This design comes from an exercise in tuning for small area and a short achievable clock period on the open sky130 flow, not from production work. RTL that was checked went through simulation tests only; none was proved equivalent to the original. Not every run is shown, and edits may drop behaviour that the tests do not exercise. The RTL of runs 1 to 3 was laid out without a check of its function. No activity file was given, so power comes from the tool's default toggle rates.

==> design.v <==
module TempVerilogMultiplier(
    input clk,
    input reset,
    input en,
    input [31:0] in0,
    input [31:0] in1,
    input [31:0] in2,
    input signedOp,
    output [63:0] out0,
    output [63:0] out0Pre
    );
  reg [31:0] xr;
  reg xs;
  reg [33:0] x3r;
  reg bneg0;
  reg bm1_0;
  reg bm3_0;
  reg bm2_0;
  reg bm4_0;
  reg bneg1;
  reg bm1_1;
  reg bm3_1;
  reg bm2_1;
  reg bm4_1;
  reg bneg2;
  reg bm1_2;
  reg bm3_2;
  reg bm2_2;
  reg bm4_2;
  reg bneg3;
  reg bm1_3;
  reg bm3_3;
  reg bm2_3;
  reg bm4_3;
  reg bneg4;
  reg bm1_4;
  reg bm3_4;
  reg bm2_4;
  reg bm4_4;
  reg bneg5;
  reg bm1_5;
  reg bm3_5;
  reg bm2_5;
  reg bm4_5;
  reg bneg6;
  reg bm1_6;
  reg bm3_6;
  reg bm2_6;
  reg bm4_6;
  reg bneg7;
  reg bm1_7;
  reg bm3_7;
  reg bm2_7;
  reg bm4_7;
  reg bneg8;
  reg bm1_8;
  reg bm3_8;
  reg bm2_8;
  reg bm4_8;
  reg bneg9;
  reg bm1_9;
  reg bm3_9;
  reg bm2_9;
  reg bm4_9;
  reg bneg10;
  reg bm1_10;
  reg bm3_10;
  reg bm2_10;
  reg bm4_10;
  reg plo0;
  reg plo1;
  reg plo2;
  reg plo3;
  reg plo4;
  reg plo5;
  reg plo6;
  reg plo7;
  reg rp0;
  reg rg0;
  reg rp1;
  reg rg1;
  reg rp2;
  reg rg2;
  reg rp3;
  reg rg3;
  reg rp4;
  reg rg4;
  reg rp5;
  reg rg5;
  reg rp6;
  reg rg6;
  reg rp7;
  reg rg7;
  reg rp8;
  reg rg8;
  reg rp9;
  reg rg9;
  reg rp10;
  reg rg10;
  reg rp11;
  reg rg11;
  reg rp12;
  reg rg12;
  reg rp13;
  reg rg13;
  reg rp14;
  reg rg14;
  reg rp15;
  reg rg15;
  reg rp16;
  reg rg16;
  reg rp17;
  reg rg17;
  reg rp18;
  reg rg18;
  reg rp19;
  reg rg19;
  reg rp20;
  reg rg20;
  reg rp21;
  reg rg21;
  reg rp22;
  reg rg22;
  reg rp23;
  reg rg23;
  reg rp24;
  reg rg24;
  reg rp25;
  reg rg25;
  reg rp26;
  reg rg26;
  reg rp27;
  reg rg27;
  reg rp28;
  reg rg28;
  reg rp29;
  reg rg29;
  reg rp30;
  reg rg30;
  reg rp31;
  reg rg31;
  reg rp32;
  reg rg32;
  reg rp33;
  reg rg33;
  reg rp34;
  reg rg34;
  reg rp35;
  reg rg35;
  reg rp36;
  reg rg36;
  reg rp37;
  reg rg37;
  reg rp38;
  reg rg38;
  reg rp39;
  reg rg39;
  reg rp40;
  reg rg40;
  reg rp41;
  reg rg41;
  reg rp42;
  reg rg42;
  reg rp43;
  reg rg43;
  reg rp44;
  reg rg44;
  reg rp45;
  reg rg45;
  reg rp46;
  reg rg46;
  reg rp47;
  reg rg47;
  reg rp48;
  reg rg48;
  reg rp49;
  reg rg49;
  reg rp50;
  reg rg50;
  reg rp51;
  reg rg51;
  reg rp52;
  reg rg52;
  reg rp53;
  reg rg53;
  reg rp54;
  reg rg54;
  reg rp55;
  reg rg55;
  reg rcin;
  reg [63:0] result;
  assign out0 = result;
  wire [34:0] x3a = {{3{signedOp & in0[31]}}, in0} + {{2{signedOp & in0[31]}}, in0, 1'b0};
  wire pp1 = ((bm1_0 & xr[0]) | (bm3_0 & xr[0])) ^ bneg0;
  wire pp2 = ((bm1_0 & xr[1]) | (bm2_0 & xr[0]) | (bm3_0 & x3r[0])) ^ bneg0;
  wire pp3 = ((bm1_0 & xr[2]) | (bm2_0 & xr[1]) | (bm3_0 & x3r[1]) | (bm4_0 & xr[0])) ^ bneg0;
  wire pp4 = ((bm1_0 & xr[3]) | (bm2_0 & xr[2]) | (bm3_0 & x3r[2]) | (bm4_0 & xr[1])) ^ bneg0;
  wire pp5 = ((bm1_0 & xr[4]) | (bm2_0 & xr[3]) | (bm3_0 & x3r[3]) | (bm4_0 & xr[2])) ^ bneg0;
  wire pp6 = ((bm1_0 & xr[5]) | (bm2_0 & xr[4]) | (bm3_0 & x3r[4]) | (bm4_0 & xr[3])) ^ bneg0;
  wire pp7 = ((bm1_0 & xr[6]) | (bm2_0 & xr[5]) | (bm3_0 & x3r[5]) | (bm4_0 & xr[4])) ^ bneg0;
  wire pp8 = ((bm1_0 & xr[7]) | (bm2_0 & xr[6]) | (bm3_0 & x3r[6]) | (bm4_0 & xr[5])) ^ bneg0;
  wire pp9 = ((bm1_0 & xr[8]) | (bm2_0 & xr[7]) | (bm3_0 & x3r[7]) | (bm4_0 & xr[6])) ^ bneg0;
  wire pp10 = ((bm1_0 & xr[9]) | (bm2_0 & xr[8]) | (bm3_0 & x3r[8]) | (bm4_0 & xr[7])) ^ bneg0;
  wire pp11 = ((bm1_0 & xr[10]) | (bm2_0 & xr[9]) | (bm3_0 & x3r[9]) | (bm4_0 & xr[8])) ^ bneg0;
  wire pp12 = ((bm1_0 & xr[11]) | (bm2_0 & xr[10]) | (bm3_0 & x3r[10]) | (bm4_0 & xr[9])) ^ bneg0;
  wire pp13 = ((bm1_0 & xr[12]) | (bm2_0 & xr[11]) | (bm3_0 & x3r[11]) | (bm4_0 & xr[10])) ^ bneg0;
  wire pp14 = ((bm1_0 & xr[13]) | (bm2_0 & xr[12]) | (bm3_0 & x3r[12]) | (bm4_0 & xr[11])) ^ bneg0;
  wire pp15 = ((bm1_0 & xr[14]) | (bm2_0 & xr[13]) | (bm3_0 & x3r[13]) | (bm4_0 & xr[12])) ^ bneg0;
  wire pp16 = ((bm1_0 & xr[15]) | (bm2_0 & xr[14]) | (bm3_0 & x3r[14]) | (bm4_0 & xr[13])) ^ bneg0;
  wire pp17 = ((bm1_0 & xr[16]) | (bm2_0 & xr[15]) | (bm3_0 & x3r[15]) | (bm4_0 & xr[14])) ^ bneg0;
  wire pp18 = ((bm1_0 & xr[17]) | (bm2_0 & xr[16]) | (bm3_0 & x3r[16]) | (bm4_0 & xr[15])) ^ bneg0;
  wire pp19 = ((bm1_0 & xr[18]) | (bm2_0 & xr[17]) | (bm3_0 & x3r[17]) | (bm4_0 & xr[16])) ^ bneg0;
  wire pp20 = ((bm1_0 & xr[19]) | (bm2_0 & xr[18]) | (bm3_0 & x3r[18]) | (bm4_0 & xr[17])) ^ bneg0;
  wire pp21 = ((bm1_0 & xr[20]) | (bm2_0 & xr[19]) | (bm3_0 & x3r[19]) | (bm4_0 & xr[18])) ^ bneg0;
  wire pp22 = ((bm1_0 & xr[21]) | (bm2_0 & xr[20]) | (bm3_0 & x3r[20]) | (bm4_0 & xr[19])) ^ bneg0;
  wire pp23 = ((bm1_0 & xr[22]) | (bm2_0 & xr[21]) | (bm3_0 & x3r[21]) | (bm4_0 & xr[20])) ^ bneg0;
  wire pp24 = ((bm1_0 & xr[23]) | (bm2_0 & xr[22]) | (bm3_0 & x3r[22]) | (bm4_0 & xr[21])) ^ bneg0;
  wire pp25 = ((bm1_0 & xr[24]) | (bm2_0 & xr[23]) | (bm3_0 & x3r[23]) | (bm4_0 & xr[22])) ^ bneg0;
  wire pp26 = ((bm1_0 & xr[25]) | (bm2_0 & xr[24]) | (bm3_0 & x3r[24]) | (bm4_0 & xr[23])) ^ bneg0;
  wire pp27 = ((bm1_0 & xr[26]) | (bm2_0 & xr[25]) | (bm3_0 & x3r[25]) | (bm4_0 & xr[24])) ^ bneg0;
  wire pp28 = ((bm1_0 & xr[27]) | (bm2_0 & xr[26]) | (bm3_0 & x3r[26]) | (bm4_0 & xr[25])) ^ bneg0;
  wire pp29 = ((bm1_0 & xr[28]) | (bm2_0 & xr[27]) | (bm3_0 & x3r[27]) | (bm4_0 & xr[26])) ^ bneg0;
  wire pp30 = ((bm1_0 & xr[29]) | (bm2_0 & xr[28]) | (bm3_0 & x3r[28]) | (bm4_0 & xr[27])) ^ bneg0;
  wire pp31 = ((bm1_0 & xr[30]) | (bm2_0 & xr[29]) | (bm3_0 & x3r[29]) | (bm4_0 & xr[28])) ^ bneg0;
  wire pp32 = ((bm1_0 & xr[31]) | (bm2_0 & xr[30]) | (bm3_0 & x3r[30]) | (bm4_0 & xr[29])) ^ bneg0;
  wire pp33 = ((bm1_0 & xs) | (bm2_0 & xr[31]) | (bm3_0 & x3r[31]) | (bm4_0 & xr[30])) ^ bneg0;
  wire pp34 = ((bm1_0 & xs) | (bm2_0 & xs) | (bm3_0 & x3r[32]) | (bm4_0 & xr[31])) ^ bneg0;
  wire pp35 = ((bm1_0 & xs) | (bm2_0 & xs) | (bm3_0 & x3r[33]) | (bm4_0 & xs)) ^ bneg0;
  wire pp36 = ~(((bm1_0 & xs) | (bm2_0 & xs) | (bm3_0 & x3r[33]) | (bm4_0 & xs)) ^ bneg0);
  wire pp37 = ((bm1_1 & xr[0]) | (bm3_1 & xr[0])) ^ bneg1;
  wire pp38 = ((bm1_1 & xr[1]) | (bm2_1 & xr[0]) | (bm3_1 & x3r[0])) ^ bneg1;
  wire pp39 = ((bm1_1 & xr[2]) | (bm2_1 & xr[1]) | (bm3_1 & x3r[1]) | (bm4_1 & xr[0])) ^ bneg1;
  wire pp40 = ((bm1_1 & xr[3]) | (bm2_1 & xr[2]) | (bm3_1 & x3r[2]) | (bm4_1 & xr[1])) ^ bneg1;
  wire pp41 = ((bm1_1 & xr[4]) | (bm2_1 & xr[3]) | (bm3_1 & x3r[3]) | (bm4_1 & xr[2])) ^ bneg1;
  wire pp42 = ((bm1_1 & xr[5]) | (bm2_1 & xr[4]) | (bm3_1 & x3r[4]) | (bm4_1 & xr[3])) ^ bneg1;
  wire pp43 = ((bm1_1 & xr[6]) | (bm2_1 & xr[5]) | (bm3_1 & x3r[5]) | (bm4_1 & xr[4])) ^ bneg1;
  wire pp44 = ((bm1_1 & xr[7]) | (bm2_1 & xr[6]) | (bm3_1 & x3r[6]) | (bm4_1 & xr[5])) ^ bneg1;
  wire pp45 = ((bm1_1 & xr[8]) | (bm2_1 & xr[7]) | (bm3_1 & x3r[7]) | (bm4_1 & xr[6])) ^ bneg1;
  wire pp46 = ((bm1_1 & xr[9]) | (bm2_1 & xr[8]) | (bm3_1 & x3r[8]) | (bm4_1 & xr[7])) ^ bneg1;
  wire pp47 = ((bm1_1 & xr[10]) | (bm2_1 & xr[9]) | (bm3_1 & x3r[9]) | (bm4_1 & xr[8])) ^ bneg1;
  wire pp48 = ((bm1_1 & xr[11]) | (bm2_1 & xr[10]) | (bm3_1 & x3r[10]) | (bm4_1 & xr[9])) ^ bneg1;
  wire pp49 = ((bm1_1 & xr[12]) | (bm2_1 & xr[11]) | (bm3_1 & x3r[11]) | (bm4_1 & xr[10])) ^ bneg1;
  wire pp50 = ((bm1_1 & xr[13]) | (bm2_1 & xr[12]) | (bm3_1 & x3r[12]) | (bm4_1 & xr[11])) ^ bneg1;
  wire pp51 = ((bm1_1 & xr[14]) | (bm2_1 & xr[13]) | (bm3_1 & x3r[13]) | (bm4_1 & xr[12])) ^ bneg1;
  wire pp52 = ((bm1_1 & xr[15]) | (bm2_1 & xr[14]) | (bm3_1 & x3r[14]) | (bm4_1 & xr[13])) ^ bneg1;
  wire pp53 = ((bm1_1 & xr[16]) | (bm2_1 & xr[15]) | (bm3_1 & x3r[15]) | (bm4_1 & xr[14])) ^ bneg1;
  wire pp54 = ((bm1_1 & xr[17]) | (bm2_1 & xr[16]) | (bm3_1 & x3r[16]) | (bm4_1 & xr[15])) ^ bneg1;
  wire pp55 = ((bm1_1 & xr[18]) | (bm2_1 & xr[17]) | (bm3_1 & x3r[17]) | (bm4_1 & xr[16])) ^ bneg1;
  wire pp56 = ((bm1_1 & xr[19]) | (bm2_1 & xr[18]) | (bm3_1 & x3r[18]) | (bm4_1 & xr[17])) ^ bneg1;
  wire pp57 = ((bm1_1 & xr[20]) | (bm2_1 & xr[19]) | (bm3_1 & x3r[19]) | (bm4_1 & xr[18])) ^ bneg1;
  wire pp58 = ((bm1_1 & xr[21]) | (bm2_1 & xr[20]) | (bm3_1 & x3r[20]) | (bm4_1 & xr[19])) ^ bneg1;
  wire pp59 = ((bm1_1 & xr[22]) | (bm2_1 & xr[21]) | (bm3_1 & x3r[21]) | (bm4_1 & xr[20])) ^ bneg1;
  wire pp60 = ((bm1_1 & xr[23]) | (bm2_1 & xr[22]) | (bm3_1 & x3r[22]) | (bm4_1 & xr[21])) ^ bneg1;
  wire pp61 = ((bm1_1 & xr[24]) | (bm2_1 & xr[23]) | (bm3_1 & x3r[23]) | (bm4_1 & xr[22])) ^ bneg1;
  wire pp62 = ((bm1_1 & xr[25]) | (bm2_1 & xr[24]) | (bm3_1 & x3r[24]) | (bm4_1 & xr[23])) ^ bneg1;
  wire pp63 = ((bm1_1 & xr[26]) | (bm2_1 & xr[25]) | (bm3_1 & x3r[25]) | (bm4_1 & xr[24])) ^ bneg1;
  wire pp64 = ((bm1_1 & xr[27]) | (bm2_1 & xr[26]) | (bm3_1 & x3r[26]) | (bm4_1 & xr[25])) ^ bneg1;
  wire pp65 = ((bm1_1 & xr[28]) | (bm2_1 & xr[27]) | (bm3_1 & x3r[27]) | (bm4_1 & xr[26])) ^ bneg1;
  wire pp66 = ((bm1_1 & xr[29]) | (bm2_1 & xr[28]) | (bm3_1 & x3r[28]) | (bm4_1 & xr[27])) ^ bneg1;
  wire pp67 = ((bm1_1 & xr[30]) | (bm2_1 & xr[29]) | (bm3_1 & x3r[29]) | (bm4_1 & xr[28])) ^ bneg1;
  wire pp68 = ((bm1_1 & xr[31]) | (bm2_1 & xr[30]) | (bm3_1 & x3r[30]) | (bm4_1 & xr[29])) ^ bneg1;
  wire pp69 = ((bm1_1 & xs) | (bm2_1 & xr[31]) | (bm3_1 & x3r[31]) | (bm4_1 & xr[30])) ^ bneg1;
  wire pp70 = ((bm1_1 & xs) | (bm2_1 & xs) | (bm3_1 & x3r[32]) | (bm4_1 & xr[31])) ^ bneg1;
  wire pp71 = ((bm1_1 & xs) | (bm2_1 & xs) | (bm3_1 & x3r[33]) | (bm4_1 & xs)) ^ bneg1;
  wire pp72 = ~(((bm1_1 & xs) | (bm2_1 & xs) | (bm3_1 & x3r[33]) | (bm4_1 & xs)) ^ bneg1);
  wire pp73 = ((bm1_2 & xr[0]) | (bm3_2 & xr[0])) ^ bneg2;
  wire pp74 = ((bm1_2 & xr[1]) | (bm2_2 & xr[0]) | (bm3_2 & x3r[0])) ^ bneg2;
  wire pp75 = ((bm1_2 & xr[2]) | (bm2_2 & xr[1]) | (bm3_2 & x3r[1]) | (bm4_2 & xr[0])) ^ bneg2;
  wire pp76 = ((bm1_2 & xr[3]) | (bm2_2 & xr[2]) | (bm3_2 & x3r[2]) | (bm4_2 & xr[1])) ^ bneg2;
  wire pp77 = ((bm1_2 & xr[4]) | (bm2_2 & xr[3]) | (bm3_2 & x3r[3]) | (bm4_2 & xr[2])) ^ bneg2;
  wire pp78 = ((bm1_2 & xr[5]) | (bm2_2 & xr[4]) | (bm3_2 & x3r[4]) | (bm4_2 & xr[3])) ^ bneg2;
  wire pp79 = ((bm1_2 & xr[6]) | (bm2_2 & xr[5]) | (bm3_2 & x3r[5]) | (bm4_2 & xr[4])) ^ bneg2;
  wire pp80 = ((bm1_2 & xr[7]) | (bm2_2 & xr[6]) | (bm3_2 & x3r[6]) | (bm4_2 & xr[5])) ^ bneg2;
  wire pp81 = ((bm1_2 & xr[8]) | (bm2_2 & xr[7]) | (bm3_2 & x3r[7]) | (bm4_2 & xr[6])) ^ bneg2;
  wire pp82 = ((bm1_2 & xr[9]) | (bm2_2 & xr[8]) | (bm3_2 & x3r[8]) | (bm4_2 & xr[7])) ^ bneg2;
  wire pp83 = ((bm1_2 & xr[10]) | (bm2_2 & xr[9]) | (bm3_2 & x3r[9]) | (bm4_2 & xr[8])) ^ bneg2;
  wire pp84 = ((bm1_2 & xr[11]) | (bm2_2 & xr[10]) | (bm3_2 & x3r[10]) | (bm4_2 & xr[9])) ^ bneg2;
  wire pp85 = ((bm1_2 & xr[12]) | (bm2_2 & xr[11]) | (bm3_2 & x3r[11]) | (bm4_2 & xr[10])) ^ bneg2;
  wire pp86 = ((bm1_2 & xr[13]) | (bm2_2 & xr[12]) | (bm3_2 & x3r[12]) | (bm4_2 & xr[11])) ^ bneg2;
  wire pp87 = ((bm1_2 & xr[14]) | (bm2_2 & xr[13]) | (bm3_2 & x3r[13]) | (bm4_2 & xr[12])) ^ bneg2;
  wire pp88 = ((bm1_2 & xr[15]) | (bm2_2 & xr[14]) | (bm3_2 & x3r[14]) | (bm4_2 & xr[13])) ^ bneg2;
  wire pp89 = ((bm1_2 & xr[16]) | (bm2_2 & xr[15]) | (bm3_2 & x3r[15]) | (bm4_2 & xr[14])) ^ bneg2;
  wire pp90 = ((bm1_2 & xr[17]) | (bm2_2 & xr[16]) | (bm3_2 & x3r[16]) | (bm4_2 & xr[15])) ^ bneg2;
  wire pp91 = ((bm1_2 & xr[18]) | (bm2_2 & xr[17]) | (bm3_2 & x3r[17]) | (bm4_2 & xr[16])) ^ bneg2;
  wire pp92 = ((bm1_2 & xr[19]) | (bm2_2 & xr[18]) | (bm3_2 & x3r[18]) | (bm4_2 & xr[17])) ^ bneg2;
  wire pp93 = ((bm1_2 & xr[20]) | (bm2_2 & xr[19]) | (bm3_2 & x3r[19]) | (bm4_2 & xr[18])) ^ bneg2;
  wire pp94 = ((bm1_2 & xr[21]) | (bm2_2 & xr[20]) | (bm3_2 & x3r[20]) | (bm4_2 & xr[19])) ^ bneg2;
  wire pp95 = ((bm1_2 & xr[22]) | (bm2_2 & xr[21]) | (bm3_2 & x3r[21]) | (bm4_2 & xr[20])) ^ bneg2;
  wire pp96 = ((bm1_2 & xr[23]) | (bm2_2 & xr[22]) | (bm3_2 & x3r[22]) | (bm4_2 & xr[21])) ^ bneg2;
  wire pp97 = ((bm1_2 & xr[24]) | (bm2_2 & xr[23]) | (bm3_2 & x3r[23]) | (bm4_2 & xr[22])) ^ bneg2;
  wire pp98 = ((bm1_2 & xr[25]) | (bm2_2 & xr[24]) | (bm3_2 & x3r[24]) | (bm4_2 & xr[23])) ^ bneg2;
  wire pp99 = ((bm1_2 & xr[26]) | (bm2_2 & xr[25]) | (bm3_2 & x3r[25]) | (bm4_2 & xr[24])) ^ bneg2;
  wire pp100 = ((bm1_2 & xr[27]) | (bm2_2 & xr[26]) | (bm3_2 & x3r[26]) | (bm4_2 & xr[25])) ^ bneg2;
  wire pp101 = ((bm1_2 & xr[28]) | (bm2_2 & xr[27]) | (bm3_2 & x3r[27]) | (bm4_2 & xr[26])) ^ bneg2;
  wire pp102 = ((bm1_2 & xr[29]) | (bm2_2 & xr[28]) | (bm3_2 & x3r[28]) | (bm4_2 & xr[27])) ^ bneg2;
  wire pp103 = ((bm1_2 & xr[30]) | (bm2_2 & xr[29]) | (bm3_2 & x3r[29]) | (bm4_2 & xr[28])) ^ bneg2;
  wire pp104 = ((bm1_2 & xr[31]) | (bm2_2 & xr[30]) | (bm3_2 & x3r[30]) | (bm4_2 & xr[29])) ^ bneg2;
  wire pp105 = ((bm1_2 & xs) | (bm2_2 & xr[31]) | (bm3_2 & x3r[31]) | (bm4_2 & xr[30])) ^ bneg2;
  wire pp106 = ((bm1_2 & xs) | (bm2_2 & xs) | (bm3_2 & x3r[32]) | (bm4_2 & xr[31])) ^ bneg2;
  wire pp107 = ((bm1_2 & xs) | (bm2_2 & xs) | (bm3_2 & x3r[33]) | (bm4_2 & xs)) ^ bneg2;
  wire pp108 = ~(((bm1_2 & xs) | (bm2_2 & xs) | (bm3_2 & x3r[33]) | (bm4_2 & xs)) ^ bneg2);
  wire pp109 = ((bm1_3 & xr[0]) | (bm3_3 & xr[0])) ^ bneg3;
  wire pp110 = ((bm1_3 & xr[1]) | (bm2_3 & xr[0]) | (bm3_3 & x3r[0])) ^ bneg3;
  wire pp111 = ((bm1_3 & xr[2]) | (bm2_3 & xr[1]) | (bm3_3 & x3r[1]) | (bm4_3 & xr[0])) ^ bneg3;
  wire pp112 = ((bm1_3 & xr[3]) | (bm2_3 & xr[2]) | (bm3_3 & x3r[2]) | (bm4_3 & xr[1])) ^ bneg3;
  wire pp113 = ((bm1_3 & xr[4]) | (bm2_3 & xr[3]) | (bm3_3 & x3r[3]) | (bm4_3 & xr[2])) ^ bneg3;
  wire pp114 = ((bm1_3 & xr[5]) | (bm2_3 & xr[4]) | (bm3_3 & x3r[4]) | (bm4_3 & xr[3])) ^ bneg3;
  wire pp115 = ((bm1_3 & xr[6]) | (bm2_3 & xr[5]) | (bm3_3 & x3r[5]) | (bm4_3 & xr[4])) ^ bneg3;
  wire pp116 = ((bm1_3 & xr[7]) | (bm2_3 & xr[6]) | (bm3_3 & x3r[6]) | (bm4_3 & xr[5])) ^ bneg3;
  wire pp117 = ((bm1_3 & xr[8]) | (bm2_3 & xr[7]) | (bm3_3 & x3r[7]) | (bm4_3 & xr[6])) ^ bneg3;
  wire pp118 = ((bm1_3 & xr[9]) | (bm2_3 & xr[8]) | (bm3_3 & x3r[8]) | (bm4_3 & xr[7])) ^ bneg3;
  wire pp119 = ((bm1_3 & xr[10]) | (bm2_3 & xr[9]) | (bm3_3 & x3r[9]) | (bm4_3 & xr[8])) ^ bneg3;
  wire pp120 = ((bm1_3 & xr[11]) | (bm2_3 & xr[10]) | (bm3_3 & x3r[10]) | (bm4_3 & xr[9])) ^ bneg3;
  wire pp121 = ((bm1_3 & xr[12]) | (bm2_3 & xr[11]) | (bm3_3 & x3r[11]) | (bm4_3 & xr[10])) ^ bneg3;
  wire pp122 = ((bm1_3 & xr[13]) | (bm2_3 & xr[12]) | (bm3_3 & x3r[12]) | (bm4_3 & xr[11])) ^ bneg3;
  wire pp123 = ((bm1_3 & xr[14]) | (bm2_3 & xr[13]) | (bm3_3 & x3r[13]) | (bm4_3 & xr[12])) ^ bneg3;
  wire pp124 = ((bm1_3 & xr[15]) | (bm2_3 & xr[14]) | (bm3_3 & x3r[14]) | (bm4_3 & xr[13])) ^ bneg3;
  wire pp125 = ((bm1_3 & xr[16]) | (bm2_3 & xr[15]) | (bm3_3 & x3r[15]) | (bm4_3 & xr[14])) ^ bneg3;
  wire pp126 = ((bm1_3 & xr[17]) | (bm2_3 & xr[16]) | (bm3_3 & x3r[16]) | (bm4_3 & xr[15])) ^ bneg3;
  wire pp127 = ((bm1_3 & xr[18]) | (bm2_3 & xr[17]) | (bm3_3 & x3r[17]) | (bm4_3 & xr[16])) ^ bneg3;
  wire pp128 = ((bm1_3 & xr[19]) | (bm2_3 & xr[18]) | (bm3_3 & x3r[18]) | (bm4_3 & xr[17])) ^ bneg3;
  wire pp129 = ((bm1_3 & xr[20]) | (bm2_3 & xr[19]) | (bm3_3 & x3r[19]) | (bm4_3 & xr[18])) ^ bneg3;
  wire pp130 = ((bm1_3 & xr[21]) | (bm2_3 & xr[20]) | (bm3_3 & x3r[20]) | (bm4_3 & xr[19])) ^ bneg3;
  wire pp131 = ((bm1_3 & xr[22]) | (bm2_3 & xr[21]) | (bm3_3 & x3r[21]) | (bm4_3 & xr[20])) ^ bneg3;
  wire pp132 = ((bm1_3 & xr[23]) | (bm2_3 & xr[22]) | (bm3_3 & x3r[22]) | (bm4_3 & xr[21])) ^ bneg3;
  wire pp133 = ((bm1_3 & xr[24]) | (bm2_3 & xr[23]) | (bm3_3 & x3r[23]) | (bm4_3 & xr[22])) ^ bneg3;
  wire pp134 = ((bm1_3 & xr[25]) | (bm2_3 & xr[24]) | (bm3_3 & x3r[24]) | (bm4_3 & xr[23])) ^ bneg3;
  wire pp135 = ((bm1_3 & xr[26]) | (bm2_3 & xr[25]) | (bm3_3 & x3r[25]) | (bm4_3 & xr[24])) ^ bneg3;
  wire pp136 = ((bm1_3 & xr[27]) | (bm2_3 & xr[26]) | (bm3_3 & x3r[26]) | (bm4_3 & xr[25])) ^ bneg3;
  wire pp137 = ((bm1_3 & xr[28]) | (bm2_3 & xr[27]) | (bm3_3 & x3r[27]) | (bm4_3 & xr[26])) ^ bneg3;
  wire pp138 = ((bm1_3 & xr[29]) | (bm2_3 & xr[28]) | (bm3_3 & x3r[28]) | (bm4_3 & xr[27])) ^ bneg3;
  wire pp139 = ((bm1_3 & xr[30]) | (bm2_3 & xr[29]) | (bm3_3 & x3r[29]) | (bm4_3 & xr[28])) ^ bneg3;
  wire pp140 = ((bm1_3 & xr[31]) | (bm2_3 & xr[30]) | (bm3_3 & x3r[30]) | (bm4_3 & xr[29])) ^ bneg3;
  wire pp141 = ((bm1_3 & xs) | (bm2_3 & xr[31]) | (bm3_3 & x3r[31]) | (bm4_3 & xr[30])) ^ bneg3;
  wire pp142 = ((bm1_3 & xs) | (bm2_3 & xs) | (bm3_3 & x3r[32]) | (bm4_3 & xr[31])) ^ bneg3;
  wire pp143 = ((bm1_3 & xs) | (bm2_3 & xs) | (bm3_3 & x3r[33]) | (bm4_3 & xs)) ^ bneg3;
  wire pp144 = ~(((bm1_3 & xs) | (bm2_3 & xs) | (bm3_3 & x3r[33]) | (bm4_3 & xs)) ^ bneg3);
  wire pp145 = ((bm1_4 & xr[0]) | (bm3_4 & xr[0])) ^ bneg4;
  wire pp146 = ((bm1_4 & xr[1]) | (bm2_4 & xr[0]) | (bm3_4 & x3r[0])) ^ bneg4;
  wire pp147 = ((bm1_4 & xr[2]) | (bm2_4 & xr[1]) | (bm3_4 & x3r[1]) | (bm4_4 & xr[0])) ^ bneg4;
  wire pp148 = ((bm1_4 & xr[3]) | (bm2_4 & xr[2]) | (bm3_4 & x3r[2]) | (bm4_4 & xr[1])) ^ bneg4;
  wire pp149 = ((bm1_4 & xr[4]) | (bm2_4 & xr[3]) | (bm3_4 & x3r[3]) | (bm4_4 & xr[2])) ^ bneg4;
  wire pp150 = ((bm1_4 & xr[5]) | (bm2_4 & xr[4]) | (bm3_4 & x3r[4]) | (bm4_4 & xr[3])) ^ bneg4;
  wire pp151 = ((bm1_4 & xr[6]) | (bm2_4 & xr[5]) | (bm3_4 & x3r[5]) | (bm4_4 & xr[4])) ^ bneg4;
  wire pp152 = ((bm1_4 & xr[7]) | (bm2_4 & xr[6]) | (bm3_4 & x3r[6]) | (bm4_4 & xr[5])) ^ bneg4;
  wire pp153 = ((bm1_4 & xr[8]) | (bm2_4 & xr[7]) | (bm3_4 & x3r[7]) | (bm4_4 & xr[6])) ^ bneg4;
  wire pp154 = ((bm1_4 & xr[9]) | (bm2_4 & xr[8]) | (bm3_4 & x3r[8]) | (bm4_4 & xr[7])) ^ bneg4;
  wire pp155 = ((bm1_4 & xr[10]) | (bm2_4 & xr[9]) | (bm3_4 & x3r[9]) | (bm4_4 & xr[8])) ^ bneg4;
  wire pp156 = ((bm1_4 & xr[11]) | (bm2_4 & xr[10]) | (bm3_4 & x3r[10]) | (bm4_4 & xr[9])) ^ bneg4;
  wire pp157 = ((bm1_4 & xr[12]) | (bm2_4 & xr[11]) | (bm3_4 & x3r[11]) | (bm4_4 & xr[10])) ^ bneg4;
  wire pp158 = ((bm1_4 & xr[13]) | (bm2_4 & xr[12]) | (bm3_4 & x3r[12]) | (bm4_4 & xr[11])) ^ bneg4;
  wire pp159 = ((bm1_4 & xr[14]) | (bm2_4 & xr[13]) | (bm3_4 & x3r[13]) | (bm4_4 & xr[12])) ^ bneg4;
  wire pp160 = ((bm1_4 & xr[15]) | (bm2_4 & xr[14]) | (bm3_4 & x3r[14]) | (bm4_4 & xr[13])) ^ bneg4;
  wire pp161 = ((bm1_4 & xr[16]) | (bm2_4 & xr[15]) | (bm3_4 & x3r[15]) | (bm4_4 & xr[14])) ^ bneg4;
  wire pp162 = ((bm1_4 & xr[17]) | (bm2_4 & xr[16]) | (bm3_4 & x3r[16]) | (bm4_4 & xr[15])) ^ bneg4;
  wire pp163 = ((bm1_4 & xr[18]) | (bm2_4 & xr[17]) | (bm3_4 & x3r[17]) | (bm4_4 & xr[16])) ^ bneg4;
  wire pp164 = ((bm1_4 & xr[19]) | (bm2_4 & xr[18]) | (bm3_4 & x3r[18]) | (bm4_4 & xr[17])) ^ bneg4;
  wire pp165 = ((bm1_4 & xr[20]) | (bm2_4 & xr[19]) | (bm3_4 & x3r[19]) | (bm4_4 & xr[18])) ^ bneg4;
  wire pp166 = ((bm1_4 & xr[21]) | (bm2_4 & xr[20]) | (bm3_4 & x3r[20]) | (bm4_4 & xr[19])) ^ bneg4;
  wire pp167 = ((bm1_4 & xr[22]) | (bm2_4 & xr[21]) | (bm3_4 & x3r[21]) | (bm4_4 & xr[20])) ^ bneg4;
  wire pp168 = ((bm1_4 & xr[23]) | (bm2_4 & xr[22]) | (bm3_4 & x3r[22]) | (bm4_4 & xr[21])) ^ bneg4;
  wire pp169 = ((bm1_4 & xr[24]) | (bm2_4 & xr[23]) | (bm3_4 & x3r[23]) | (bm4_4 & xr[22])) ^ bneg4;
  wire pp170 = ((bm1_4 & xr[25]) | (bm2_4 & xr[24]) | (bm3_4 & x3r[24]) | (bm4_4 & xr[23])) ^ bneg4;
  wire pp171 = ((bm1_4 & xr[26]) | (bm2_4 & xr[25]) | (bm3_4 & x3r[25]) | (bm4_4 & xr[24])) ^ bneg4;
  wire pp172 = ((bm1_4 & xr[27]) | (bm2_4 & xr[26]) | (bm3_4 & x3r[26]) | (bm4_4 & xr[25])) ^ bneg4;
  wire pp173 = ((bm1_4 & xr[28]) | (bm2_4 & xr[27]) | (bm3_4 & x3r[27]) | (bm4_4 & xr[26])) ^ bneg4;
  wire pp174 = ((bm1_4 & xr[29]) | (bm2_4 & xr[28]) | (bm3_4 & x3r[28]) | (bm4_4 & xr[27])) ^ bneg4;
  wire pp175 = ((bm1_4 & xr[30]) | (bm2_4 & xr[29]) | (bm3_4 & x3r[29]) | (bm4_4 & xr[28])) ^ bneg4;
  wire pp176 = ((bm1_4 & xr[31]) | (bm2_4 & xr[30]) | (bm3_4 & x3r[30]) | (bm4_4 & xr[29])) ^ bneg4;
  wire pp177 = ((bm1_4 & xs) | (bm2_4 & xr[31]) | (bm3_4 & x3r[31]) | (bm4_4 & xr[30])) ^ bneg4;
  wire pp178 = ((bm1_4 & xs) | (bm2_4 & xs) | (bm3_4 & x3r[32]) | (bm4_4 & xr[31])) ^ bneg4;
  wire pp179 = ((bm1_4 & xs) | (bm2_4 & xs) | (bm3_4 & x3r[33]) | (bm4_4 & xs)) ^ bneg4;
  wire pp180 = ~(((bm1_4 & xs) | (bm2_4 & xs) | (bm3_4 & x3r[33]) | (bm4_4 & xs)) ^ bneg4);
  wire pp181 = ((bm1_5 & xr[0]) | (bm3_5 & xr[0])) ^ bneg5;
  wire pp182 = ((bm1_5 & xr[1]) | (bm2_5 & xr[0]) | (bm3_5 & x3r[0])) ^ bneg5;
  wire pp183 = ((bm1_5 & xr[2]) | (bm2_5 & xr[1]) | (bm3_5 & x3r[1]) | (bm4_5 & xr[0])) ^ bneg5;
  wire pp184 = ((bm1_5 & xr[3]) | (bm2_5 & xr[2]) | (bm3_5 & x3r[2]) | (bm4_5 & xr[1])) ^ bneg5;
  wire pp185 = ((bm1_5 & xr[4]) | (bm2_5 & xr[3]) | (bm3_5 & x3r[3]) | (bm4_5 & xr[2])) ^ bneg5;
  wire pp186 = ((bm1_5 & xr[5]) | (bm2_5 & xr[4]) | (bm3_5 & x3r[4]) | (bm4_5 & xr[3])) ^ bneg5;
  wire pp187 = ((bm1_5 & xr[6]) | (bm2_5 & xr[5]) | (bm3_5 & x3r[5]) | (bm4_5 & xr[4])) ^ bneg5;
  wire pp188 = ((bm1_5 & xr[7]) | (bm2_5 & xr[6]) | (bm3_5 & x3r[6]) | (bm4_5 & xr[5])) ^ bneg5;
  wire pp189 = ((bm1_5 & xr[8]) | (bm2_5 & xr[7]) | (bm3_5 & x3r[7]) | (bm4_5 & xr[6])) ^ bneg5;
  wire pp190 = ((bm1_5 & xr[9]) | (bm2_5 & xr[8]) | (bm3_5 & x3r[8]) | (bm4_5 & xr[7])) ^ bneg5;
  wire pp191 = ((bm1_5 & xr[10]) | (bm2_5 & xr[9]) | (bm3_5 & x3r[9]) | (bm4_5 & xr[8])) ^ bneg5;
  wire pp192 = ((bm1_5 & xr[11]) | (bm2_5 & xr[10]) | (bm3_5 & x3r[10]) | (bm4_5 & xr[9])) ^ bneg5;
  wire pp193 = ((bm1_5 & xr[12]) | (bm2_5 & xr[11]) | (bm3_5 & x3r[11]) | (bm4_5 & xr[10])) ^ bneg5;
  wire pp194 = ((bm1_5 & xr[13]) | (bm2_5 & xr[12]) | (bm3_5 & x3r[12]) | (bm4_5 & xr[11])) ^ bneg5;
  wire pp195 = ((bm1_5 & xr[14]) | (bm2_5 & xr[13]) | (bm3_5 & x3r[13]) | (bm4_5 & xr[12])) ^ bneg5;
  wire pp196 = ((bm1_5 & xr[15]) | (bm2_5 & xr[14]) | (bm3_5 & x3r[14]) | (bm4_5 & xr[13])) ^ bneg5;
  wire pp197 = ((bm1_5 & xr[16]) | (bm2_5 & xr[15]) | (bm3_5 & x3r[15]) | (bm4_5 & xr[14])) ^ bneg5;
  wire pp198 = ((bm1_5 & xr[17]) | (bm2_5 & xr[16]) | (bm3_5 & x3r[16]) | (bm4_5 & xr[15])) ^ bneg5;
  wire pp199 = ((bm1_5 & xr[18]) | (bm2_5 & xr[17]) | (bm3_5 & x3r[17]) | (bm4_5 & xr[16])) ^ bneg5;
  wire pp200 = ((bm1_5 & xr[19]) | (bm2_5 & xr[18]) | (bm3_5 & x3r[18]) | (bm4_5 & xr[17])) ^ bneg5;
  wire pp201 = ((bm1_5 & xr[20]) | (bm2_5 & xr[19]) | (bm3_5 & x3r[19]) | (bm4_5 & xr[18])) ^ bneg5;
  wire pp202 = ((bm1_5 & xr[21]) | (bm2_5 & xr[20]) | (bm3_5 & x3r[20]) | (bm4_5 & xr[19])) ^ bneg5;
  wire pp203 = ((bm1_5 & xr[22]) | (bm2_5 & xr[21]) | (bm3_5 & x3r[21]) | (bm4_5 & xr[20])) ^ bneg5;
  wire pp204 = ((bm1_5 & xr[23]) | (bm2_5 & xr[22]) | (bm3_5 & x3r[22]) | (bm4_5 & xr[21])) ^ bneg5;
  wire pp205 = ((bm1_5 & xr[24]) | (bm2_5 & xr[23]) | (bm3_5 & x3r[23]) | (bm4_5 & xr[22])) ^ bneg5;
  wire pp206 = ((bm1_5 & xr[25]) | (bm2_5 & xr[24]) | (bm3_5 & x3r[24]) | (bm4_5 & xr[23])) ^ bneg5;
  wire pp207 = ((bm1_5 & xr[26]) | (bm2_5 & xr[25]) | (bm3_5 & x3r[25]) | (bm4_5 & xr[24])) ^ bneg5;
  wire pp208 = ((bm1_5 & xr[27]) | (bm2_5 & xr[26]) | (bm3_5 & x3r[26]) | (bm4_5 & xr[25])) ^ bneg5;
  wire pp209 = ((bm1_5 & xr[28]) | (bm2_5 & xr[27]) | (bm3_5 & x3r[27]) | (bm4_5 & xr[26])) ^ bneg5;
  wire pp210 = ((bm1_5 & xr[29]) | (bm2_5 & xr[28]) | (bm3_5 & x3r[28]) | (bm4_5 & xr[27])) ^ bneg5;
  wire pp211 = ((bm1_5 & xr[30]) | (bm2_5 & xr[29]) | (bm3_5 & x3r[29]) | (bm4_5 & xr[28])) ^ bneg5;
  wire pp212 = ((bm1_5 & xr[31]) | (bm2_5 & xr[30]) | (bm3_5 & x3r[30]) | (bm4_5 & xr[29])) ^ bneg5;
  wire pp213 = ((bm1_5 & xs) | (bm2_5 & xr[31]) | (bm3_5 & x3r[31]) | (bm4_5 & xr[30])) ^ bneg5;
  wire pp214 = ((bm1_5 & xs) | (bm2_5 & xs) | (bm3_5 & x3r[32]) | (bm4_5 & xr[31])) ^ bneg5;
  wire pp215 = ((bm1_5 & xs) | (bm2_5 & xs) | (bm3_5 & x3r[33]) | (bm4_5 & xs)) ^ bneg5;
  wire pp216 = ~(((bm1_5 & xs) | (bm2_5 & xs) | (bm3_5 & x3r[33]) | (bm4_5 & xs)) ^ bneg5);
  wire pp217 = ((bm1_6 & xr[0]) | (bm3_6 & xr[0])) ^ bneg6;
  wire pp218 = ((bm1_6 & xr[1]) | (bm2_6 & xr[0]) | (bm3_6 & x3r[0])) ^ bneg6;
  wire pp219 = ((bm1_6 & xr[2]) | (bm2_6 & xr[1]) | (bm3_6 & x3r[1]) | (bm4_6 & xr[0])) ^ bneg6;
  wire pp220 = ((bm1_6 & xr[3]) | (bm2_6 & xr[2]) | (bm3_6 & x3r[2]) | (bm4_6 & xr[1])) ^ bneg6;
  wire pp221 = ((bm1_6 & xr[4]) | (bm2_6 & xr[3]) | (bm3_6 & x3r[3]) | (bm4_6 & xr[2])) ^ bneg6;
  wire pp222 = ((bm1_6 & xr[5]) | (bm2_6 & xr[4]) | (bm3_6 & x3r[4]) | (bm4_6 & xr[3])) ^ bneg6;
  wire pp223 = ((bm1_6 & xr[6]) | (bm2_6 & xr[5]) | (bm3_6 & x3r[5]) | (bm4_6 & xr[4])) ^ bneg6;
  wire pp224 = ((bm1_6 & xr[7]) | (bm2_6 & xr[6]) | (bm3_6 & x3r[6]) | (bm4_6 & xr[5])) ^ bneg6;
  wire pp225 = ((bm1_6 & xr[8]) | (bm2_6 & xr[7]) | (bm3_6 & x3r[7]) | (bm4_6 & xr[6])) ^ bneg6;
  wire pp226 = ((bm1_6 & xr[9]) | (bm2_6 & xr[8]) | (bm3_6 & x3r[8]) | (bm4_6 & xr[7])) ^ bneg6;
  wire pp227 = ((bm1_6 & xr[10]) | (bm2_6 & xr[9]) | (bm3_6 & x3r[9]) | (bm4_6 & xr[8])) ^ bneg6;
  wire pp228 = ((bm1_6 & xr[11]) | (bm2_6 & xr[10]) | (bm3_6 & x3r[10]) | (bm4_6 & xr[9])) ^ bneg6;
  wire pp229 = ((bm1_6 & xr[12]) | (bm2_6 & xr[11]) | (bm3_6 & x3r[11]) | (bm4_6 & xr[10])) ^ bneg6;
  wire pp230 = ((bm1_6 & xr[13]) | (bm2_6 & xr[12]) | (bm3_6 & x3r[12]) | (bm4_6 & xr[11])) ^ bneg6;
  wire pp231 = ((bm1_6 & xr[14]) | (bm2_6 & xr[13]) | (bm3_6 & x3r[13]) | (bm4_6 & xr[12])) ^ bneg6;
  wire pp232 = ((bm1_6 & xr[15]) | (bm2_6 & xr[14]) | (bm3_6 & x3r[14]) | (bm4_6 & xr[13])) ^ bneg6;
  wire pp233 = ((bm1_6 & xr[16]) | (bm2_6 & xr[15]) | (bm3_6 & x3r[15]) | (bm4_6 & xr[14])) ^ bneg6;
  wire pp234 = ((bm1_6 & xr[17]) | (bm2_6 & xr[16]) | (bm3_6 & x3r[16]) | (bm4_6 & xr[15])) ^ bneg6;
  wire pp235 = ((bm1_6 & xr[18]) | (bm2_6 & xr[17]) | (bm3_6 & x3r[17]) | (bm4_6 & xr[16])) ^ bneg6;
  wire pp236 = ((bm1_6 & xr[19]) | (bm2_6 & xr[18]) | (bm3_6 & x3r[18]) | (bm4_6 & xr[17])) ^ bneg6;
  wire pp237 = ((bm1_6 & xr[20]) | (bm2_6 & xr[19]) | (bm3_6 & x3r[19]) | (bm4_6 & xr[18])) ^ bneg6;
  wire pp238 = ((bm1_6 & xr[21]) | (bm2_6 & xr[20]) | (bm3_6 & x3r[20]) | (bm4_6 & xr[19])) ^ bneg6;
  wire pp239 = ((bm1_6 & xr[22]) | (bm2_6 & xr[21]) | (bm3_6 & x3r[21]) | (bm4_6 & xr[20])) ^ bneg6;
  wire pp240 = ((bm1_6 & xr[23]) | (bm2_6 & xr[22]) | (bm3_6 & x3r[22]) | (bm4_6 & xr[21])) ^ bneg6;
  wire pp241 = ((bm1_6 & xr[24]) | (bm2_6 & xr[23]) | (bm3_6 & x3r[23]) | (bm4_6 & xr[22])) ^ bneg6;
  wire pp242 = ((bm1_6 & xr[25]) | (bm2_6 & xr[24]) | (bm3_6 & x3r[24]) | (bm4_6 & xr[23])) ^ bneg6;
  wire pp243 = ((bm1_6 & xr[26]) | (bm2_6 & xr[25]) | (bm3_6 & x3r[25]) | (bm4_6 & xr[24])) ^ bneg6;
  wire pp244 = ((bm1_6 & xr[27]) | (bm2_6 & xr[26]) | (bm3_6 & x3r[26]) | (bm4_6 & xr[25])) ^ bneg6;
  wire pp245 = ((bm1_6 & xr[28]) | (bm2_6 & xr[27]) | (bm3_6 & x3r[27]) | (bm4_6 & xr[26])) ^ bneg6;
  wire pp246 = ((bm1_6 & xr[29]) | (bm2_6 & xr[28]) | (bm3_6 & x3r[28]) | (bm4_6 & xr[27])) ^ bneg6;
  wire pp247 = ((bm1_6 & xr[30]) | (bm2_6 & xr[29]) | (bm3_6 & x3r[29]) | (bm4_6 & xr[28])) ^ bneg6;
  wire pp248 = ((bm1_6 & xr[31]) | (bm2_6 & xr[30]) | (bm3_6 & x3r[30]) | (bm4_6 & xr[29])) ^ bneg6;
  wire pp249 = ((bm1_6 & xs) | (bm2_6 & xr[31]) | (bm3_6 & x3r[31]) | (bm4_6 & xr[30])) ^ bneg6;
  wire pp250 = ((bm1_6 & xs) | (bm2_6 & xs) | (bm3_6 & x3r[32]) | (bm4_6 & xr[31])) ^ bneg6;
  wire pp251 = ((bm1_6 & xs) | (bm2_6 & xs) | (bm3_6 & x3r[33]) | (bm4_6 & xs)) ^ bneg6;
  wire pp252 = ~(((bm1_6 & xs) | (bm2_6 & xs) | (bm3_6 & x3r[33]) | (bm4_6 & xs)) ^ bneg6);
  wire pp253 = ((bm1_7 & xr[0]) | (bm3_7 & xr[0])) ^ bneg7;
  wire pp254 = ((bm1_7 & xr[1]) | (bm2_7 & xr[0]) | (bm3_7 & x3r[0])) ^ bneg7;
  wire pp255 = ((bm1_7 & xr[2]) | (bm2_7 & xr[1]) | (bm3_7 & x3r[1]) | (bm4_7 & xr[0])) ^ bneg7;
  wire pp256 = ((bm1_7 & xr[3]) | (bm2_7 & xr[2]) | (bm3_7 & x3r[2]) | (bm4_7 & xr[1])) ^ bneg7;
  wire pp257 = ((bm1_7 & xr[4]) | (bm2_7 & xr[3]) | (bm3_7 & x3r[3]) | (bm4_7 & xr[2])) ^ bneg7;
  wire pp258 = ((bm1_7 & xr[5]) | (bm2_7 & xr[4]) | (bm3_7 & x3r[4]) | (bm4_7 & xr[3])) ^ bneg7;
  wire pp259 = ((bm1_7 & xr[6]) | (bm2_7 & xr[5]) | (bm3_7 & x3r[5]) | (bm4_7 & xr[4])) ^ bneg7;
  wire pp260 = ((bm1_7 & xr[7]) | (bm2_7 & xr[6]) | (bm3_7 & x3r[6]) | (bm4_7 & xr[5])) ^ bneg7;
  wire pp261 = ((bm1_7 & xr[8]) | (bm2_7 & xr[7]) | (bm3_7 & x3r[7]) | (bm4_7 & xr[6])) ^ bneg7;
  wire pp262 = ((bm1_7 & xr[9]) | (bm2_7 & xr[8]) | (bm3_7 & x3r[8]) | (bm4_7 & xr[7])) ^ bneg7;
  wire pp263 = ((bm1_7 & xr[10]) | (bm2_7 & xr[9]) | (bm3_7 & x3r[9]) | (bm4_7 & xr[8])) ^ bneg7;
  wire pp264 = ((bm1_7 & xr[11]) | (bm2_7 & xr[10]) | (bm3_7 & x3r[10]) | (bm4_7 & xr[9])) ^ bneg7;
  wire pp265 = ((bm1_7 & xr[12]) | (bm2_7 & xr[11]) | (bm3_7 & x3r[11]) | (bm4_7 & xr[10])) ^ bneg7;
  wire pp266 = ((bm1_7 & xr[13]) | (bm2_7 & xr[12]) | (bm3_7 & x3r[12]) | (bm4_7 & xr[11])) ^ bneg7;
  wire pp267 = ((bm1_7 & xr[14]) | (bm2_7 & xr[13]) | (bm3_7 & x3r[13]) | (bm4_7 & xr[12])) ^ bneg7;
  wire pp268 = ((bm1_7 & xr[15]) | (bm2_7 & xr[14]) | (bm3_7 & x3r[14]) | (bm4_7 & xr[13])) ^ bneg7;
  wire pp269 = ((bm1_7 & xr[16]) | (bm2_7 & xr[15]) | (bm3_7 & x3r[15]) | (bm4_7 & xr[14])) ^ bneg7;
  wire pp270 = ((bm1_7 & xr[17]) | (bm2_7 & xr[16]) | (bm3_7 & x3r[16]) | (bm4_7 & xr[15])) ^ bneg7;
  wire pp271 = ((bm1_7 & xr[18]) | (bm2_7 & xr[17]) | (bm3_7 & x3r[17]) | (bm4_7 & xr[16])) ^ bneg7;
  wire pp272 = ((bm1_7 & xr[19]) | (bm2_7 & xr[18]) | (bm3_7 & x3r[18]) | (bm4_7 & xr[17])) ^ bneg7;
  wire pp273 = ((bm1_7 & xr[20]) | (bm2_7 & xr[19]) | (bm3_7 & x3r[19]) | (bm4_7 & xr[18])) ^ bneg7;
  wire pp274 = ((bm1_7 & xr[21]) | (bm2_7 & xr[20]) | (bm3_7 & x3r[20]) | (bm4_7 & xr[19])) ^ bneg7;
  wire pp275 = ((bm1_7 & xr[22]) | (bm2_7 & xr[21]) | (bm3_7 & x3r[21]) | (bm4_7 & xr[20])) ^ bneg7;
  wire pp276 = ((bm1_7 & xr[23]) | (bm2_7 & xr[22]) | (bm3_7 & x3r[22]) | (bm4_7 & xr[21])) ^ bneg7;
  wire pp277 = ((bm1_7 & xr[24]) | (bm2_7 & xr[23]) | (bm3_7 & x3r[23]) | (bm4_7 & xr[22])) ^ bneg7;
  wire pp278 = ((bm1_7 & xr[25]) | (bm2_7 & xr[24]) | (bm3_7 & x3r[24]) | (bm4_7 & xr[23])) ^ bneg7;
  wire pp279 = ((bm1_7 & xr[26]) | (bm2_7 & xr[25]) | (bm3_7 & x3r[25]) | (bm4_7 & xr[24])) ^ bneg7;
  wire pp280 = ((bm1_7 & xr[27]) | (bm2_7 & xr[26]) | (bm3_7 & x3r[26]) | (bm4_7 & xr[25])) ^ bneg7;
  wire pp281 = ((bm1_7 & xr[28]) | (bm2_7 & xr[27]) | (bm3_7 & x3r[27]) | (bm4_7 & xr[26])) ^ bneg7;
  wire pp282 = ((bm1_7 & xr[29]) | (bm2_7 & xr[28]) | (bm3_7 & x3r[28]) | (bm4_7 & xr[27])) ^ bneg7;
  wire pp283 = ((bm1_7 & xr[30]) | (bm2_7 & xr[29]) | (bm3_7 & x3r[29]) | (bm4_7 & xr[28])) ^ bneg7;
  wire pp284 = ((bm1_7 & xr[31]) | (bm2_7 & xr[30]) | (bm3_7 & x3r[30]) | (bm4_7 & xr[29])) ^ bneg7;
  wire pp285 = ((bm1_7 & xs) | (bm2_7 & xr[31]) | (bm3_7 & x3r[31]) | (bm4_7 & xr[30])) ^ bneg7;
  wire pp286 = ((bm1_7 & xs) | (bm2_7 & xs) | (bm3_7 & x3r[32]) | (bm4_7 & xr[31])) ^ bneg7;
  wire pp287 = ((bm1_7 & xs) | (bm2_7 & xs) | (bm3_7 & x3r[33]) | (bm4_7 & xs)) ^ bneg7;
  wire pp288 = ~(((bm1_7 & xs) | (bm2_7 & xs) | (bm3_7 & x3r[33]) | (bm4_7 & xs)) ^ bneg7);
  wire pp289 = ((bm1_8 & xr[0]) | (bm3_8 & xr[0])) ^ bneg8;
  wire pp290 = ((bm1_8 & xr[1]) | (bm2_8 & xr[0]) | (bm3_8 & x3r[0])) ^ bneg8;
  wire pp291 = ((bm1_8 & xr[2]) | (bm2_8 & xr[1]) | (bm3_8 & x3r[1]) | (bm4_8 & xr[0])) ^ bneg8;
  wire pp292 = ((bm1_8 & xr[3]) | (bm2_8 & xr[2]) | (bm3_8 & x3r[2]) | (bm4_8 & xr[1])) ^ bneg8;
  wire pp293 = ((bm1_8 & xr[4]) | (bm2_8 & xr[3]) | (bm3_8 & x3r[3]) | (bm4_8 & xr[2])) ^ bneg8;
  wire pp294 = ((bm1_8 & xr[5]) | (bm2_8 & xr[4]) | (bm3_8 & x3r[4]) | (bm4_8 & xr[3])) ^ bneg8;
  wire pp295 = ((bm1_8 & xr[6]) | (bm2_8 & xr[5]) | (bm3_8 & x3r[5]) | (bm4_8 & xr[4])) ^ bneg8;
  wire pp296 = ((bm1_8 & xr[7]) | (bm2_8 & xr[6]) | (bm3_8 & x3r[6]) | (bm4_8 & xr[5])) ^ bneg8;
  wire pp297 = ((bm1_8 & xr[8]) | (bm2_8 & xr[7]) | (bm3_8 & x3r[7]) | (bm4_8 & xr[6])) ^ bneg8;
  wire pp298 = ((bm1_8 & xr[9]) | (bm2_8 & xr[8]) | (bm3_8 & x3r[8]) | (bm4_8 & xr[7])) ^ bneg8;
  wire pp299 = ((bm1_8 & xr[10]) | (bm2_8 & xr[9]) | (bm3_8 & x3r[9]) | (bm4_8 & xr[8])) ^ bneg8;
  wire pp300 = ((bm1_8 & xr[11]) | (bm2_8 & xr[10]) | (bm3_8 & x3r[10]) | (bm4_8 & xr[9])) ^ bneg8;
  wire pp301 = ((bm1_8 & xr[12]) | (bm2_8 & xr[11]) | (bm3_8 & x3r[11]) | (bm4_8 & xr[10])) ^ bneg8;
  wire pp302 = ((bm1_8 & xr[13]) | (bm2_8 & xr[12]) | (bm3_8 & x3r[12]) | (bm4_8 & xr[11])) ^ bneg8;
  wire pp303 = ((bm1_8 & xr[14]) | (bm2_8 & xr[13]) | (bm3_8 & x3r[13]) | (bm4_8 & xr[12])) ^ bneg8;
  wire pp304 = ((bm1_8 & xr[15]) | (bm2_8 & xr[14]) | (bm3_8 & x3r[14]) | (bm4_8 & xr[13])) ^ bneg8;
  wire pp305 = ((bm1_8 & xr[16]) | (bm2_8 & xr[15]) | (bm3_8 & x3r[15]) | (bm4_8 & xr[14])) ^ bneg8;
  wire pp306 = ((bm1_8 & xr[17]) | (bm2_8 & xr[16]) | (bm3_8 & x3r[16]) | (bm4_8 & xr[15])) ^ bneg8;
  wire pp307 = ((bm1_8 & xr[18]) | (bm2_8 & xr[17]) | (bm3_8 & x3r[17]) | (bm4_8 & xr[16])) ^ bneg8;
  wire pp308 = ((bm1_8 & xr[19]) | (bm2_8 & xr[18]) | (bm3_8 & x3r[18]) | (bm4_8 & xr[17])) ^ bneg8;
  wire pp309 = ((bm1_8 & xr[20]) | (bm2_8 & xr[19]) | (bm3_8 & x3r[19]) | (bm4_8 & xr[18])) ^ bneg8;
  wire pp310 = ((bm1_8 & xr[21]) | (bm2_8 & xr[20]) | (bm3_8 & x3r[20]) | (bm4_8 & xr[19])) ^ bneg8;
  wire pp311 = ((bm1_8 & xr[22]) | (bm2_8 & xr[21]) | (bm3_8 & x3r[21]) | (bm4_8 & xr[20])) ^ bneg8;
  wire pp312 = ((bm1_8 & xr[23]) | (bm2_8 & xr[22]) | (bm3_8 & x3r[22]) | (bm4_8 & xr[21])) ^ bneg8;
  wire pp313 = ((bm1_8 & xr[24]) | (bm2_8 & xr[23]) | (bm3_8 & x3r[23]) | (bm4_8 & xr[22])) ^ bneg8;
  wire pp314 = ((bm1_8 & xr[25]) | (bm2_8 & xr[24]) | (bm3_8 & x3r[24]) | (bm4_8 & xr[23])) ^ bneg8;
  wire pp315 = ((bm1_8 & xr[26]) | (bm2_8 & xr[25]) | (bm3_8 & x3r[25]) | (bm4_8 & xr[24])) ^ bneg8;
  wire pp316 = ((bm1_8 & xr[27]) | (bm2_8 & xr[26]) | (bm3_8 & x3r[26]) | (bm4_8 & xr[25])) ^ bneg8;
  wire pp317 = ((bm1_8 & xr[28]) | (bm2_8 & xr[27]) | (bm3_8 & x3r[27]) | (bm4_8 & xr[26])) ^ bneg8;
  wire pp318 = ((bm1_8 & xr[29]) | (bm2_8 & xr[28]) | (bm3_8 & x3r[28]) | (bm4_8 & xr[27])) ^ bneg8;
  wire pp319 = ((bm1_8 & xr[30]) | (bm2_8 & xr[29]) | (bm3_8 & x3r[29]) | (bm4_8 & xr[28])) ^ bneg8;
  wire pp320 = ((bm1_8 & xr[31]) | (bm2_8 & xr[30]) | (bm3_8 & x3r[30]) | (bm4_8 & xr[29])) ^ bneg8;
  wire pp321 = ((bm1_8 & xs) | (bm2_8 & xr[31]) | (bm3_8 & x3r[31]) | (bm4_8 & xr[30])) ^ bneg8;
  wire pp322 = ((bm1_8 & xs) | (bm2_8 & xs) | (bm3_8 & x3r[32]) | (bm4_8 & xr[31])) ^ bneg8;
  wire pp323 = ((bm1_8 & xs) | (bm2_8 & xs) | (bm3_8 & x3r[33]) | (bm4_8 & xs)) ^ bneg8;
  wire pp324 = ~(((bm1_8 & xs) | (bm2_8 & xs) | (bm3_8 & x3r[33]) | (bm4_8 & xs)) ^ bneg8);
  wire pp325 = ((bm1_9 & xr[0]) | (bm3_9 & xr[0])) ^ bneg9;
  wire pp326 = ((bm1_9 & xr[1]) | (bm2_9 & xr[0]) | (bm3_9 & x3r[0])) ^ bneg9;
  wire pp327 = ((bm1_9 & xr[2]) | (bm2_9 & xr[1]) | (bm3_9 & x3r[1]) | (bm4_9 & xr[0])) ^ bneg9;
  wire pp328 = ((bm1_9 & xr[3]) | (bm2_9 & xr[2]) | (bm3_9 & x3r[2]) | (bm4_9 & xr[1])) ^ bneg9;
  wire pp329 = ((bm1_9 & xr[4]) | (bm2_9 & xr[3]) | (bm3_9 & x3r[3]) | (bm4_9 & xr[2])) ^ bneg9;
  wire pp330 = ((bm1_9 & xr[5]) | (bm2_9 & xr[4]) | (bm3_9 & x3r[4]) | (bm4_9 & xr[3])) ^ bneg9;
  wire pp331 = ((bm1_9 & xr[6]) | (bm2_9 & xr[5]) | (bm3_9 & x3r[5]) | (bm4_9 & xr[4])) ^ bneg9;
  wire pp332 = ((bm1_9 & xr[7]) | (bm2_9 & xr[6]) | (bm3_9 & x3r[6]) | (bm4_9 & xr[5])) ^ bneg9;
  wire pp333 = ((bm1_9 & xr[8]) | (bm2_9 & xr[7]) | (bm3_9 & x3r[7]) | (bm4_9 & xr[6])) ^ bneg9;
  wire pp334 = ((bm1_9 & xr[9]) | (bm2_9 & xr[8]) | (bm3_9 & x3r[8]) | (bm4_9 & xr[7])) ^ bneg9;
  wire pp335 = ((bm1_9 & xr[10]) | (bm2_9 & xr[9]) | (bm3_9 & x3r[9]) | (bm4_9 & xr[8])) ^ bneg9;
  wire pp336 = ((bm1_9 & xr[11]) | (bm2_9 & xr[10]) | (bm3_9 & x3r[10]) | (bm4_9 & xr[9])) ^ bneg9;
  wire pp337 = ((bm1_9 & xr[12]) | (bm2_9 & xr[11]) | (bm3_9 & x3r[11]) | (bm4_9 & xr[10])) ^ bneg9;
  wire pp338 = ((bm1_9 & xr[13]) | (bm2_9 & xr[12]) | (bm3_9 & x3r[12]) | (bm4_9 & xr[11])) ^ bneg9;
  wire pp339 = ((bm1_9 & xr[14]) | (bm2_9 & xr[13]) | (bm3_9 & x3r[13]) | (bm4_9 & xr[12])) ^ bneg9;
  wire pp340 = ((bm1_9 & xr[15]) | (bm2_9 & xr[14]) | (bm3_9 & x3r[14]) | (bm4_9 & xr[13])) ^ bneg9;
  wire pp341 = ((bm1_9 & xr[16]) | (bm2_9 & xr[15]) | (bm3_9 & x3r[15]) | (bm4_9 & xr[14])) ^ bneg9;
  wire pp342 = ((bm1_9 & xr[17]) | (bm2_9 & xr[16]) | (bm3_9 & x3r[16]) | (bm4_9 & xr[15])) ^ bneg9;
  wire pp343 = ((bm1_9 & xr[18]) | (bm2_9 & xr[17]) | (bm3_9 & x3r[17]) | (bm4_9 & xr[16])) ^ bneg9;
  wire pp344 = ((bm1_9 & xr[19]) | (bm2_9 & xr[18]) | (bm3_9 & x3r[18]) | (bm4_9 & xr[17])) ^ bneg9;
  wire pp345 = ((bm1_9 & xr[20]) | (bm2_9 & xr[19]) | (bm3_9 & x3r[19]) | (bm4_9 & xr[18])) ^ bneg9;
  wire pp346 = ((bm1_9 & xr[21]) | (bm2_9 & xr[20]) | (bm3_9 & x3r[20]) | (bm4_9 & xr[19])) ^ bneg9;
  wire pp347 = ((bm1_9 & xr[22]) | (bm2_9 & xr[21]) | (bm3_9 & x3r[21]) | (bm4_9 & xr[20])) ^ bneg9;
  wire pp348 = ((bm1_9 & xr[23]) | (bm2_9 & xr[22]) | (bm3_9 & x3r[22]) | (bm4_9 & xr[21])) ^ bneg9;
  wire pp349 = ((bm1_9 & xr[24]) | (bm2_9 & xr[23]) | (bm3_9 & x3r[23]) | (bm4_9 & xr[22])) ^ bneg9;
  wire pp350 = ((bm1_9 & xr[25]) | (bm2_9 & xr[24]) | (bm3_9 & x3r[24]) | (bm4_9 & xr[23])) ^ bneg9;
  wire pp351 = ((bm1_9 & xr[26]) | (bm2_9 & xr[25]) | (bm3_9 & x3r[25]) | (bm4_9 & xr[24])) ^ bneg9;
  wire pp352 = ((bm1_9 & xr[27]) | (bm2_9 & xr[26]) | (bm3_9 & x3r[26]) | (bm4_9 & xr[25])) ^ bneg9;
  wire pp353 = ((bm1_9 & xr[28]) | (bm2_9 & xr[27]) | (bm3_9 & x3r[27]) | (bm4_9 & xr[26])) ^ bneg9;
  wire pp354 = ((bm1_9 & xr[29]) | (bm2_9 & xr[28]) | (bm3_9 & x3r[28]) | (bm4_9 & xr[27])) ^ bneg9;
  wire pp355 = ((bm1_9 & xr[30]) | (bm2_9 & xr[29]) | (bm3_9 & x3r[29]) | (bm4_9 & xr[28])) ^ bneg9;
  wire pp356 = ((bm1_9 & xr[31]) | (bm2_9 & xr[30]) | (bm3_9 & x3r[30]) | (bm4_9 & xr[29])) ^ bneg9;
  wire pp357 = ((bm1_9 & xs) | (bm2_9 & xr[31]) | (bm3_9 & x3r[31]) | (bm4_9 & xr[30])) ^ bneg9;
  wire pp358 = ((bm1_9 & xs) | (bm2_9 & xs) | (bm3_9 & x3r[32]) | (bm4_9 & xr[31])) ^ bneg9;
  wire pp359 = ((bm1_9 & xs) | (bm2_9 & xs) | (bm3_9 & x3r[33]) | (bm4_9 & xs)) ^ bneg9;
  wire pp360 = ~(((bm1_9 & xs) | (bm2_9 & xs) | (bm3_9 & x3r[33]) | (bm4_9 & xs)) ^ bneg9);
  wire pp361 = ((bm1_10 & xr[0]) | (bm3_10 & xr[0])) ^ bneg10;
  wire pp362 = ((bm1_10 & xr[1]) | (bm2_10 & xr[0]) | (bm3_10 & x3r[0])) ^ bneg10;
  wire pp363 = ((bm1_10 & xr[2]) | (bm2_10 & xr[1]) | (bm3_10 & x3r[1]) | (bm4_10 & xr[0])) ^ bneg10;
  wire pp364 = ((bm1_10 & xr[3]) | (bm2_10 & xr[2]) | (bm3_10 & x3r[2]) | (bm4_10 & xr[1])) ^ bneg10;
  wire pp365 = ((bm1_10 & xr[4]) | (bm2_10 & xr[3]) | (bm3_10 & x3r[3]) | (bm4_10 & xr[2])) ^ bneg10;
  wire pp366 = ((bm1_10 & xr[5]) | (bm2_10 & xr[4]) | (bm3_10 & x3r[4]) | (bm4_10 & xr[3])) ^ bneg10;
  wire pp367 = ((bm1_10 & xr[6]) | (bm2_10 & xr[5]) | (bm3_10 & x3r[5]) | (bm4_10 & xr[4])) ^ bneg10;
  wire pp368 = ((bm1_10 & xr[7]) | (bm2_10 & xr[6]) | (bm3_10 & x3r[6]) | (bm4_10 & xr[5])) ^ bneg10;
  wire pp369 = ((bm1_10 & xr[8]) | (bm2_10 & xr[7]) | (bm3_10 & x3r[7]) | (bm4_10 & xr[6])) ^ bneg10;
  wire pp370 = ((bm1_10 & xr[9]) | (bm2_10 & xr[8]) | (bm3_10 & x3r[8]) | (bm4_10 & xr[7])) ^ bneg10;
  wire pp371 = ((bm1_10 & xr[10]) | (bm2_10 & xr[9]) | (bm3_10 & x3r[9]) | (bm4_10 & xr[8])) ^ bneg10;
  wire pp372 = ((bm1_10 & xr[11]) | (bm2_10 & xr[10]) | (bm3_10 & x3r[10]) | (bm4_10 & xr[9])) ^ bneg10;
  wire pp373 = ((bm1_10 & xr[12]) | (bm2_10 & xr[11]) | (bm3_10 & x3r[11]) | (bm4_10 & xr[10])) ^ bneg10;
  wire pp374 = ((bm1_10 & xr[13]) | (bm2_10 & xr[12]) | (bm3_10 & x3r[12]) | (bm4_10 & xr[11])) ^ bneg10;
  wire pp375 = ((bm1_10 & xr[14]) | (bm2_10 & xr[13]) | (bm3_10 & x3r[13]) | (bm4_10 & xr[12])) ^ bneg10;
  wire pp376 = ((bm1_10 & xr[15]) | (bm2_10 & xr[14]) | (bm3_10 & x3r[14]) | (bm4_10 & xr[13])) ^ bneg10;
  wire pp377 = ((bm1_10 & xr[16]) | (bm2_10 & xr[15]) | (bm3_10 & x3r[15]) | (bm4_10 & xr[14])) ^ bneg10;
  wire pp378 = ((bm1_10 & xr[17]) | (bm2_10 & xr[16]) | (bm3_10 & x3r[16]) | (bm4_10 & xr[15])) ^ bneg10;
  wire pp379 = ((bm1_10 & xr[18]) | (bm2_10 & xr[17]) | (bm3_10 & x3r[17]) | (bm4_10 & xr[16])) ^ bneg10;
  wire pp380 = ((bm1_10 & xr[19]) | (bm2_10 & xr[18]) | (bm3_10 & x3r[18]) | (bm4_10 & xr[17])) ^ bneg10;
  wire pp381 = ((bm1_10 & xr[20]) | (bm2_10 & xr[19]) | (bm3_10 & x3r[19]) | (bm4_10 & xr[18])) ^ bneg10;
  wire pp382 = ((bm1_10 & xr[21]) | (bm2_10 & xr[20]) | (bm3_10 & x3r[20]) | (bm4_10 & xr[19])) ^ bneg10;
  wire pp383 = ((bm1_10 & xr[22]) | (bm2_10 & xr[21]) | (bm3_10 & x3r[21]) | (bm4_10 & xr[20])) ^ bneg10;
  wire pp384 = ((bm1_10 & xr[23]) | (bm2_10 & xr[22]) | (bm3_10 & x3r[22]) | (bm4_10 & xr[21])) ^ bneg10;
  wire pp385 = ((bm1_10 & xr[24]) | (bm2_10 & xr[23]) | (bm3_10 & x3r[23]) | (bm4_10 & xr[22])) ^ bneg10;
  wire pp386 = ((bm1_10 & xr[25]) | (bm2_10 & xr[24]) | (bm3_10 & x3r[24]) | (bm4_10 & xr[23])) ^ bneg10;
  wire pp387 = ((bm1_10 & xr[26]) | (bm2_10 & xr[25]) | (bm3_10 & x3r[25]) | (bm4_10 & xr[24])) ^ bneg10;
  wire pp388 = ((bm1_10 & xr[27]) | (bm2_10 & xr[26]) | (bm3_10 & x3r[26]) | (bm4_10 & xr[25])) ^ bneg10;
  wire pp389 = ((bm1_10 & xr[28]) | (bm2_10 & xr[27]) | (bm3_10 & x3r[27]) | (bm4_10 & xr[26])) ^ bneg10;
  wire pp390 = ((bm1_10 & xr[29]) | (bm2_10 & xr[28]) | (bm3_10 & x3r[28]) | (bm4_10 & xr[27])) ^ bneg10;
  wire pp391 = ((bm1_10 & xr[30]) | (bm2_10 & xr[29]) | (bm3_10 & x3r[29]) | (bm4_10 & xr[28])) ^ bneg10;
  wire pp392 = ((bm1_10 & xr[31]) | (bm2_10 & xr[30]) | (bm3_10 & x3r[30]) | (bm4_10 & xr[29])) ^ bneg10;
  wire pp393 = ((bm1_10 & xs) | (bm2_10 & xr[31]) | (bm3_10 & x3r[31]) | (bm4_10 & xr[30])) ^ bneg10;
  wire pp394 = ((bm1_10 & xs) | (bm2_10 & xs) | (bm3_10 & x3r[32]) | (bm4_10 & xr[31])) ^ bneg10;
  wire x397 = bneg1 ^ pp4;
  wire s395 = x397 ^ pp37;
  wire c396 = (bneg1 & pp4) | (x397 & pp37);
  wire x400 = pp5 ^ pp38;
  wire s398 = x400 ^ c396;
  wire c399 = (pp5 & pp38) | (x400 & c396);
  wire x403 = pp6 ^ pp39;
  wire s401 = x403 ^ c399;
  wire c402 = (pp6 & pp39) | (x403 & c399);
  wire x406 = bneg2 ^ pp7;
  wire s404 = x406 ^ pp40;
  wire c405 = (bneg2 & pp7) | (x406 & pp40);
  wire x409 = pp73 ^ s404;
  wire s407 = x409 ^ c402;
  wire c408 = (pp73 & s404) | (x409 & c402);
  wire x412 = pp8 ^ pp41;
  wire s410 = x412 ^ pp74;
  wire c411 = (pp8 & pp41) | (x412 & pp74);
  wire x415 = c405 ^ s410;
  wire s413 = x415 ^ c408;
  wire c414 = (c405 & s410) | (x415 & c408);
  wire x418 = pp9 ^ pp42;
  wire s416 = x418 ^ pp75;
  wire c417 = (pp9 & pp42) | (x418 & pp75);
  wire x421 = c411 ^ s416;
  wire s419 = x421 ^ c414;
  wire c420 = (c411 & s416) | (x421 & c414);
  wire x424 = bneg3 ^ pp10;
  wire s422 = x424 ^ pp43;
  wire c423 = (bneg3 & pp10) | (x424 & pp43);
  wire x427 = pp76 ^ pp109;
  wire s425 = x427 ^ c417;
  wire c426 = (pp76 & pp109) | (x427 & c417);
  wire s428 = s422 ^ s425;
  wire c429 = s422 & s425;
  wire x432 = pp11 ^ pp44;
  wire s430 = x432 ^ pp77;
  wire c431 = (pp11 & pp44) | (x432 & pp77);
  wire x435 = pp110 ^ c423;
  wire s433 = x435 ^ s430;
  wire c434 = (pp110 & c423) | (x435 & s430);
  wire x438 = c426 ^ s433;
  wire s436 = x438 ^ c429;
  wire c437 = (c426 & s433) | (x438 & c429);
  wire x441 = pp12 ^ pp45;
  wire s439 = x441 ^ pp78;
  wire c440 = (pp12 & pp45) | (x441 & pp78);
  wire x444 = pp111 ^ c431;
  wire s442 = x444 ^ s439;
  wire c443 = (pp111 & c431) | (x444 & s439);
  wire x447 = c434 ^ s442;
  wire s445 = x447 ^ c437;
  wire c446 = (c434 & s442) | (x447 & c437);
  wire x450 = bneg4 ^ pp13;
  wire s448 = x450 ^ pp46;
  wire c449 = (bneg4 & pp13) | (x450 & pp46);
  wire x453 = pp79 ^ pp112;
  wire s451 = x453 ^ pp145;
  wire c452 = (pp79 & pp112) | (x453 & pp145);
  wire x456 = c440 ^ s448;
  wire s454 = x456 ^ s451;
  wire c455 = (c440 & s448) | (x456 & s451);
  wire x459 = c443 ^ s454;
  wire s457 = x459 ^ c446;
  wire c458 = (c443 & s454) | (x459 & c446);
  wire x462 = pp14 ^ pp47;
  wire s460 = x462 ^ pp80;
  wire c461 = (pp14 & pp47) | (x462 & pp80);
  wire x465 = pp113 ^ pp146;
  wire s463 = x465 ^ c449;
  wire c464 = (pp113 & pp146) | (x465 & c449);
  wire x468 = c452 ^ s460;
  wire s466 = x468 ^ c455;
  wire c467 = (c452 & s460) | (x468 & c455);
  wire s469 = s463 ^ s466;
  wire c470 = s463 & s466;
  wire x473 = pp15 ^ pp48;
  wire s471 = x473 ^ pp81;
  wire c472 = (pp15 & pp48) | (x473 & pp81);
  wire x476 = pp114 ^ pp147;
  wire s474 = x476 ^ c461;
  wire c475 = (pp114 & pp147) | (x476 & c461);
  wire x479 = s471 ^ c464;
  wire s477 = x479 ^ s474;
  wire c478 = (s471 & c464) | (x479 & s474);
  wire x482 = c467 ^ s477;
  wire s480 = x482 ^ c470;
  wire c481 = (c467 & s477) | (x482 & c470);
  wire x485 = bneg5 ^ pp16;
  wire s483 = x485 ^ pp49;
  wire c484 = (bneg5 & pp16) | (x485 & pp49);
  wire x488 = pp82 ^ pp115;
  wire s486 = x488 ^ pp148;
  wire c487 = (pp82 & pp115) | (x488 & pp148);
  wire x491 = pp181 ^ c472;
  wire s489 = x491 ^ s483;
  wire c490 = (pp181 & c472) | (x491 & s483);
  wire x494 = s486 ^ c475;
  wire s492 = x494 ^ s489;
  wire c493 = (s486 & c475) | (x494 & s489);
  wire x497 = c478 ^ s492;
  wire s495 = x497 ^ c481;
  wire c496 = (c478 & s492) | (x497 & c481);
  wire x500 = pp17 ^ pp50;
  wire s498 = x500 ^ pp83;
  wire c499 = (pp17 & pp50) | (x500 & pp83);
  wire x503 = pp116 ^ pp149;
  wire s501 = x503 ^ pp182;
  wire c502 = (pp116 & pp149) | (x503 & pp182);
  wire x506 = c484 ^ c487;
  wire s504 = x506 ^ s498;
  wire c505 = (c484 & c487) | (x506 & s498);
  wire x509 = s501 ^ c490;
  wire s507 = x509 ^ s504;
  wire c508 = (s501 & c490) | (x509 & s504);
  wire s510 = c493 ^ s507;
  wire c511 = c493 & s507;
  wire x514 = pp18 ^ pp51;
  wire s512 = x514 ^ pp84;
  wire c513 = (pp18 & pp51) | (x514 & pp84);
  wire x517 = pp117 ^ pp150;
  wire s515 = x517 ^ pp183;
  wire c516 = (pp117 & pp150) | (x517 & pp183);
  wire x520 = c499 ^ c502;
  wire s518 = x520 ^ s512;
  wire c519 = (c499 & c502) | (x520 & s512);
  wire x523 = s515 ^ c505;
  wire s521 = x523 ^ s518;
  wire c522 = (s515 & c505) | (x523 & s518);
  wire x526 = c508 ^ s521;
  wire s524 = x526 ^ c511;
  wire c525 = (c508 & s521) | (x526 & c511);
  wire x529 = bneg6 ^ pp19;
  wire s527 = x529 ^ pp52;
  wire c528 = (bneg6 & pp19) | (x529 & pp52);
  wire x532 = pp85 ^ pp118;
  wire s530 = x532 ^ pp151;
  wire c531 = (pp85 & pp118) | (x532 & pp151);
  wire x535 = pp184 ^ pp217;
  wire s533 = x535 ^ c513;
  wire c534 = (pp184 & pp217) | (x535 & c513);
  wire x538 = c516 ^ s527;
  wire s536 = x538 ^ s530;
  wire c537 = (c516 & s527) | (x538 & s530);
  wire x541 = c519 ^ s533;
  wire s539 = x541 ^ s536;
  wire c540 = (c519 & s533) | (x541 & s536);
  wire x544 = c522 ^ s539;
  wire s542 = x544 ^ c525;
  wire c543 = (c522 & s539) | (x544 & c525);
  wire x547 = pp20 ^ pp53;
  wire s545 = x547 ^ pp86;
  wire c546 = (pp20 & pp53) | (x547 & pp86);
  wire x550 = pp119 ^ pp152;
  wire s548 = x550 ^ pp185;
  wire c549 = (pp119 & pp152) | (x550 & pp185);
  wire x553 = pp218 ^ c528;
  wire s551 = x553 ^ c531;
  wire c552 = (pp218 & c528) | (x553 & c531);
  wire x556 = s545 ^ s548;
  wire s554 = x556 ^ c534;
  wire c555 = (s545 & s548) | (x556 & c534);
  wire x559 = c537 ^ s551;
  wire s557 = x559 ^ s554;
  wire c558 = (c537 & s551) | (x559 & s554);
  wire s560 = c540 ^ s557;
  wire c561 = c540 & s557;
  wire x564 = pp21 ^ pp54;
  wire s562 = x564 ^ pp87;
  wire c563 = (pp21 & pp54) | (x564 & pp87);
  wire x567 = pp120 ^ pp153;
  wire s565 = x567 ^ pp186;
  wire c566 = (pp120 & pp153) | (x567 & pp186);
  wire x570 = pp219 ^ c546;
  wire s568 = x570 ^ c549;
  wire c569 = (pp219 & c546) | (x570 & c549);
  wire x573 = s562 ^ s565;
  wire s571 = x573 ^ c552;
  wire c572 = (s562 & s565) | (x573 & c552);
  wire x576 = s568 ^ c555;
  wire s574 = x576 ^ s571;
  wire c575 = (s568 & c555) | (x576 & s571);
  wire x579 = c558 ^ s574;
  wire s577 = x579 ^ c561;
  wire c578 = (c558 & s574) | (x579 & c561);
  wire x582 = bneg7 ^ pp22;
  wire s580 = x582 ^ pp55;
  wire c581 = (bneg7 & pp22) | (x582 & pp55);
  wire x585 = pp88 ^ pp121;
  wire s583 = x585 ^ pp154;
  wire c584 = (pp88 & pp121) | (x585 & pp154);
  wire x588 = pp187 ^ pp220;
  wire s586 = x588 ^ pp253;
  wire c587 = (pp187 & pp220) | (x588 & pp253);
  wire x591 = c563 ^ c566;
  wire s589 = x591 ^ s580;
  wire c590 = (c563 & c566) | (x591 & s580);
  wire x594 = s583 ^ s586;
  wire s592 = x594 ^ c569;
  wire c593 = (s583 & s586) | (x594 & c569);
  wire x597 = s589 ^ c572;
  wire s595 = x597 ^ s592;
  wire c596 = (s589 & c572) | (x597 & s592);
  wire s598 = c575 ^ s595;
  wire c599 = c575 & s595;
  wire x602 = pp23 ^ pp56;
  wire s600 = x602 ^ pp89;
  wire c601 = (pp23 & pp56) | (x602 & pp89);
  wire x605 = pp122 ^ pp155;
  wire s603 = x605 ^ pp188;
  wire c604 = (pp122 & pp155) | (x605 & pp188);
  wire x608 = pp221 ^ pp254;
  wire s606 = x608 ^ c581;
  wire c607 = (pp221 & pp254) | (x608 & c581);
  wire x611 = c584 ^ c587;
  wire s609 = x611 ^ s600;
  wire c610 = (c584 & c587) | (x611 & s600);
  wire x614 = s603 ^ c590;
  wire s612 = x614 ^ s606;
  wire c613 = (s603 & c590) | (x614 & s606);
  wire x617 = s609 ^ c593;
  wire s615 = x617 ^ s612;
  wire c616 = (s609 & c593) | (x617 & s612);
  wire x620 = c596 ^ s615;
  wire s618 = x620 ^ c599;
  wire c619 = (c596 & s615) | (x620 & c599);
  wire x623 = pp24 ^ pp57;
  wire s621 = x623 ^ pp90;
  wire c622 = (pp24 & pp57) | (x623 & pp90);
  wire x626 = pp123 ^ pp156;
  wire s624 = x626 ^ pp189;
  wire c625 = (pp123 & pp156) | (x626 & pp189);
  wire x629 = pp222 ^ pp255;
  wire s627 = x629 ^ c601;
  wire c628 = (pp222 & pp255) | (x629 & c601);
  wire x632 = c604 ^ s621;
  wire s630 = x632 ^ s624;
  wire c631 = (c604 & s621) | (x632 & s624);
  wire x635 = c607 ^ c610;
  wire s633 = x635 ^ s627;
  wire c634 = (c607 & c610) | (x635 & s627);
  wire x638 = s630 ^ c613;
  wire s636 = x638 ^ s633;
  wire c637 = (s630 & c613) | (x638 & s633);
  wire s639 = c616 ^ s636;
  wire c640 = c616 & s636;
  wire x643 = bneg8 ^ pp25;
  wire s641 = x643 ^ pp58;
  wire c642 = (bneg8 & pp25) | (x643 & pp58);
  wire x646 = pp91 ^ pp124;
  wire s644 = x646 ^ pp157;
  wire c645 = (pp91 & pp124) | (x646 & pp157);
  wire x649 = pp190 ^ pp223;
  wire s647 = x649 ^ pp256;
  wire c648 = (pp190 & pp223) | (x649 & pp256);
  wire x652 = pp289 ^ c622;
  wire s650 = x652 ^ c625;
  wire c651 = (pp289 & c622) | (x652 & c625);
  wire x655 = s641 ^ s644;
  wire s653 = x655 ^ s647;
  wire c654 = (s641 & s644) | (x655 & s647);
  wire x658 = c628 ^ c631;
  wire s656 = x658 ^ s650;
  wire c657 = (c628 & c631) | (x658 & s650);
  wire x661 = s653 ^ c634;
  wire s659 = x661 ^ s656;
  wire c660 = (s653 & c634) | (x661 & s656);
  wire x664 = c637 ^ s659;
  wire s662 = x664 ^ c640;
  wire c663 = (c637 & s659) | (x664 & c640);
  wire x667 = pp26 ^ pp59;
  wire s665 = x667 ^ pp92;
  wire c666 = (pp26 & pp59) | (x667 & pp92);
  wire x670 = pp125 ^ pp158;
  wire s668 = x670 ^ pp191;
  wire c669 = (pp125 & pp158) | (x670 & pp191);
  wire x673 = pp224 ^ pp257;
  wire s671 = x673 ^ pp290;
  wire c672 = (pp224 & pp257) | (x673 & pp290);
  wire x676 = c642 ^ c645;
  wire s674 = x676 ^ c648;
  wire c675 = (c642 & c645) | (x676 & c648);
  wire x679 = s665 ^ s668;
  wire s677 = x679 ^ s671;
  wire c678 = (s665 & s668) | (x679 & s671);
  wire x682 = c651 ^ c654;
  wire s680 = x682 ^ s674;
  wire c681 = (c651 & c654) | (x682 & s674);
  wire x685 = s677 ^ c657;
  wire s683 = x685 ^ s680;
  wire c684 = (s677 & c657) | (x685 & s680);
  wire s686 = c660 ^ s683;
  wire c687 = c660 & s683;
  wire x690 = pp27 ^ pp60;
  wire s688 = x690 ^ pp93;
  wire c689 = (pp27 & pp60) | (x690 & pp93);
  wire x693 = pp126 ^ pp159;
  wire s691 = x693 ^ pp192;
  wire c692 = (pp126 & pp159) | (x693 & pp192);
  wire x696 = pp225 ^ pp258;
  wire s694 = x696 ^ pp291;
  wire c695 = (pp225 & pp258) | (x696 & pp291);
  wire x699 = c666 ^ c669;
  wire s697 = x699 ^ c672;
  wire c698 = (c666 & c669) | (x699 & c672);
  wire x702 = s688 ^ s691;
  wire s700 = x702 ^ s694;
  wire c701 = (s688 & s691) | (x702 & s694);
  wire x705 = c675 ^ c678;
  wire s703 = x705 ^ s697;
  wire c704 = (c675 & c678) | (x705 & s697);
  wire x708 = s700 ^ c681;
  wire s706 = x708 ^ s703;
  wire c707 = (s700 & c681) | (x708 & s703);
  wire x711 = c684 ^ s706;
  wire s709 = x711 ^ c687;
  wire c710 = (c684 & s706) | (x711 & c687);
  wire x714 = bneg9 ^ pp28;
  wire s712 = x714 ^ pp61;
  wire c713 = (bneg9 & pp28) | (x714 & pp61);
  wire x717 = pp94 ^ pp127;
  wire s715 = x717 ^ pp160;
  wire c716 = (pp94 & pp127) | (x717 & pp160);
  wire x720 = pp193 ^ pp226;
  wire s718 = x720 ^ pp259;
  wire c719 = (pp193 & pp226) | (x720 & pp259);
  wire x723 = pp292 ^ pp325;
  wire s721 = x723 ^ c689;
  wire c722 = (pp292 & pp325) | (x723 & c689);
  wire x726 = c692 ^ c695;
  wire s724 = x726 ^ s712;
  wire c725 = (c692 & c695) | (x726 & s712);
  wire x729 = s715 ^ s718;
  wire s727 = x729 ^ c698;
  wire c728 = (s715 & s718) | (x729 & c698);
  wire x732 = c701 ^ s721;
  wire s730 = x732 ^ s724;
  wire c731 = (c701 & s721) | (x732 & s724);
  wire x735 = c704 ^ s727;
  wire s733 = x735 ^ s730;
  wire c734 = (c704 & s727) | (x735 & s730);
  wire s736 = c707 ^ s733;
  wire c737 = c707 & s733;
  wire x740 = pp29 ^ pp62;
  wire s738 = x740 ^ pp95;
  wire c739 = (pp29 & pp62) | (x740 & pp95);
  wire x743 = pp128 ^ pp161;
  wire s741 = x743 ^ pp194;
  wire c742 = (pp128 & pp161) | (x743 & pp194);
  wire x746 = pp227 ^ pp260;
  wire s744 = x746 ^ pp293;
  wire c745 = (pp227 & pp260) | (x746 & pp293);
  wire x749 = pp326 ^ c713;
  wire s747 = x749 ^ c716;
  wire c748 = (pp326 & c713) | (x749 & c716);
  wire x752 = c719 ^ s738;
  wire s750 = x752 ^ s741;
  wire c751 = (c719 & s738) | (x752 & s741);
  wire x755 = s744 ^ c722;
  wire s753 = x755 ^ c725;
  wire c754 = (s744 & c722) | (x755 & c725);
  wire x758 = s747 ^ s750;
  wire s756 = x758 ^ c728;
  wire c757 = (s747 & s750) | (x758 & c728);
  wire x761 = c731 ^ s753;
  wire s759 = x761 ^ s756;
  wire c760 = (c731 & s753) | (x761 & s756);
  wire x764 = c734 ^ c737;
  wire s762 = x764 ^ s759;
  wire c763 = (c734 & c737) | (x764 & s759);
  wire x767 = pp30 ^ pp63;
  wire s765 = x767 ^ pp96;
  wire c766 = (pp30 & pp63) | (x767 & pp96);
  wire x770 = pp129 ^ pp162;
  wire s768 = x770 ^ pp195;
  wire c769 = (pp129 & pp162) | (x770 & pp195);
  wire x773 = pp228 ^ pp261;
  wire s771 = x773 ^ pp294;
  wire c772 = (pp228 & pp261) | (x773 & pp294);
  wire x776 = pp327 ^ c739;
  wire s774 = x776 ^ c742;
  wire c775 = (pp327 & c739) | (x776 & c742);
  wire x779 = c745 ^ s765;
  wire s777 = x779 ^ s768;
  wire c778 = (c745 & s765) | (x779 & s768);
  wire x782 = s771 ^ c748;
  wire s780 = x782 ^ c751;
  wire c781 = (s771 & c748) | (x782 & c751);
  wire x785 = s774 ^ s777;
  wire s783 = x785 ^ c754;
  wire c784 = (s774 & s777) | (x785 & c754);
  wire x788 = s780 ^ c757;
  wire s786 = x788 ^ s783;
  wire c787 = (s780 & c757) | (x788 & s783);
  wire s789 = c760 ^ s786;
  wire c790 = c760 & s786;
  wire x793 = bneg10 ^ pp31;
  wire s791 = x793 ^ pp64;
  wire c792 = (bneg10 & pp31) | (x793 & pp64);
  wire x796 = pp97 ^ pp130;
  wire s794 = x796 ^ pp163;
  wire c795 = (pp97 & pp130) | (x796 & pp163);
  wire x799 = pp196 ^ pp229;
  wire s797 = x799 ^ pp262;
  wire c798 = (pp196 & pp229) | (x799 & pp262);
  wire x802 = pp295 ^ pp328;
  wire s800 = x802 ^ pp361;
  wire c801 = (pp295 & pp328) | (x802 & pp361);
  wire x805 = c766 ^ c769;
  wire s803 = x805 ^ c772;
  wire c804 = (c766 & c769) | (x805 & c772);
  wire x808 = s791 ^ s794;
  wire s806 = x808 ^ s797;
  wire c807 = (s791 & s794) | (x808 & s797);
  wire x811 = s800 ^ c775;
  wire s809 = x811 ^ c778;
  wire c810 = (s800 & c775) | (x811 & c778);
  wire x814 = s803 ^ s806;
  wire s812 = x814 ^ c781;
  wire c813 = (s803 & s806) | (x814 & c781);
  wire x817 = s809 ^ c784;
  wire s815 = x817 ^ s812;
  wire c816 = (s809 & c784) | (x817 & s812);
  wire s818 = c787 ^ s815;
  wire c819 = c787 & s815;
  wire x822 = pp32 ^ pp65;
  wire s820 = x822 ^ pp98;
  wire c821 = (pp32 & pp65) | (x822 & pp98);
  wire x825 = pp131 ^ pp164;
  wire s823 = x825 ^ pp197;
  wire c824 = (pp131 & pp164) | (x825 & pp197);
  wire x828 = pp230 ^ pp263;
  wire s826 = x828 ^ pp296;
  wire c827 = (pp230 & pp263) | (x828 & pp296);
  wire x831 = pp329 ^ pp362;
  wire s829 = x831 ^ c792;
  wire c830 = (pp329 & pp362) | (x831 & c792);
  wire x834 = c795 ^ c798;
  wire s832 = x834 ^ c801;
  wire c833 = (c795 & c798) | (x834 & c801);
  wire x837 = s820 ^ s823;
  wire s835 = x837 ^ s826;
  wire c836 = (s820 & s823) | (x837 & s826);
  wire x840 = c804 ^ c807;
  wire s838 = x840 ^ s829;
  wire c839 = (c804 & c807) | (x840 & s829);
  wire x843 = s832 ^ s835;
  wire s841 = x843 ^ c810;
  wire c842 = (s832 & s835) | (x843 & c810);
  wire x846 = s838 ^ c813;
  wire s844 = x846 ^ s841;
  wire c845 = (s838 & c813) | (x846 & s841);
  wire s847 = c816 ^ s844;
  wire c848 = c816 & s844;
  wire x851 = pp33 ^ pp66;
  wire s849 = x851 ^ pp99;
  wire c850 = (pp33 & pp66) | (x851 & pp99);
  wire x854 = pp132 ^ pp165;
  wire s852 = x854 ^ pp198;
  wire c853 = (pp132 & pp165) | (x854 & pp198);
  wire x857 = pp231 ^ pp264;
  wire s855 = x857 ^ pp297;
  wire c856 = (pp231 & pp264) | (x857 & pp297);
  wire x860 = pp330 ^ pp363;
  wire s858 = x860 ^ c821;
  wire c859 = (pp330 & pp363) | (x860 & c821);
  wire x863 = c824 ^ c827;
  wire s861 = x863 ^ s849;
  wire c862 = (c824 & c827) | (x863 & s849);
  wire x866 = s852 ^ s855;
  wire s864 = x866 ^ c830;
  wire c865 = (s852 & s855) | (x866 & c830);
  wire x869 = c833 ^ c836;
  wire s867 = x869 ^ s858;
  wire c868 = (c833 & c836) | (x869 & s858);
  wire x872 = s861 ^ c839;
  wire s870 = x872 ^ s864;
  wire c871 = (s861 & c839) | (x872 & s864);
  wire x875 = s867 ^ c842;
  wire s873 = x875 ^ s870;
  wire c874 = (s867 & c842) | (x875 & s870);
  wire s876 = c845 ^ s873;
  wire c877 = c845 & s873;
  wire x880 = pp34 ^ pp67;
  wire s878 = x880 ^ pp100;
  wire c879 = (pp34 & pp67) | (x880 & pp100);
  wire x883 = pp133 ^ pp166;
  wire s881 = x883 ^ pp199;
  wire c882 = (pp133 & pp166) | (x883 & pp199);
  wire x886 = pp232 ^ pp265;
  wire s884 = x886 ^ pp298;
  wire c885 = (pp232 & pp265) | (x886 & pp298);
  wire x889 = pp331 ^ pp364;
  wire s887 = x889 ^ c850;
  wire c888 = (pp331 & pp364) | (x889 & c850);
  wire x892 = c853 ^ c856;
  wire s890 = x892 ^ s878;
  wire c891 = (c853 & c856) | (x892 & s878);
  wire x895 = s881 ^ s884;
  wire s893 = x895 ^ c859;
  wire c894 = (s881 & s884) | (x895 & c859);
  wire x898 = c862 ^ s887;
  wire s896 = x898 ^ s890;
  wire c897 = (c862 & s887) | (x898 & s890);
  wire x901 = c865 ^ c868;
  wire s899 = x901 ^ s893;
  wire c900 = (c865 & c868) | (x901 & s893);
  wire x904 = s896 ^ c871;
  wire s902 = x904 ^ s899;
  wire c903 = (s896 & c871) | (x904 & s899);
  wire s905 = c874 ^ s902;
  wire c906 = c874 & s902;
  wire x909 = pp35 ^ pp68;
  wire s907 = x909 ^ pp101;
  wire c908 = (pp35 & pp68) | (x909 & pp101);
  wire x912 = pp134 ^ pp167;
  wire s910 = x912 ^ pp200;
  wire c911 = (pp134 & pp167) | (x912 & pp200);
  wire x915 = pp233 ^ pp266;
  wire s913 = x915 ^ pp299;
  wire c914 = (pp233 & pp266) | (x915 & pp299);
  wire x918 = pp332 ^ pp365;
  wire s916 = x918 ^ c879;
  wire c917 = (pp332 & pp365) | (x918 & c879);
  wire x921 = c882 ^ c885;
  wire s919 = x921 ^ s907;
  wire c920 = (c882 & c885) | (x921 & s907);
  wire x924 = s910 ^ s913;
  wire s922 = x924 ^ c888;
  wire c923 = (s910 & s913) | (x924 & c888);
  wire x927 = c891 ^ s916;
  wire s925 = x927 ^ s919;
  wire c926 = (c891 & s916) | (x927 & s919);
  wire x930 = c894 ^ s922;
  wire s928 = x930 ^ c897;
  wire c929 = (c894 & s922) | (x930 & c897);
  wire x933 = s925 ^ c900;
  wire s931 = x933 ^ s928;
  wire c932 = (s925 & c900) | (x933 & s928);
  wire s934 = c903 ^ s931;
  wire c935 = c903 & s931;
  wire x938 = 1'b1 ^ pp36;
  wire s936 = x938 ^ pp69;
  wire c937 = (1'b1 & pp36) | (x938 & pp69);
  wire x941 = pp102 ^ pp135;
  wire s939 = x941 ^ pp168;
  wire c940 = (pp102 & pp135) | (x941 & pp168);
  wire x944 = pp201 ^ pp234;
  wire s942 = x944 ^ pp267;
  wire c943 = (pp201 & pp234) | (x944 & pp267);
  wire x947 = pp300 ^ pp333;
  wire s945 = x947 ^ pp366;
  wire c946 = (pp300 & pp333) | (x947 & pp366);
  wire x950 = c908 ^ c911;
  wire s948 = x950 ^ c914;
  wire c949 = (c908 & c911) | (x950 & c914);
  wire x953 = s936 ^ s939;
  wire s951 = x953 ^ s942;
  wire c952 = (s936 & s939) | (x953 & s942);
  wire x956 = s945 ^ c917;
  wire s954 = x956 ^ c920;
  wire c955 = (s945 & c917) | (x956 & c920);
  wire x959 = s948 ^ s951;
  wire s957 = x959 ^ c923;
  wire c958 = (s948 & s951) | (x959 & c923);
  wire x962 = c926 ^ s954;
  wire s960 = x962 ^ s957;
  wire c961 = (c926 & s954) | (x962 & s957);
  wire x965 = c929 ^ s960;
  wire s963 = x965 ^ c932;
  wire c964 = (c929 & s960) | (x965 & c932);
  wire x968 = 1'b1 ^ pp70;
  wire s966 = x968 ^ pp103;
  wire c967 = (1'b1 & pp70) | (x968 & pp103);
  wire x971 = pp136 ^ pp169;
  wire s969 = x971 ^ pp202;
  wire c970 = (pp136 & pp169) | (x971 & pp202);
  wire x974 = pp235 ^ pp268;
  wire s972 = x974 ^ pp301;
  wire c973 = (pp235 & pp268) | (x974 & pp301);
  wire x977 = pp334 ^ pp367;
  wire s975 = x977 ^ c937;
  wire c976 = (pp334 & pp367) | (x977 & c937);
  wire x980 = c940 ^ c943;
  wire s978 = x980 ^ c946;
  wire c979 = (c940 & c943) | (x980 & c946);
  wire x983 = s966 ^ s969;
  wire s981 = x983 ^ s972;
  wire c982 = (s966 & s969) | (x983 & s972);
  wire x986 = c949 ^ c952;
  wire s984 = x986 ^ s975;
  wire c985 = (c949 & c952) | (x986 & s975);
  wire x989 = s978 ^ s981;
  wire s987 = x989 ^ c955;
  wire c988 = (s978 & s981) | (x989 & c955);
  wire x992 = s984 ^ c958;
  wire s990 = x992 ^ s987;
  wire c991 = (s984 & c958) | (x992 & s987);
  wire s993 = c961 ^ s990;
  wire c994 = c961 & s990;
  wire x997 = 1'b1 ^ pp71;
  wire s995 = x997 ^ pp104;
  wire c996 = (1'b1 & pp71) | (x997 & pp104);
  wire x1000 = pp137 ^ pp170;
  wire s998 = x1000 ^ pp203;
  wire c999 = (pp137 & pp170) | (x1000 & pp203);
  wire x1003 = pp236 ^ pp269;
  wire s1001 = x1003 ^ pp302;
  wire c1002 = (pp236 & pp269) | (x1003 & pp302);
  wire x1006 = pp335 ^ pp368;
  wire s1004 = x1006 ^ c967;
  wire c1005 = (pp335 & pp368) | (x1006 & c967);
  wire x1009 = c970 ^ c973;
  wire s1007 = x1009 ^ s995;
  wire c1008 = (c970 & c973) | (x1009 & s995);
  wire x1012 = s998 ^ s1001;
  wire s1010 = x1012 ^ c976;
  wire c1011 = (s998 & s1001) | (x1012 & c976);
  wire x1015 = c979 ^ c982;
  wire s1013 = x1015 ^ s1004;
  wire c1014 = (c979 & c982) | (x1015 & s1004);
  wire x1018 = s1007 ^ c985;
  wire s1016 = x1018 ^ s1010;
  wire c1017 = (s1007 & c985) | (x1018 & s1010);
  wire x1021 = s1013 ^ c988;
  wire s1019 = x1021 ^ s1016;
  wire c1020 = (s1013 & c988) | (x1021 & s1016);
  wire s1022 = c991 ^ s1019;
  wire c1023 = c991 & s1019;
  wire x1026 = pp72 ^ pp105;
  wire s1024 = x1026 ^ pp138;
  wire c1025 = (pp72 & pp105) | (x1026 & pp138);
  wire x1029 = pp171 ^ pp204;
  wire s1027 = x1029 ^ pp237;
  wire c1028 = (pp171 & pp204) | (x1029 & pp237);
  wire x1032 = pp270 ^ pp303;
  wire s1030 = x1032 ^ pp336;
  wire c1031 = (pp270 & pp303) | (x1032 & pp336);
  wire x1035 = pp369 ^ c996;
  wire s1033 = x1035 ^ c999;
  wire c1034 = (pp369 & c996) | (x1035 & c999);
  wire x1038 = c1002 ^ s1024;
  wire s1036 = x1038 ^ s1027;
  wire c1037 = (c1002 & s1024) | (x1038 & s1027);
  wire x1041 = s1030 ^ c1005;
  wire s1039 = x1041 ^ c1008;
  wire c1040 = (s1030 & c1005) | (x1041 & c1008);
  wire x1044 = s1033 ^ s1036;
  wire s1042 = x1044 ^ c1011;
  wire c1043 = (s1033 & s1036) | (x1044 & c1011);
  wire x1047 = c1014 ^ s1039;
  wire s1045 = x1047 ^ s1042;
  wire c1046 = (c1014 & s1039) | (x1047 & s1042);
  wire x1050 = c1017 ^ s1045;
  wire s1048 = x1050 ^ c1020;
  wire c1049 = (c1017 & s1045) | (x1050 & c1020);
  wire x1053 = 1'b1 ^ pp106;
  wire s1051 = x1053 ^ pp139;
  wire c1052 = (1'b1 & pp106) | (x1053 & pp139);
  wire x1056 = pp172 ^ pp205;
  wire s1054 = x1056 ^ pp238;
  wire c1055 = (pp172 & pp205) | (x1056 & pp238);
  wire x1059 = pp271 ^ pp304;
  wire s1057 = x1059 ^ pp337;
  wire c1058 = (pp271 & pp304) | (x1059 & pp337);
  wire x1062 = pp370 ^ c1025;
  wire s1060 = x1062 ^ c1028;
  wire c1061 = (pp370 & c1025) | (x1062 & c1028);
  wire x1065 = c1031 ^ s1051;
  wire s1063 = x1065 ^ s1054;
  wire c1064 = (c1031 & s1051) | (x1065 & s1054);
  wire x1068 = s1057 ^ c1034;
  wire s1066 = x1068 ^ c1037;
  wire c1067 = (s1057 & c1034) | (x1068 & c1037);
  wire x1071 = s1060 ^ s1063;
  wire s1069 = x1071 ^ c1040;
  wire c1070 = (s1060 & s1063) | (x1071 & c1040);
  wire x1074 = s1066 ^ c1043;
  wire s1072 = x1074 ^ s1069;
  wire c1073 = (s1066 & c1043) | (x1074 & s1069);
  wire s1075 = c1046 ^ s1072;
  wire c1076 = c1046 & s1072;
  wire x1079 = 1'b1 ^ pp107;
  wire s1077 = x1079 ^ pp140;
  wire c1078 = (1'b1 & pp107) | (x1079 & pp140);
  wire x1082 = pp173 ^ pp206;
  wire s1080 = x1082 ^ pp239;
  wire c1081 = (pp173 & pp206) | (x1082 & pp239);
  wire x1085 = pp272 ^ pp305;
  wire s1083 = x1085 ^ pp338;
  wire c1084 = (pp272 & pp305) | (x1085 & pp338);
  wire x1088 = pp371 ^ c1052;
  wire s1086 = x1088 ^ c1055;
  wire c1087 = (pp371 & c1052) | (x1088 & c1055);
  wire x1091 = c1058 ^ s1077;
  wire s1089 = x1091 ^ s1080;
  wire c1090 = (c1058 & s1077) | (x1091 & s1080);
  wire x1094 = s1083 ^ c1061;
  wire s1092 = x1094 ^ c1064;
  wire c1093 = (s1083 & c1061) | (x1094 & c1064);
  wire x1097 = s1086 ^ s1089;
  wire s1095 = x1097 ^ c1067;
  wire c1096 = (s1086 & s1089) | (x1097 & c1067);
  wire x1100 = s1092 ^ c1070;
  wire s1098 = x1100 ^ s1095;
  wire c1099 = (s1092 & c1070) | (x1100 & s1095);
  wire s1101 = c1073 ^ s1098;
  wire c1102 = c1073 & s1098;
  wire x1105 = pp108 ^ pp141;
  wire s1103 = x1105 ^ pp174;
  wire c1104 = (pp108 & pp141) | (x1105 & pp174);
  wire x1108 = pp207 ^ pp240;
  wire s1106 = x1108 ^ pp273;
  wire c1107 = (pp207 & pp240) | (x1108 & pp273);
  wire x1111 = pp306 ^ pp339;
  wire s1109 = x1111 ^ pp372;
  wire c1110 = (pp306 & pp339) | (x1111 & pp372);
  wire x1114 = c1078 ^ c1081;
  wire s1112 = x1114 ^ c1084;
  wire c1113 = (c1078 & c1081) | (x1114 & c1084);
  wire x1117 = s1103 ^ s1106;
  wire s1115 = x1117 ^ s1109;
  wire c1116 = (s1103 & s1106) | (x1117 & s1109);
  wire x1120 = c1087 ^ c1090;
  wire s1118 = x1120 ^ s1112;
  wire c1119 = (c1087 & c1090) | (x1120 & s1112);
  wire x1123 = s1115 ^ c1093;
  wire s1121 = x1123 ^ s1118;
  wire c1122 = (s1115 & c1093) | (x1123 & s1118);
  wire x1126 = c1096 ^ s1121;
  wire s1124 = x1126 ^ c1099;
  wire c1125 = (c1096 & s1121) | (x1126 & c1099);
  wire x1129 = 1'b1 ^ pp142;
  wire s1127 = x1129 ^ pp175;
  wire c1128 = (1'b1 & pp142) | (x1129 & pp175);
  wire x1132 = pp208 ^ pp241;
  wire s1130 = x1132 ^ pp274;
  wire c1131 = (pp208 & pp241) | (x1132 & pp274);
  wire x1135 = pp307 ^ pp340;
  wire s1133 = x1135 ^ pp373;
  wire c1134 = (pp307 & pp340) | (x1135 & pp373);
  wire x1138 = c1104 ^ c1107;
  wire s1136 = x1138 ^ c1110;
  wire c1137 = (c1104 & c1107) | (x1138 & c1110);
  wire x1141 = s1127 ^ s1130;
  wire s1139 = x1141 ^ s1133;
  wire c1140 = (s1127 & s1130) | (x1141 & s1133);
  wire x1144 = c1113 ^ c1116;
  wire s1142 = x1144 ^ s1136;
  wire c1143 = (c1113 & c1116) | (x1144 & s1136);
  wire x1147 = s1139 ^ c1119;
  wire s1145 = x1147 ^ s1142;
  wire c1146 = (s1139 & c1119) | (x1147 & s1142);
  wire s1148 = c1122 ^ s1145;
  wire c1149 = c1122 & s1145;
  wire x1152 = 1'b1 ^ pp143;
  wire s1150 = x1152 ^ pp176;
  wire c1151 = (1'b1 & pp143) | (x1152 & pp176);
  wire x1155 = pp209 ^ pp242;
  wire s1153 = x1155 ^ pp275;
  wire c1154 = (pp209 & pp242) | (x1155 & pp275);
  wire x1158 = pp308 ^ pp341;
  wire s1156 = x1158 ^ pp374;
  wire c1157 = (pp308 & pp341) | (x1158 & pp374);
  wire x1161 = c1128 ^ c1131;
  wire s1159 = x1161 ^ c1134;
  wire c1160 = (c1128 & c1131) | (x1161 & c1134);
  wire x1164 = s1150 ^ s1153;
  wire s1162 = x1164 ^ s1156;
  wire c1163 = (s1150 & s1153) | (x1164 & s1156);
  wire x1167 = c1137 ^ c1140;
  wire s1165 = x1167 ^ s1159;
  wire c1166 = (c1137 & c1140) | (x1167 & s1159);
  wire x1170 = s1162 ^ c1143;
  wire s1168 = x1170 ^ s1165;
  wire c1169 = (s1162 & c1143) | (x1170 & s1165);
  wire x1173 = c1146 ^ s1168;
  wire s1171 = x1173 ^ c1149;
  wire c1172 = (c1146 & s1168) | (x1173 & c1149);
  wire x1176 = pp144 ^ pp177;
  wire s1174 = x1176 ^ pp210;
  wire c1175 = (pp144 & pp177) | (x1176 & pp210);
  wire x1179 = pp243 ^ pp276;
  wire s1177 = x1179 ^ pp309;
  wire c1178 = (pp243 & pp276) | (x1179 & pp309);
  wire x1182 = pp342 ^ pp375;
  wire s1180 = x1182 ^ c1151;
  wire c1181 = (pp342 & pp375) | (x1182 & c1151);
  wire x1185 = c1154 ^ c1157;
  wire s1183 = x1185 ^ s1174;
  wire c1184 = (c1154 & c1157) | (x1185 & s1174);
  wire x1188 = s1177 ^ c1160;
  wire s1186 = x1188 ^ c1163;
  wire c1187 = (s1177 & c1160) | (x1188 & c1163);
  wire x1191 = s1180 ^ s1183;
  wire s1189 = x1191 ^ c1166;
  wire c1190 = (s1180 & s1183) | (x1191 & c1166);
  wire x1194 = s1186 ^ c1169;
  wire s1192 = x1194 ^ s1189;
  wire c1193 = (s1186 & c1169) | (x1194 & s1189);
  wire x1197 = 1'b1 ^ pp178;
  wire s1195 = x1197 ^ pp211;
  wire c1196 = (1'b1 & pp178) | (x1197 & pp211);
  wire x1200 = pp244 ^ pp277;
  wire s1198 = x1200 ^ pp310;
  wire c1199 = (pp244 & pp277) | (x1200 & pp310);
  wire x1203 = pp343 ^ pp376;
  wire s1201 = x1203 ^ c1175;
  wire c1202 = (pp343 & pp376) | (x1203 & c1175);
  wire x1206 = c1178 ^ s1195;
  wire s1204 = x1206 ^ s1198;
  wire c1205 = (c1178 & s1195) | (x1206 & s1198);
  wire x1209 = c1181 ^ c1184;
  wire s1207 = x1209 ^ s1201;
  wire c1208 = (c1181 & c1184) | (x1209 & s1201);
  wire x1212 = s1204 ^ c1187;
  wire s1210 = x1212 ^ s1207;
  wire c1211 = (s1204 & c1187) | (x1212 & s1207);
  wire x1215 = c1190 ^ s1210;
  wire s1213 = x1215 ^ c1193;
  wire c1214 = (c1190 & s1210) | (x1215 & c1193);
  wire x1218 = 1'b1 ^ pp179;
  wire s1216 = x1218 ^ pp212;
  wire c1217 = (1'b1 & pp179) | (x1218 & pp212);
  wire x1221 = pp245 ^ pp278;
  wire s1219 = x1221 ^ pp311;
  wire c1220 = (pp245 & pp278) | (x1221 & pp311);
  wire x1224 = pp344 ^ pp377;
  wire s1222 = x1224 ^ c1196;
  wire c1223 = (pp344 & pp377) | (x1224 & c1196);
  wire x1227 = c1199 ^ s1216;
  wire s1225 = x1227 ^ s1219;
  wire c1226 = (c1199 & s1216) | (x1227 & s1219);
  wire x1230 = c1202 ^ c1205;
  wire s1228 = x1230 ^ s1222;
  wire c1229 = (c1202 & c1205) | (x1230 & s1222);
  wire x1233 = s1225 ^ c1208;
  wire s1231 = x1233 ^ s1228;
  wire c1232 = (s1225 & c1208) | (x1233 & s1228);
  wire s1234 = c1211 ^ s1231;
  wire c1235 = c1211 & s1231;
  wire x1238 = pp180 ^ pp213;
  wire s1236 = x1238 ^ pp246;
  wire c1237 = (pp180 & pp213) | (x1238 & pp246);
  wire x1241 = pp279 ^ pp312;
  wire s1239 = x1241 ^ pp345;
  wire c1240 = (pp279 & pp312) | (x1241 & pp345);
  wire x1244 = pp378 ^ c1217;
  wire s1242 = x1244 ^ c1220;
  wire c1243 = (pp378 & c1217) | (x1244 & c1220);
  wire x1247 = s1236 ^ s1239;
  wire s1245 = x1247 ^ c1223;
  wire c1246 = (s1236 & s1239) | (x1247 & c1223);
  wire x1250 = c1226 ^ s1242;
  wire s1248 = x1250 ^ c1229;
  wire c1249 = (c1226 & s1242) | (x1250 & c1229);
  wire x1253 = s1245 ^ c1232;
  wire s1251 = x1253 ^ s1248;
  wire c1252 = (s1245 & c1232) | (x1253 & s1248);
  wire x1256 = 1'b1 ^ pp214;
  wire s1254 = x1256 ^ pp247;
  wire c1255 = (1'b1 & pp214) | (x1256 & pp247);
  wire x1259 = pp280 ^ pp313;
  wire s1257 = x1259 ^ pp346;
  wire c1258 = (pp280 & pp313) | (x1259 & pp346);
  wire x1262 = pp379 ^ c1237;
  wire s1260 = x1262 ^ c1240;
  wire c1261 = (pp379 & c1237) | (x1262 & c1240);
  wire x1265 = s1254 ^ s1257;
  wire s1263 = x1265 ^ c1243;
  wire c1264 = (s1254 & s1257) | (x1265 & c1243);
  wire x1268 = s1260 ^ c1246;
  wire s1266 = x1268 ^ s1263;
  wire c1267 = (s1260 & c1246) | (x1268 & s1263);
  wire x1271 = c1249 ^ s1266;
  wire s1269 = x1271 ^ c1252;
  wire c1270 = (c1249 & s1266) | (x1271 & c1252);
  wire x1274 = 1'b1 ^ pp215;
  wire s1272 = x1274 ^ pp248;
  wire c1273 = (1'b1 & pp215) | (x1274 & pp248);
  wire x1277 = pp281 ^ pp314;
  wire s1275 = x1277 ^ pp347;
  wire c1276 = (pp281 & pp314) | (x1277 & pp347);
  wire x1280 = pp380 ^ c1255;
  wire s1278 = x1280 ^ c1258;
  wire c1279 = (pp380 & c1255) | (x1280 & c1258);
  wire x1283 = s1272 ^ s1275;
  wire s1281 = x1283 ^ c1261;
  wire c1282 = (s1272 & s1275) | (x1283 & c1261);
  wire x1286 = s1278 ^ c1264;
  wire s1284 = x1286 ^ s1281;
  wire c1285 = (s1278 & c1264) | (x1286 & s1281);
  wire s1287 = c1267 ^ s1284;
  wire c1288 = c1267 & s1284;
  wire x1291 = pp216 ^ pp249;
  wire s1289 = x1291 ^ pp282;
  wire c1290 = (pp216 & pp249) | (x1291 & pp282);
  wire x1294 = pp315 ^ pp348;
  wire s1292 = x1294 ^ pp381;
  wire c1293 = (pp315 & pp348) | (x1294 & pp381);
  wire x1297 = c1273 ^ c1276;
  wire s1295 = x1297 ^ s1289;
  wire c1296 = (c1273 & c1276) | (x1297 & s1289);
  wire x1300 = s1292 ^ c1279;
  wire s1298 = x1300 ^ s1295;
  wire c1299 = (s1292 & c1279) | (x1300 & s1295);
  wire x1303 = c1282 ^ s1298;
  wire s1301 = x1303 ^ c1285;
  wire c1302 = (c1282 & s1298) | (x1303 & c1285);
  wire x1306 = 1'b1 ^ pp250;
  wire s1304 = x1306 ^ pp283;
  wire c1305 = (1'b1 & pp250) | (x1306 & pp283);
  wire x1309 = pp316 ^ pp349;
  wire s1307 = x1309 ^ pp382;
  wire c1308 = (pp316 & pp349) | (x1309 & pp382);
  wire x1312 = c1290 ^ c1293;
  wire s1310 = x1312 ^ s1304;
  wire c1311 = (c1290 & c1293) | (x1312 & s1304);
  wire x1315 = s1307 ^ c1296;
  wire s1313 = x1315 ^ s1310;
  wire c1314 = (s1307 & c1296) | (x1315 & s1310);
  wire x1318 = c1299 ^ s1313;
  wire s1316 = x1318 ^ c1302;
  wire c1317 = (c1299 & s1313) | (x1318 & c1302);
  wire x1321 = 1'b1 ^ pp251;
  wire s1319 = x1321 ^ pp284;
  wire c1320 = (1'b1 & pp251) | (x1321 & pp284);
  wire x1324 = pp317 ^ pp350;
  wire s1322 = x1324 ^ pp383;
  wire c1323 = (pp317 & pp350) | (x1324 & pp383);
  wire x1327 = c1305 ^ c1308;
  wire s1325 = x1327 ^ s1319;
  wire c1326 = (c1305 & c1308) | (x1327 & s1319);
  wire x1330 = s1322 ^ c1311;
  wire s1328 = x1330 ^ s1325;
  wire c1329 = (s1322 & c1311) | (x1330 & s1325);
  wire s1331 = c1314 ^ s1328;
  wire c1332 = c1314 & s1328;
  wire x1335 = pp252 ^ pp285;
  wire s1333 = x1335 ^ pp318;
  wire c1334 = (pp252 & pp285) | (x1335 & pp318);
  wire x1338 = pp351 ^ pp384;
  wire s1336 = x1338 ^ c1320;
  wire c1337 = (pp351 & pp384) | (x1338 & c1320);
  wire x1341 = c1323 ^ s1333;
  wire s1339 = x1341 ^ c1326;
  wire c1340 = (c1323 & s1333) | (x1341 & c1326);
  wire x1344 = s1336 ^ c1329;
  wire s1342 = x1344 ^ s1339;
  wire c1343 = (s1336 & c1329) | (x1344 & s1339);
  wire x1347 = 1'b1 ^ pp286;
  wire s1345 = x1347 ^ pp319;
  wire c1346 = (1'b1 & pp286) | (x1347 & pp319);
  wire x1350 = pp352 ^ pp385;
  wire s1348 = x1350 ^ c1334;
  wire c1349 = (pp352 & pp385) | (x1350 & c1334);
  wire x1353 = s1345 ^ c1337;
  wire s1351 = x1353 ^ s1348;
  wire c1352 = (s1345 & c1337) | (x1353 & s1348);
  wire x1356 = c1340 ^ s1351;
  wire s1354 = x1356 ^ c1343;
  wire c1355 = (c1340 & s1351) | (x1356 & c1343);
  wire x1359 = 1'b1 ^ pp287;
  wire s1357 = x1359 ^ pp320;
  wire c1358 = (1'b1 & pp287) | (x1359 & pp320);
  wire x1362 = pp353 ^ pp386;
  wire s1360 = x1362 ^ c1346;
  wire c1361 = (pp353 & pp386) | (x1362 & c1346);
  wire x1365 = s1357 ^ c1349;
  wire s1363 = x1365 ^ s1360;
  wire c1364 = (s1357 & c1349) | (x1365 & s1360);
  wire x1368 = c1352 ^ s1363;
  wire s1366 = x1368 ^ c1355;
  wire c1367 = (c1352 & s1363) | (x1368 & c1355);
  wire x1371 = pp288 ^ pp321;
  wire s1369 = x1371 ^ pp354;
  wire c1370 = (pp288 & pp321) | (x1371 & pp354);
  wire x1374 = pp387 ^ c1358;
  wire s1372 = x1374 ^ s1369;
  wire c1373 = (pp387 & c1358) | (x1374 & s1369);
  wire x1377 = c1361 ^ s1372;
  wire s1375 = x1377 ^ c1364;
  wire c1376 = (c1361 & s1372) | (x1377 & c1364);
  wire x1380 = 1'b1 ^ pp322;
  wire s1378 = x1380 ^ pp355;
  wire c1379 = (1'b1 & pp322) | (x1380 & pp355);
  wire x1383 = pp388 ^ c1370;
  wire s1381 = x1383 ^ s1378;
  wire c1382 = (pp388 & c1370) | (x1383 & s1378);
  wire x1386 = c1373 ^ s1381;
  wire s1384 = x1386 ^ c1376;
  wire c1385 = (c1373 & s1381) | (x1386 & c1376);
  wire x1389 = 1'b1 ^ pp323;
  wire s1387 = x1389 ^ pp356;
  wire c1388 = (1'b1 & pp323) | (x1389 & pp356);
  wire x1392 = pp389 ^ c1379;
  wire s1390 = x1392 ^ s1387;
  wire c1391 = (pp389 & c1379) | (x1392 & s1387);
  wire x1395 = c1382 ^ s1390;
  wire s1393 = x1395 ^ c1385;
  wire c1394 = (c1382 & s1390) | (x1395 & c1385);
  wire x1398 = pp324 ^ pp357;
  wire s1396 = x1398 ^ pp390;
  wire c1397 = (pp324 & pp357) | (x1398 & pp390);
  wire x1401 = c1388 ^ s1396;
  wire s1399 = x1401 ^ c1391;
  wire c1400 = (c1388 & s1396) | (x1401 & c1391);
  wire x1404 = 1'b1 ^ pp358;
  wire s1402 = x1404 ^ pp391;
  wire c1403 = (1'b1 & pp358) | (x1404 & pp391);
  wire x1407 = c1397 ^ s1402;
  wire s1405 = x1407 ^ c1400;
  wire c1406 = (c1397 & s1402) | (x1407 & c1400);
  wire x1410 = 1'b1 ^ pp359;
  wire s1408 = x1410 ^ pp392;
  wire c1409 = (1'b1 & pp359) | (x1410 & pp392);
  wire x1413 = c1403 ^ s1408;
  wire s1411 = x1413 ^ c1406;
  wire c1412 = (c1403 & s1408) | (x1413 & c1406);
  wire x1416 = pp360 ^ pp393;
  wire s1414 = x1416 ^ c1409;
  wire c1415 = (pp360 & pp393) | (x1416 & c1409);
  wire x1419 = 1'b1 ^ pp394;
  wire s1417 = x1419 ^ c1415;
  wire c1418 = (1'b1 & pp394) | (x1419 & c1415);
  wire s1420 = bneg0 ^ pp1;
  wire c1421 = bneg0 & pp1;
  wire s1422 = pp2 ^ c1421;
  wire c1423 = pp2 & c1421;
  wire s1424 = pp3 ^ c1423;
  wire c1425 = pp3 & c1423;
  wire s1426 = s395 ^ c1425;
  wire c1427 = s395 & c1425;
  wire s1428 = s398 ^ c1427;
  wire c1429 = s398 & c1427;
  wire s1430 = s401 ^ c1429;
  wire c1431 = s401 & c1429;
  wire s1432 = s407 ^ c1431;
  wire c1433 = s407 & c1431;
  wire s1434 = s413 ^ c1433;
  wire c1435 = s413 & c1433;
  wire g1436 = s419 & 1'b0;
  wire g1437 = s428 & c420;
  wire g1438 = s436 & 1'b0;
  wire g1439 = s445 & 1'b0;
  wire g1440 = s457 & 1'b0;
  wire g1441 = s469 & c458;
  wire g1442 = s480 & 1'b0;
  wire g1443 = s495 & 1'b0;
  wire g1444 = s510 & c496;
  wire g1445 = s524 & 1'b0;
  wire g1446 = s542 & 1'b0;
  wire g1447 = s560 & c543;
  wire g1448 = s577 & 1'b0;
  wire g1449 = s598 & c578;
  wire g1450 = s618 & 1'b0;
  wire g1451 = s639 & c619;
  wire g1452 = s662 & 1'b0;
  wire g1453 = s686 & c663;
  wire g1454 = s709 & 1'b0;
  wire g1455 = s736 & c710;
  wire g1456 = s762 & 1'b0;
  wire g1457 = s789 & c763;
  wire g1458 = c790 & s818;
  wire g1459 = c819 & s847;
  wire g1460 = c848 & s876;
  wire g1461 = c877 & s905;
  wire g1462 = c906 & s934;
  wire g1463 = c935 & s963;
  wire g1464 = s993 & c964;
  wire g1465 = c994 & s1022;
  wire g1466 = c1023 & s1048;
  wire g1467 = s1075 & c1049;
  wire g1468 = c1076 & s1101;
  wire g1469 = c1102 & s1124;
  wire g1470 = s1148 & c1125;
  wire g1471 = s1171 & 1'b0;
  wire g1472 = s1192 & c1172;
  wire g1473 = s1213 & 1'b0;
  wire g1474 = s1234 & c1214;
  wire g1475 = c1235 & s1251;
  wire g1476 = s1269 & 1'b0;
  wire g1477 = s1287 & c1270;
  wire g1478 = c1288 & s1301;
  wire g1479 = s1316 & 1'b0;
  wire g1480 = s1331 & c1317;
  wire g1481 = c1332 & s1342;
  wire g1482 = s1354 & 1'b0;
  wire g1483 = s1366 & 1'b0;
  wire g1484 = s1375 & c1367;
  wire g1485 = s1384 & 1'b0;
  wire g1486 = s1393 & 1'b0;
  wire g1487 = s1399 & c1394;
  wire g1488 = s1405 & 1'b0;
  wire g1489 = s1411 & 1'b0;
  wire g1490 = s1414 & c1412;
  wire g1491 = s1417 & 1'b0;
  wire p1492 = s419 ^ 1'b0;
  wire p1493 = s428 ^ c420;
  wire p1494 = s436 ^ 1'b0;
  wire p1495 = s445 ^ 1'b0;
  wire p1496 = s457 ^ 1'b0;
  wire p1497 = s469 ^ c458;
  wire p1498 = s480 ^ 1'b0;
  wire p1499 = s495 ^ 1'b0;
  wire p1500 = s510 ^ c496;
  wire p1501 = s524 ^ 1'b0;
  wire p1502 = s542 ^ 1'b0;
  wire p1503 = s560 ^ c543;
  wire p1504 = s577 ^ 1'b0;
  wire p1505 = s598 ^ c578;
  wire p1506 = s618 ^ 1'b0;
  wire p1507 = s639 ^ c619;
  wire p1508 = s662 ^ 1'b0;
  wire p1509 = s686 ^ c663;
  wire p1510 = s709 ^ 1'b0;
  wire p1511 = s736 ^ c710;
  wire p1512 = s762 ^ 1'b0;
  wire p1513 = s789 ^ c763;
  wire p1514 = c790 ^ s818;
  wire p1515 = c819 ^ s847;
  wire p1516 = c848 ^ s876;
  wire p1517 = c877 ^ s905;
  wire p1518 = c906 ^ s934;
  wire p1519 = c935 ^ s963;
  wire p1520 = s993 ^ c964;
  wire p1521 = c994 ^ s1022;
  wire p1522 = c1023 ^ s1048;
  wire p1523 = s1075 ^ c1049;
  wire p1524 = c1076 ^ s1101;
  wire p1525 = c1102 ^ s1124;
  wire p1526 = s1148 ^ c1125;
  wire p1527 = s1171 ^ 1'b0;
  wire p1528 = s1192 ^ c1172;
  wire p1529 = s1213 ^ 1'b0;
  wire p1530 = s1234 ^ c1214;
  wire p1531 = c1235 ^ s1251;
  wire p1532 = s1269 ^ 1'b0;
  wire p1533 = s1287 ^ c1270;
  wire p1534 = c1288 ^ s1301;
  wire p1535 = s1316 ^ 1'b0;
  wire p1536 = s1331 ^ c1317;
  wire p1537 = c1332 ^ s1342;
  wire p1538 = s1354 ^ 1'b0;
  wire p1539 = s1366 ^ 1'b0;
  wire p1540 = s1375 ^ c1367;
  wire p1541 = s1384 ^ 1'b0;
  wire p1542 = s1393 ^ 1'b0;
  wire p1543 = s1399 ^ c1394;
  wire p1544 = s1405 ^ 1'b0;
  wire p1545 = s1411 ^ 1'b0;
  wire p1546 = s1414 ^ c1412;
  wire p1547 = s1417 ^ 1'b0;
  wire g1548 = g1436 | (p1492 & c1435);
  wire g1549 = g1437 | (p1493 & g1548);
  wire p1550 = p1493 & p1492;
  wire g1551 = g1439 | (p1495 & g1438);
  wire p1552 = p1495 & p1494;
  wire g1553 = g1441 | (p1497 & g1440);
  wire p1554 = p1497 & p1496;
  wire g1555 = g1443 | (p1499 & g1442);
  wire p1556 = p1499 & p1498;
  wire g1557 = g1445 | (p1501 & g1444);
  wire p1558 = p1501 & p1500;
  wire g1559 = g1447 | (p1503 & g1446);
  wire p1560 = p1503 & p1502;
  wire g1561 = g1449 | (p1505 & g1448);
  wire p1562 = p1505 & p1504;
  wire g1563 = g1451 | (p1507 & g1450);
  wire p1564 = p1507 & p1506;
  wire g1565 = g1453 | (p1509 & g1452);
  wire p1566 = p1509 & p1508;
  wire g1567 = g1455 | (p1511 & g1454);
  wire p1568 = p1511 & p1510;
  wire g1569 = g1457 | (p1513 & g1456);
  wire p1570 = p1513 & p1512;
  wire g1571 = g1459 | (p1515 & g1458);
  wire p1572 = p1515 & p1514;
  wire g1573 = g1461 | (p1517 & g1460);
  wire p1574 = p1517 & p1516;
  wire g1575 = g1463 | (p1519 & g1462);
  wire p1576 = p1519 & p1518;
  wire g1577 = g1465 | (p1521 & g1464);
  wire p1578 = p1521 & p1520;
  wire g1579 = g1467 | (p1523 & g1466);
  wire p1580 = p1523 & p1522;
  wire g1581 = g1469 | (p1525 & g1468);
  wire p1582 = p1525 & p1524;
  wire g1583 = g1471 | (p1527 & g1470);
  wire p1584 = p1527 & p1526;
  wire g1585 = g1473 | (p1529 & g1472);
  wire p1586 = p1529 & p1528;
  wire g1587 = g1475 | (p1531 & g1474);
  wire p1588 = p1531 & p1530;
  wire g1589 = g1477 | (p1533 & g1476);
  wire p1590 = p1533 & p1532;
  wire g1591 = g1479 | (p1535 & g1478);
  wire p1592 = p1535 & p1534;
  wire g1593 = g1481 | (p1537 & g1480);
  wire p1594 = p1537 & p1536;
  wire g1595 = g1483 | (p1539 & g1482);
  wire p1596 = p1539 & p1538;
  wire g1597 = g1485 | (p1541 & g1484);
  wire p1598 = p1541 & p1540;
  wire g1599 = g1487 | (p1543 & g1486);
  wire p1600 = p1543 & p1542;
  wire g1601 = g1489 | (p1545 & g1488);
  wire p1602 = p1545 & p1544;
  wire g1603 = g1491 | (p1547 & g1490);
  wire p1604 = p1547 & p1546;
  wire p1605 = rp0 & rp1;
  wire p1606 = rp2 & rp3;
  wire p1607 = rp4 & rp5;
  wire p1608 = rp6 & rp7;
  wire p1609 = rp8 & rp9;
  wire p1610 = rp10 & rp11;
  wire p1611 = rp12 & rp13;
  wire p1612 = rp14 & rp15;
  wire p1613 = rp16 & rp17;
  wire p1614 = rp18 & rp19;
  wire p1615 = rp20 & rp21;
  wire p1616 = rp22 & rp23;
  wire p1617 = rp24 & rp25;
  wire p1618 = rp26 & rp27;
  wire p1619 = rp28 & rp29;
  wire p1620 = rp30 & rp31;
  wire p1621 = rp32 & rp33;
  wire p1622 = rp34 & rp35;
  wire p1623 = rp36 & rp37;
  wire p1624 = rp38 & rp39;
  wire p1625 = rp40 & rp41;
  wire p1626 = rp42 & rp43;
  wire p1627 = rp44 & rp45;
  wire p1628 = rp46 & rp47;
  wire p1629 = rp48 & rp49;
  wire p1630 = rp50 & rp51;
  wire p1631 = rp52 & rp53;
  wire p1632 = rp54 & rp55;
  wire g1633 = rg2 | (rp2 & rg1);
  wire p1634 = rp2 & p1605;
  wire g1635 = rg3 | (p1606 & rg1);
  wire p1636 = p1606 & p1605;
  wire g1637 = rg6 | (rp6 & rg5);
  wire p1638 = rp6 & p1607;
  wire g1639 = rg7 | (p1608 & rg5);
  wire p1640 = p1608 & p1607;
  wire g1641 = rg10 | (rp10 & rg9);
  wire p1642 = rp10 & p1609;
  wire g1643 = rg11 | (p1610 & rg9);
  wire p1644 = p1610 & p1609;
  wire g1645 = rg14 | (rp14 & rg13);
  wire p1646 = rp14 & p1611;
  wire g1647 = rg15 | (p1612 & rg13);
  wire p1648 = p1612 & p1611;
  wire g1649 = rg18 | (rp18 & rg17);
  wire p1650 = rp18 & p1613;
  wire g1651 = rg19 | (p1614 & rg17);
  wire p1652 = p1614 & p1613;
  wire g1653 = rg22 | (rp22 & rg21);
  wire p1654 = rp22 & p1615;
  wire g1655 = rg23 | (p1616 & rg21);
  wire p1656 = p1616 & p1615;
  wire g1657 = rg26 | (rp26 & rg25);
  wire p1658 = rp26 & p1617;
  wire g1659 = rg27 | (p1618 & rg25);
  wire p1660 = p1618 & p1617;
  wire g1661 = rg30 | (rp30 & rg29);
  wire p1662 = rp30 & p1619;
  wire g1663 = rg31 | (p1620 & rg29);
  wire p1664 = p1620 & p1619;
  wire g1665 = rg34 | (rp34 & rg33);
  wire p1666 = rp34 & p1621;
  wire g1667 = rg35 | (p1622 & rg33);
  wire p1668 = p1622 & p1621;
  wire g1669 = rg38 | (rp38 & rg37);
  wire p1670 = rp38 & p1623;
  wire g1671 = rg39 | (p1624 & rg37);
  wire p1672 = p1624 & p1623;
  wire g1673 = rg42 | (rp42 & rg41);
  wire p1674 = rp42 & p1625;
  wire g1675 = rg43 | (p1626 & rg41);
  wire p1676 = p1626 & p1625;
  wire g1677 = rg46 | (rp46 & rg45);
  wire p1678 = rp46 & p1627;
  wire g1679 = rg47 | (p1628 & rg45);
  wire p1680 = p1628 & p1627;
  wire g1681 = rg50 | (rp50 & rg49);
  wire p1682 = rp50 & p1629;
  wire g1683 = rg51 | (p1630 & rg49);
  wire p1684 = p1630 & p1629;
  wire g1685 = rg54 | (rp54 & rg53);
  wire p1686 = rp54 & p1631;
  wire g1687 = rg55 | (p1632 & rg53);
  wire p1688 = p1632 & p1631;
  wire g1689 = rg4 | (rp4 & g1635);
  wire p1690 = rp4 & p1636;
  wire g1691 = rg5 | (p1607 & g1635);
  wire p1692 = p1607 & p1636;
  wire g1693 = g1637 | (p1638 & g1635);
  wire p1694 = p1638 & p1636;
  wire g1695 = g1639 | (p1640 & g1635);
  wire p1696 = p1640 & p1636;
  wire g1697 = rg12 | (rp12 & g1643);
  wire p1698 = rp12 & p1644;
  wire g1699 = rg13 | (p1611 & g1643);
  wire p1700 = p1611 & p1644;
  wire g1701 = g1645 | (p1646 & g1643);
  wire p1702 = p1646 & p1644;
  wire g1703 = g1647 | (p1648 & g1643);
  wire p1704 = p1648 & p1644;
  wire g1705 = rg20 | (rp20 & g1651);
  wire p1706 = rp20 & p1652;
  wire g1707 = rg21 | (p1615 & g1651);
  wire p1708 = p1615 & p1652;
  wire g1709 = g1653 | (p1654 & g1651);
  wire p1710 = p1654 & p1652;
  wire g1711 = g1655 | (p1656 & g1651);
  wire p1712 = p1656 & p1652;
  wire g1713 = rg28 | (rp28 & g1659);
  wire p1714 = rp28 & p1660;
  wire g1715 = rg29 | (p1619 & g1659);
  wire p1716 = p1619 & p1660;
  wire g1717 = g1661 | (p1662 & g1659);
  wire p1718 = p1662 & p1660;
  wire g1719 = g1663 | (p1664 & g1659);
  wire p1720 = p1664 & p1660;
  wire g1721 = rg36 | (rp36 & g1667);
  wire p1722 = rp36 & p1668;
  wire g1723 = rg37 | (p1623 & g1667);
  wire p1724 = p1623 & p1668;
  wire g1725 = g1669 | (p1670 & g1667);
  wire p1726 = p1670 & p1668;
  wire g1727 = g1671 | (p1672 & g1667);
  wire p1728 = p1672 & p1668;
  wire g1729 = rg44 | (rp44 & g1675);
  wire p1730 = rp44 & p1676;
  wire g1731 = rg45 | (p1627 & g1675);
  wire p1732 = p1627 & p1676;
  wire g1733 = g1677 | (p1678 & g1675);
  wire p1734 = p1678 & p1676;
  wire g1735 = g1679 | (p1680 & g1675);
  wire p1736 = p1680 & p1676;
  wire g1737 = rg52 | (rp52 & g1683);
  wire p1738 = rp52 & p1684;
  wire g1739 = rg53 | (p1631 & g1683);
  wire p1740 = p1631 & p1684;
  wire g1741 = g1685 | (p1686 & g1683);
  wire p1742 = p1686 & p1684;
  wire g1743 = g1687 | (p1688 & g1683);
  wire p1744 = p1688 & p1684;
  wire g1745 = rg8 | (rp8 & g1695);
  wire p1746 = rp8 & p1696;
  wire g1747 = rg9 | (p1609 & g1695);
  wire p1748 = p1609 & p1696;
  wire g1749 = g1641 | (p1642 & g1695);
  wire p1750 = p1642 & p1696;
  wire g1751 = g1643 | (p1644 & g1695);
  wire p1752 = p1644 & p1696;
  wire g1753 = g1697 | (p1698 & g1695);
  wire p1754 = p1698 & p1696;
  wire g1755 = g1699 | (p1700 & g1695);
  wire p1756 = p1700 & p1696;
  wire g1757 = g1701 | (p1702 & g1695);
  wire p1758 = p1702 & p1696;
  wire g1759 = g1703 | (p1704 & g1695);
  wire p1760 = p1704 & p1696;
  wire g1761 = rg24 | (rp24 & g1711);
  wire p1762 = rp24 & p1712;
  wire g1763 = rg25 | (p1617 & g1711);
  wire p1764 = p1617 & p1712;
  wire g1765 = g1657 | (p1658 & g1711);
  wire p1766 = p1658 & p1712;
  wire g1767 = g1659 | (p1660 & g1711);
  wire p1768 = p1660 & p1712;
  wire g1769 = g1713 | (p1714 & g1711);
  wire p1770 = p1714 & p1712;
  wire g1771 = g1715 | (p1716 & g1711);
  wire p1772 = p1716 & p1712;
  wire g1773 = g1717 | (p1718 & g1711);
  wire p1774 = p1718 & p1712;
  wire g1775 = g1719 | (p1720 & g1711);
  wire p1776 = p1720 & p1712;
  wire g1777 = rg40 | (rp40 & g1727);
  wire p1778 = rp40 & p1728;
  wire g1779 = rg41 | (p1625 & g1727);
  wire p1780 = p1625 & p1728;
  wire g1781 = g1673 | (p1674 & g1727);
  wire p1782 = p1674 & p1728;
  wire g1783 = g1675 | (p1676 & g1727);
  wire p1784 = p1676 & p1728;
  wire g1785 = g1729 | (p1730 & g1727);
  wire p1786 = p1730 & p1728;
  wire g1787 = g1731 | (p1732 & g1727);
  wire p1788 = p1732 & p1728;
  wire g1789 = g1733 | (p1734 & g1727);
  wire p1790 = p1734 & p1728;
  wire g1791 = g1735 | (p1736 & g1727);
  wire p1792 = p1736 & p1728;
  wire g1793 = rg16 | (rp16 & g1759);
  wire p1794 = rp16 & p1760;
  wire g1795 = rg17 | (p1613 & g1759);
  wire p1796 = p1613 & p1760;
  wire g1797 = g1649 | (p1650 & g1759);
  wire p1798 = p1650 & p1760;
  wire g1799 = g1651 | (p1652 & g1759);
  wire p1800 = p1652 & p1760;
  wire g1801 = g1705 | (p1706 & g1759);
  wire p1802 = p1706 & p1760;
  wire g1803 = g1707 | (p1708 & g1759);
  wire p1804 = p1708 & p1760;
  wire g1805 = g1709 | (p1710 & g1759);
  wire p1806 = p1710 & p1760;
  wire g1807 = g1711 | (p1712 & g1759);
  wire p1808 = p1712 & p1760;
  wire g1809 = g1761 | (p1762 & g1759);
  wire p1810 = p1762 & p1760;
  wire g1811 = g1763 | (p1764 & g1759);
  wire p1812 = p1764 & p1760;
  wire g1813 = g1765 | (p1766 & g1759);
  wire p1814 = p1766 & p1760;
  wire g1815 = g1767 | (p1768 & g1759);
  wire p1816 = p1768 & p1760;
  wire g1817 = g1769 | (p1770 & g1759);
  wire p1818 = p1770 & p1760;
  wire g1819 = g1771 | (p1772 & g1759);
  wire p1820 = p1772 & p1760;
  wire g1821 = g1773 | (p1774 & g1759);
  wire p1822 = p1774 & p1760;
  wire g1823 = g1775 | (p1776 & g1759);
  wire p1824 = p1776 & p1760;
  wire g1825 = rg48 | (rp48 & g1791);
  wire p1826 = rp48 & p1792;
  wire g1827 = rg49 | (p1629 & g1791);
  wire p1828 = p1629 & p1792;
  wire g1829 = g1681 | (p1682 & g1791);
  wire p1830 = p1682 & p1792;
  wire g1831 = g1683 | (p1684 & g1791);
  wire p1832 = p1684 & p1792;
  wire g1833 = g1737 | (p1738 & g1791);
  wire p1834 = p1738 & p1792;
  wire g1835 = g1739 | (p1740 & g1791);
  wire p1836 = p1740 & p1792;
  wire g1837 = g1741 | (p1742 & g1791);
  wire p1838 = p1742 & p1792;
  wire g1839 = g1743 | (p1744 & g1791);
  wire p1840 = p1744 & p1792;
  wire g1841 = rg32 | (rp32 & g1823);
  wire p1842 = rp32 & p1824;
  wire g1843 = rg33 | (p1621 & g1823);
  wire p1844 = p1621 & p1824;
  wire g1845 = g1665 | (p1666 & g1823);
  wire p1846 = p1666 & p1824;
  wire g1847 = g1667 | (p1668 & g1823);
  wire p1848 = p1668 & p1824;
  wire g1849 = g1721 | (p1722 & g1823);
  wire p1850 = p1722 & p1824;
  wire g1851 = g1723 | (p1724 & g1823);
  wire p1852 = p1724 & p1824;
  wire g1853 = g1725 | (p1726 & g1823);
  wire p1854 = p1726 & p1824;
  wire g1855 = g1727 | (p1728 & g1823);
  wire p1856 = p1728 & p1824;
  wire g1857 = g1777 | (p1778 & g1823);
  wire p1858 = p1778 & p1824;
  wire g1859 = g1779 | (p1780 & g1823);
  wire p1860 = p1780 & p1824;
  wire g1861 = g1781 | (p1782 & g1823);
  wire p1862 = p1782 & p1824;
  wire g1863 = g1783 | (p1784 & g1823);
  wire p1864 = p1784 & p1824;
  wire g1865 = g1785 | (p1786 & g1823);
  wire p1866 = p1786 & p1824;
  wire g1867 = g1787 | (p1788 & g1823);
  wire p1868 = p1788 & p1824;
  wire g1869 = g1789 | (p1790 & g1823);
  wire p1870 = p1790 & p1824;
  wire g1871 = g1791 | (p1792 & g1823);
  wire p1872 = p1792 & p1824;
  wire g1873 = g1825 | (p1826 & g1823);
  wire p1874 = p1826 & p1824;
  wire g1875 = g1827 | (p1828 & g1823);
  wire p1876 = p1828 & p1824;
  wire g1877 = g1829 | (p1830 & g1823);
  wire p1878 = p1830 & p1824;
  wire g1879 = g1831 | (p1832 & g1823);
  wire p1880 = p1832 & p1824;
  wire g1881 = g1833 | (p1834 & g1823);
  wire p1882 = p1834 & p1824;
  wire g1883 = g1835 | (p1836 & g1823);
  wire p1884 = p1836 & p1824;
  wire g1885 = g1837 | (p1838 & g1823);
  wire p1886 = p1838 & p1824;
  wire g1887 = g1839 | (p1840 & g1823);
  wire p1888 = p1840 & p1824;
  wire sum1889 = rp0 ^ rcin;
  wire sum1890 = rp1 ^ rg0;
  wire sum1891 = rp2 ^ rg1;
  wire sum1892 = rp3 ^ g1633;
  wire sum1893 = rp4 ^ g1635;
  wire sum1894 = rp5 ^ g1689;
  wire sum1895 = rp6 ^ g1691;
  wire sum1896 = rp7 ^ g1693;
  wire sum1897 = rp8 ^ g1695;
  wire sum1898 = rp9 ^ g1745;
  wire sum1899 = rp10 ^ g1747;
  wire sum1900 = rp11 ^ g1749;
  wire sum1901 = rp12 ^ g1751;
  wire sum1902 = rp13 ^ g1753;
  wire sum1903 = rp14 ^ g1755;
  wire sum1904 = rp15 ^ g1757;
  wire sum1905 = rp16 ^ g1759;
  wire sum1906 = rp17 ^ g1793;
  wire sum1907 = rp18 ^ g1795;
  wire sum1908 = rp19 ^ g1797;
  wire sum1909 = rp20 ^ g1799;
  wire sum1910 = rp21 ^ g1801;
  wire sum1911 = rp22 ^ g1803;
  wire sum1912 = rp23 ^ g1805;
  wire sum1913 = rp24 ^ g1807;
  wire sum1914 = rp25 ^ g1809;
  wire sum1915 = rp26 ^ g1811;
  wire sum1916 = rp27 ^ g1813;
  wire sum1917 = rp28 ^ g1815;
  wire sum1918 = rp29 ^ g1817;
  wire sum1919 = rp30 ^ g1819;
  wire sum1920 = rp31 ^ g1821;
  wire sum1921 = rp32 ^ g1823;
  wire sum1922 = rp33 ^ g1841;
  wire sum1923 = rp34 ^ g1843;
  wire sum1924 = rp35 ^ g1845;
  wire sum1925 = rp36 ^ g1847;
  wire sum1926 = rp37 ^ g1849;
  wire sum1927 = rp38 ^ g1851;
  wire sum1928 = rp39 ^ g1853;
  wire sum1929 = rp40 ^ g1855;
  wire sum1930 = rp41 ^ g1857;
  wire sum1931 = rp42 ^ g1859;
  wire sum1932 = rp43 ^ g1861;
  wire sum1933 = rp44 ^ g1863;
  wire sum1934 = rp45 ^ g1865;
  wire sum1935 = rp46 ^ g1867;
  wire sum1936 = rp47 ^ g1869;
  wire sum1937 = rp48 ^ g1871;
  wire sum1938 = rp49 ^ g1873;
  wire sum1939 = rp50 ^ g1875;
  wire sum1940 = rp51 ^ g1877;
  wire sum1941 = rp52 ^ g1879;
  wire sum1942 = rp53 ^ g1881;
  wire sum1943 = rp54 ^ g1883;
  wire sum1944 = rp55 ^ g1885;
  assign out0Pre = {sum1944, sum1943, sum1942, sum1941, sum1940, sum1939, sum1938, sum1937, sum1936, sum1935, sum1934, sum1933, sum1932, sum1931, sum1930, sum1929, sum1928, sum1927, sum1926, sum1925, sum1924, sum1923, sum1922, sum1921, sum1920, sum1919, sum1918, sum1917, sum1916, sum1915, sum1914, sum1913, sum1912, sum1911, sum1910, sum1909, sum1908, sum1907, sum1906, sum1905, sum1904, sum1903, sum1902, sum1901, sum1900, sum1899, sum1898, sum1897, sum1896, sum1895, sum1894, sum1893, sum1892, sum1891, sum1890, sum1889, plo7, plo6, plo5, plo4, plo3, plo2, plo1, plo0};
  always @(posedge clk) begin
    xr <= in0;
    xs <= signedOp & in0[31];
    x3r <= x3a[34:1];
    bneg0 <= in1[2] & ~(in1[1] & in1[0] & 1'b0);
    bm1_0 <= (in1[0] ^ 1'b0) & ~(in1[2] ^ in1[1]);
    bm3_0 <= (in1[0] ^ 1'b0) & (in1[2] ^ in1[1]);
    bm2_0 <= (in1[1] & ~in1[0] & ~1'b0) | (~in1[1] & in1[0] & 1'b0);
    bm4_0 <= (~in1[2] & in1[1] & in1[0] & 1'b0) | (in1[2] & ~in1[1] & ~in1[0] & ~1'b0);
    bneg1 <= in1[5] & ~(in1[4] & in1[3] & in1[2]);
    bm1_1 <= (in1[3] ^ in1[2]) & ~(in1[5] ^ in1[4]);
    bm3_1 <= (in1[3] ^ in1[2]) & (in1[5] ^ in1[4]);
    bm2_1 <= (in1[4] & ~in1[3] & ~in1[2]) | (~in1[4] & in1[3] & in1[2]);
    bm4_1 <= (~in1[5] & in1[4] & in1[3] & in1[2]) | (in1[5] & ~in1[4] & ~in1[3] & ~in1[2]);
    bneg2 <= in1[8] & ~(in1[7] & in1[6] & in1[5]);
    bm1_2 <= (in1[6] ^ in1[5]) & ~(in1[8] ^ in1[7]);
    bm3_2 <= (in1[6] ^ in1[5]) & (in1[8] ^ in1[7]);
    bm2_2 <= (in1[7] & ~in1[6] & ~in1[5]) | (~in1[7] & in1[6] & in1[5]);
    bm4_2 <= (~in1[8] & in1[7] & in1[6] & in1[5]) | (in1[8] & ~in1[7] & ~in1[6] & ~in1[5]);
    bneg3 <= in1[11] & ~(in1[10] & in1[9] & in1[8]);
    bm1_3 <= (in1[9] ^ in1[8]) & ~(in1[11] ^ in1[10]);
    bm3_3 <= (in1[9] ^ in1[8]) & (in1[11] ^ in1[10]);
    bm2_3 <= (in1[10] & ~in1[9] & ~in1[8]) | (~in1[10] & in1[9] & in1[8]);
    bm4_3 <= (~in1[11] & in1[10] & in1[9] & in1[8]) | (in1[11] & ~in1[10] & ~in1[9] & ~in1[8]);
    bneg4 <= in1[14] & ~(in1[13] & in1[12] & in1[11]);
    bm1_4 <= (in1[12] ^ in1[11]) & ~(in1[14] ^ in1[13]);
    bm3_4 <= (in1[12] ^ in1[11]) & (in1[14] ^ in1[13]);
    bm2_4 <= (in1[13] & ~in1[12] & ~in1[11]) | (~in1[13] & in1[12] & in1[11]);
    bm4_4 <= (~in1[14] & in1[13] & in1[12] & in1[11]) | (in1[14] & ~in1[13] & ~in1[12] & ~in1[11]);
    bneg5 <= in1[17] & ~(in1[16] & in1[15] & in1[14]);
    bm1_5 <= (in1[15] ^ in1[14]) & ~(in1[17] ^ in1[16]);
    bm3_5 <= (in1[15] ^ in1[14]) & (in1[17] ^ in1[16]);
    bm2_5 <= (in1[16] & ~in1[15] & ~in1[14]) | (~in1[16] & in1[15] & in1[14]);
    bm4_5 <= (~in1[17] & in1[16] & in1[15] & in1[14]) | (in1[17] & ~in1[16] & ~in1[15] & ~in1[14]);
    bneg6 <= in1[20] & ~(in1[19] & in1[18] & in1[17]);
    bm1_6 <= (in1[18] ^ in1[17]) & ~(in1[20] ^ in1[19]);
    bm3_6 <= (in1[18] ^ in1[17]) & (in1[20] ^ in1[19]);
    bm2_6 <= (in1[19] & ~in1[18] & ~in1[17]) | (~in1[19] & in1[18] & in1[17]);
    bm4_6 <= (~in1[20] & in1[19] & in1[18] & in1[17]) | (in1[20] & ~in1[19] & ~in1[18] & ~in1[17]);
    bneg7 <= in1[23] & ~(in1[22] & in1[21] & in1[20]);
    bm1_7 <= (in1[21] ^ in1[20]) & ~(in1[23] ^ in1[22]);
    bm3_7 <= (in1[21] ^ in1[20]) & (in1[23] ^ in1[22]);
    bm2_7 <= (in1[22] & ~in1[21] & ~in1[20]) | (~in1[22] & in1[21] & in1[20]);
    bm4_7 <= (~in1[23] & in1[22] & in1[21] & in1[20]) | (in1[23] & ~in1[22] & ~in1[21] & ~in1[20]);
    bneg8 <= in1[26] & ~(in1[25] & in1[24] & in1[23]);
    bm1_8 <= (in1[24] ^ in1[23]) & ~(in1[26] ^ in1[25]);
    bm3_8 <= (in1[24] ^ in1[23]) & (in1[26] ^ in1[25]);
    bm2_8 <= (in1[25] & ~in1[24] & ~in1[23]) | (~in1[25] & in1[24] & in1[23]);
    bm4_8 <= (~in1[26] & in1[25] & in1[24] & in1[23]) | (in1[26] & ~in1[25] & ~in1[24] & ~in1[23]);
    bneg9 <= in1[29] & ~(in1[28] & in1[27] & in1[26]);
    bm1_9 <= (in1[27] ^ in1[26]) & ~(in1[29] ^ in1[28]);
    bm3_9 <= (in1[27] ^ in1[26]) & (in1[29] ^ in1[28]);
    bm2_9 <= (in1[28] & ~in1[27] & ~in1[26]) | (~in1[28] & in1[27] & in1[26]);
    bm4_9 <= (~in1[29] & in1[28] & in1[27] & in1[26]) | (in1[29] & ~in1[28] & ~in1[27] & ~in1[26]);
    bneg10 <= (signedOp & in1[31]) & ~(in1[31] & in1[30] & in1[29]);
    bm1_10 <= (in1[30] ^ in1[29]) & ~((signedOp & in1[31]) ^ in1[31]);
    bm3_10 <= (in1[30] ^ in1[29]) & ((signedOp & in1[31]) ^ in1[31]);
    bm2_10 <= (in1[31] & ~in1[30] & ~in1[29]) | (~in1[31] & in1[30] & in1[29]);
    bm4_10 <= (~(signedOp & in1[31]) & in1[31] & in1[30] & in1[29]) | ((signedOp & in1[31]) & ~in1[31] & ~in1[30] & ~in1[29]);
    plo0 <= s1420;
    plo1 <= s1422;
    plo2 <= s1424;
    plo3 <= s1426;
    plo4 <= s1428;
    plo5 <= s1430;
    plo6 <= s1432;
    plo7 <= s1434;
    rp0 <= p1492;
    rg0 <= g1548;
    rp1 <= p1493;
    rg1 <= g1549;
    rp2 <= p1494;
    rg2 <= g1438;
    rp3 <= p1495;
    rg3 <= g1551;
    rp4 <= p1496;
    rg4 <= g1440;
    rp5 <= p1497;
    rg5 <= g1553;
    rp6 <= p1498;
    rg6 <= g1442;
    rp7 <= p1499;
    rg7 <= g1555;
    rp8 <= p1500;
    rg8 <= g1444;
    rp9 <= p1501;
    rg9 <= g1557;
    rp10 <= p1502;
    rg10 <= g1446;
    rp11 <= p1503;
    rg11 <= g1559;
    rp12 <= p1504;
    rg12 <= g1448;
    rp13 <= p1505;
    rg13 <= g1561;
    rp14 <= p1506;
    rg14 <= g1450;
    rp15 <= p1507;
    rg15 <= g1563;
    rp16 <= p1508;
    rg16 <= g1452;
    rp17 <= p1509;
    rg17 <= g1565;
    rp18 <= p1510;
    rg18 <= g1454;
    rp19 <= p1511;
    rg19 <= g1567;
    rp20 <= p1512;
    rg20 <= g1456;
    rp21 <= p1513;
    rg21 <= g1569;
    rp22 <= p1514;
    rg22 <= g1458;
    rp23 <= p1515;
    rg23 <= g1571;
    rp24 <= p1516;
    rg24 <= g1460;
    rp25 <= p1517;
    rg25 <= g1573;
    rp26 <= p1518;
    rg26 <= g1462;
    rp27 <= p1519;
    rg27 <= g1575;
    rp28 <= p1520;
    rg28 <= g1464;
    rp29 <= p1521;
    rg29 <= g1577;
    rp30 <= p1522;
    rg30 <= g1466;
    rp31 <= p1523;
    rg31 <= g1579;
    rp32 <= p1524;
    rg32 <= g1468;
    rp33 <= p1525;
    rg33 <= g1581;
    rp34 <= p1526;
    rg34 <= g1470;
    rp35 <= p1527;
    rg35 <= g1583;
    rp36 <= p1528;
    rg36 <= g1472;
    rp37 <= p1529;
    rg37 <= g1585;
    rp38 <= p1530;
    rg38 <= g1474;
    rp39 <= p1531;
    rg39 <= g1587;
    rp40 <= p1532;
    rg40 <= g1476;
    rp41 <= p1533;
    rg41 <= g1589;
    rp42 <= p1534;
    rg42 <= g1478;
    rp43 <= p1535;
    rg43 <= g1591;
    rp44 <= p1536;
    rg44 <= g1480;
    rp45 <= p1537;
    rg45 <= g1593;
    rp46 <= p1538;
    rg46 <= g1482;
    rp47 <= p1539;
    rg47 <= g1595;
    rp48 <= p1540;
    rg48 <= g1484;
    rp49 <= p1541;
    rg49 <= g1597;
    rp50 <= p1542;
    rg50 <= g1486;
    rp51 <= p1543;
    rg51 <= g1599;
    rp52 <= p1544;
    rg52 <= g1488;
    rp53 <= p1545;
    rg53 <= g1601;
    rp54 <= p1546;
    rg54 <= g1490;
    rp55 <= p1547;
    rg55 <= g1603;
    rcin <= c1435;
    result <= out0Pre;
  end
endmodule
==> flow/run.sh <==
#!/bin/bash
# Own layout flow: the standard ORFS flow with two changes:
#  - synthesis runs Yosys's synth with -noabc (in addition to -nofsm -noshare), so the
#    carry-save adder cells written in the RTL reach extract_fa as written (no inverters
#    between full adders); the final ABC mapping of the remaining logic is unchanged.
#  - port buffers are plain sky130_fd_sc_hd__buf_1 cells instead of the default choice.
set -euo pipefail
HERE=$(pwd)
sed 's/yosys synth -nofsm -noshare/yosys synth -nofsm -noshare -noabc/' synth_recipe.tcl > my_synth.tcl
EXTRA=()
if [[ -f flow/extra_make_args ]]; then
  while IFS= read -r line; do [[ -n "$line" ]] && EXTRA+=("$line"); done < flow/extra_make_args
fi
bash standard.sh SYNTH_SCRIPT="$HERE/my_synth.tcl" \
  "BUFFER_PORTS_ARGS=-buffer_cell sky130_fd_sc_hd__buf_1" "${EXTRA[@]}" finish > standard_flow.log 2>&1
==> standard.sh <==
#!/bin/bash
# synth_recipe.tcl (not shown) runs the flow's synth.tcl, then flattens the netlist and writes it again
# the make line also repeats each setting of config.mk as NAME=value (left out here)
make -C /OpenROAD-flow-scripts/flow DESIGN_CONFIG=/design/flow/config.mk WORK_HOME=/design/flow/orfs CLKGATE_MAP_FILE= SYNTH_SCRIPT=/design/flow/synth_recipe.tcl "${@:-finish}"
==> config.mk <==
export PLATFORM = sky130hd
export DESIGN_NAME = TempVerilogMultiplier
export DESIGN_NICKNAME = TempVerilogMultiplier
export VERILOG_FILES = /design/flow/design.v
export SDC_FILE = /design/flow/constraint.sdc
export NUM_CORES = 4
export LEC_CHECK = 0
export CAP_MARGIN = 20
export CORE_MARGIN = 2
export CORE_UTILIZATION = 40
export SETUP_SLACK_MARGIN = 1.2
export SLEW_MARGIN = 20
==> constraint.sdc <==
create_clock -name core_clock -period 5.6 [get_ports {clk}]
set_input_delay 1.1200 -clock core_clock [delete_from_list [all_inputs] [get_ports {clk}]]
set_output_delay 1.1200 -clock core_clock [all_outputs]
set_load 0.01 [all_outputs]
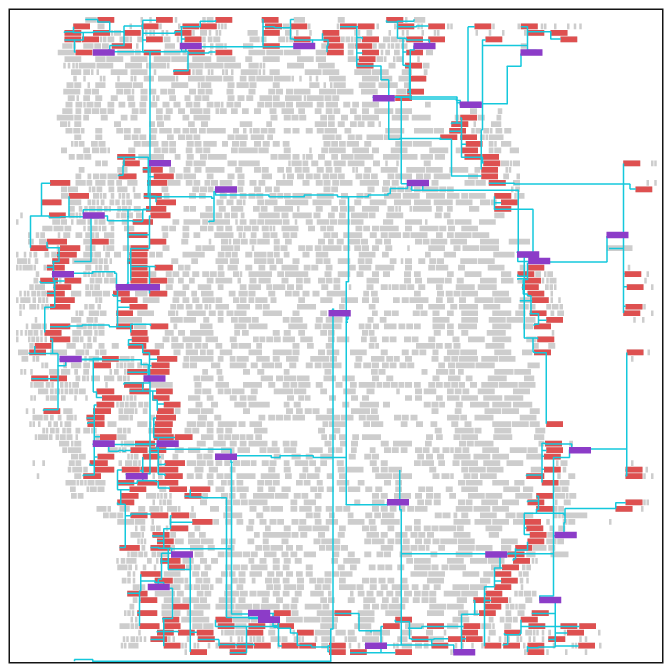
*Clock distribution, run 1*
Key: cells driving clock nets = purple [count 35]; flip-flops = red [count 288]; clock wires = cyan [length 4450 um]
Position of the flops: widely spread.

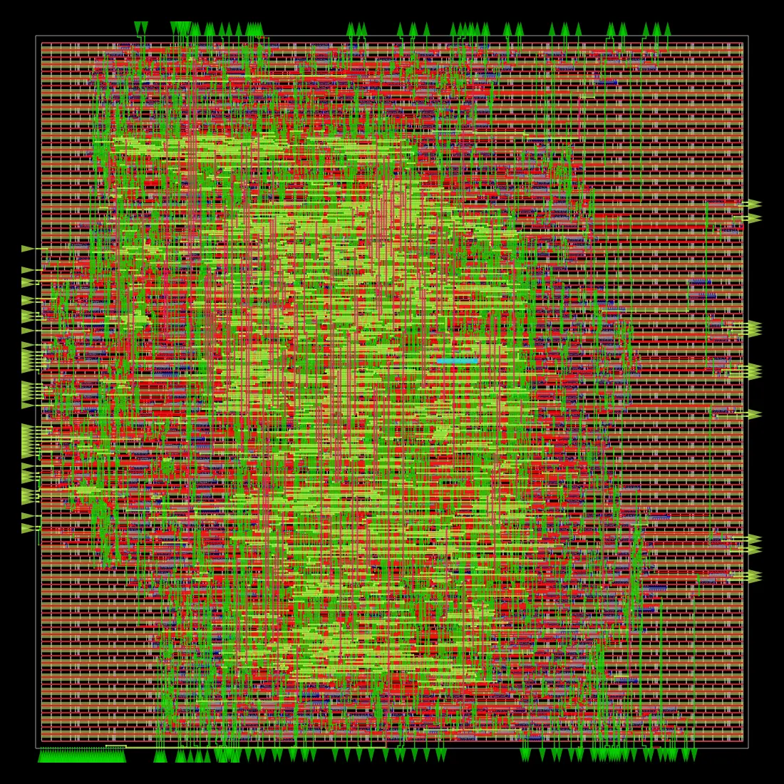
*Routing view, run 1*
aggregate routed wire length: 107800 um
wire length the detailed router placed on met1: 42980 um
DR vias: 24872

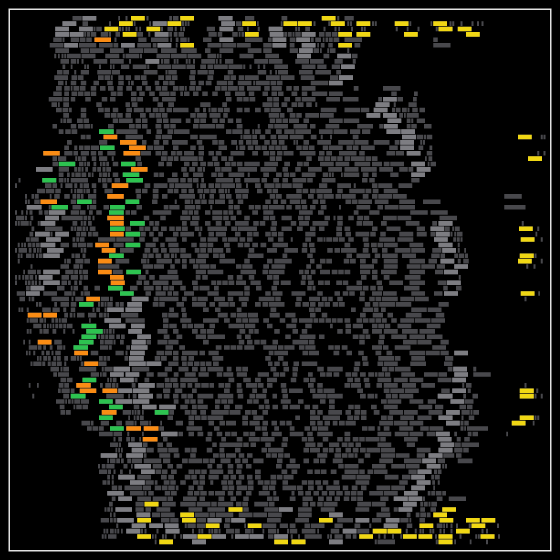
*Sequential cells coloured by netlist name, run 1*
Other sequential cells in the stronger grey, the rest of the logic in the fainter grey.
Key: result = yellow [flops 64, where widely spread]; x3r = green [flops 33]; xr = orange [flops 32]
Another 159 sequential cells are not coloured.

==> out/summary.txt, run 1 <==
Number of enable flip-flop cells after synthesis -> 0
Initial Utilization -> 40.28%
Data required time at the worst endpoint -> 6040 ps
Number of flip-flops in the largest register -> 64
Status -> finished clean
Critical-path maximum fanout -> 8
Arr. time, crit path -> 4930 ps
Distinct cell type count of the synthesized netlist -> 60
Area of all placed cells without fillers -> 33540 um^2
Path depth of the worst reg2reg path -> 12
Number of remaining DRC errors -> 0
Top area cells in the synthesized netlist -> sky130_fd_sc_hd__fa_1, sky130_fd_sc_hd__dfxtp_1, sky130_fd_sc_hd__xnor2_1
Hold Fails Final Rpt -> 0
Final Util -> 47.00%
Number of H-tree levels -> 2
Largest clock skew in the final design -> 25.97 ps
Top-count cell post-synth -> sky130_fd_sc_hd__xnor2_1
Placed standard-cell area -> 30060 um^2
Weighted congestion at the end of routability-driven global placement -> 0.9381
Hold endpoint -> result[1]
Number of sinks handled by clock tree synthesis -> 288
Initial antenna violation count -> 2
Number of endpoints failing setup at the final stage -> 0
Total negative slack -> 0 ps
Mean Syn Cell Area -> 9.939 um^2
Gate count after technology mapping -> 2892
DR WL/cell -> 27.99 um
Via-per-instance ratio -> 6.460
Yosys top cell by area -> sky130_fd_sc_hd__fa_1
Fraction of layout cells with a size suffix above 1 -> 21.00%
Fraction of the yosys area taken by sequential cells -> 20.06%
Max Transition Viols Final -> 0
Number of top-level pins -> 228
Critical-path cell with the highest stage delay -> sky130_fd_sc_hd__fa_2
Setup slack, reg-to-reg -> 1120 ps
Number of max-cap violations -> 0
Clock latency of the later-clocked register in the worst-skew pair -> 570 ps
Shortest period the worst path allows -> 4485 ps
Syn_nets -> 3440
Relative max-transition margin -> 50.80%
==> run 1: critical path: cells and delay by family (launching register included) <==
kind,cells,cell delay [ps]
adder cells (fa/ha/maj),7,3050
XOR/XNOR,1,140
buffers and inverters,1,180
AO/OA/AOI/OAI,3,580
flip-flops,1,400
==> run 1: metrics by stage <==
step | power [W] | setup WS [ps] | hold slack, ps | instances
4_1_cts | 0.02310 | 1165 | 346.8 | 3815
3_5_place_dp | 0.02013 | 648.7 | 333.0 | 3739
6_report | 0.02350 | 1115 | 345.2 | 3850
3_3_place_gp | 0.01977 | 731.7 | 332.1 | 3739
2_1_floorplan | 0.01561 | 1201 | 331.9 | 2892
5_1_grt | 0.02636 | 1055 | 352.4 | 3850
==> run 1: report_power, final <==
group	switching (W)	internal (W)
registers	0.000803	0.00331
logic	0.00883	0.00811
clock network	0.000938	0.00150
total	0.0106	0.0129
==> run 1: cells by family after synthesis <==
family,synth area share [%]
compound gates,25.98
buf+inv,8.005
xor+xnor,14.38
fa+ha+maj,27.55
flops,20.06
simple gates,4.027
==> run 1: placed cells by master (no fill, tap or decap), drive strengths merged, types with 19 or more instances in the layout <==
master / instances
a21o: 24
a21oi: 43
a221oi: 343
a22o: 342
a31oi: 20
and2: 22
buf: 392
clkbuf: 49
dfxtp: 288
fa: 308
ha: 140
inv: 101
nand2: 71
nand3: 36
nor2: 37
nor2b: 19
o21ai: 45
xnor2: 390
xor2: 82
==> run 1: what timing repair did <==
item,CTS,global route
gates resized for setup,244,176
gates cloned,1,3
setup endpoints to repair,81,45
hold buffers,0,0
setup buffers,15,32
pin swaps,56,68
==> run 1: worst max path at each step <==
stage,start,endpoint,cells past startpoint
after detailed placement,xr[27],rg39,11
after floorplan,bm3_6,rg27,13
after global placement,bm3_4,rg23,12
after CTS,rp22,out0Pre[63],10
final,bm3_2,rg27,12
after global routing,xr[25],rg27,12
==> run 1: cell type report <==
type / instances / area, um^2 / area share (%)
Timing Repair Buffer: 398 / 2746 / 8.189
Sequential cell: 288 / 5974 / 17.81
Inverter: 99 / 371.6 / 1.108
Clock inverter: 16 / 232.7 / 0.6939
Multi-Input combinational cell: 2055 / 22020 / 65.67
Clock buffer: 44 / 1001 / 2.985
Tap cell: 950 / 1189 / 3.544
==> run 1: metal layers <==
layer	wire, um	vias up	GRT usage, %	part of all wire [%]
li1	-	10467	-	-
met1	42980	12308	37.15	40
met2	45400	1739	40.80	42
met3	14240	356	9.248	13
met4	5149	2	12.28	4.8
met5	13	-	0	0.012
## Run 2: what changed since run 1
--- a/config.mk
+++ b/config.mk
@@ -8,5 +8,5 @@
 export CAP_MARGIN = 20
 export CORE_MARGIN = 2
 export CORE_UTILIZATION = 40
-export SETUP_SLACK_MARGIN = 1.2
+export SETUP_SLACK_MARGIN = 1.0
 export SLEW_MARGIN = 20
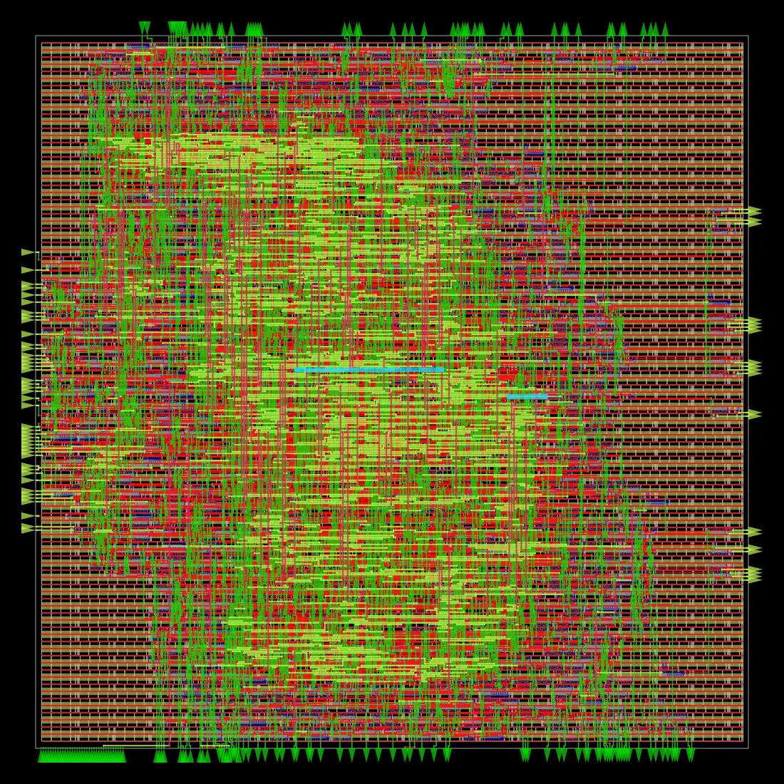
*Routing view, run 2*
GR Util All Layers: 27.46%
wire length the detailed router placed on met1: 42030 um
aggregate routed wire length: 104300 um

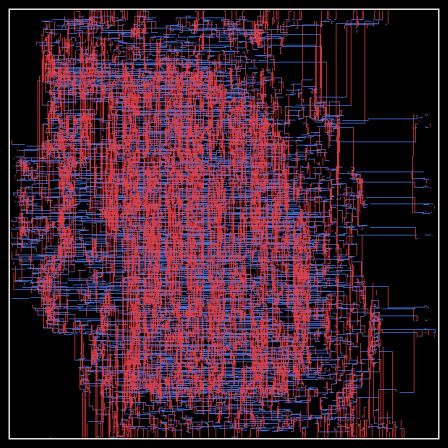
*Signal wires by layer, run 2*
Two of the layers only.
Key: met1 = blue [wire length 42.0 mm]; met2 = red [wire length 44.2 mm]

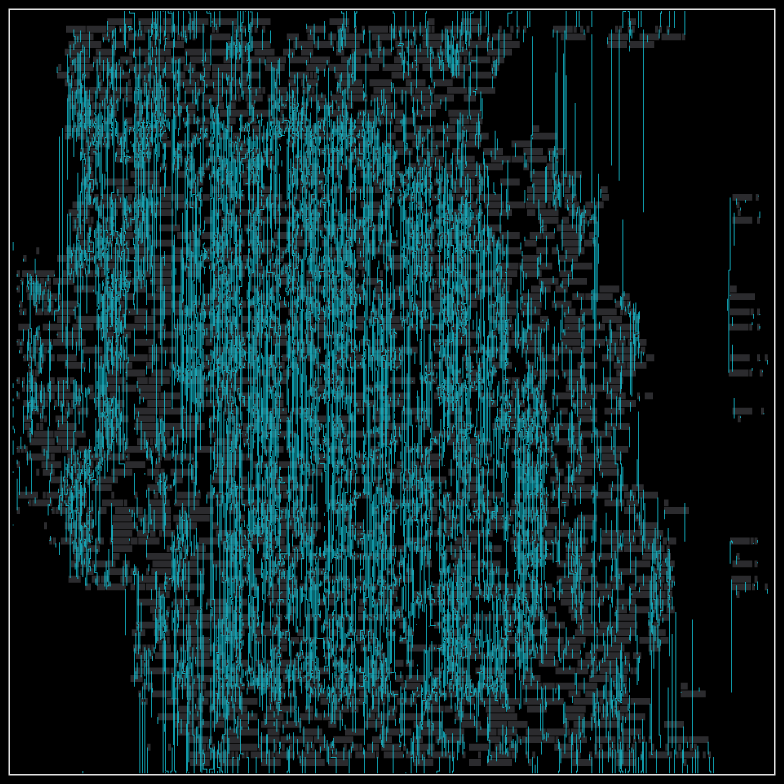
*M2 wires, run 2*
The wires run mostly vertical. The layer carries 44.2 mm of wire.

==> out/summary.txt, run 2 <==
Top area cells in the synthesized netlist -> sky130_fd_sc_hd__fa_1, sky130_fd_sc_hd__dfxtp_1, sky130_fd_sc_hd__xnor2_1
Clock latency of the later-clocked register in the worst-skew pair -> 570 ps
Master cell of the clock root buffer -> sky130_fd_sc_hd__clkbuf_16
TritonCTS clock tree -> built
Via count of the first global-routing pass -> 25028
DR WL/cell -> 27.04 um
First-pass GRT wire length -> 155100 um
Initial antenna violation count -> 2
Layout overhead on the synthesized area -> 13.63%
Distinct cell type count of the synthesized netlist -> 60
Most common cell after layout, fill and taps aside -> sky130_fd_sc_hd__xnor2_1
Die ar. -> 74020 um^2
Cell family with most CP delay -> adder cells
Largest clock skew in the final design -> 29.19 ps
Critical-path maximum fanout -> 14
Critical-path cell with the highest stage delay -> sky130_fd_sc_hd__fa_1
Placed standard-cell area -> 30270 um^2
Number of search-and-repair iterations in the first detailed-routing pass -> 7
Commonest non-fill, non-tap cells in the layout -> sky130_fd_sc_hd__xnor2_1, sky130_fd_sc_hd__a22o_1, sky130_fd_sc_hd__a221oi_1, sky130_fd_sc_hd__fa_1, sky130_fd_sc_hd__dfxtp_1
CTS hold repair buffers -> 0
Power Internal -> 0.01252 W
Number of max-cap violations -> 0
Register bit count reported by yosys -> 288
Congestion Overflow GR -> 0
Gate count after technology mapping -> 2892
Floorplan die height -> 272.1 um
Synthesis Warnings -> 1
Number of sinks handled by clock tree synthesis -> 288
Relative max-transition margin -> 42.50%
Initial detailed-routing violation count -> 2952
Number of input and output port buffers inserted -> 193
Number of enable flip-flop cells after synthesis -> 0
Via-per-instance ratio -> 6.413
Number of cells after detailed placement -> 3766
Clock Power Share -> 11.2%
Multi-input gate area in the final layout -> 21320 um^2
Data required time at the worst endpoint -> 6060 ps
Inserted Clock Buffers -> 38
Synth Cell Area -> 28740 um^2
Status -> finished clean
Smallest hold slack -> 347.2 ps
Mean Syn Cell Area -> 9.939 um^2
Top-count cell post-synth -> sky130_fd_sc_hd__xnor2_1
DR vias -> 24728
Net switching share of the total power -> 45.43%
Comb power frac -> 70.8%
Final total power -> 0.02293 W
Net Switching -> 0.01042 W
Fraction of the yosys area taken by sequential cells -> 20.06%
Clock Pin Slew Worst Setup and Hold Paths -> 60 ps
Initial Utilization -> 40.28%
Pwr Density -> 702.2 nW/um^2
Syn_nets -> 3440
Number of filler cells placed in the layout -> 6650
Count of buffering cells on the critical path with inverters included -> 1
Standard cell core area -> 71360 um^2
Max Transition Viols Final -> 0
Pin count of the biggest net entering global routing -> 36
Number of endpoints failing setup at the final stage -> 0
Number of standard cells in the layout, taps in and fillers out -> 3856
RSZ-0062 raised after global routing -> yes
Slew of the pin with the lowest slew margin -> 861.3 ps
Share of Yosys cell area claimed by the top area cell type -> 21.45%
Area of all placed cells without fillers -> 32660 um^2
Fraction of synthesis flops using an asynchronous set or reset pin -> 0%
Portion of total power attributed to sequential cells -> 18.0%
Number of remaining DRC errors -> 0
Hold Path Class -> reg2reg
Share of the clock period used by the worst path after layout -> 81.92%
Series of cell instances along the critical path -> buf_4 > a22o_1 > a221oi_1 > xnor2_1 > fa_2 > fa_1 > fa_1 > fa_1 > fa_1 > fa_1 > ha_1
Total negative slack -> 0 ps
Placement row count -> 98
Arr. time, crit path -> 5050 ps
Register area -> 5949 um^2
Number of top-level pins -> 228
Yosys top cell by area -> sky130_fd_sc_hd__fa_1
Dominant register cell in the synthesized netlist -> sky130_fd_sc_hd__dfxtp_1
Weighted congestion at the end of routability-driven global placement -> 0.9443
Fmax -> 218.0 MHz
Fraction of layout cells with a size suffix above 1 -> 16.21%
Cell occurring most often along the worst timing path -> sky130_fd_sc_hd__fa_1
Detail Placement HPWL -> 74600 um
Launching element type of the critical path -> flip-flop
Crit-path max cell delay -> 620 ps
Most common library cells after synthesis -> sky130_fd_sc_hd__xnor2_1, sky130_fd_sc_hd__clkbuf_1, sky130_fd_sc_hd__a221oi_1
Register containing the most flip-flops in the final layout -> result
Die Span X -> 272.1 um
Number of H-tree levels -> 2
Leakage -> 12.40 nW
Setup crit end kind -> flip-flop
Maximum clock path buffer count -> 3
Shortest period the worst path allows -> 4587 ps
Hold Fails Final Rpt -> 0
Number of flip-flops in the largest register -> 64
-- run 2: logic make-up after synthesis --
family | synth area share, %
flops | 20.06
xor+xnor | 14.38
simple gates | 4.027
buf+inv | 8.005
compound gates | 25.98
fa+ha+maj | 27.55
-- run 2: final timing paths --
kind	start	endpoint	slack (ps)	cells after the start
min	plo5	result[5]	350	0
min reg2reg	plo5	result[5]	350	0
max reg2reg	bm3_1	rp21	1010	11
max	bm3_1	rp21	1010	11
-- run 2: stage by stage --
stage | utilization (%) | setup slack [ps]
finish | 45.77 | 1013
global route | 45.77 | 949.2
CTS | 44.67 | 978.1
detailed placement | 42.42 | 520.0
global placement | 42.42 | 568.2
floorplan | - | 1045
-- run 2: repair_timing --
action	CTS	global route
pin swaps	2	30
resized for setup	87	156
buffers inserted	7	14
endpoints found under the setup margin	50	34
-- run 2: area by class of cell --
cell class | count | area share, %
multi-input cells | 2055 | 65.27
flip-flops and latches | 288 | 18.22
repair buffers | 395 | 7.654
well taps | 950 | 3.639
clock buffers | 44 | 3.072
inverters | 99 | 1.138
clock inverters | 24 | 1.004
diodes | 1 | 0.007662
-- run 2: per-layer routing --
metal / vias up / GRT usage, % / part of all wire [%]
met5: - / 0.5135 / 0.066
li1: 10464 / - / -
met3: 318 / 9.927 / 13
met2: 1717 / 40.76 / 42
met1: 12225 / 36.13 / 40
met4: 4 / 11.16 / 4.1
-- run 2: power by group through the flow --
stage	clock (W)	sequential, W	combinational (W)
4_1_cts	0.00265	0.00406	0.0164
6_report	0.00257	0.00412	0.0162
3_3_place_gp	0	0.00406	0.0158
5_1_grt	0.00273	0.00416	0.0190
3_5_place_dp	0	0.00410	0.0162
2_1_floorplan	0	0.00375	0.0118
-- run 2: worst reg2reg max path, stage by stage, from the launching register on --
cell and delay [ps]:
sky130_fd_sc_hd__dfxtp_4 400, sky130_fd_sc_hd__buf_4 220, sky130_fd_sc_hd__a22o_1 240, sky130_fd_sc_hd__a221oi_1 340
sky130_fd_sc_hd__xnor2_1 160, sky130_fd_sc_hd__fa_2 440, sky130_fd_sc_hd__fa_1 470, sky130_fd_sc_hd__fa_1 460
sky130_fd_sc_hd__fa_1 620, sky130_fd_sc_hd__fa_1 450, sky130_fd_sc_hd__fa_1 380, sky130_fd_sc_hd__ha_1 290
==> run 3: too many edits to list; what changed since run 2 <==
design.v: 2321 -> 2352 lines; modules unchanged: 0
  TempVerilogMultiplier: edited, 2321 -> 2352 lines
==> run.sh (new file) <==
#!/bin/bash
# synth_recipe.tcl (not shown) runs the flow's synth.tcl, then flattens the netlist and writes it again
# the make line also repeats each setting of config.mk as NAME=value (left out here)
make -C /OpenROAD-flow-scripts/flow DESIGN_CONFIG=/design/flow/config.mk WORK_HOME=/design/flow/orfs CLKGATE_MAP_FILE= SYNTH_SCRIPT=/design/flow/synth_recipe.tcl finish
--- a/config.mk
+++ b/config.mk
@@ -9,4 +9,4 @@
 export CORE_MARGIN = 2
 export CORE_UTILIZATION = 40
-export SETUP_SLACK_MARGIN = 1.0
+export SETUP_SLACK_MARGIN = 1.2
 export SLEW_MARGIN = 20
removed: flow/run.sh
removed: standard.sh
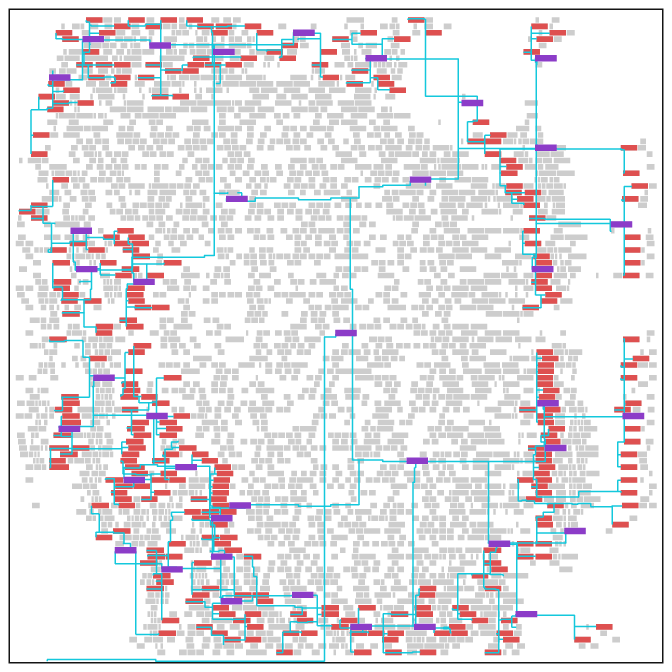
*Clock distribution, run 3*
Key: cells driving clock nets = purple [count 38]; clock wires = cyan [length 4600 um]; flip-flops = red [count 311]
There are 39 routed clock nets. Position of the flops: widely spread.

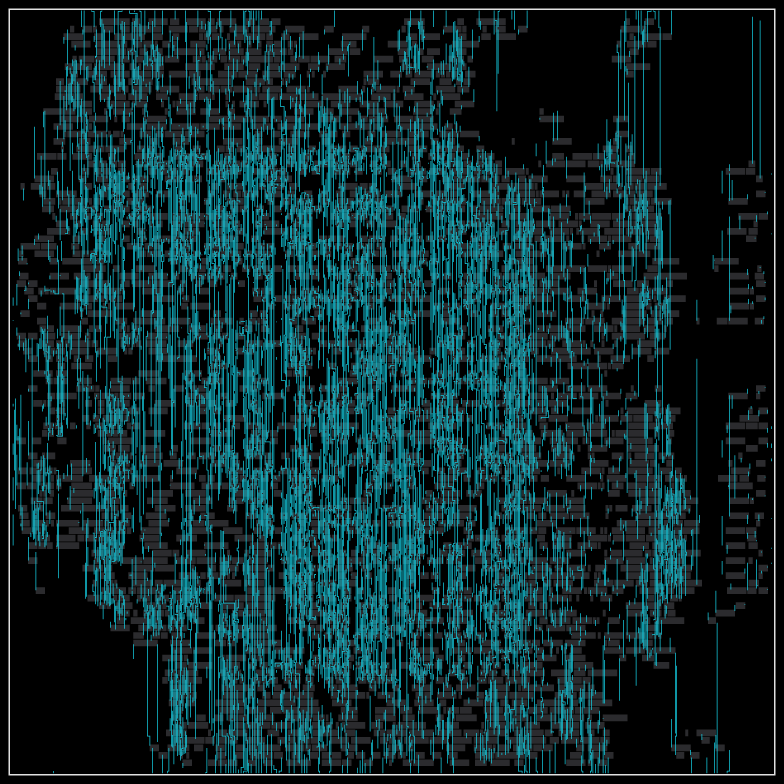
*M2 wires, run 3*
The layer carries 45.4 mm of wire. The longest straight run is 110 um.

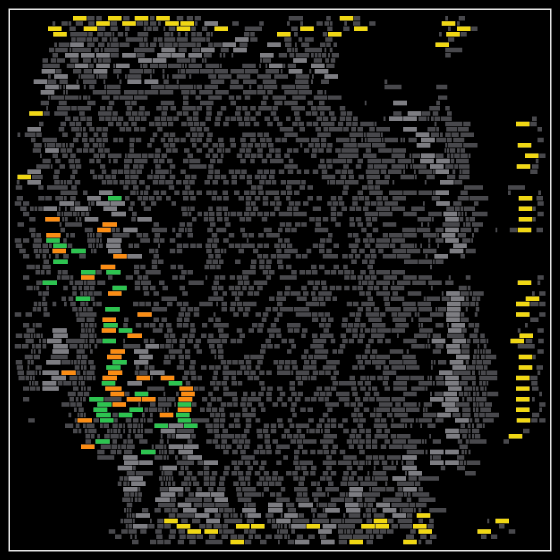
*Sequential cells coloured by netlist name, run 3*
Other sequential cells in the stronger grey, the rest of the logic in the fainter grey.
Key: result = yellow [flops 64, where widely spread]; xr = orange [flops 32]; x3r = green [flops 33]
Another 182 sequential cells are not coloured.

==> out/summary.txt, run 3 <==
Fmax -> 201.9 MHz
Number of flip-flops in the largest register -> 64
Most common library cells after synthesis -> sky130_fd_sc_hd__xor2_1, sky130_fd_sc_hd__a221oi_1, sky130_fd_sc_hd__a22o_1
Number of enable flip-flop cells after synthesis -> 0
Complex-gate fraction of the synthesized area -> 25.94%
Share of Yosys cell area claimed by the top area cell type -> 20.79%
Congestion Overflow GR -> 0
Leakage -> 14.72 nW
Synth Cell Area -> 29940 um^2
Data required time at the worst endpoint -> 4480 ps
RSZ-0062 raised after global routing -> yes
Hold Path Class -> reg2reg
Series of cell instances along the critical path -> ha_4 > nand4_4 > nor4b_4 > a2111oi_4 > buf_4 > a211oi_4 > buf_12 > o31ai_4 > buf_12 > o31ai_4 > buf_12 > a31oi_4 > o21ai_2 > buf_4 > a31oi_4 > xnor2_2 > buf_2
Number of diodes -> 0
Aggregate routed wire length -> 106900 um
Maximum clock path buffer count -> 3
Floorplan die height -> 277.6 um
Largest clock skew in the final design -> 23.56 ps
Number of sinks handled by clock tree synthesis -> 311
Via-per-instance ratio -> 6.246
Smallest hold slack -> 485.9 ps
Number of max-cap violations -> 0
Launching element type of the critical path -> flip-flop
Shortest period the worst path allows -> 4954 ps
Number of standard cells in the layout, taps in and fillers out -> 4090
Critical-path maximum fanout -> 4
GR Util All Layers -> 27.01%
Startpoint of the most critical hold path -> pr0_0
Number of H-tree levels -> 2
Share of the clock period used by the worst path after layout -> 88.46%
Status -> finished clean
Mean Syn Cell Area -> 9.738 um^2
Logic depth of the worst path, buffers included -> 17
Setup crit end kind -> primary output
Number of input and output port buffers inserted -> 193
Initial Utilization -> 40.29%
Clock Pin Slew Worst Setup and Hold Paths -> 60 ps
Top-count cell post-synth -> sky130_fd_sc_hd__xor2_1
Fraction of synthesis flops using an asynchronous set or reset pin -> 0%
Hold Fails Final Rpt -> 0
Master cell of the clock root buffer -> sky130_fd_sc_hd__clkbuf_16
DR WL/cell -> 26.13 um
Path depth of the worst reg2reg path -> 11
Synthesis Warnings -> 1
Die Span X -> 277.6 um
Count of buffering cells on the critical path with inverters included -> 6
Layout overhead on the synthesized area -> 17.22%
Largest family of logic cells by synthesized area -> adder cells
First-pass GRT wire length -> 159900 um
Launch point of the critical path -> pr1_13
Top area cells in the synthesized netlist -> sky130_fd_sc_hd__dfxtp_1, sky130_fd_sc_hd__fa_1, sky130_fd_sc_hd__xor2_1
Crit Reg-Reg Startpoint -> x3r[30]
Inserted Clock Buffers -> 38
Weighted congestion at the end of routability-driven global placement -> 0.9698
Pin count of the biggest net entering global routing -> 36
[run 3: cell families after synthesis]
family                   after synthesis
AND/OR/NAND/NOR                      242
adder cells (fa/ha/maj)              466
flip-flops                           311
XOR/XNOR                             470
buffers and inverters                644
AO/OA/AOI/OAI                        942
[run 3: through the flow]
stage / setup slack [ps] / instance area (um^2) / total power, W
floorplan: 1302 / 29940 / 0.01485
global placement: 332.1 / 32500 / 0.01940
detailed placement: 330.6 / 32500 / 0.01960
CTS: 605.3 / 34410 / 0.02251
global route: 471.1 / 35100 / 0.02551
finish: 646.0 / 35100 / 0.02297
[run 3: area by class of cell]
class	instances	area (um^2)
fill	6969	39220
sequential	311	6341
multi-input combinational	2120	21940
clock inverter	24	275.3
tap	969	1212
timing repair buffer	414	3537
clock buffer	45	1017
inverter	207	777.0
[run 3: final timing paths]
kind	to	slack [ps]
worst max-delay path	out0Pre[63]	650
worst min-delay path	result[0]	490
worst max register to register	pr0_36	1270
worst min register to register	result[0]	490
[run 3: power by group]
group	leakage [nW]	switching [W]	internal, W
clock	0.632	0.00105	0.00147
sequential	2.63	0.000768	0.00340
combinational	11.5	0.00863	0.00766
total	14.7	0.0105	0.0125
[run 3: timing repair]
action / in CTS / in global routing
hold buffers: 0 / 0
gates resized for setup: 275 / 153
pin swaps: 53 / 65
setup buffers: 26 / 27
endpoints found under the setup margin: 66 / 76
[run 3: layer usage]
metal	part of all wire, %	vias up	global-route usage, %
met3	12	368	8.608
met2	42	1671	40.31
met5	0.072	-	0.7505
li1	-	11037	-
met1	40	12468	35.46
met4	5.1	2	12.42
## Run 4: large edit since run 3, in outline
design.v: 2352 -> 2305 lines; modules unchanged: 0
  TempVerilogMultiplier: edited, 2352 -> 2305 lines
==> flow/run.sh (new file) <==
#!/bin/bash
# Own layout flow: the standard ORFS flow with two changes:
#  - synthesis runs Yosys's synth with -noabc (in addition to -nofsm -noshare), so the
#    carry-save adder cells written in the RTL reach extract_fa as written (no inverters
#    between full adders); the final ABC mapping of the remaining logic is unchanged.
#  - port buffers are plain sky130_fd_sc_hd__buf_1 cells instead of the default choice.
set -euo pipefail
HERE=$(pwd)
sed 's/yosys synth -nofsm -noshare/yosys synth -nofsm -noshare -noabc/' synth_recipe.tcl > my_synth.tcl
EXTRA=()
if [[ -f flow/extra_make_args ]]; then
  while IFS= read -r line; do [[ -n "$line" ]] && EXTRA+=("$line"); done < flow/extra_make_args
fi
bash standard.sh SYNTH_SCRIPT="$HERE/my_synth.tcl" \
  "BUFFER_PORTS_ARGS=-buffer_cell sky130_fd_sc_hd__buf_1" "${EXTRA[@]}" finish > standard_flow.log 2>&1
==> standard.sh (new file) <==
#!/bin/bash
# synth_recipe.tcl (not shown) runs the flow's synth.tcl, then flattens the netlist and writes it again
# the make line also repeats each setting of config.mk as NAME=value (left out here)
make -C /OpenROAD-flow-scripts/flow DESIGN_CONFIG=/design/flow/config.mk WORK_HOME=/design/flow/orfs CLKGATE_MAP_FILE= SYNTH_SCRIPT=/design/flow/synth_recipe.tcl "${@:-finish}"
removed: run.sh
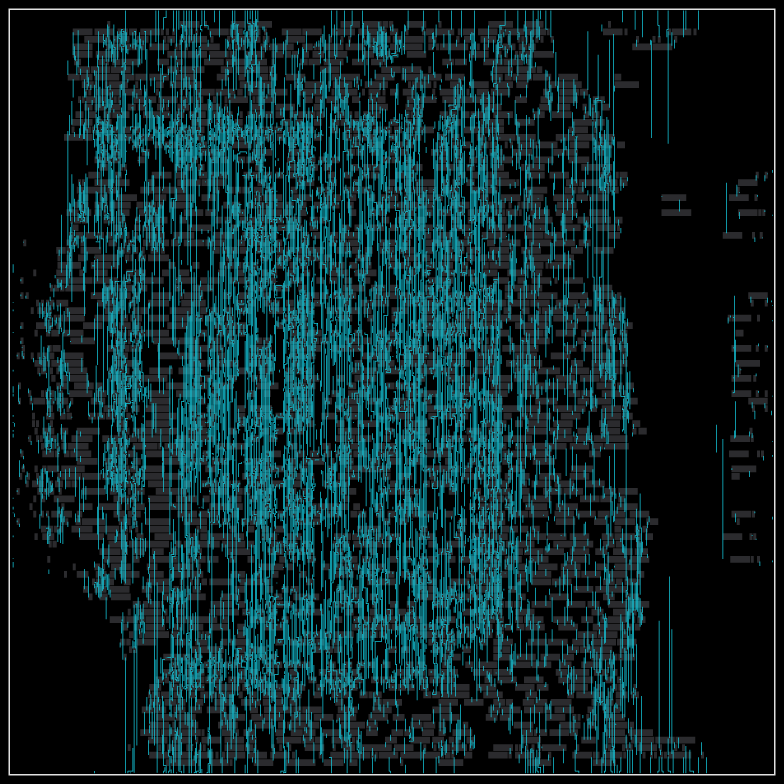
*M2 wires, run 4*
The layer carries 43.5 mm of wire. The longest straight run is 107 um. 2906 nets have wire on it. The layer holds 41% of the routed length. The wires run mostly vertical.

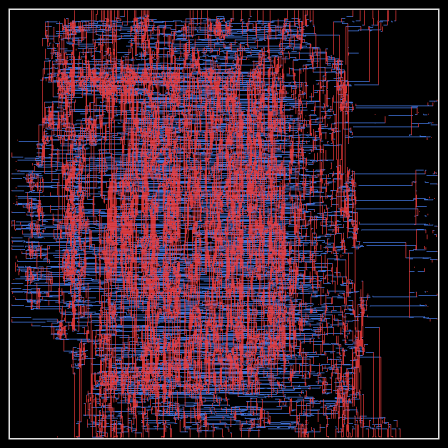
*Signal wires by layer, run 4*
Two of the layers only.
Key: met2 = red [wire length 43.5 mm]; met1 = blue [wire length 44.3 mm]

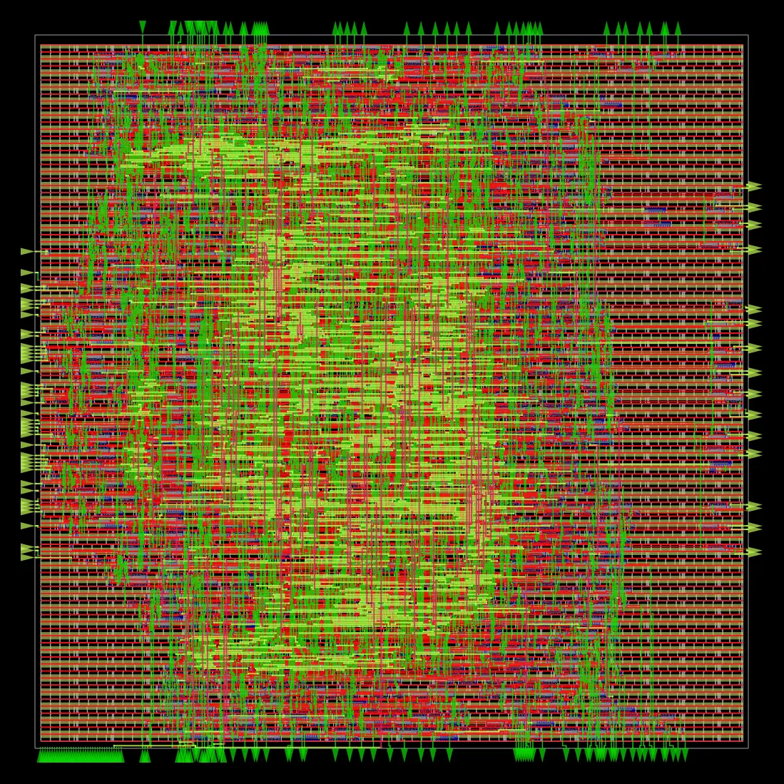
*Routing view, run 4*
DR vias: 25261
GR Util All Layers: 27.09%
wire length the detailed router placed on met1: 44260 um

==> out/summary.txt, run 4 <==
Status -> finished clean
Fmax -> 228.9 MHz
Number of max-cap violations -> 0
Clock Pin Slew Worst Setup and Hold Paths -> 60 ps
Cell family with most CP delay -> adder cells
Placement row count -> 99
Mean Syn Cell Area -> 9.904 um^2
Standard cell core area -> 73080 um^2
Aggregate routed wire length -> 105600 um
Hold Fails Final Rpt -> 0
Pwr Density -> 703.7 nW/um^2
Launching element type of the critical path -> flip-flop
Setup slack at placement -> 620.6 ps
TritonCTS clock tree -> built
Number of flip-flops in the largest register -> 64
Pin count of the biggest net entering global routing -> 36
Arr. time, crit path -> 4830 ps
Most common cell after layout, fill and taps aside -> sky130_fd_sc_hd__xnor2_1
First-pass GRT wire length -> 157000 um
Share of Yosys cell area claimed by the top area cell type -> 20.73%
Maximum clock path buffer count -> 3
Initial antenna violation count -> 3
Layout overhead on the synthesized area -> 14.15%
Share of the clock period used by the worst path after layout -> 78.01%
Commonest non-fill, non-tap cells in the layout -> sky130_fd_sc_hd__xnor2_1, sky130_fd_sc_hd__a22o_1, sky130_fd_sc_hd__a221oi_1, sky130_fd_sc_hd__fa_1, sky130_fd_sc_hd__dfxtp_1
Number of input and output port buffers inserted -> 193
Top-count cell post-synth -> sky130_fd_sc_hd__xnor2_1
Count of buffering cells on the critical path with inverters included -> 1
RSZ-0062 raised after global routing -> yes
Congestion Overflow GR -> 0
Weighted congestion at the end of routability-driven global placement -> 0.9607
Number of sinks handled by clock tree synthesis -> 306
Hold Path Class -> reg2reg
Critical-path cell with the highest stage delay -> sky130_fd_sc_hd__dfxtp_2
Fraction of synthesis flops using an asynchronous set or reset pin -> 0%
Shortest period the worst path allows -> 4368 ps
Synthesis Warnings -> 1
Die ar. -> 76070 um^2
Fraction of layout cells with a size suffix above 1 -> 18.52%
Series of cell instances along the critical path -> buf_4 > a221oi_1 > xnor2_1 > fa_1 > fa_1 > fa_1 > fa_1 > fa_1 > ha_1 > a21o_1
Number of enable flip-flop cells after synthesis -> 0
Inserted Clock Buffers -> 37
Final Worst Setup Slack -> 1232 ps
Largest clock skew in the final design -> 22.43 ps
Syn_nets -> 3555
Number of endpoints failing setup at the final stage -> 0
Crit-path max cell delay -> 650 ps
Initial Utilization -> 40.44%
DR WL/cell -> 26.83 um
Via-per-instance ratio -> 6.416
Master cell of the clock root buffer -> sky130_fd_sc_hd__clkbuf_16
Max Transition Viols Final -> 0
Gate count after technology mapping -> 2984
Register containing the most flip-flops in the final layout -> result
Synth Cell Area -> 29550 um^2
Data required time at the worst endpoint -> 6060 ps
Floorplan die height -> 275.8 um
Cell occurring most often along the worst timing path -> sky130_fd_sc_hd__fa_1
Dominant register cell in the synthesized netlist -> sky130_fd_sc_hd__dfxtp_1
Top area cells in the synthesized netlist -> sky130_fd_sc_hd__dfxtp_1, sky130_fd_sc_hd__fa_1, sky130_fd_sc_hd__xnor2_1
Setup slack, reg-to-reg -> 1230 ps
Via count of the first global-routing pass -> 24605
Detail Placement HPWL -> 77620 um
Clock latency of the later-clocked register in the worst-skew pair -> 580 ps
Number of search-and-repair iterations in the first detailed-routing pass -> 16
Total negative slack -> 0 ps
Number of H-tree levels -> 2
Distinct cell type count of the synthesized netlist -> 68
Yosys top cell by area -> sky130_fd_sc_hd__dfxtp_1
Fraction of the yosys area taken by sequential cells -> 20.73%
Slew of the pin with the lowest slew margin -> 867.5 ps
Largest registers in the final layout -> result (64), x3r (33), xr (32)
CTS hold repair buffers -> 0
Number of filler cells placed in the layout -> 6868
Relative max-transition margin -> 42.17%
Critical-path maximum fanout -> 19
==> run 4: cell types whose count changed after synthesis, sizes merged, moves of 11 or more <==
| cell | delta |
|---|---|
| nand2 | -11 |
| nand3 | +11 |
| clkbuf | +30 |
| xor2 | -281 |
| buf | -20 |
| inv | -95 |
| a21o | +14 |
| xnor2 | +280 |
==> run 4: cells by family after synthesis <==
logic type      count (synthesis)  synth area share, %
compound gates                945                26.34
xor+xnor                      469                13.90
fa+ha+maj                     471                27.16
buf+inv                       559                7.913
flops                         306                20.73
mux                             2              0.06774
simple gates                  232                3.895
==> run 4: per-stage QoR <==
step	instances	cell area [um^2]	hold slack (ps)
2_1_floorplan	2984	29670	331.9
5_1_grt	3937	33730	358.2
4_1_cts	3927	32950	351.1
3_3_place_gp	3851	30880	338.5
3_5_place_dp	3851	30880	338.9
6_report	3937	33730	348.9
==> run 4: worst paths after layout <==
check        depth (start not counted)  startpoint   endpoint
min reg2reg                          0        plo5  result[5]
max                                 10       bm1_8       rg41
max reg2reg                         10       bm1_8       rg41
min                                  0        plo5  result[5]
==> run 4: timing repair <==
action	CTS	global route
setup buffers	10	7
gates resized for setup	218	153
pin swaps	28	53
endpoints found under the setup margin	72	39
==> run 4: cell type report <==
type                    count  area [um^2]  share of cell area [%]
diodes                      3        7.507                 0.02226
clock buffers              52         1074                   3.182
clock inverters            14        188.9                  0.5601
inverters                 112        420.4                   1.246
multi-input cells        2119        22220                   65.88
flip-flops and latches    306         6356                   18.84
well taps                 959         1200                   3.557
repair buffers            372         2263                   6.710
==> run 4: where the power goes <==
part | leakage (nW) | total (W) | internal [W] | switching, W
logic | 9.74 | 0.0169 | 0.00799 | 0.00889
clock network | 0.607 | 0.00247 | 0.00149 | 0.000986
registers | 2.59 | 0.00438 | 0.00351 | 0.000875
==> run 4: routing by layer <==
metal  part of all wire [%]  vias up  track usage [%]
met2                     41     1712            39.33
met5                      0        -                0
met3                     13      345            9.187
met4                    4.0        0            9.479
li1                       -    10783                -
met1                     42    12421            37.35

re-timing with driven ports:
The results above use ideal ports. As a check the final layouts listed here were re-extracted and re-timed, cells and wires unchanged.
Step 1: set_driving_cell puts a clkbuf_16 on clk and a buf_2 on each other input, an assumption about the parent block.
Step 2, shift: input delay + t, output delay - t, t = (earliest + latest rising clock arrival at the registers) / 2. This alone moves slack from input paths to output paths.
a / b / c = ideal / step 1 / step 2; a / b = the first two.
| run | t, ns | setup slack, ns | clock arrival spread, ns |
|---|---|---|---|
| run 1 | 0.621 | 1.115 / 1.115 / 1.115 | 0.026 / 0.027 |
| run 2 | 0.623 | 1.013 / 1.013 / 1.013 | 0.030 / 0.029 |
| run 3 | 0.631 | 0.646 / 0.584 / 0.911 | 0.028 / 0.027 |
| run 4 | 0.627 | 1.232 / 1.232 / 1.232 | 0.025 / 0.025 |
After both steps setup and hold are still met in every run listed.
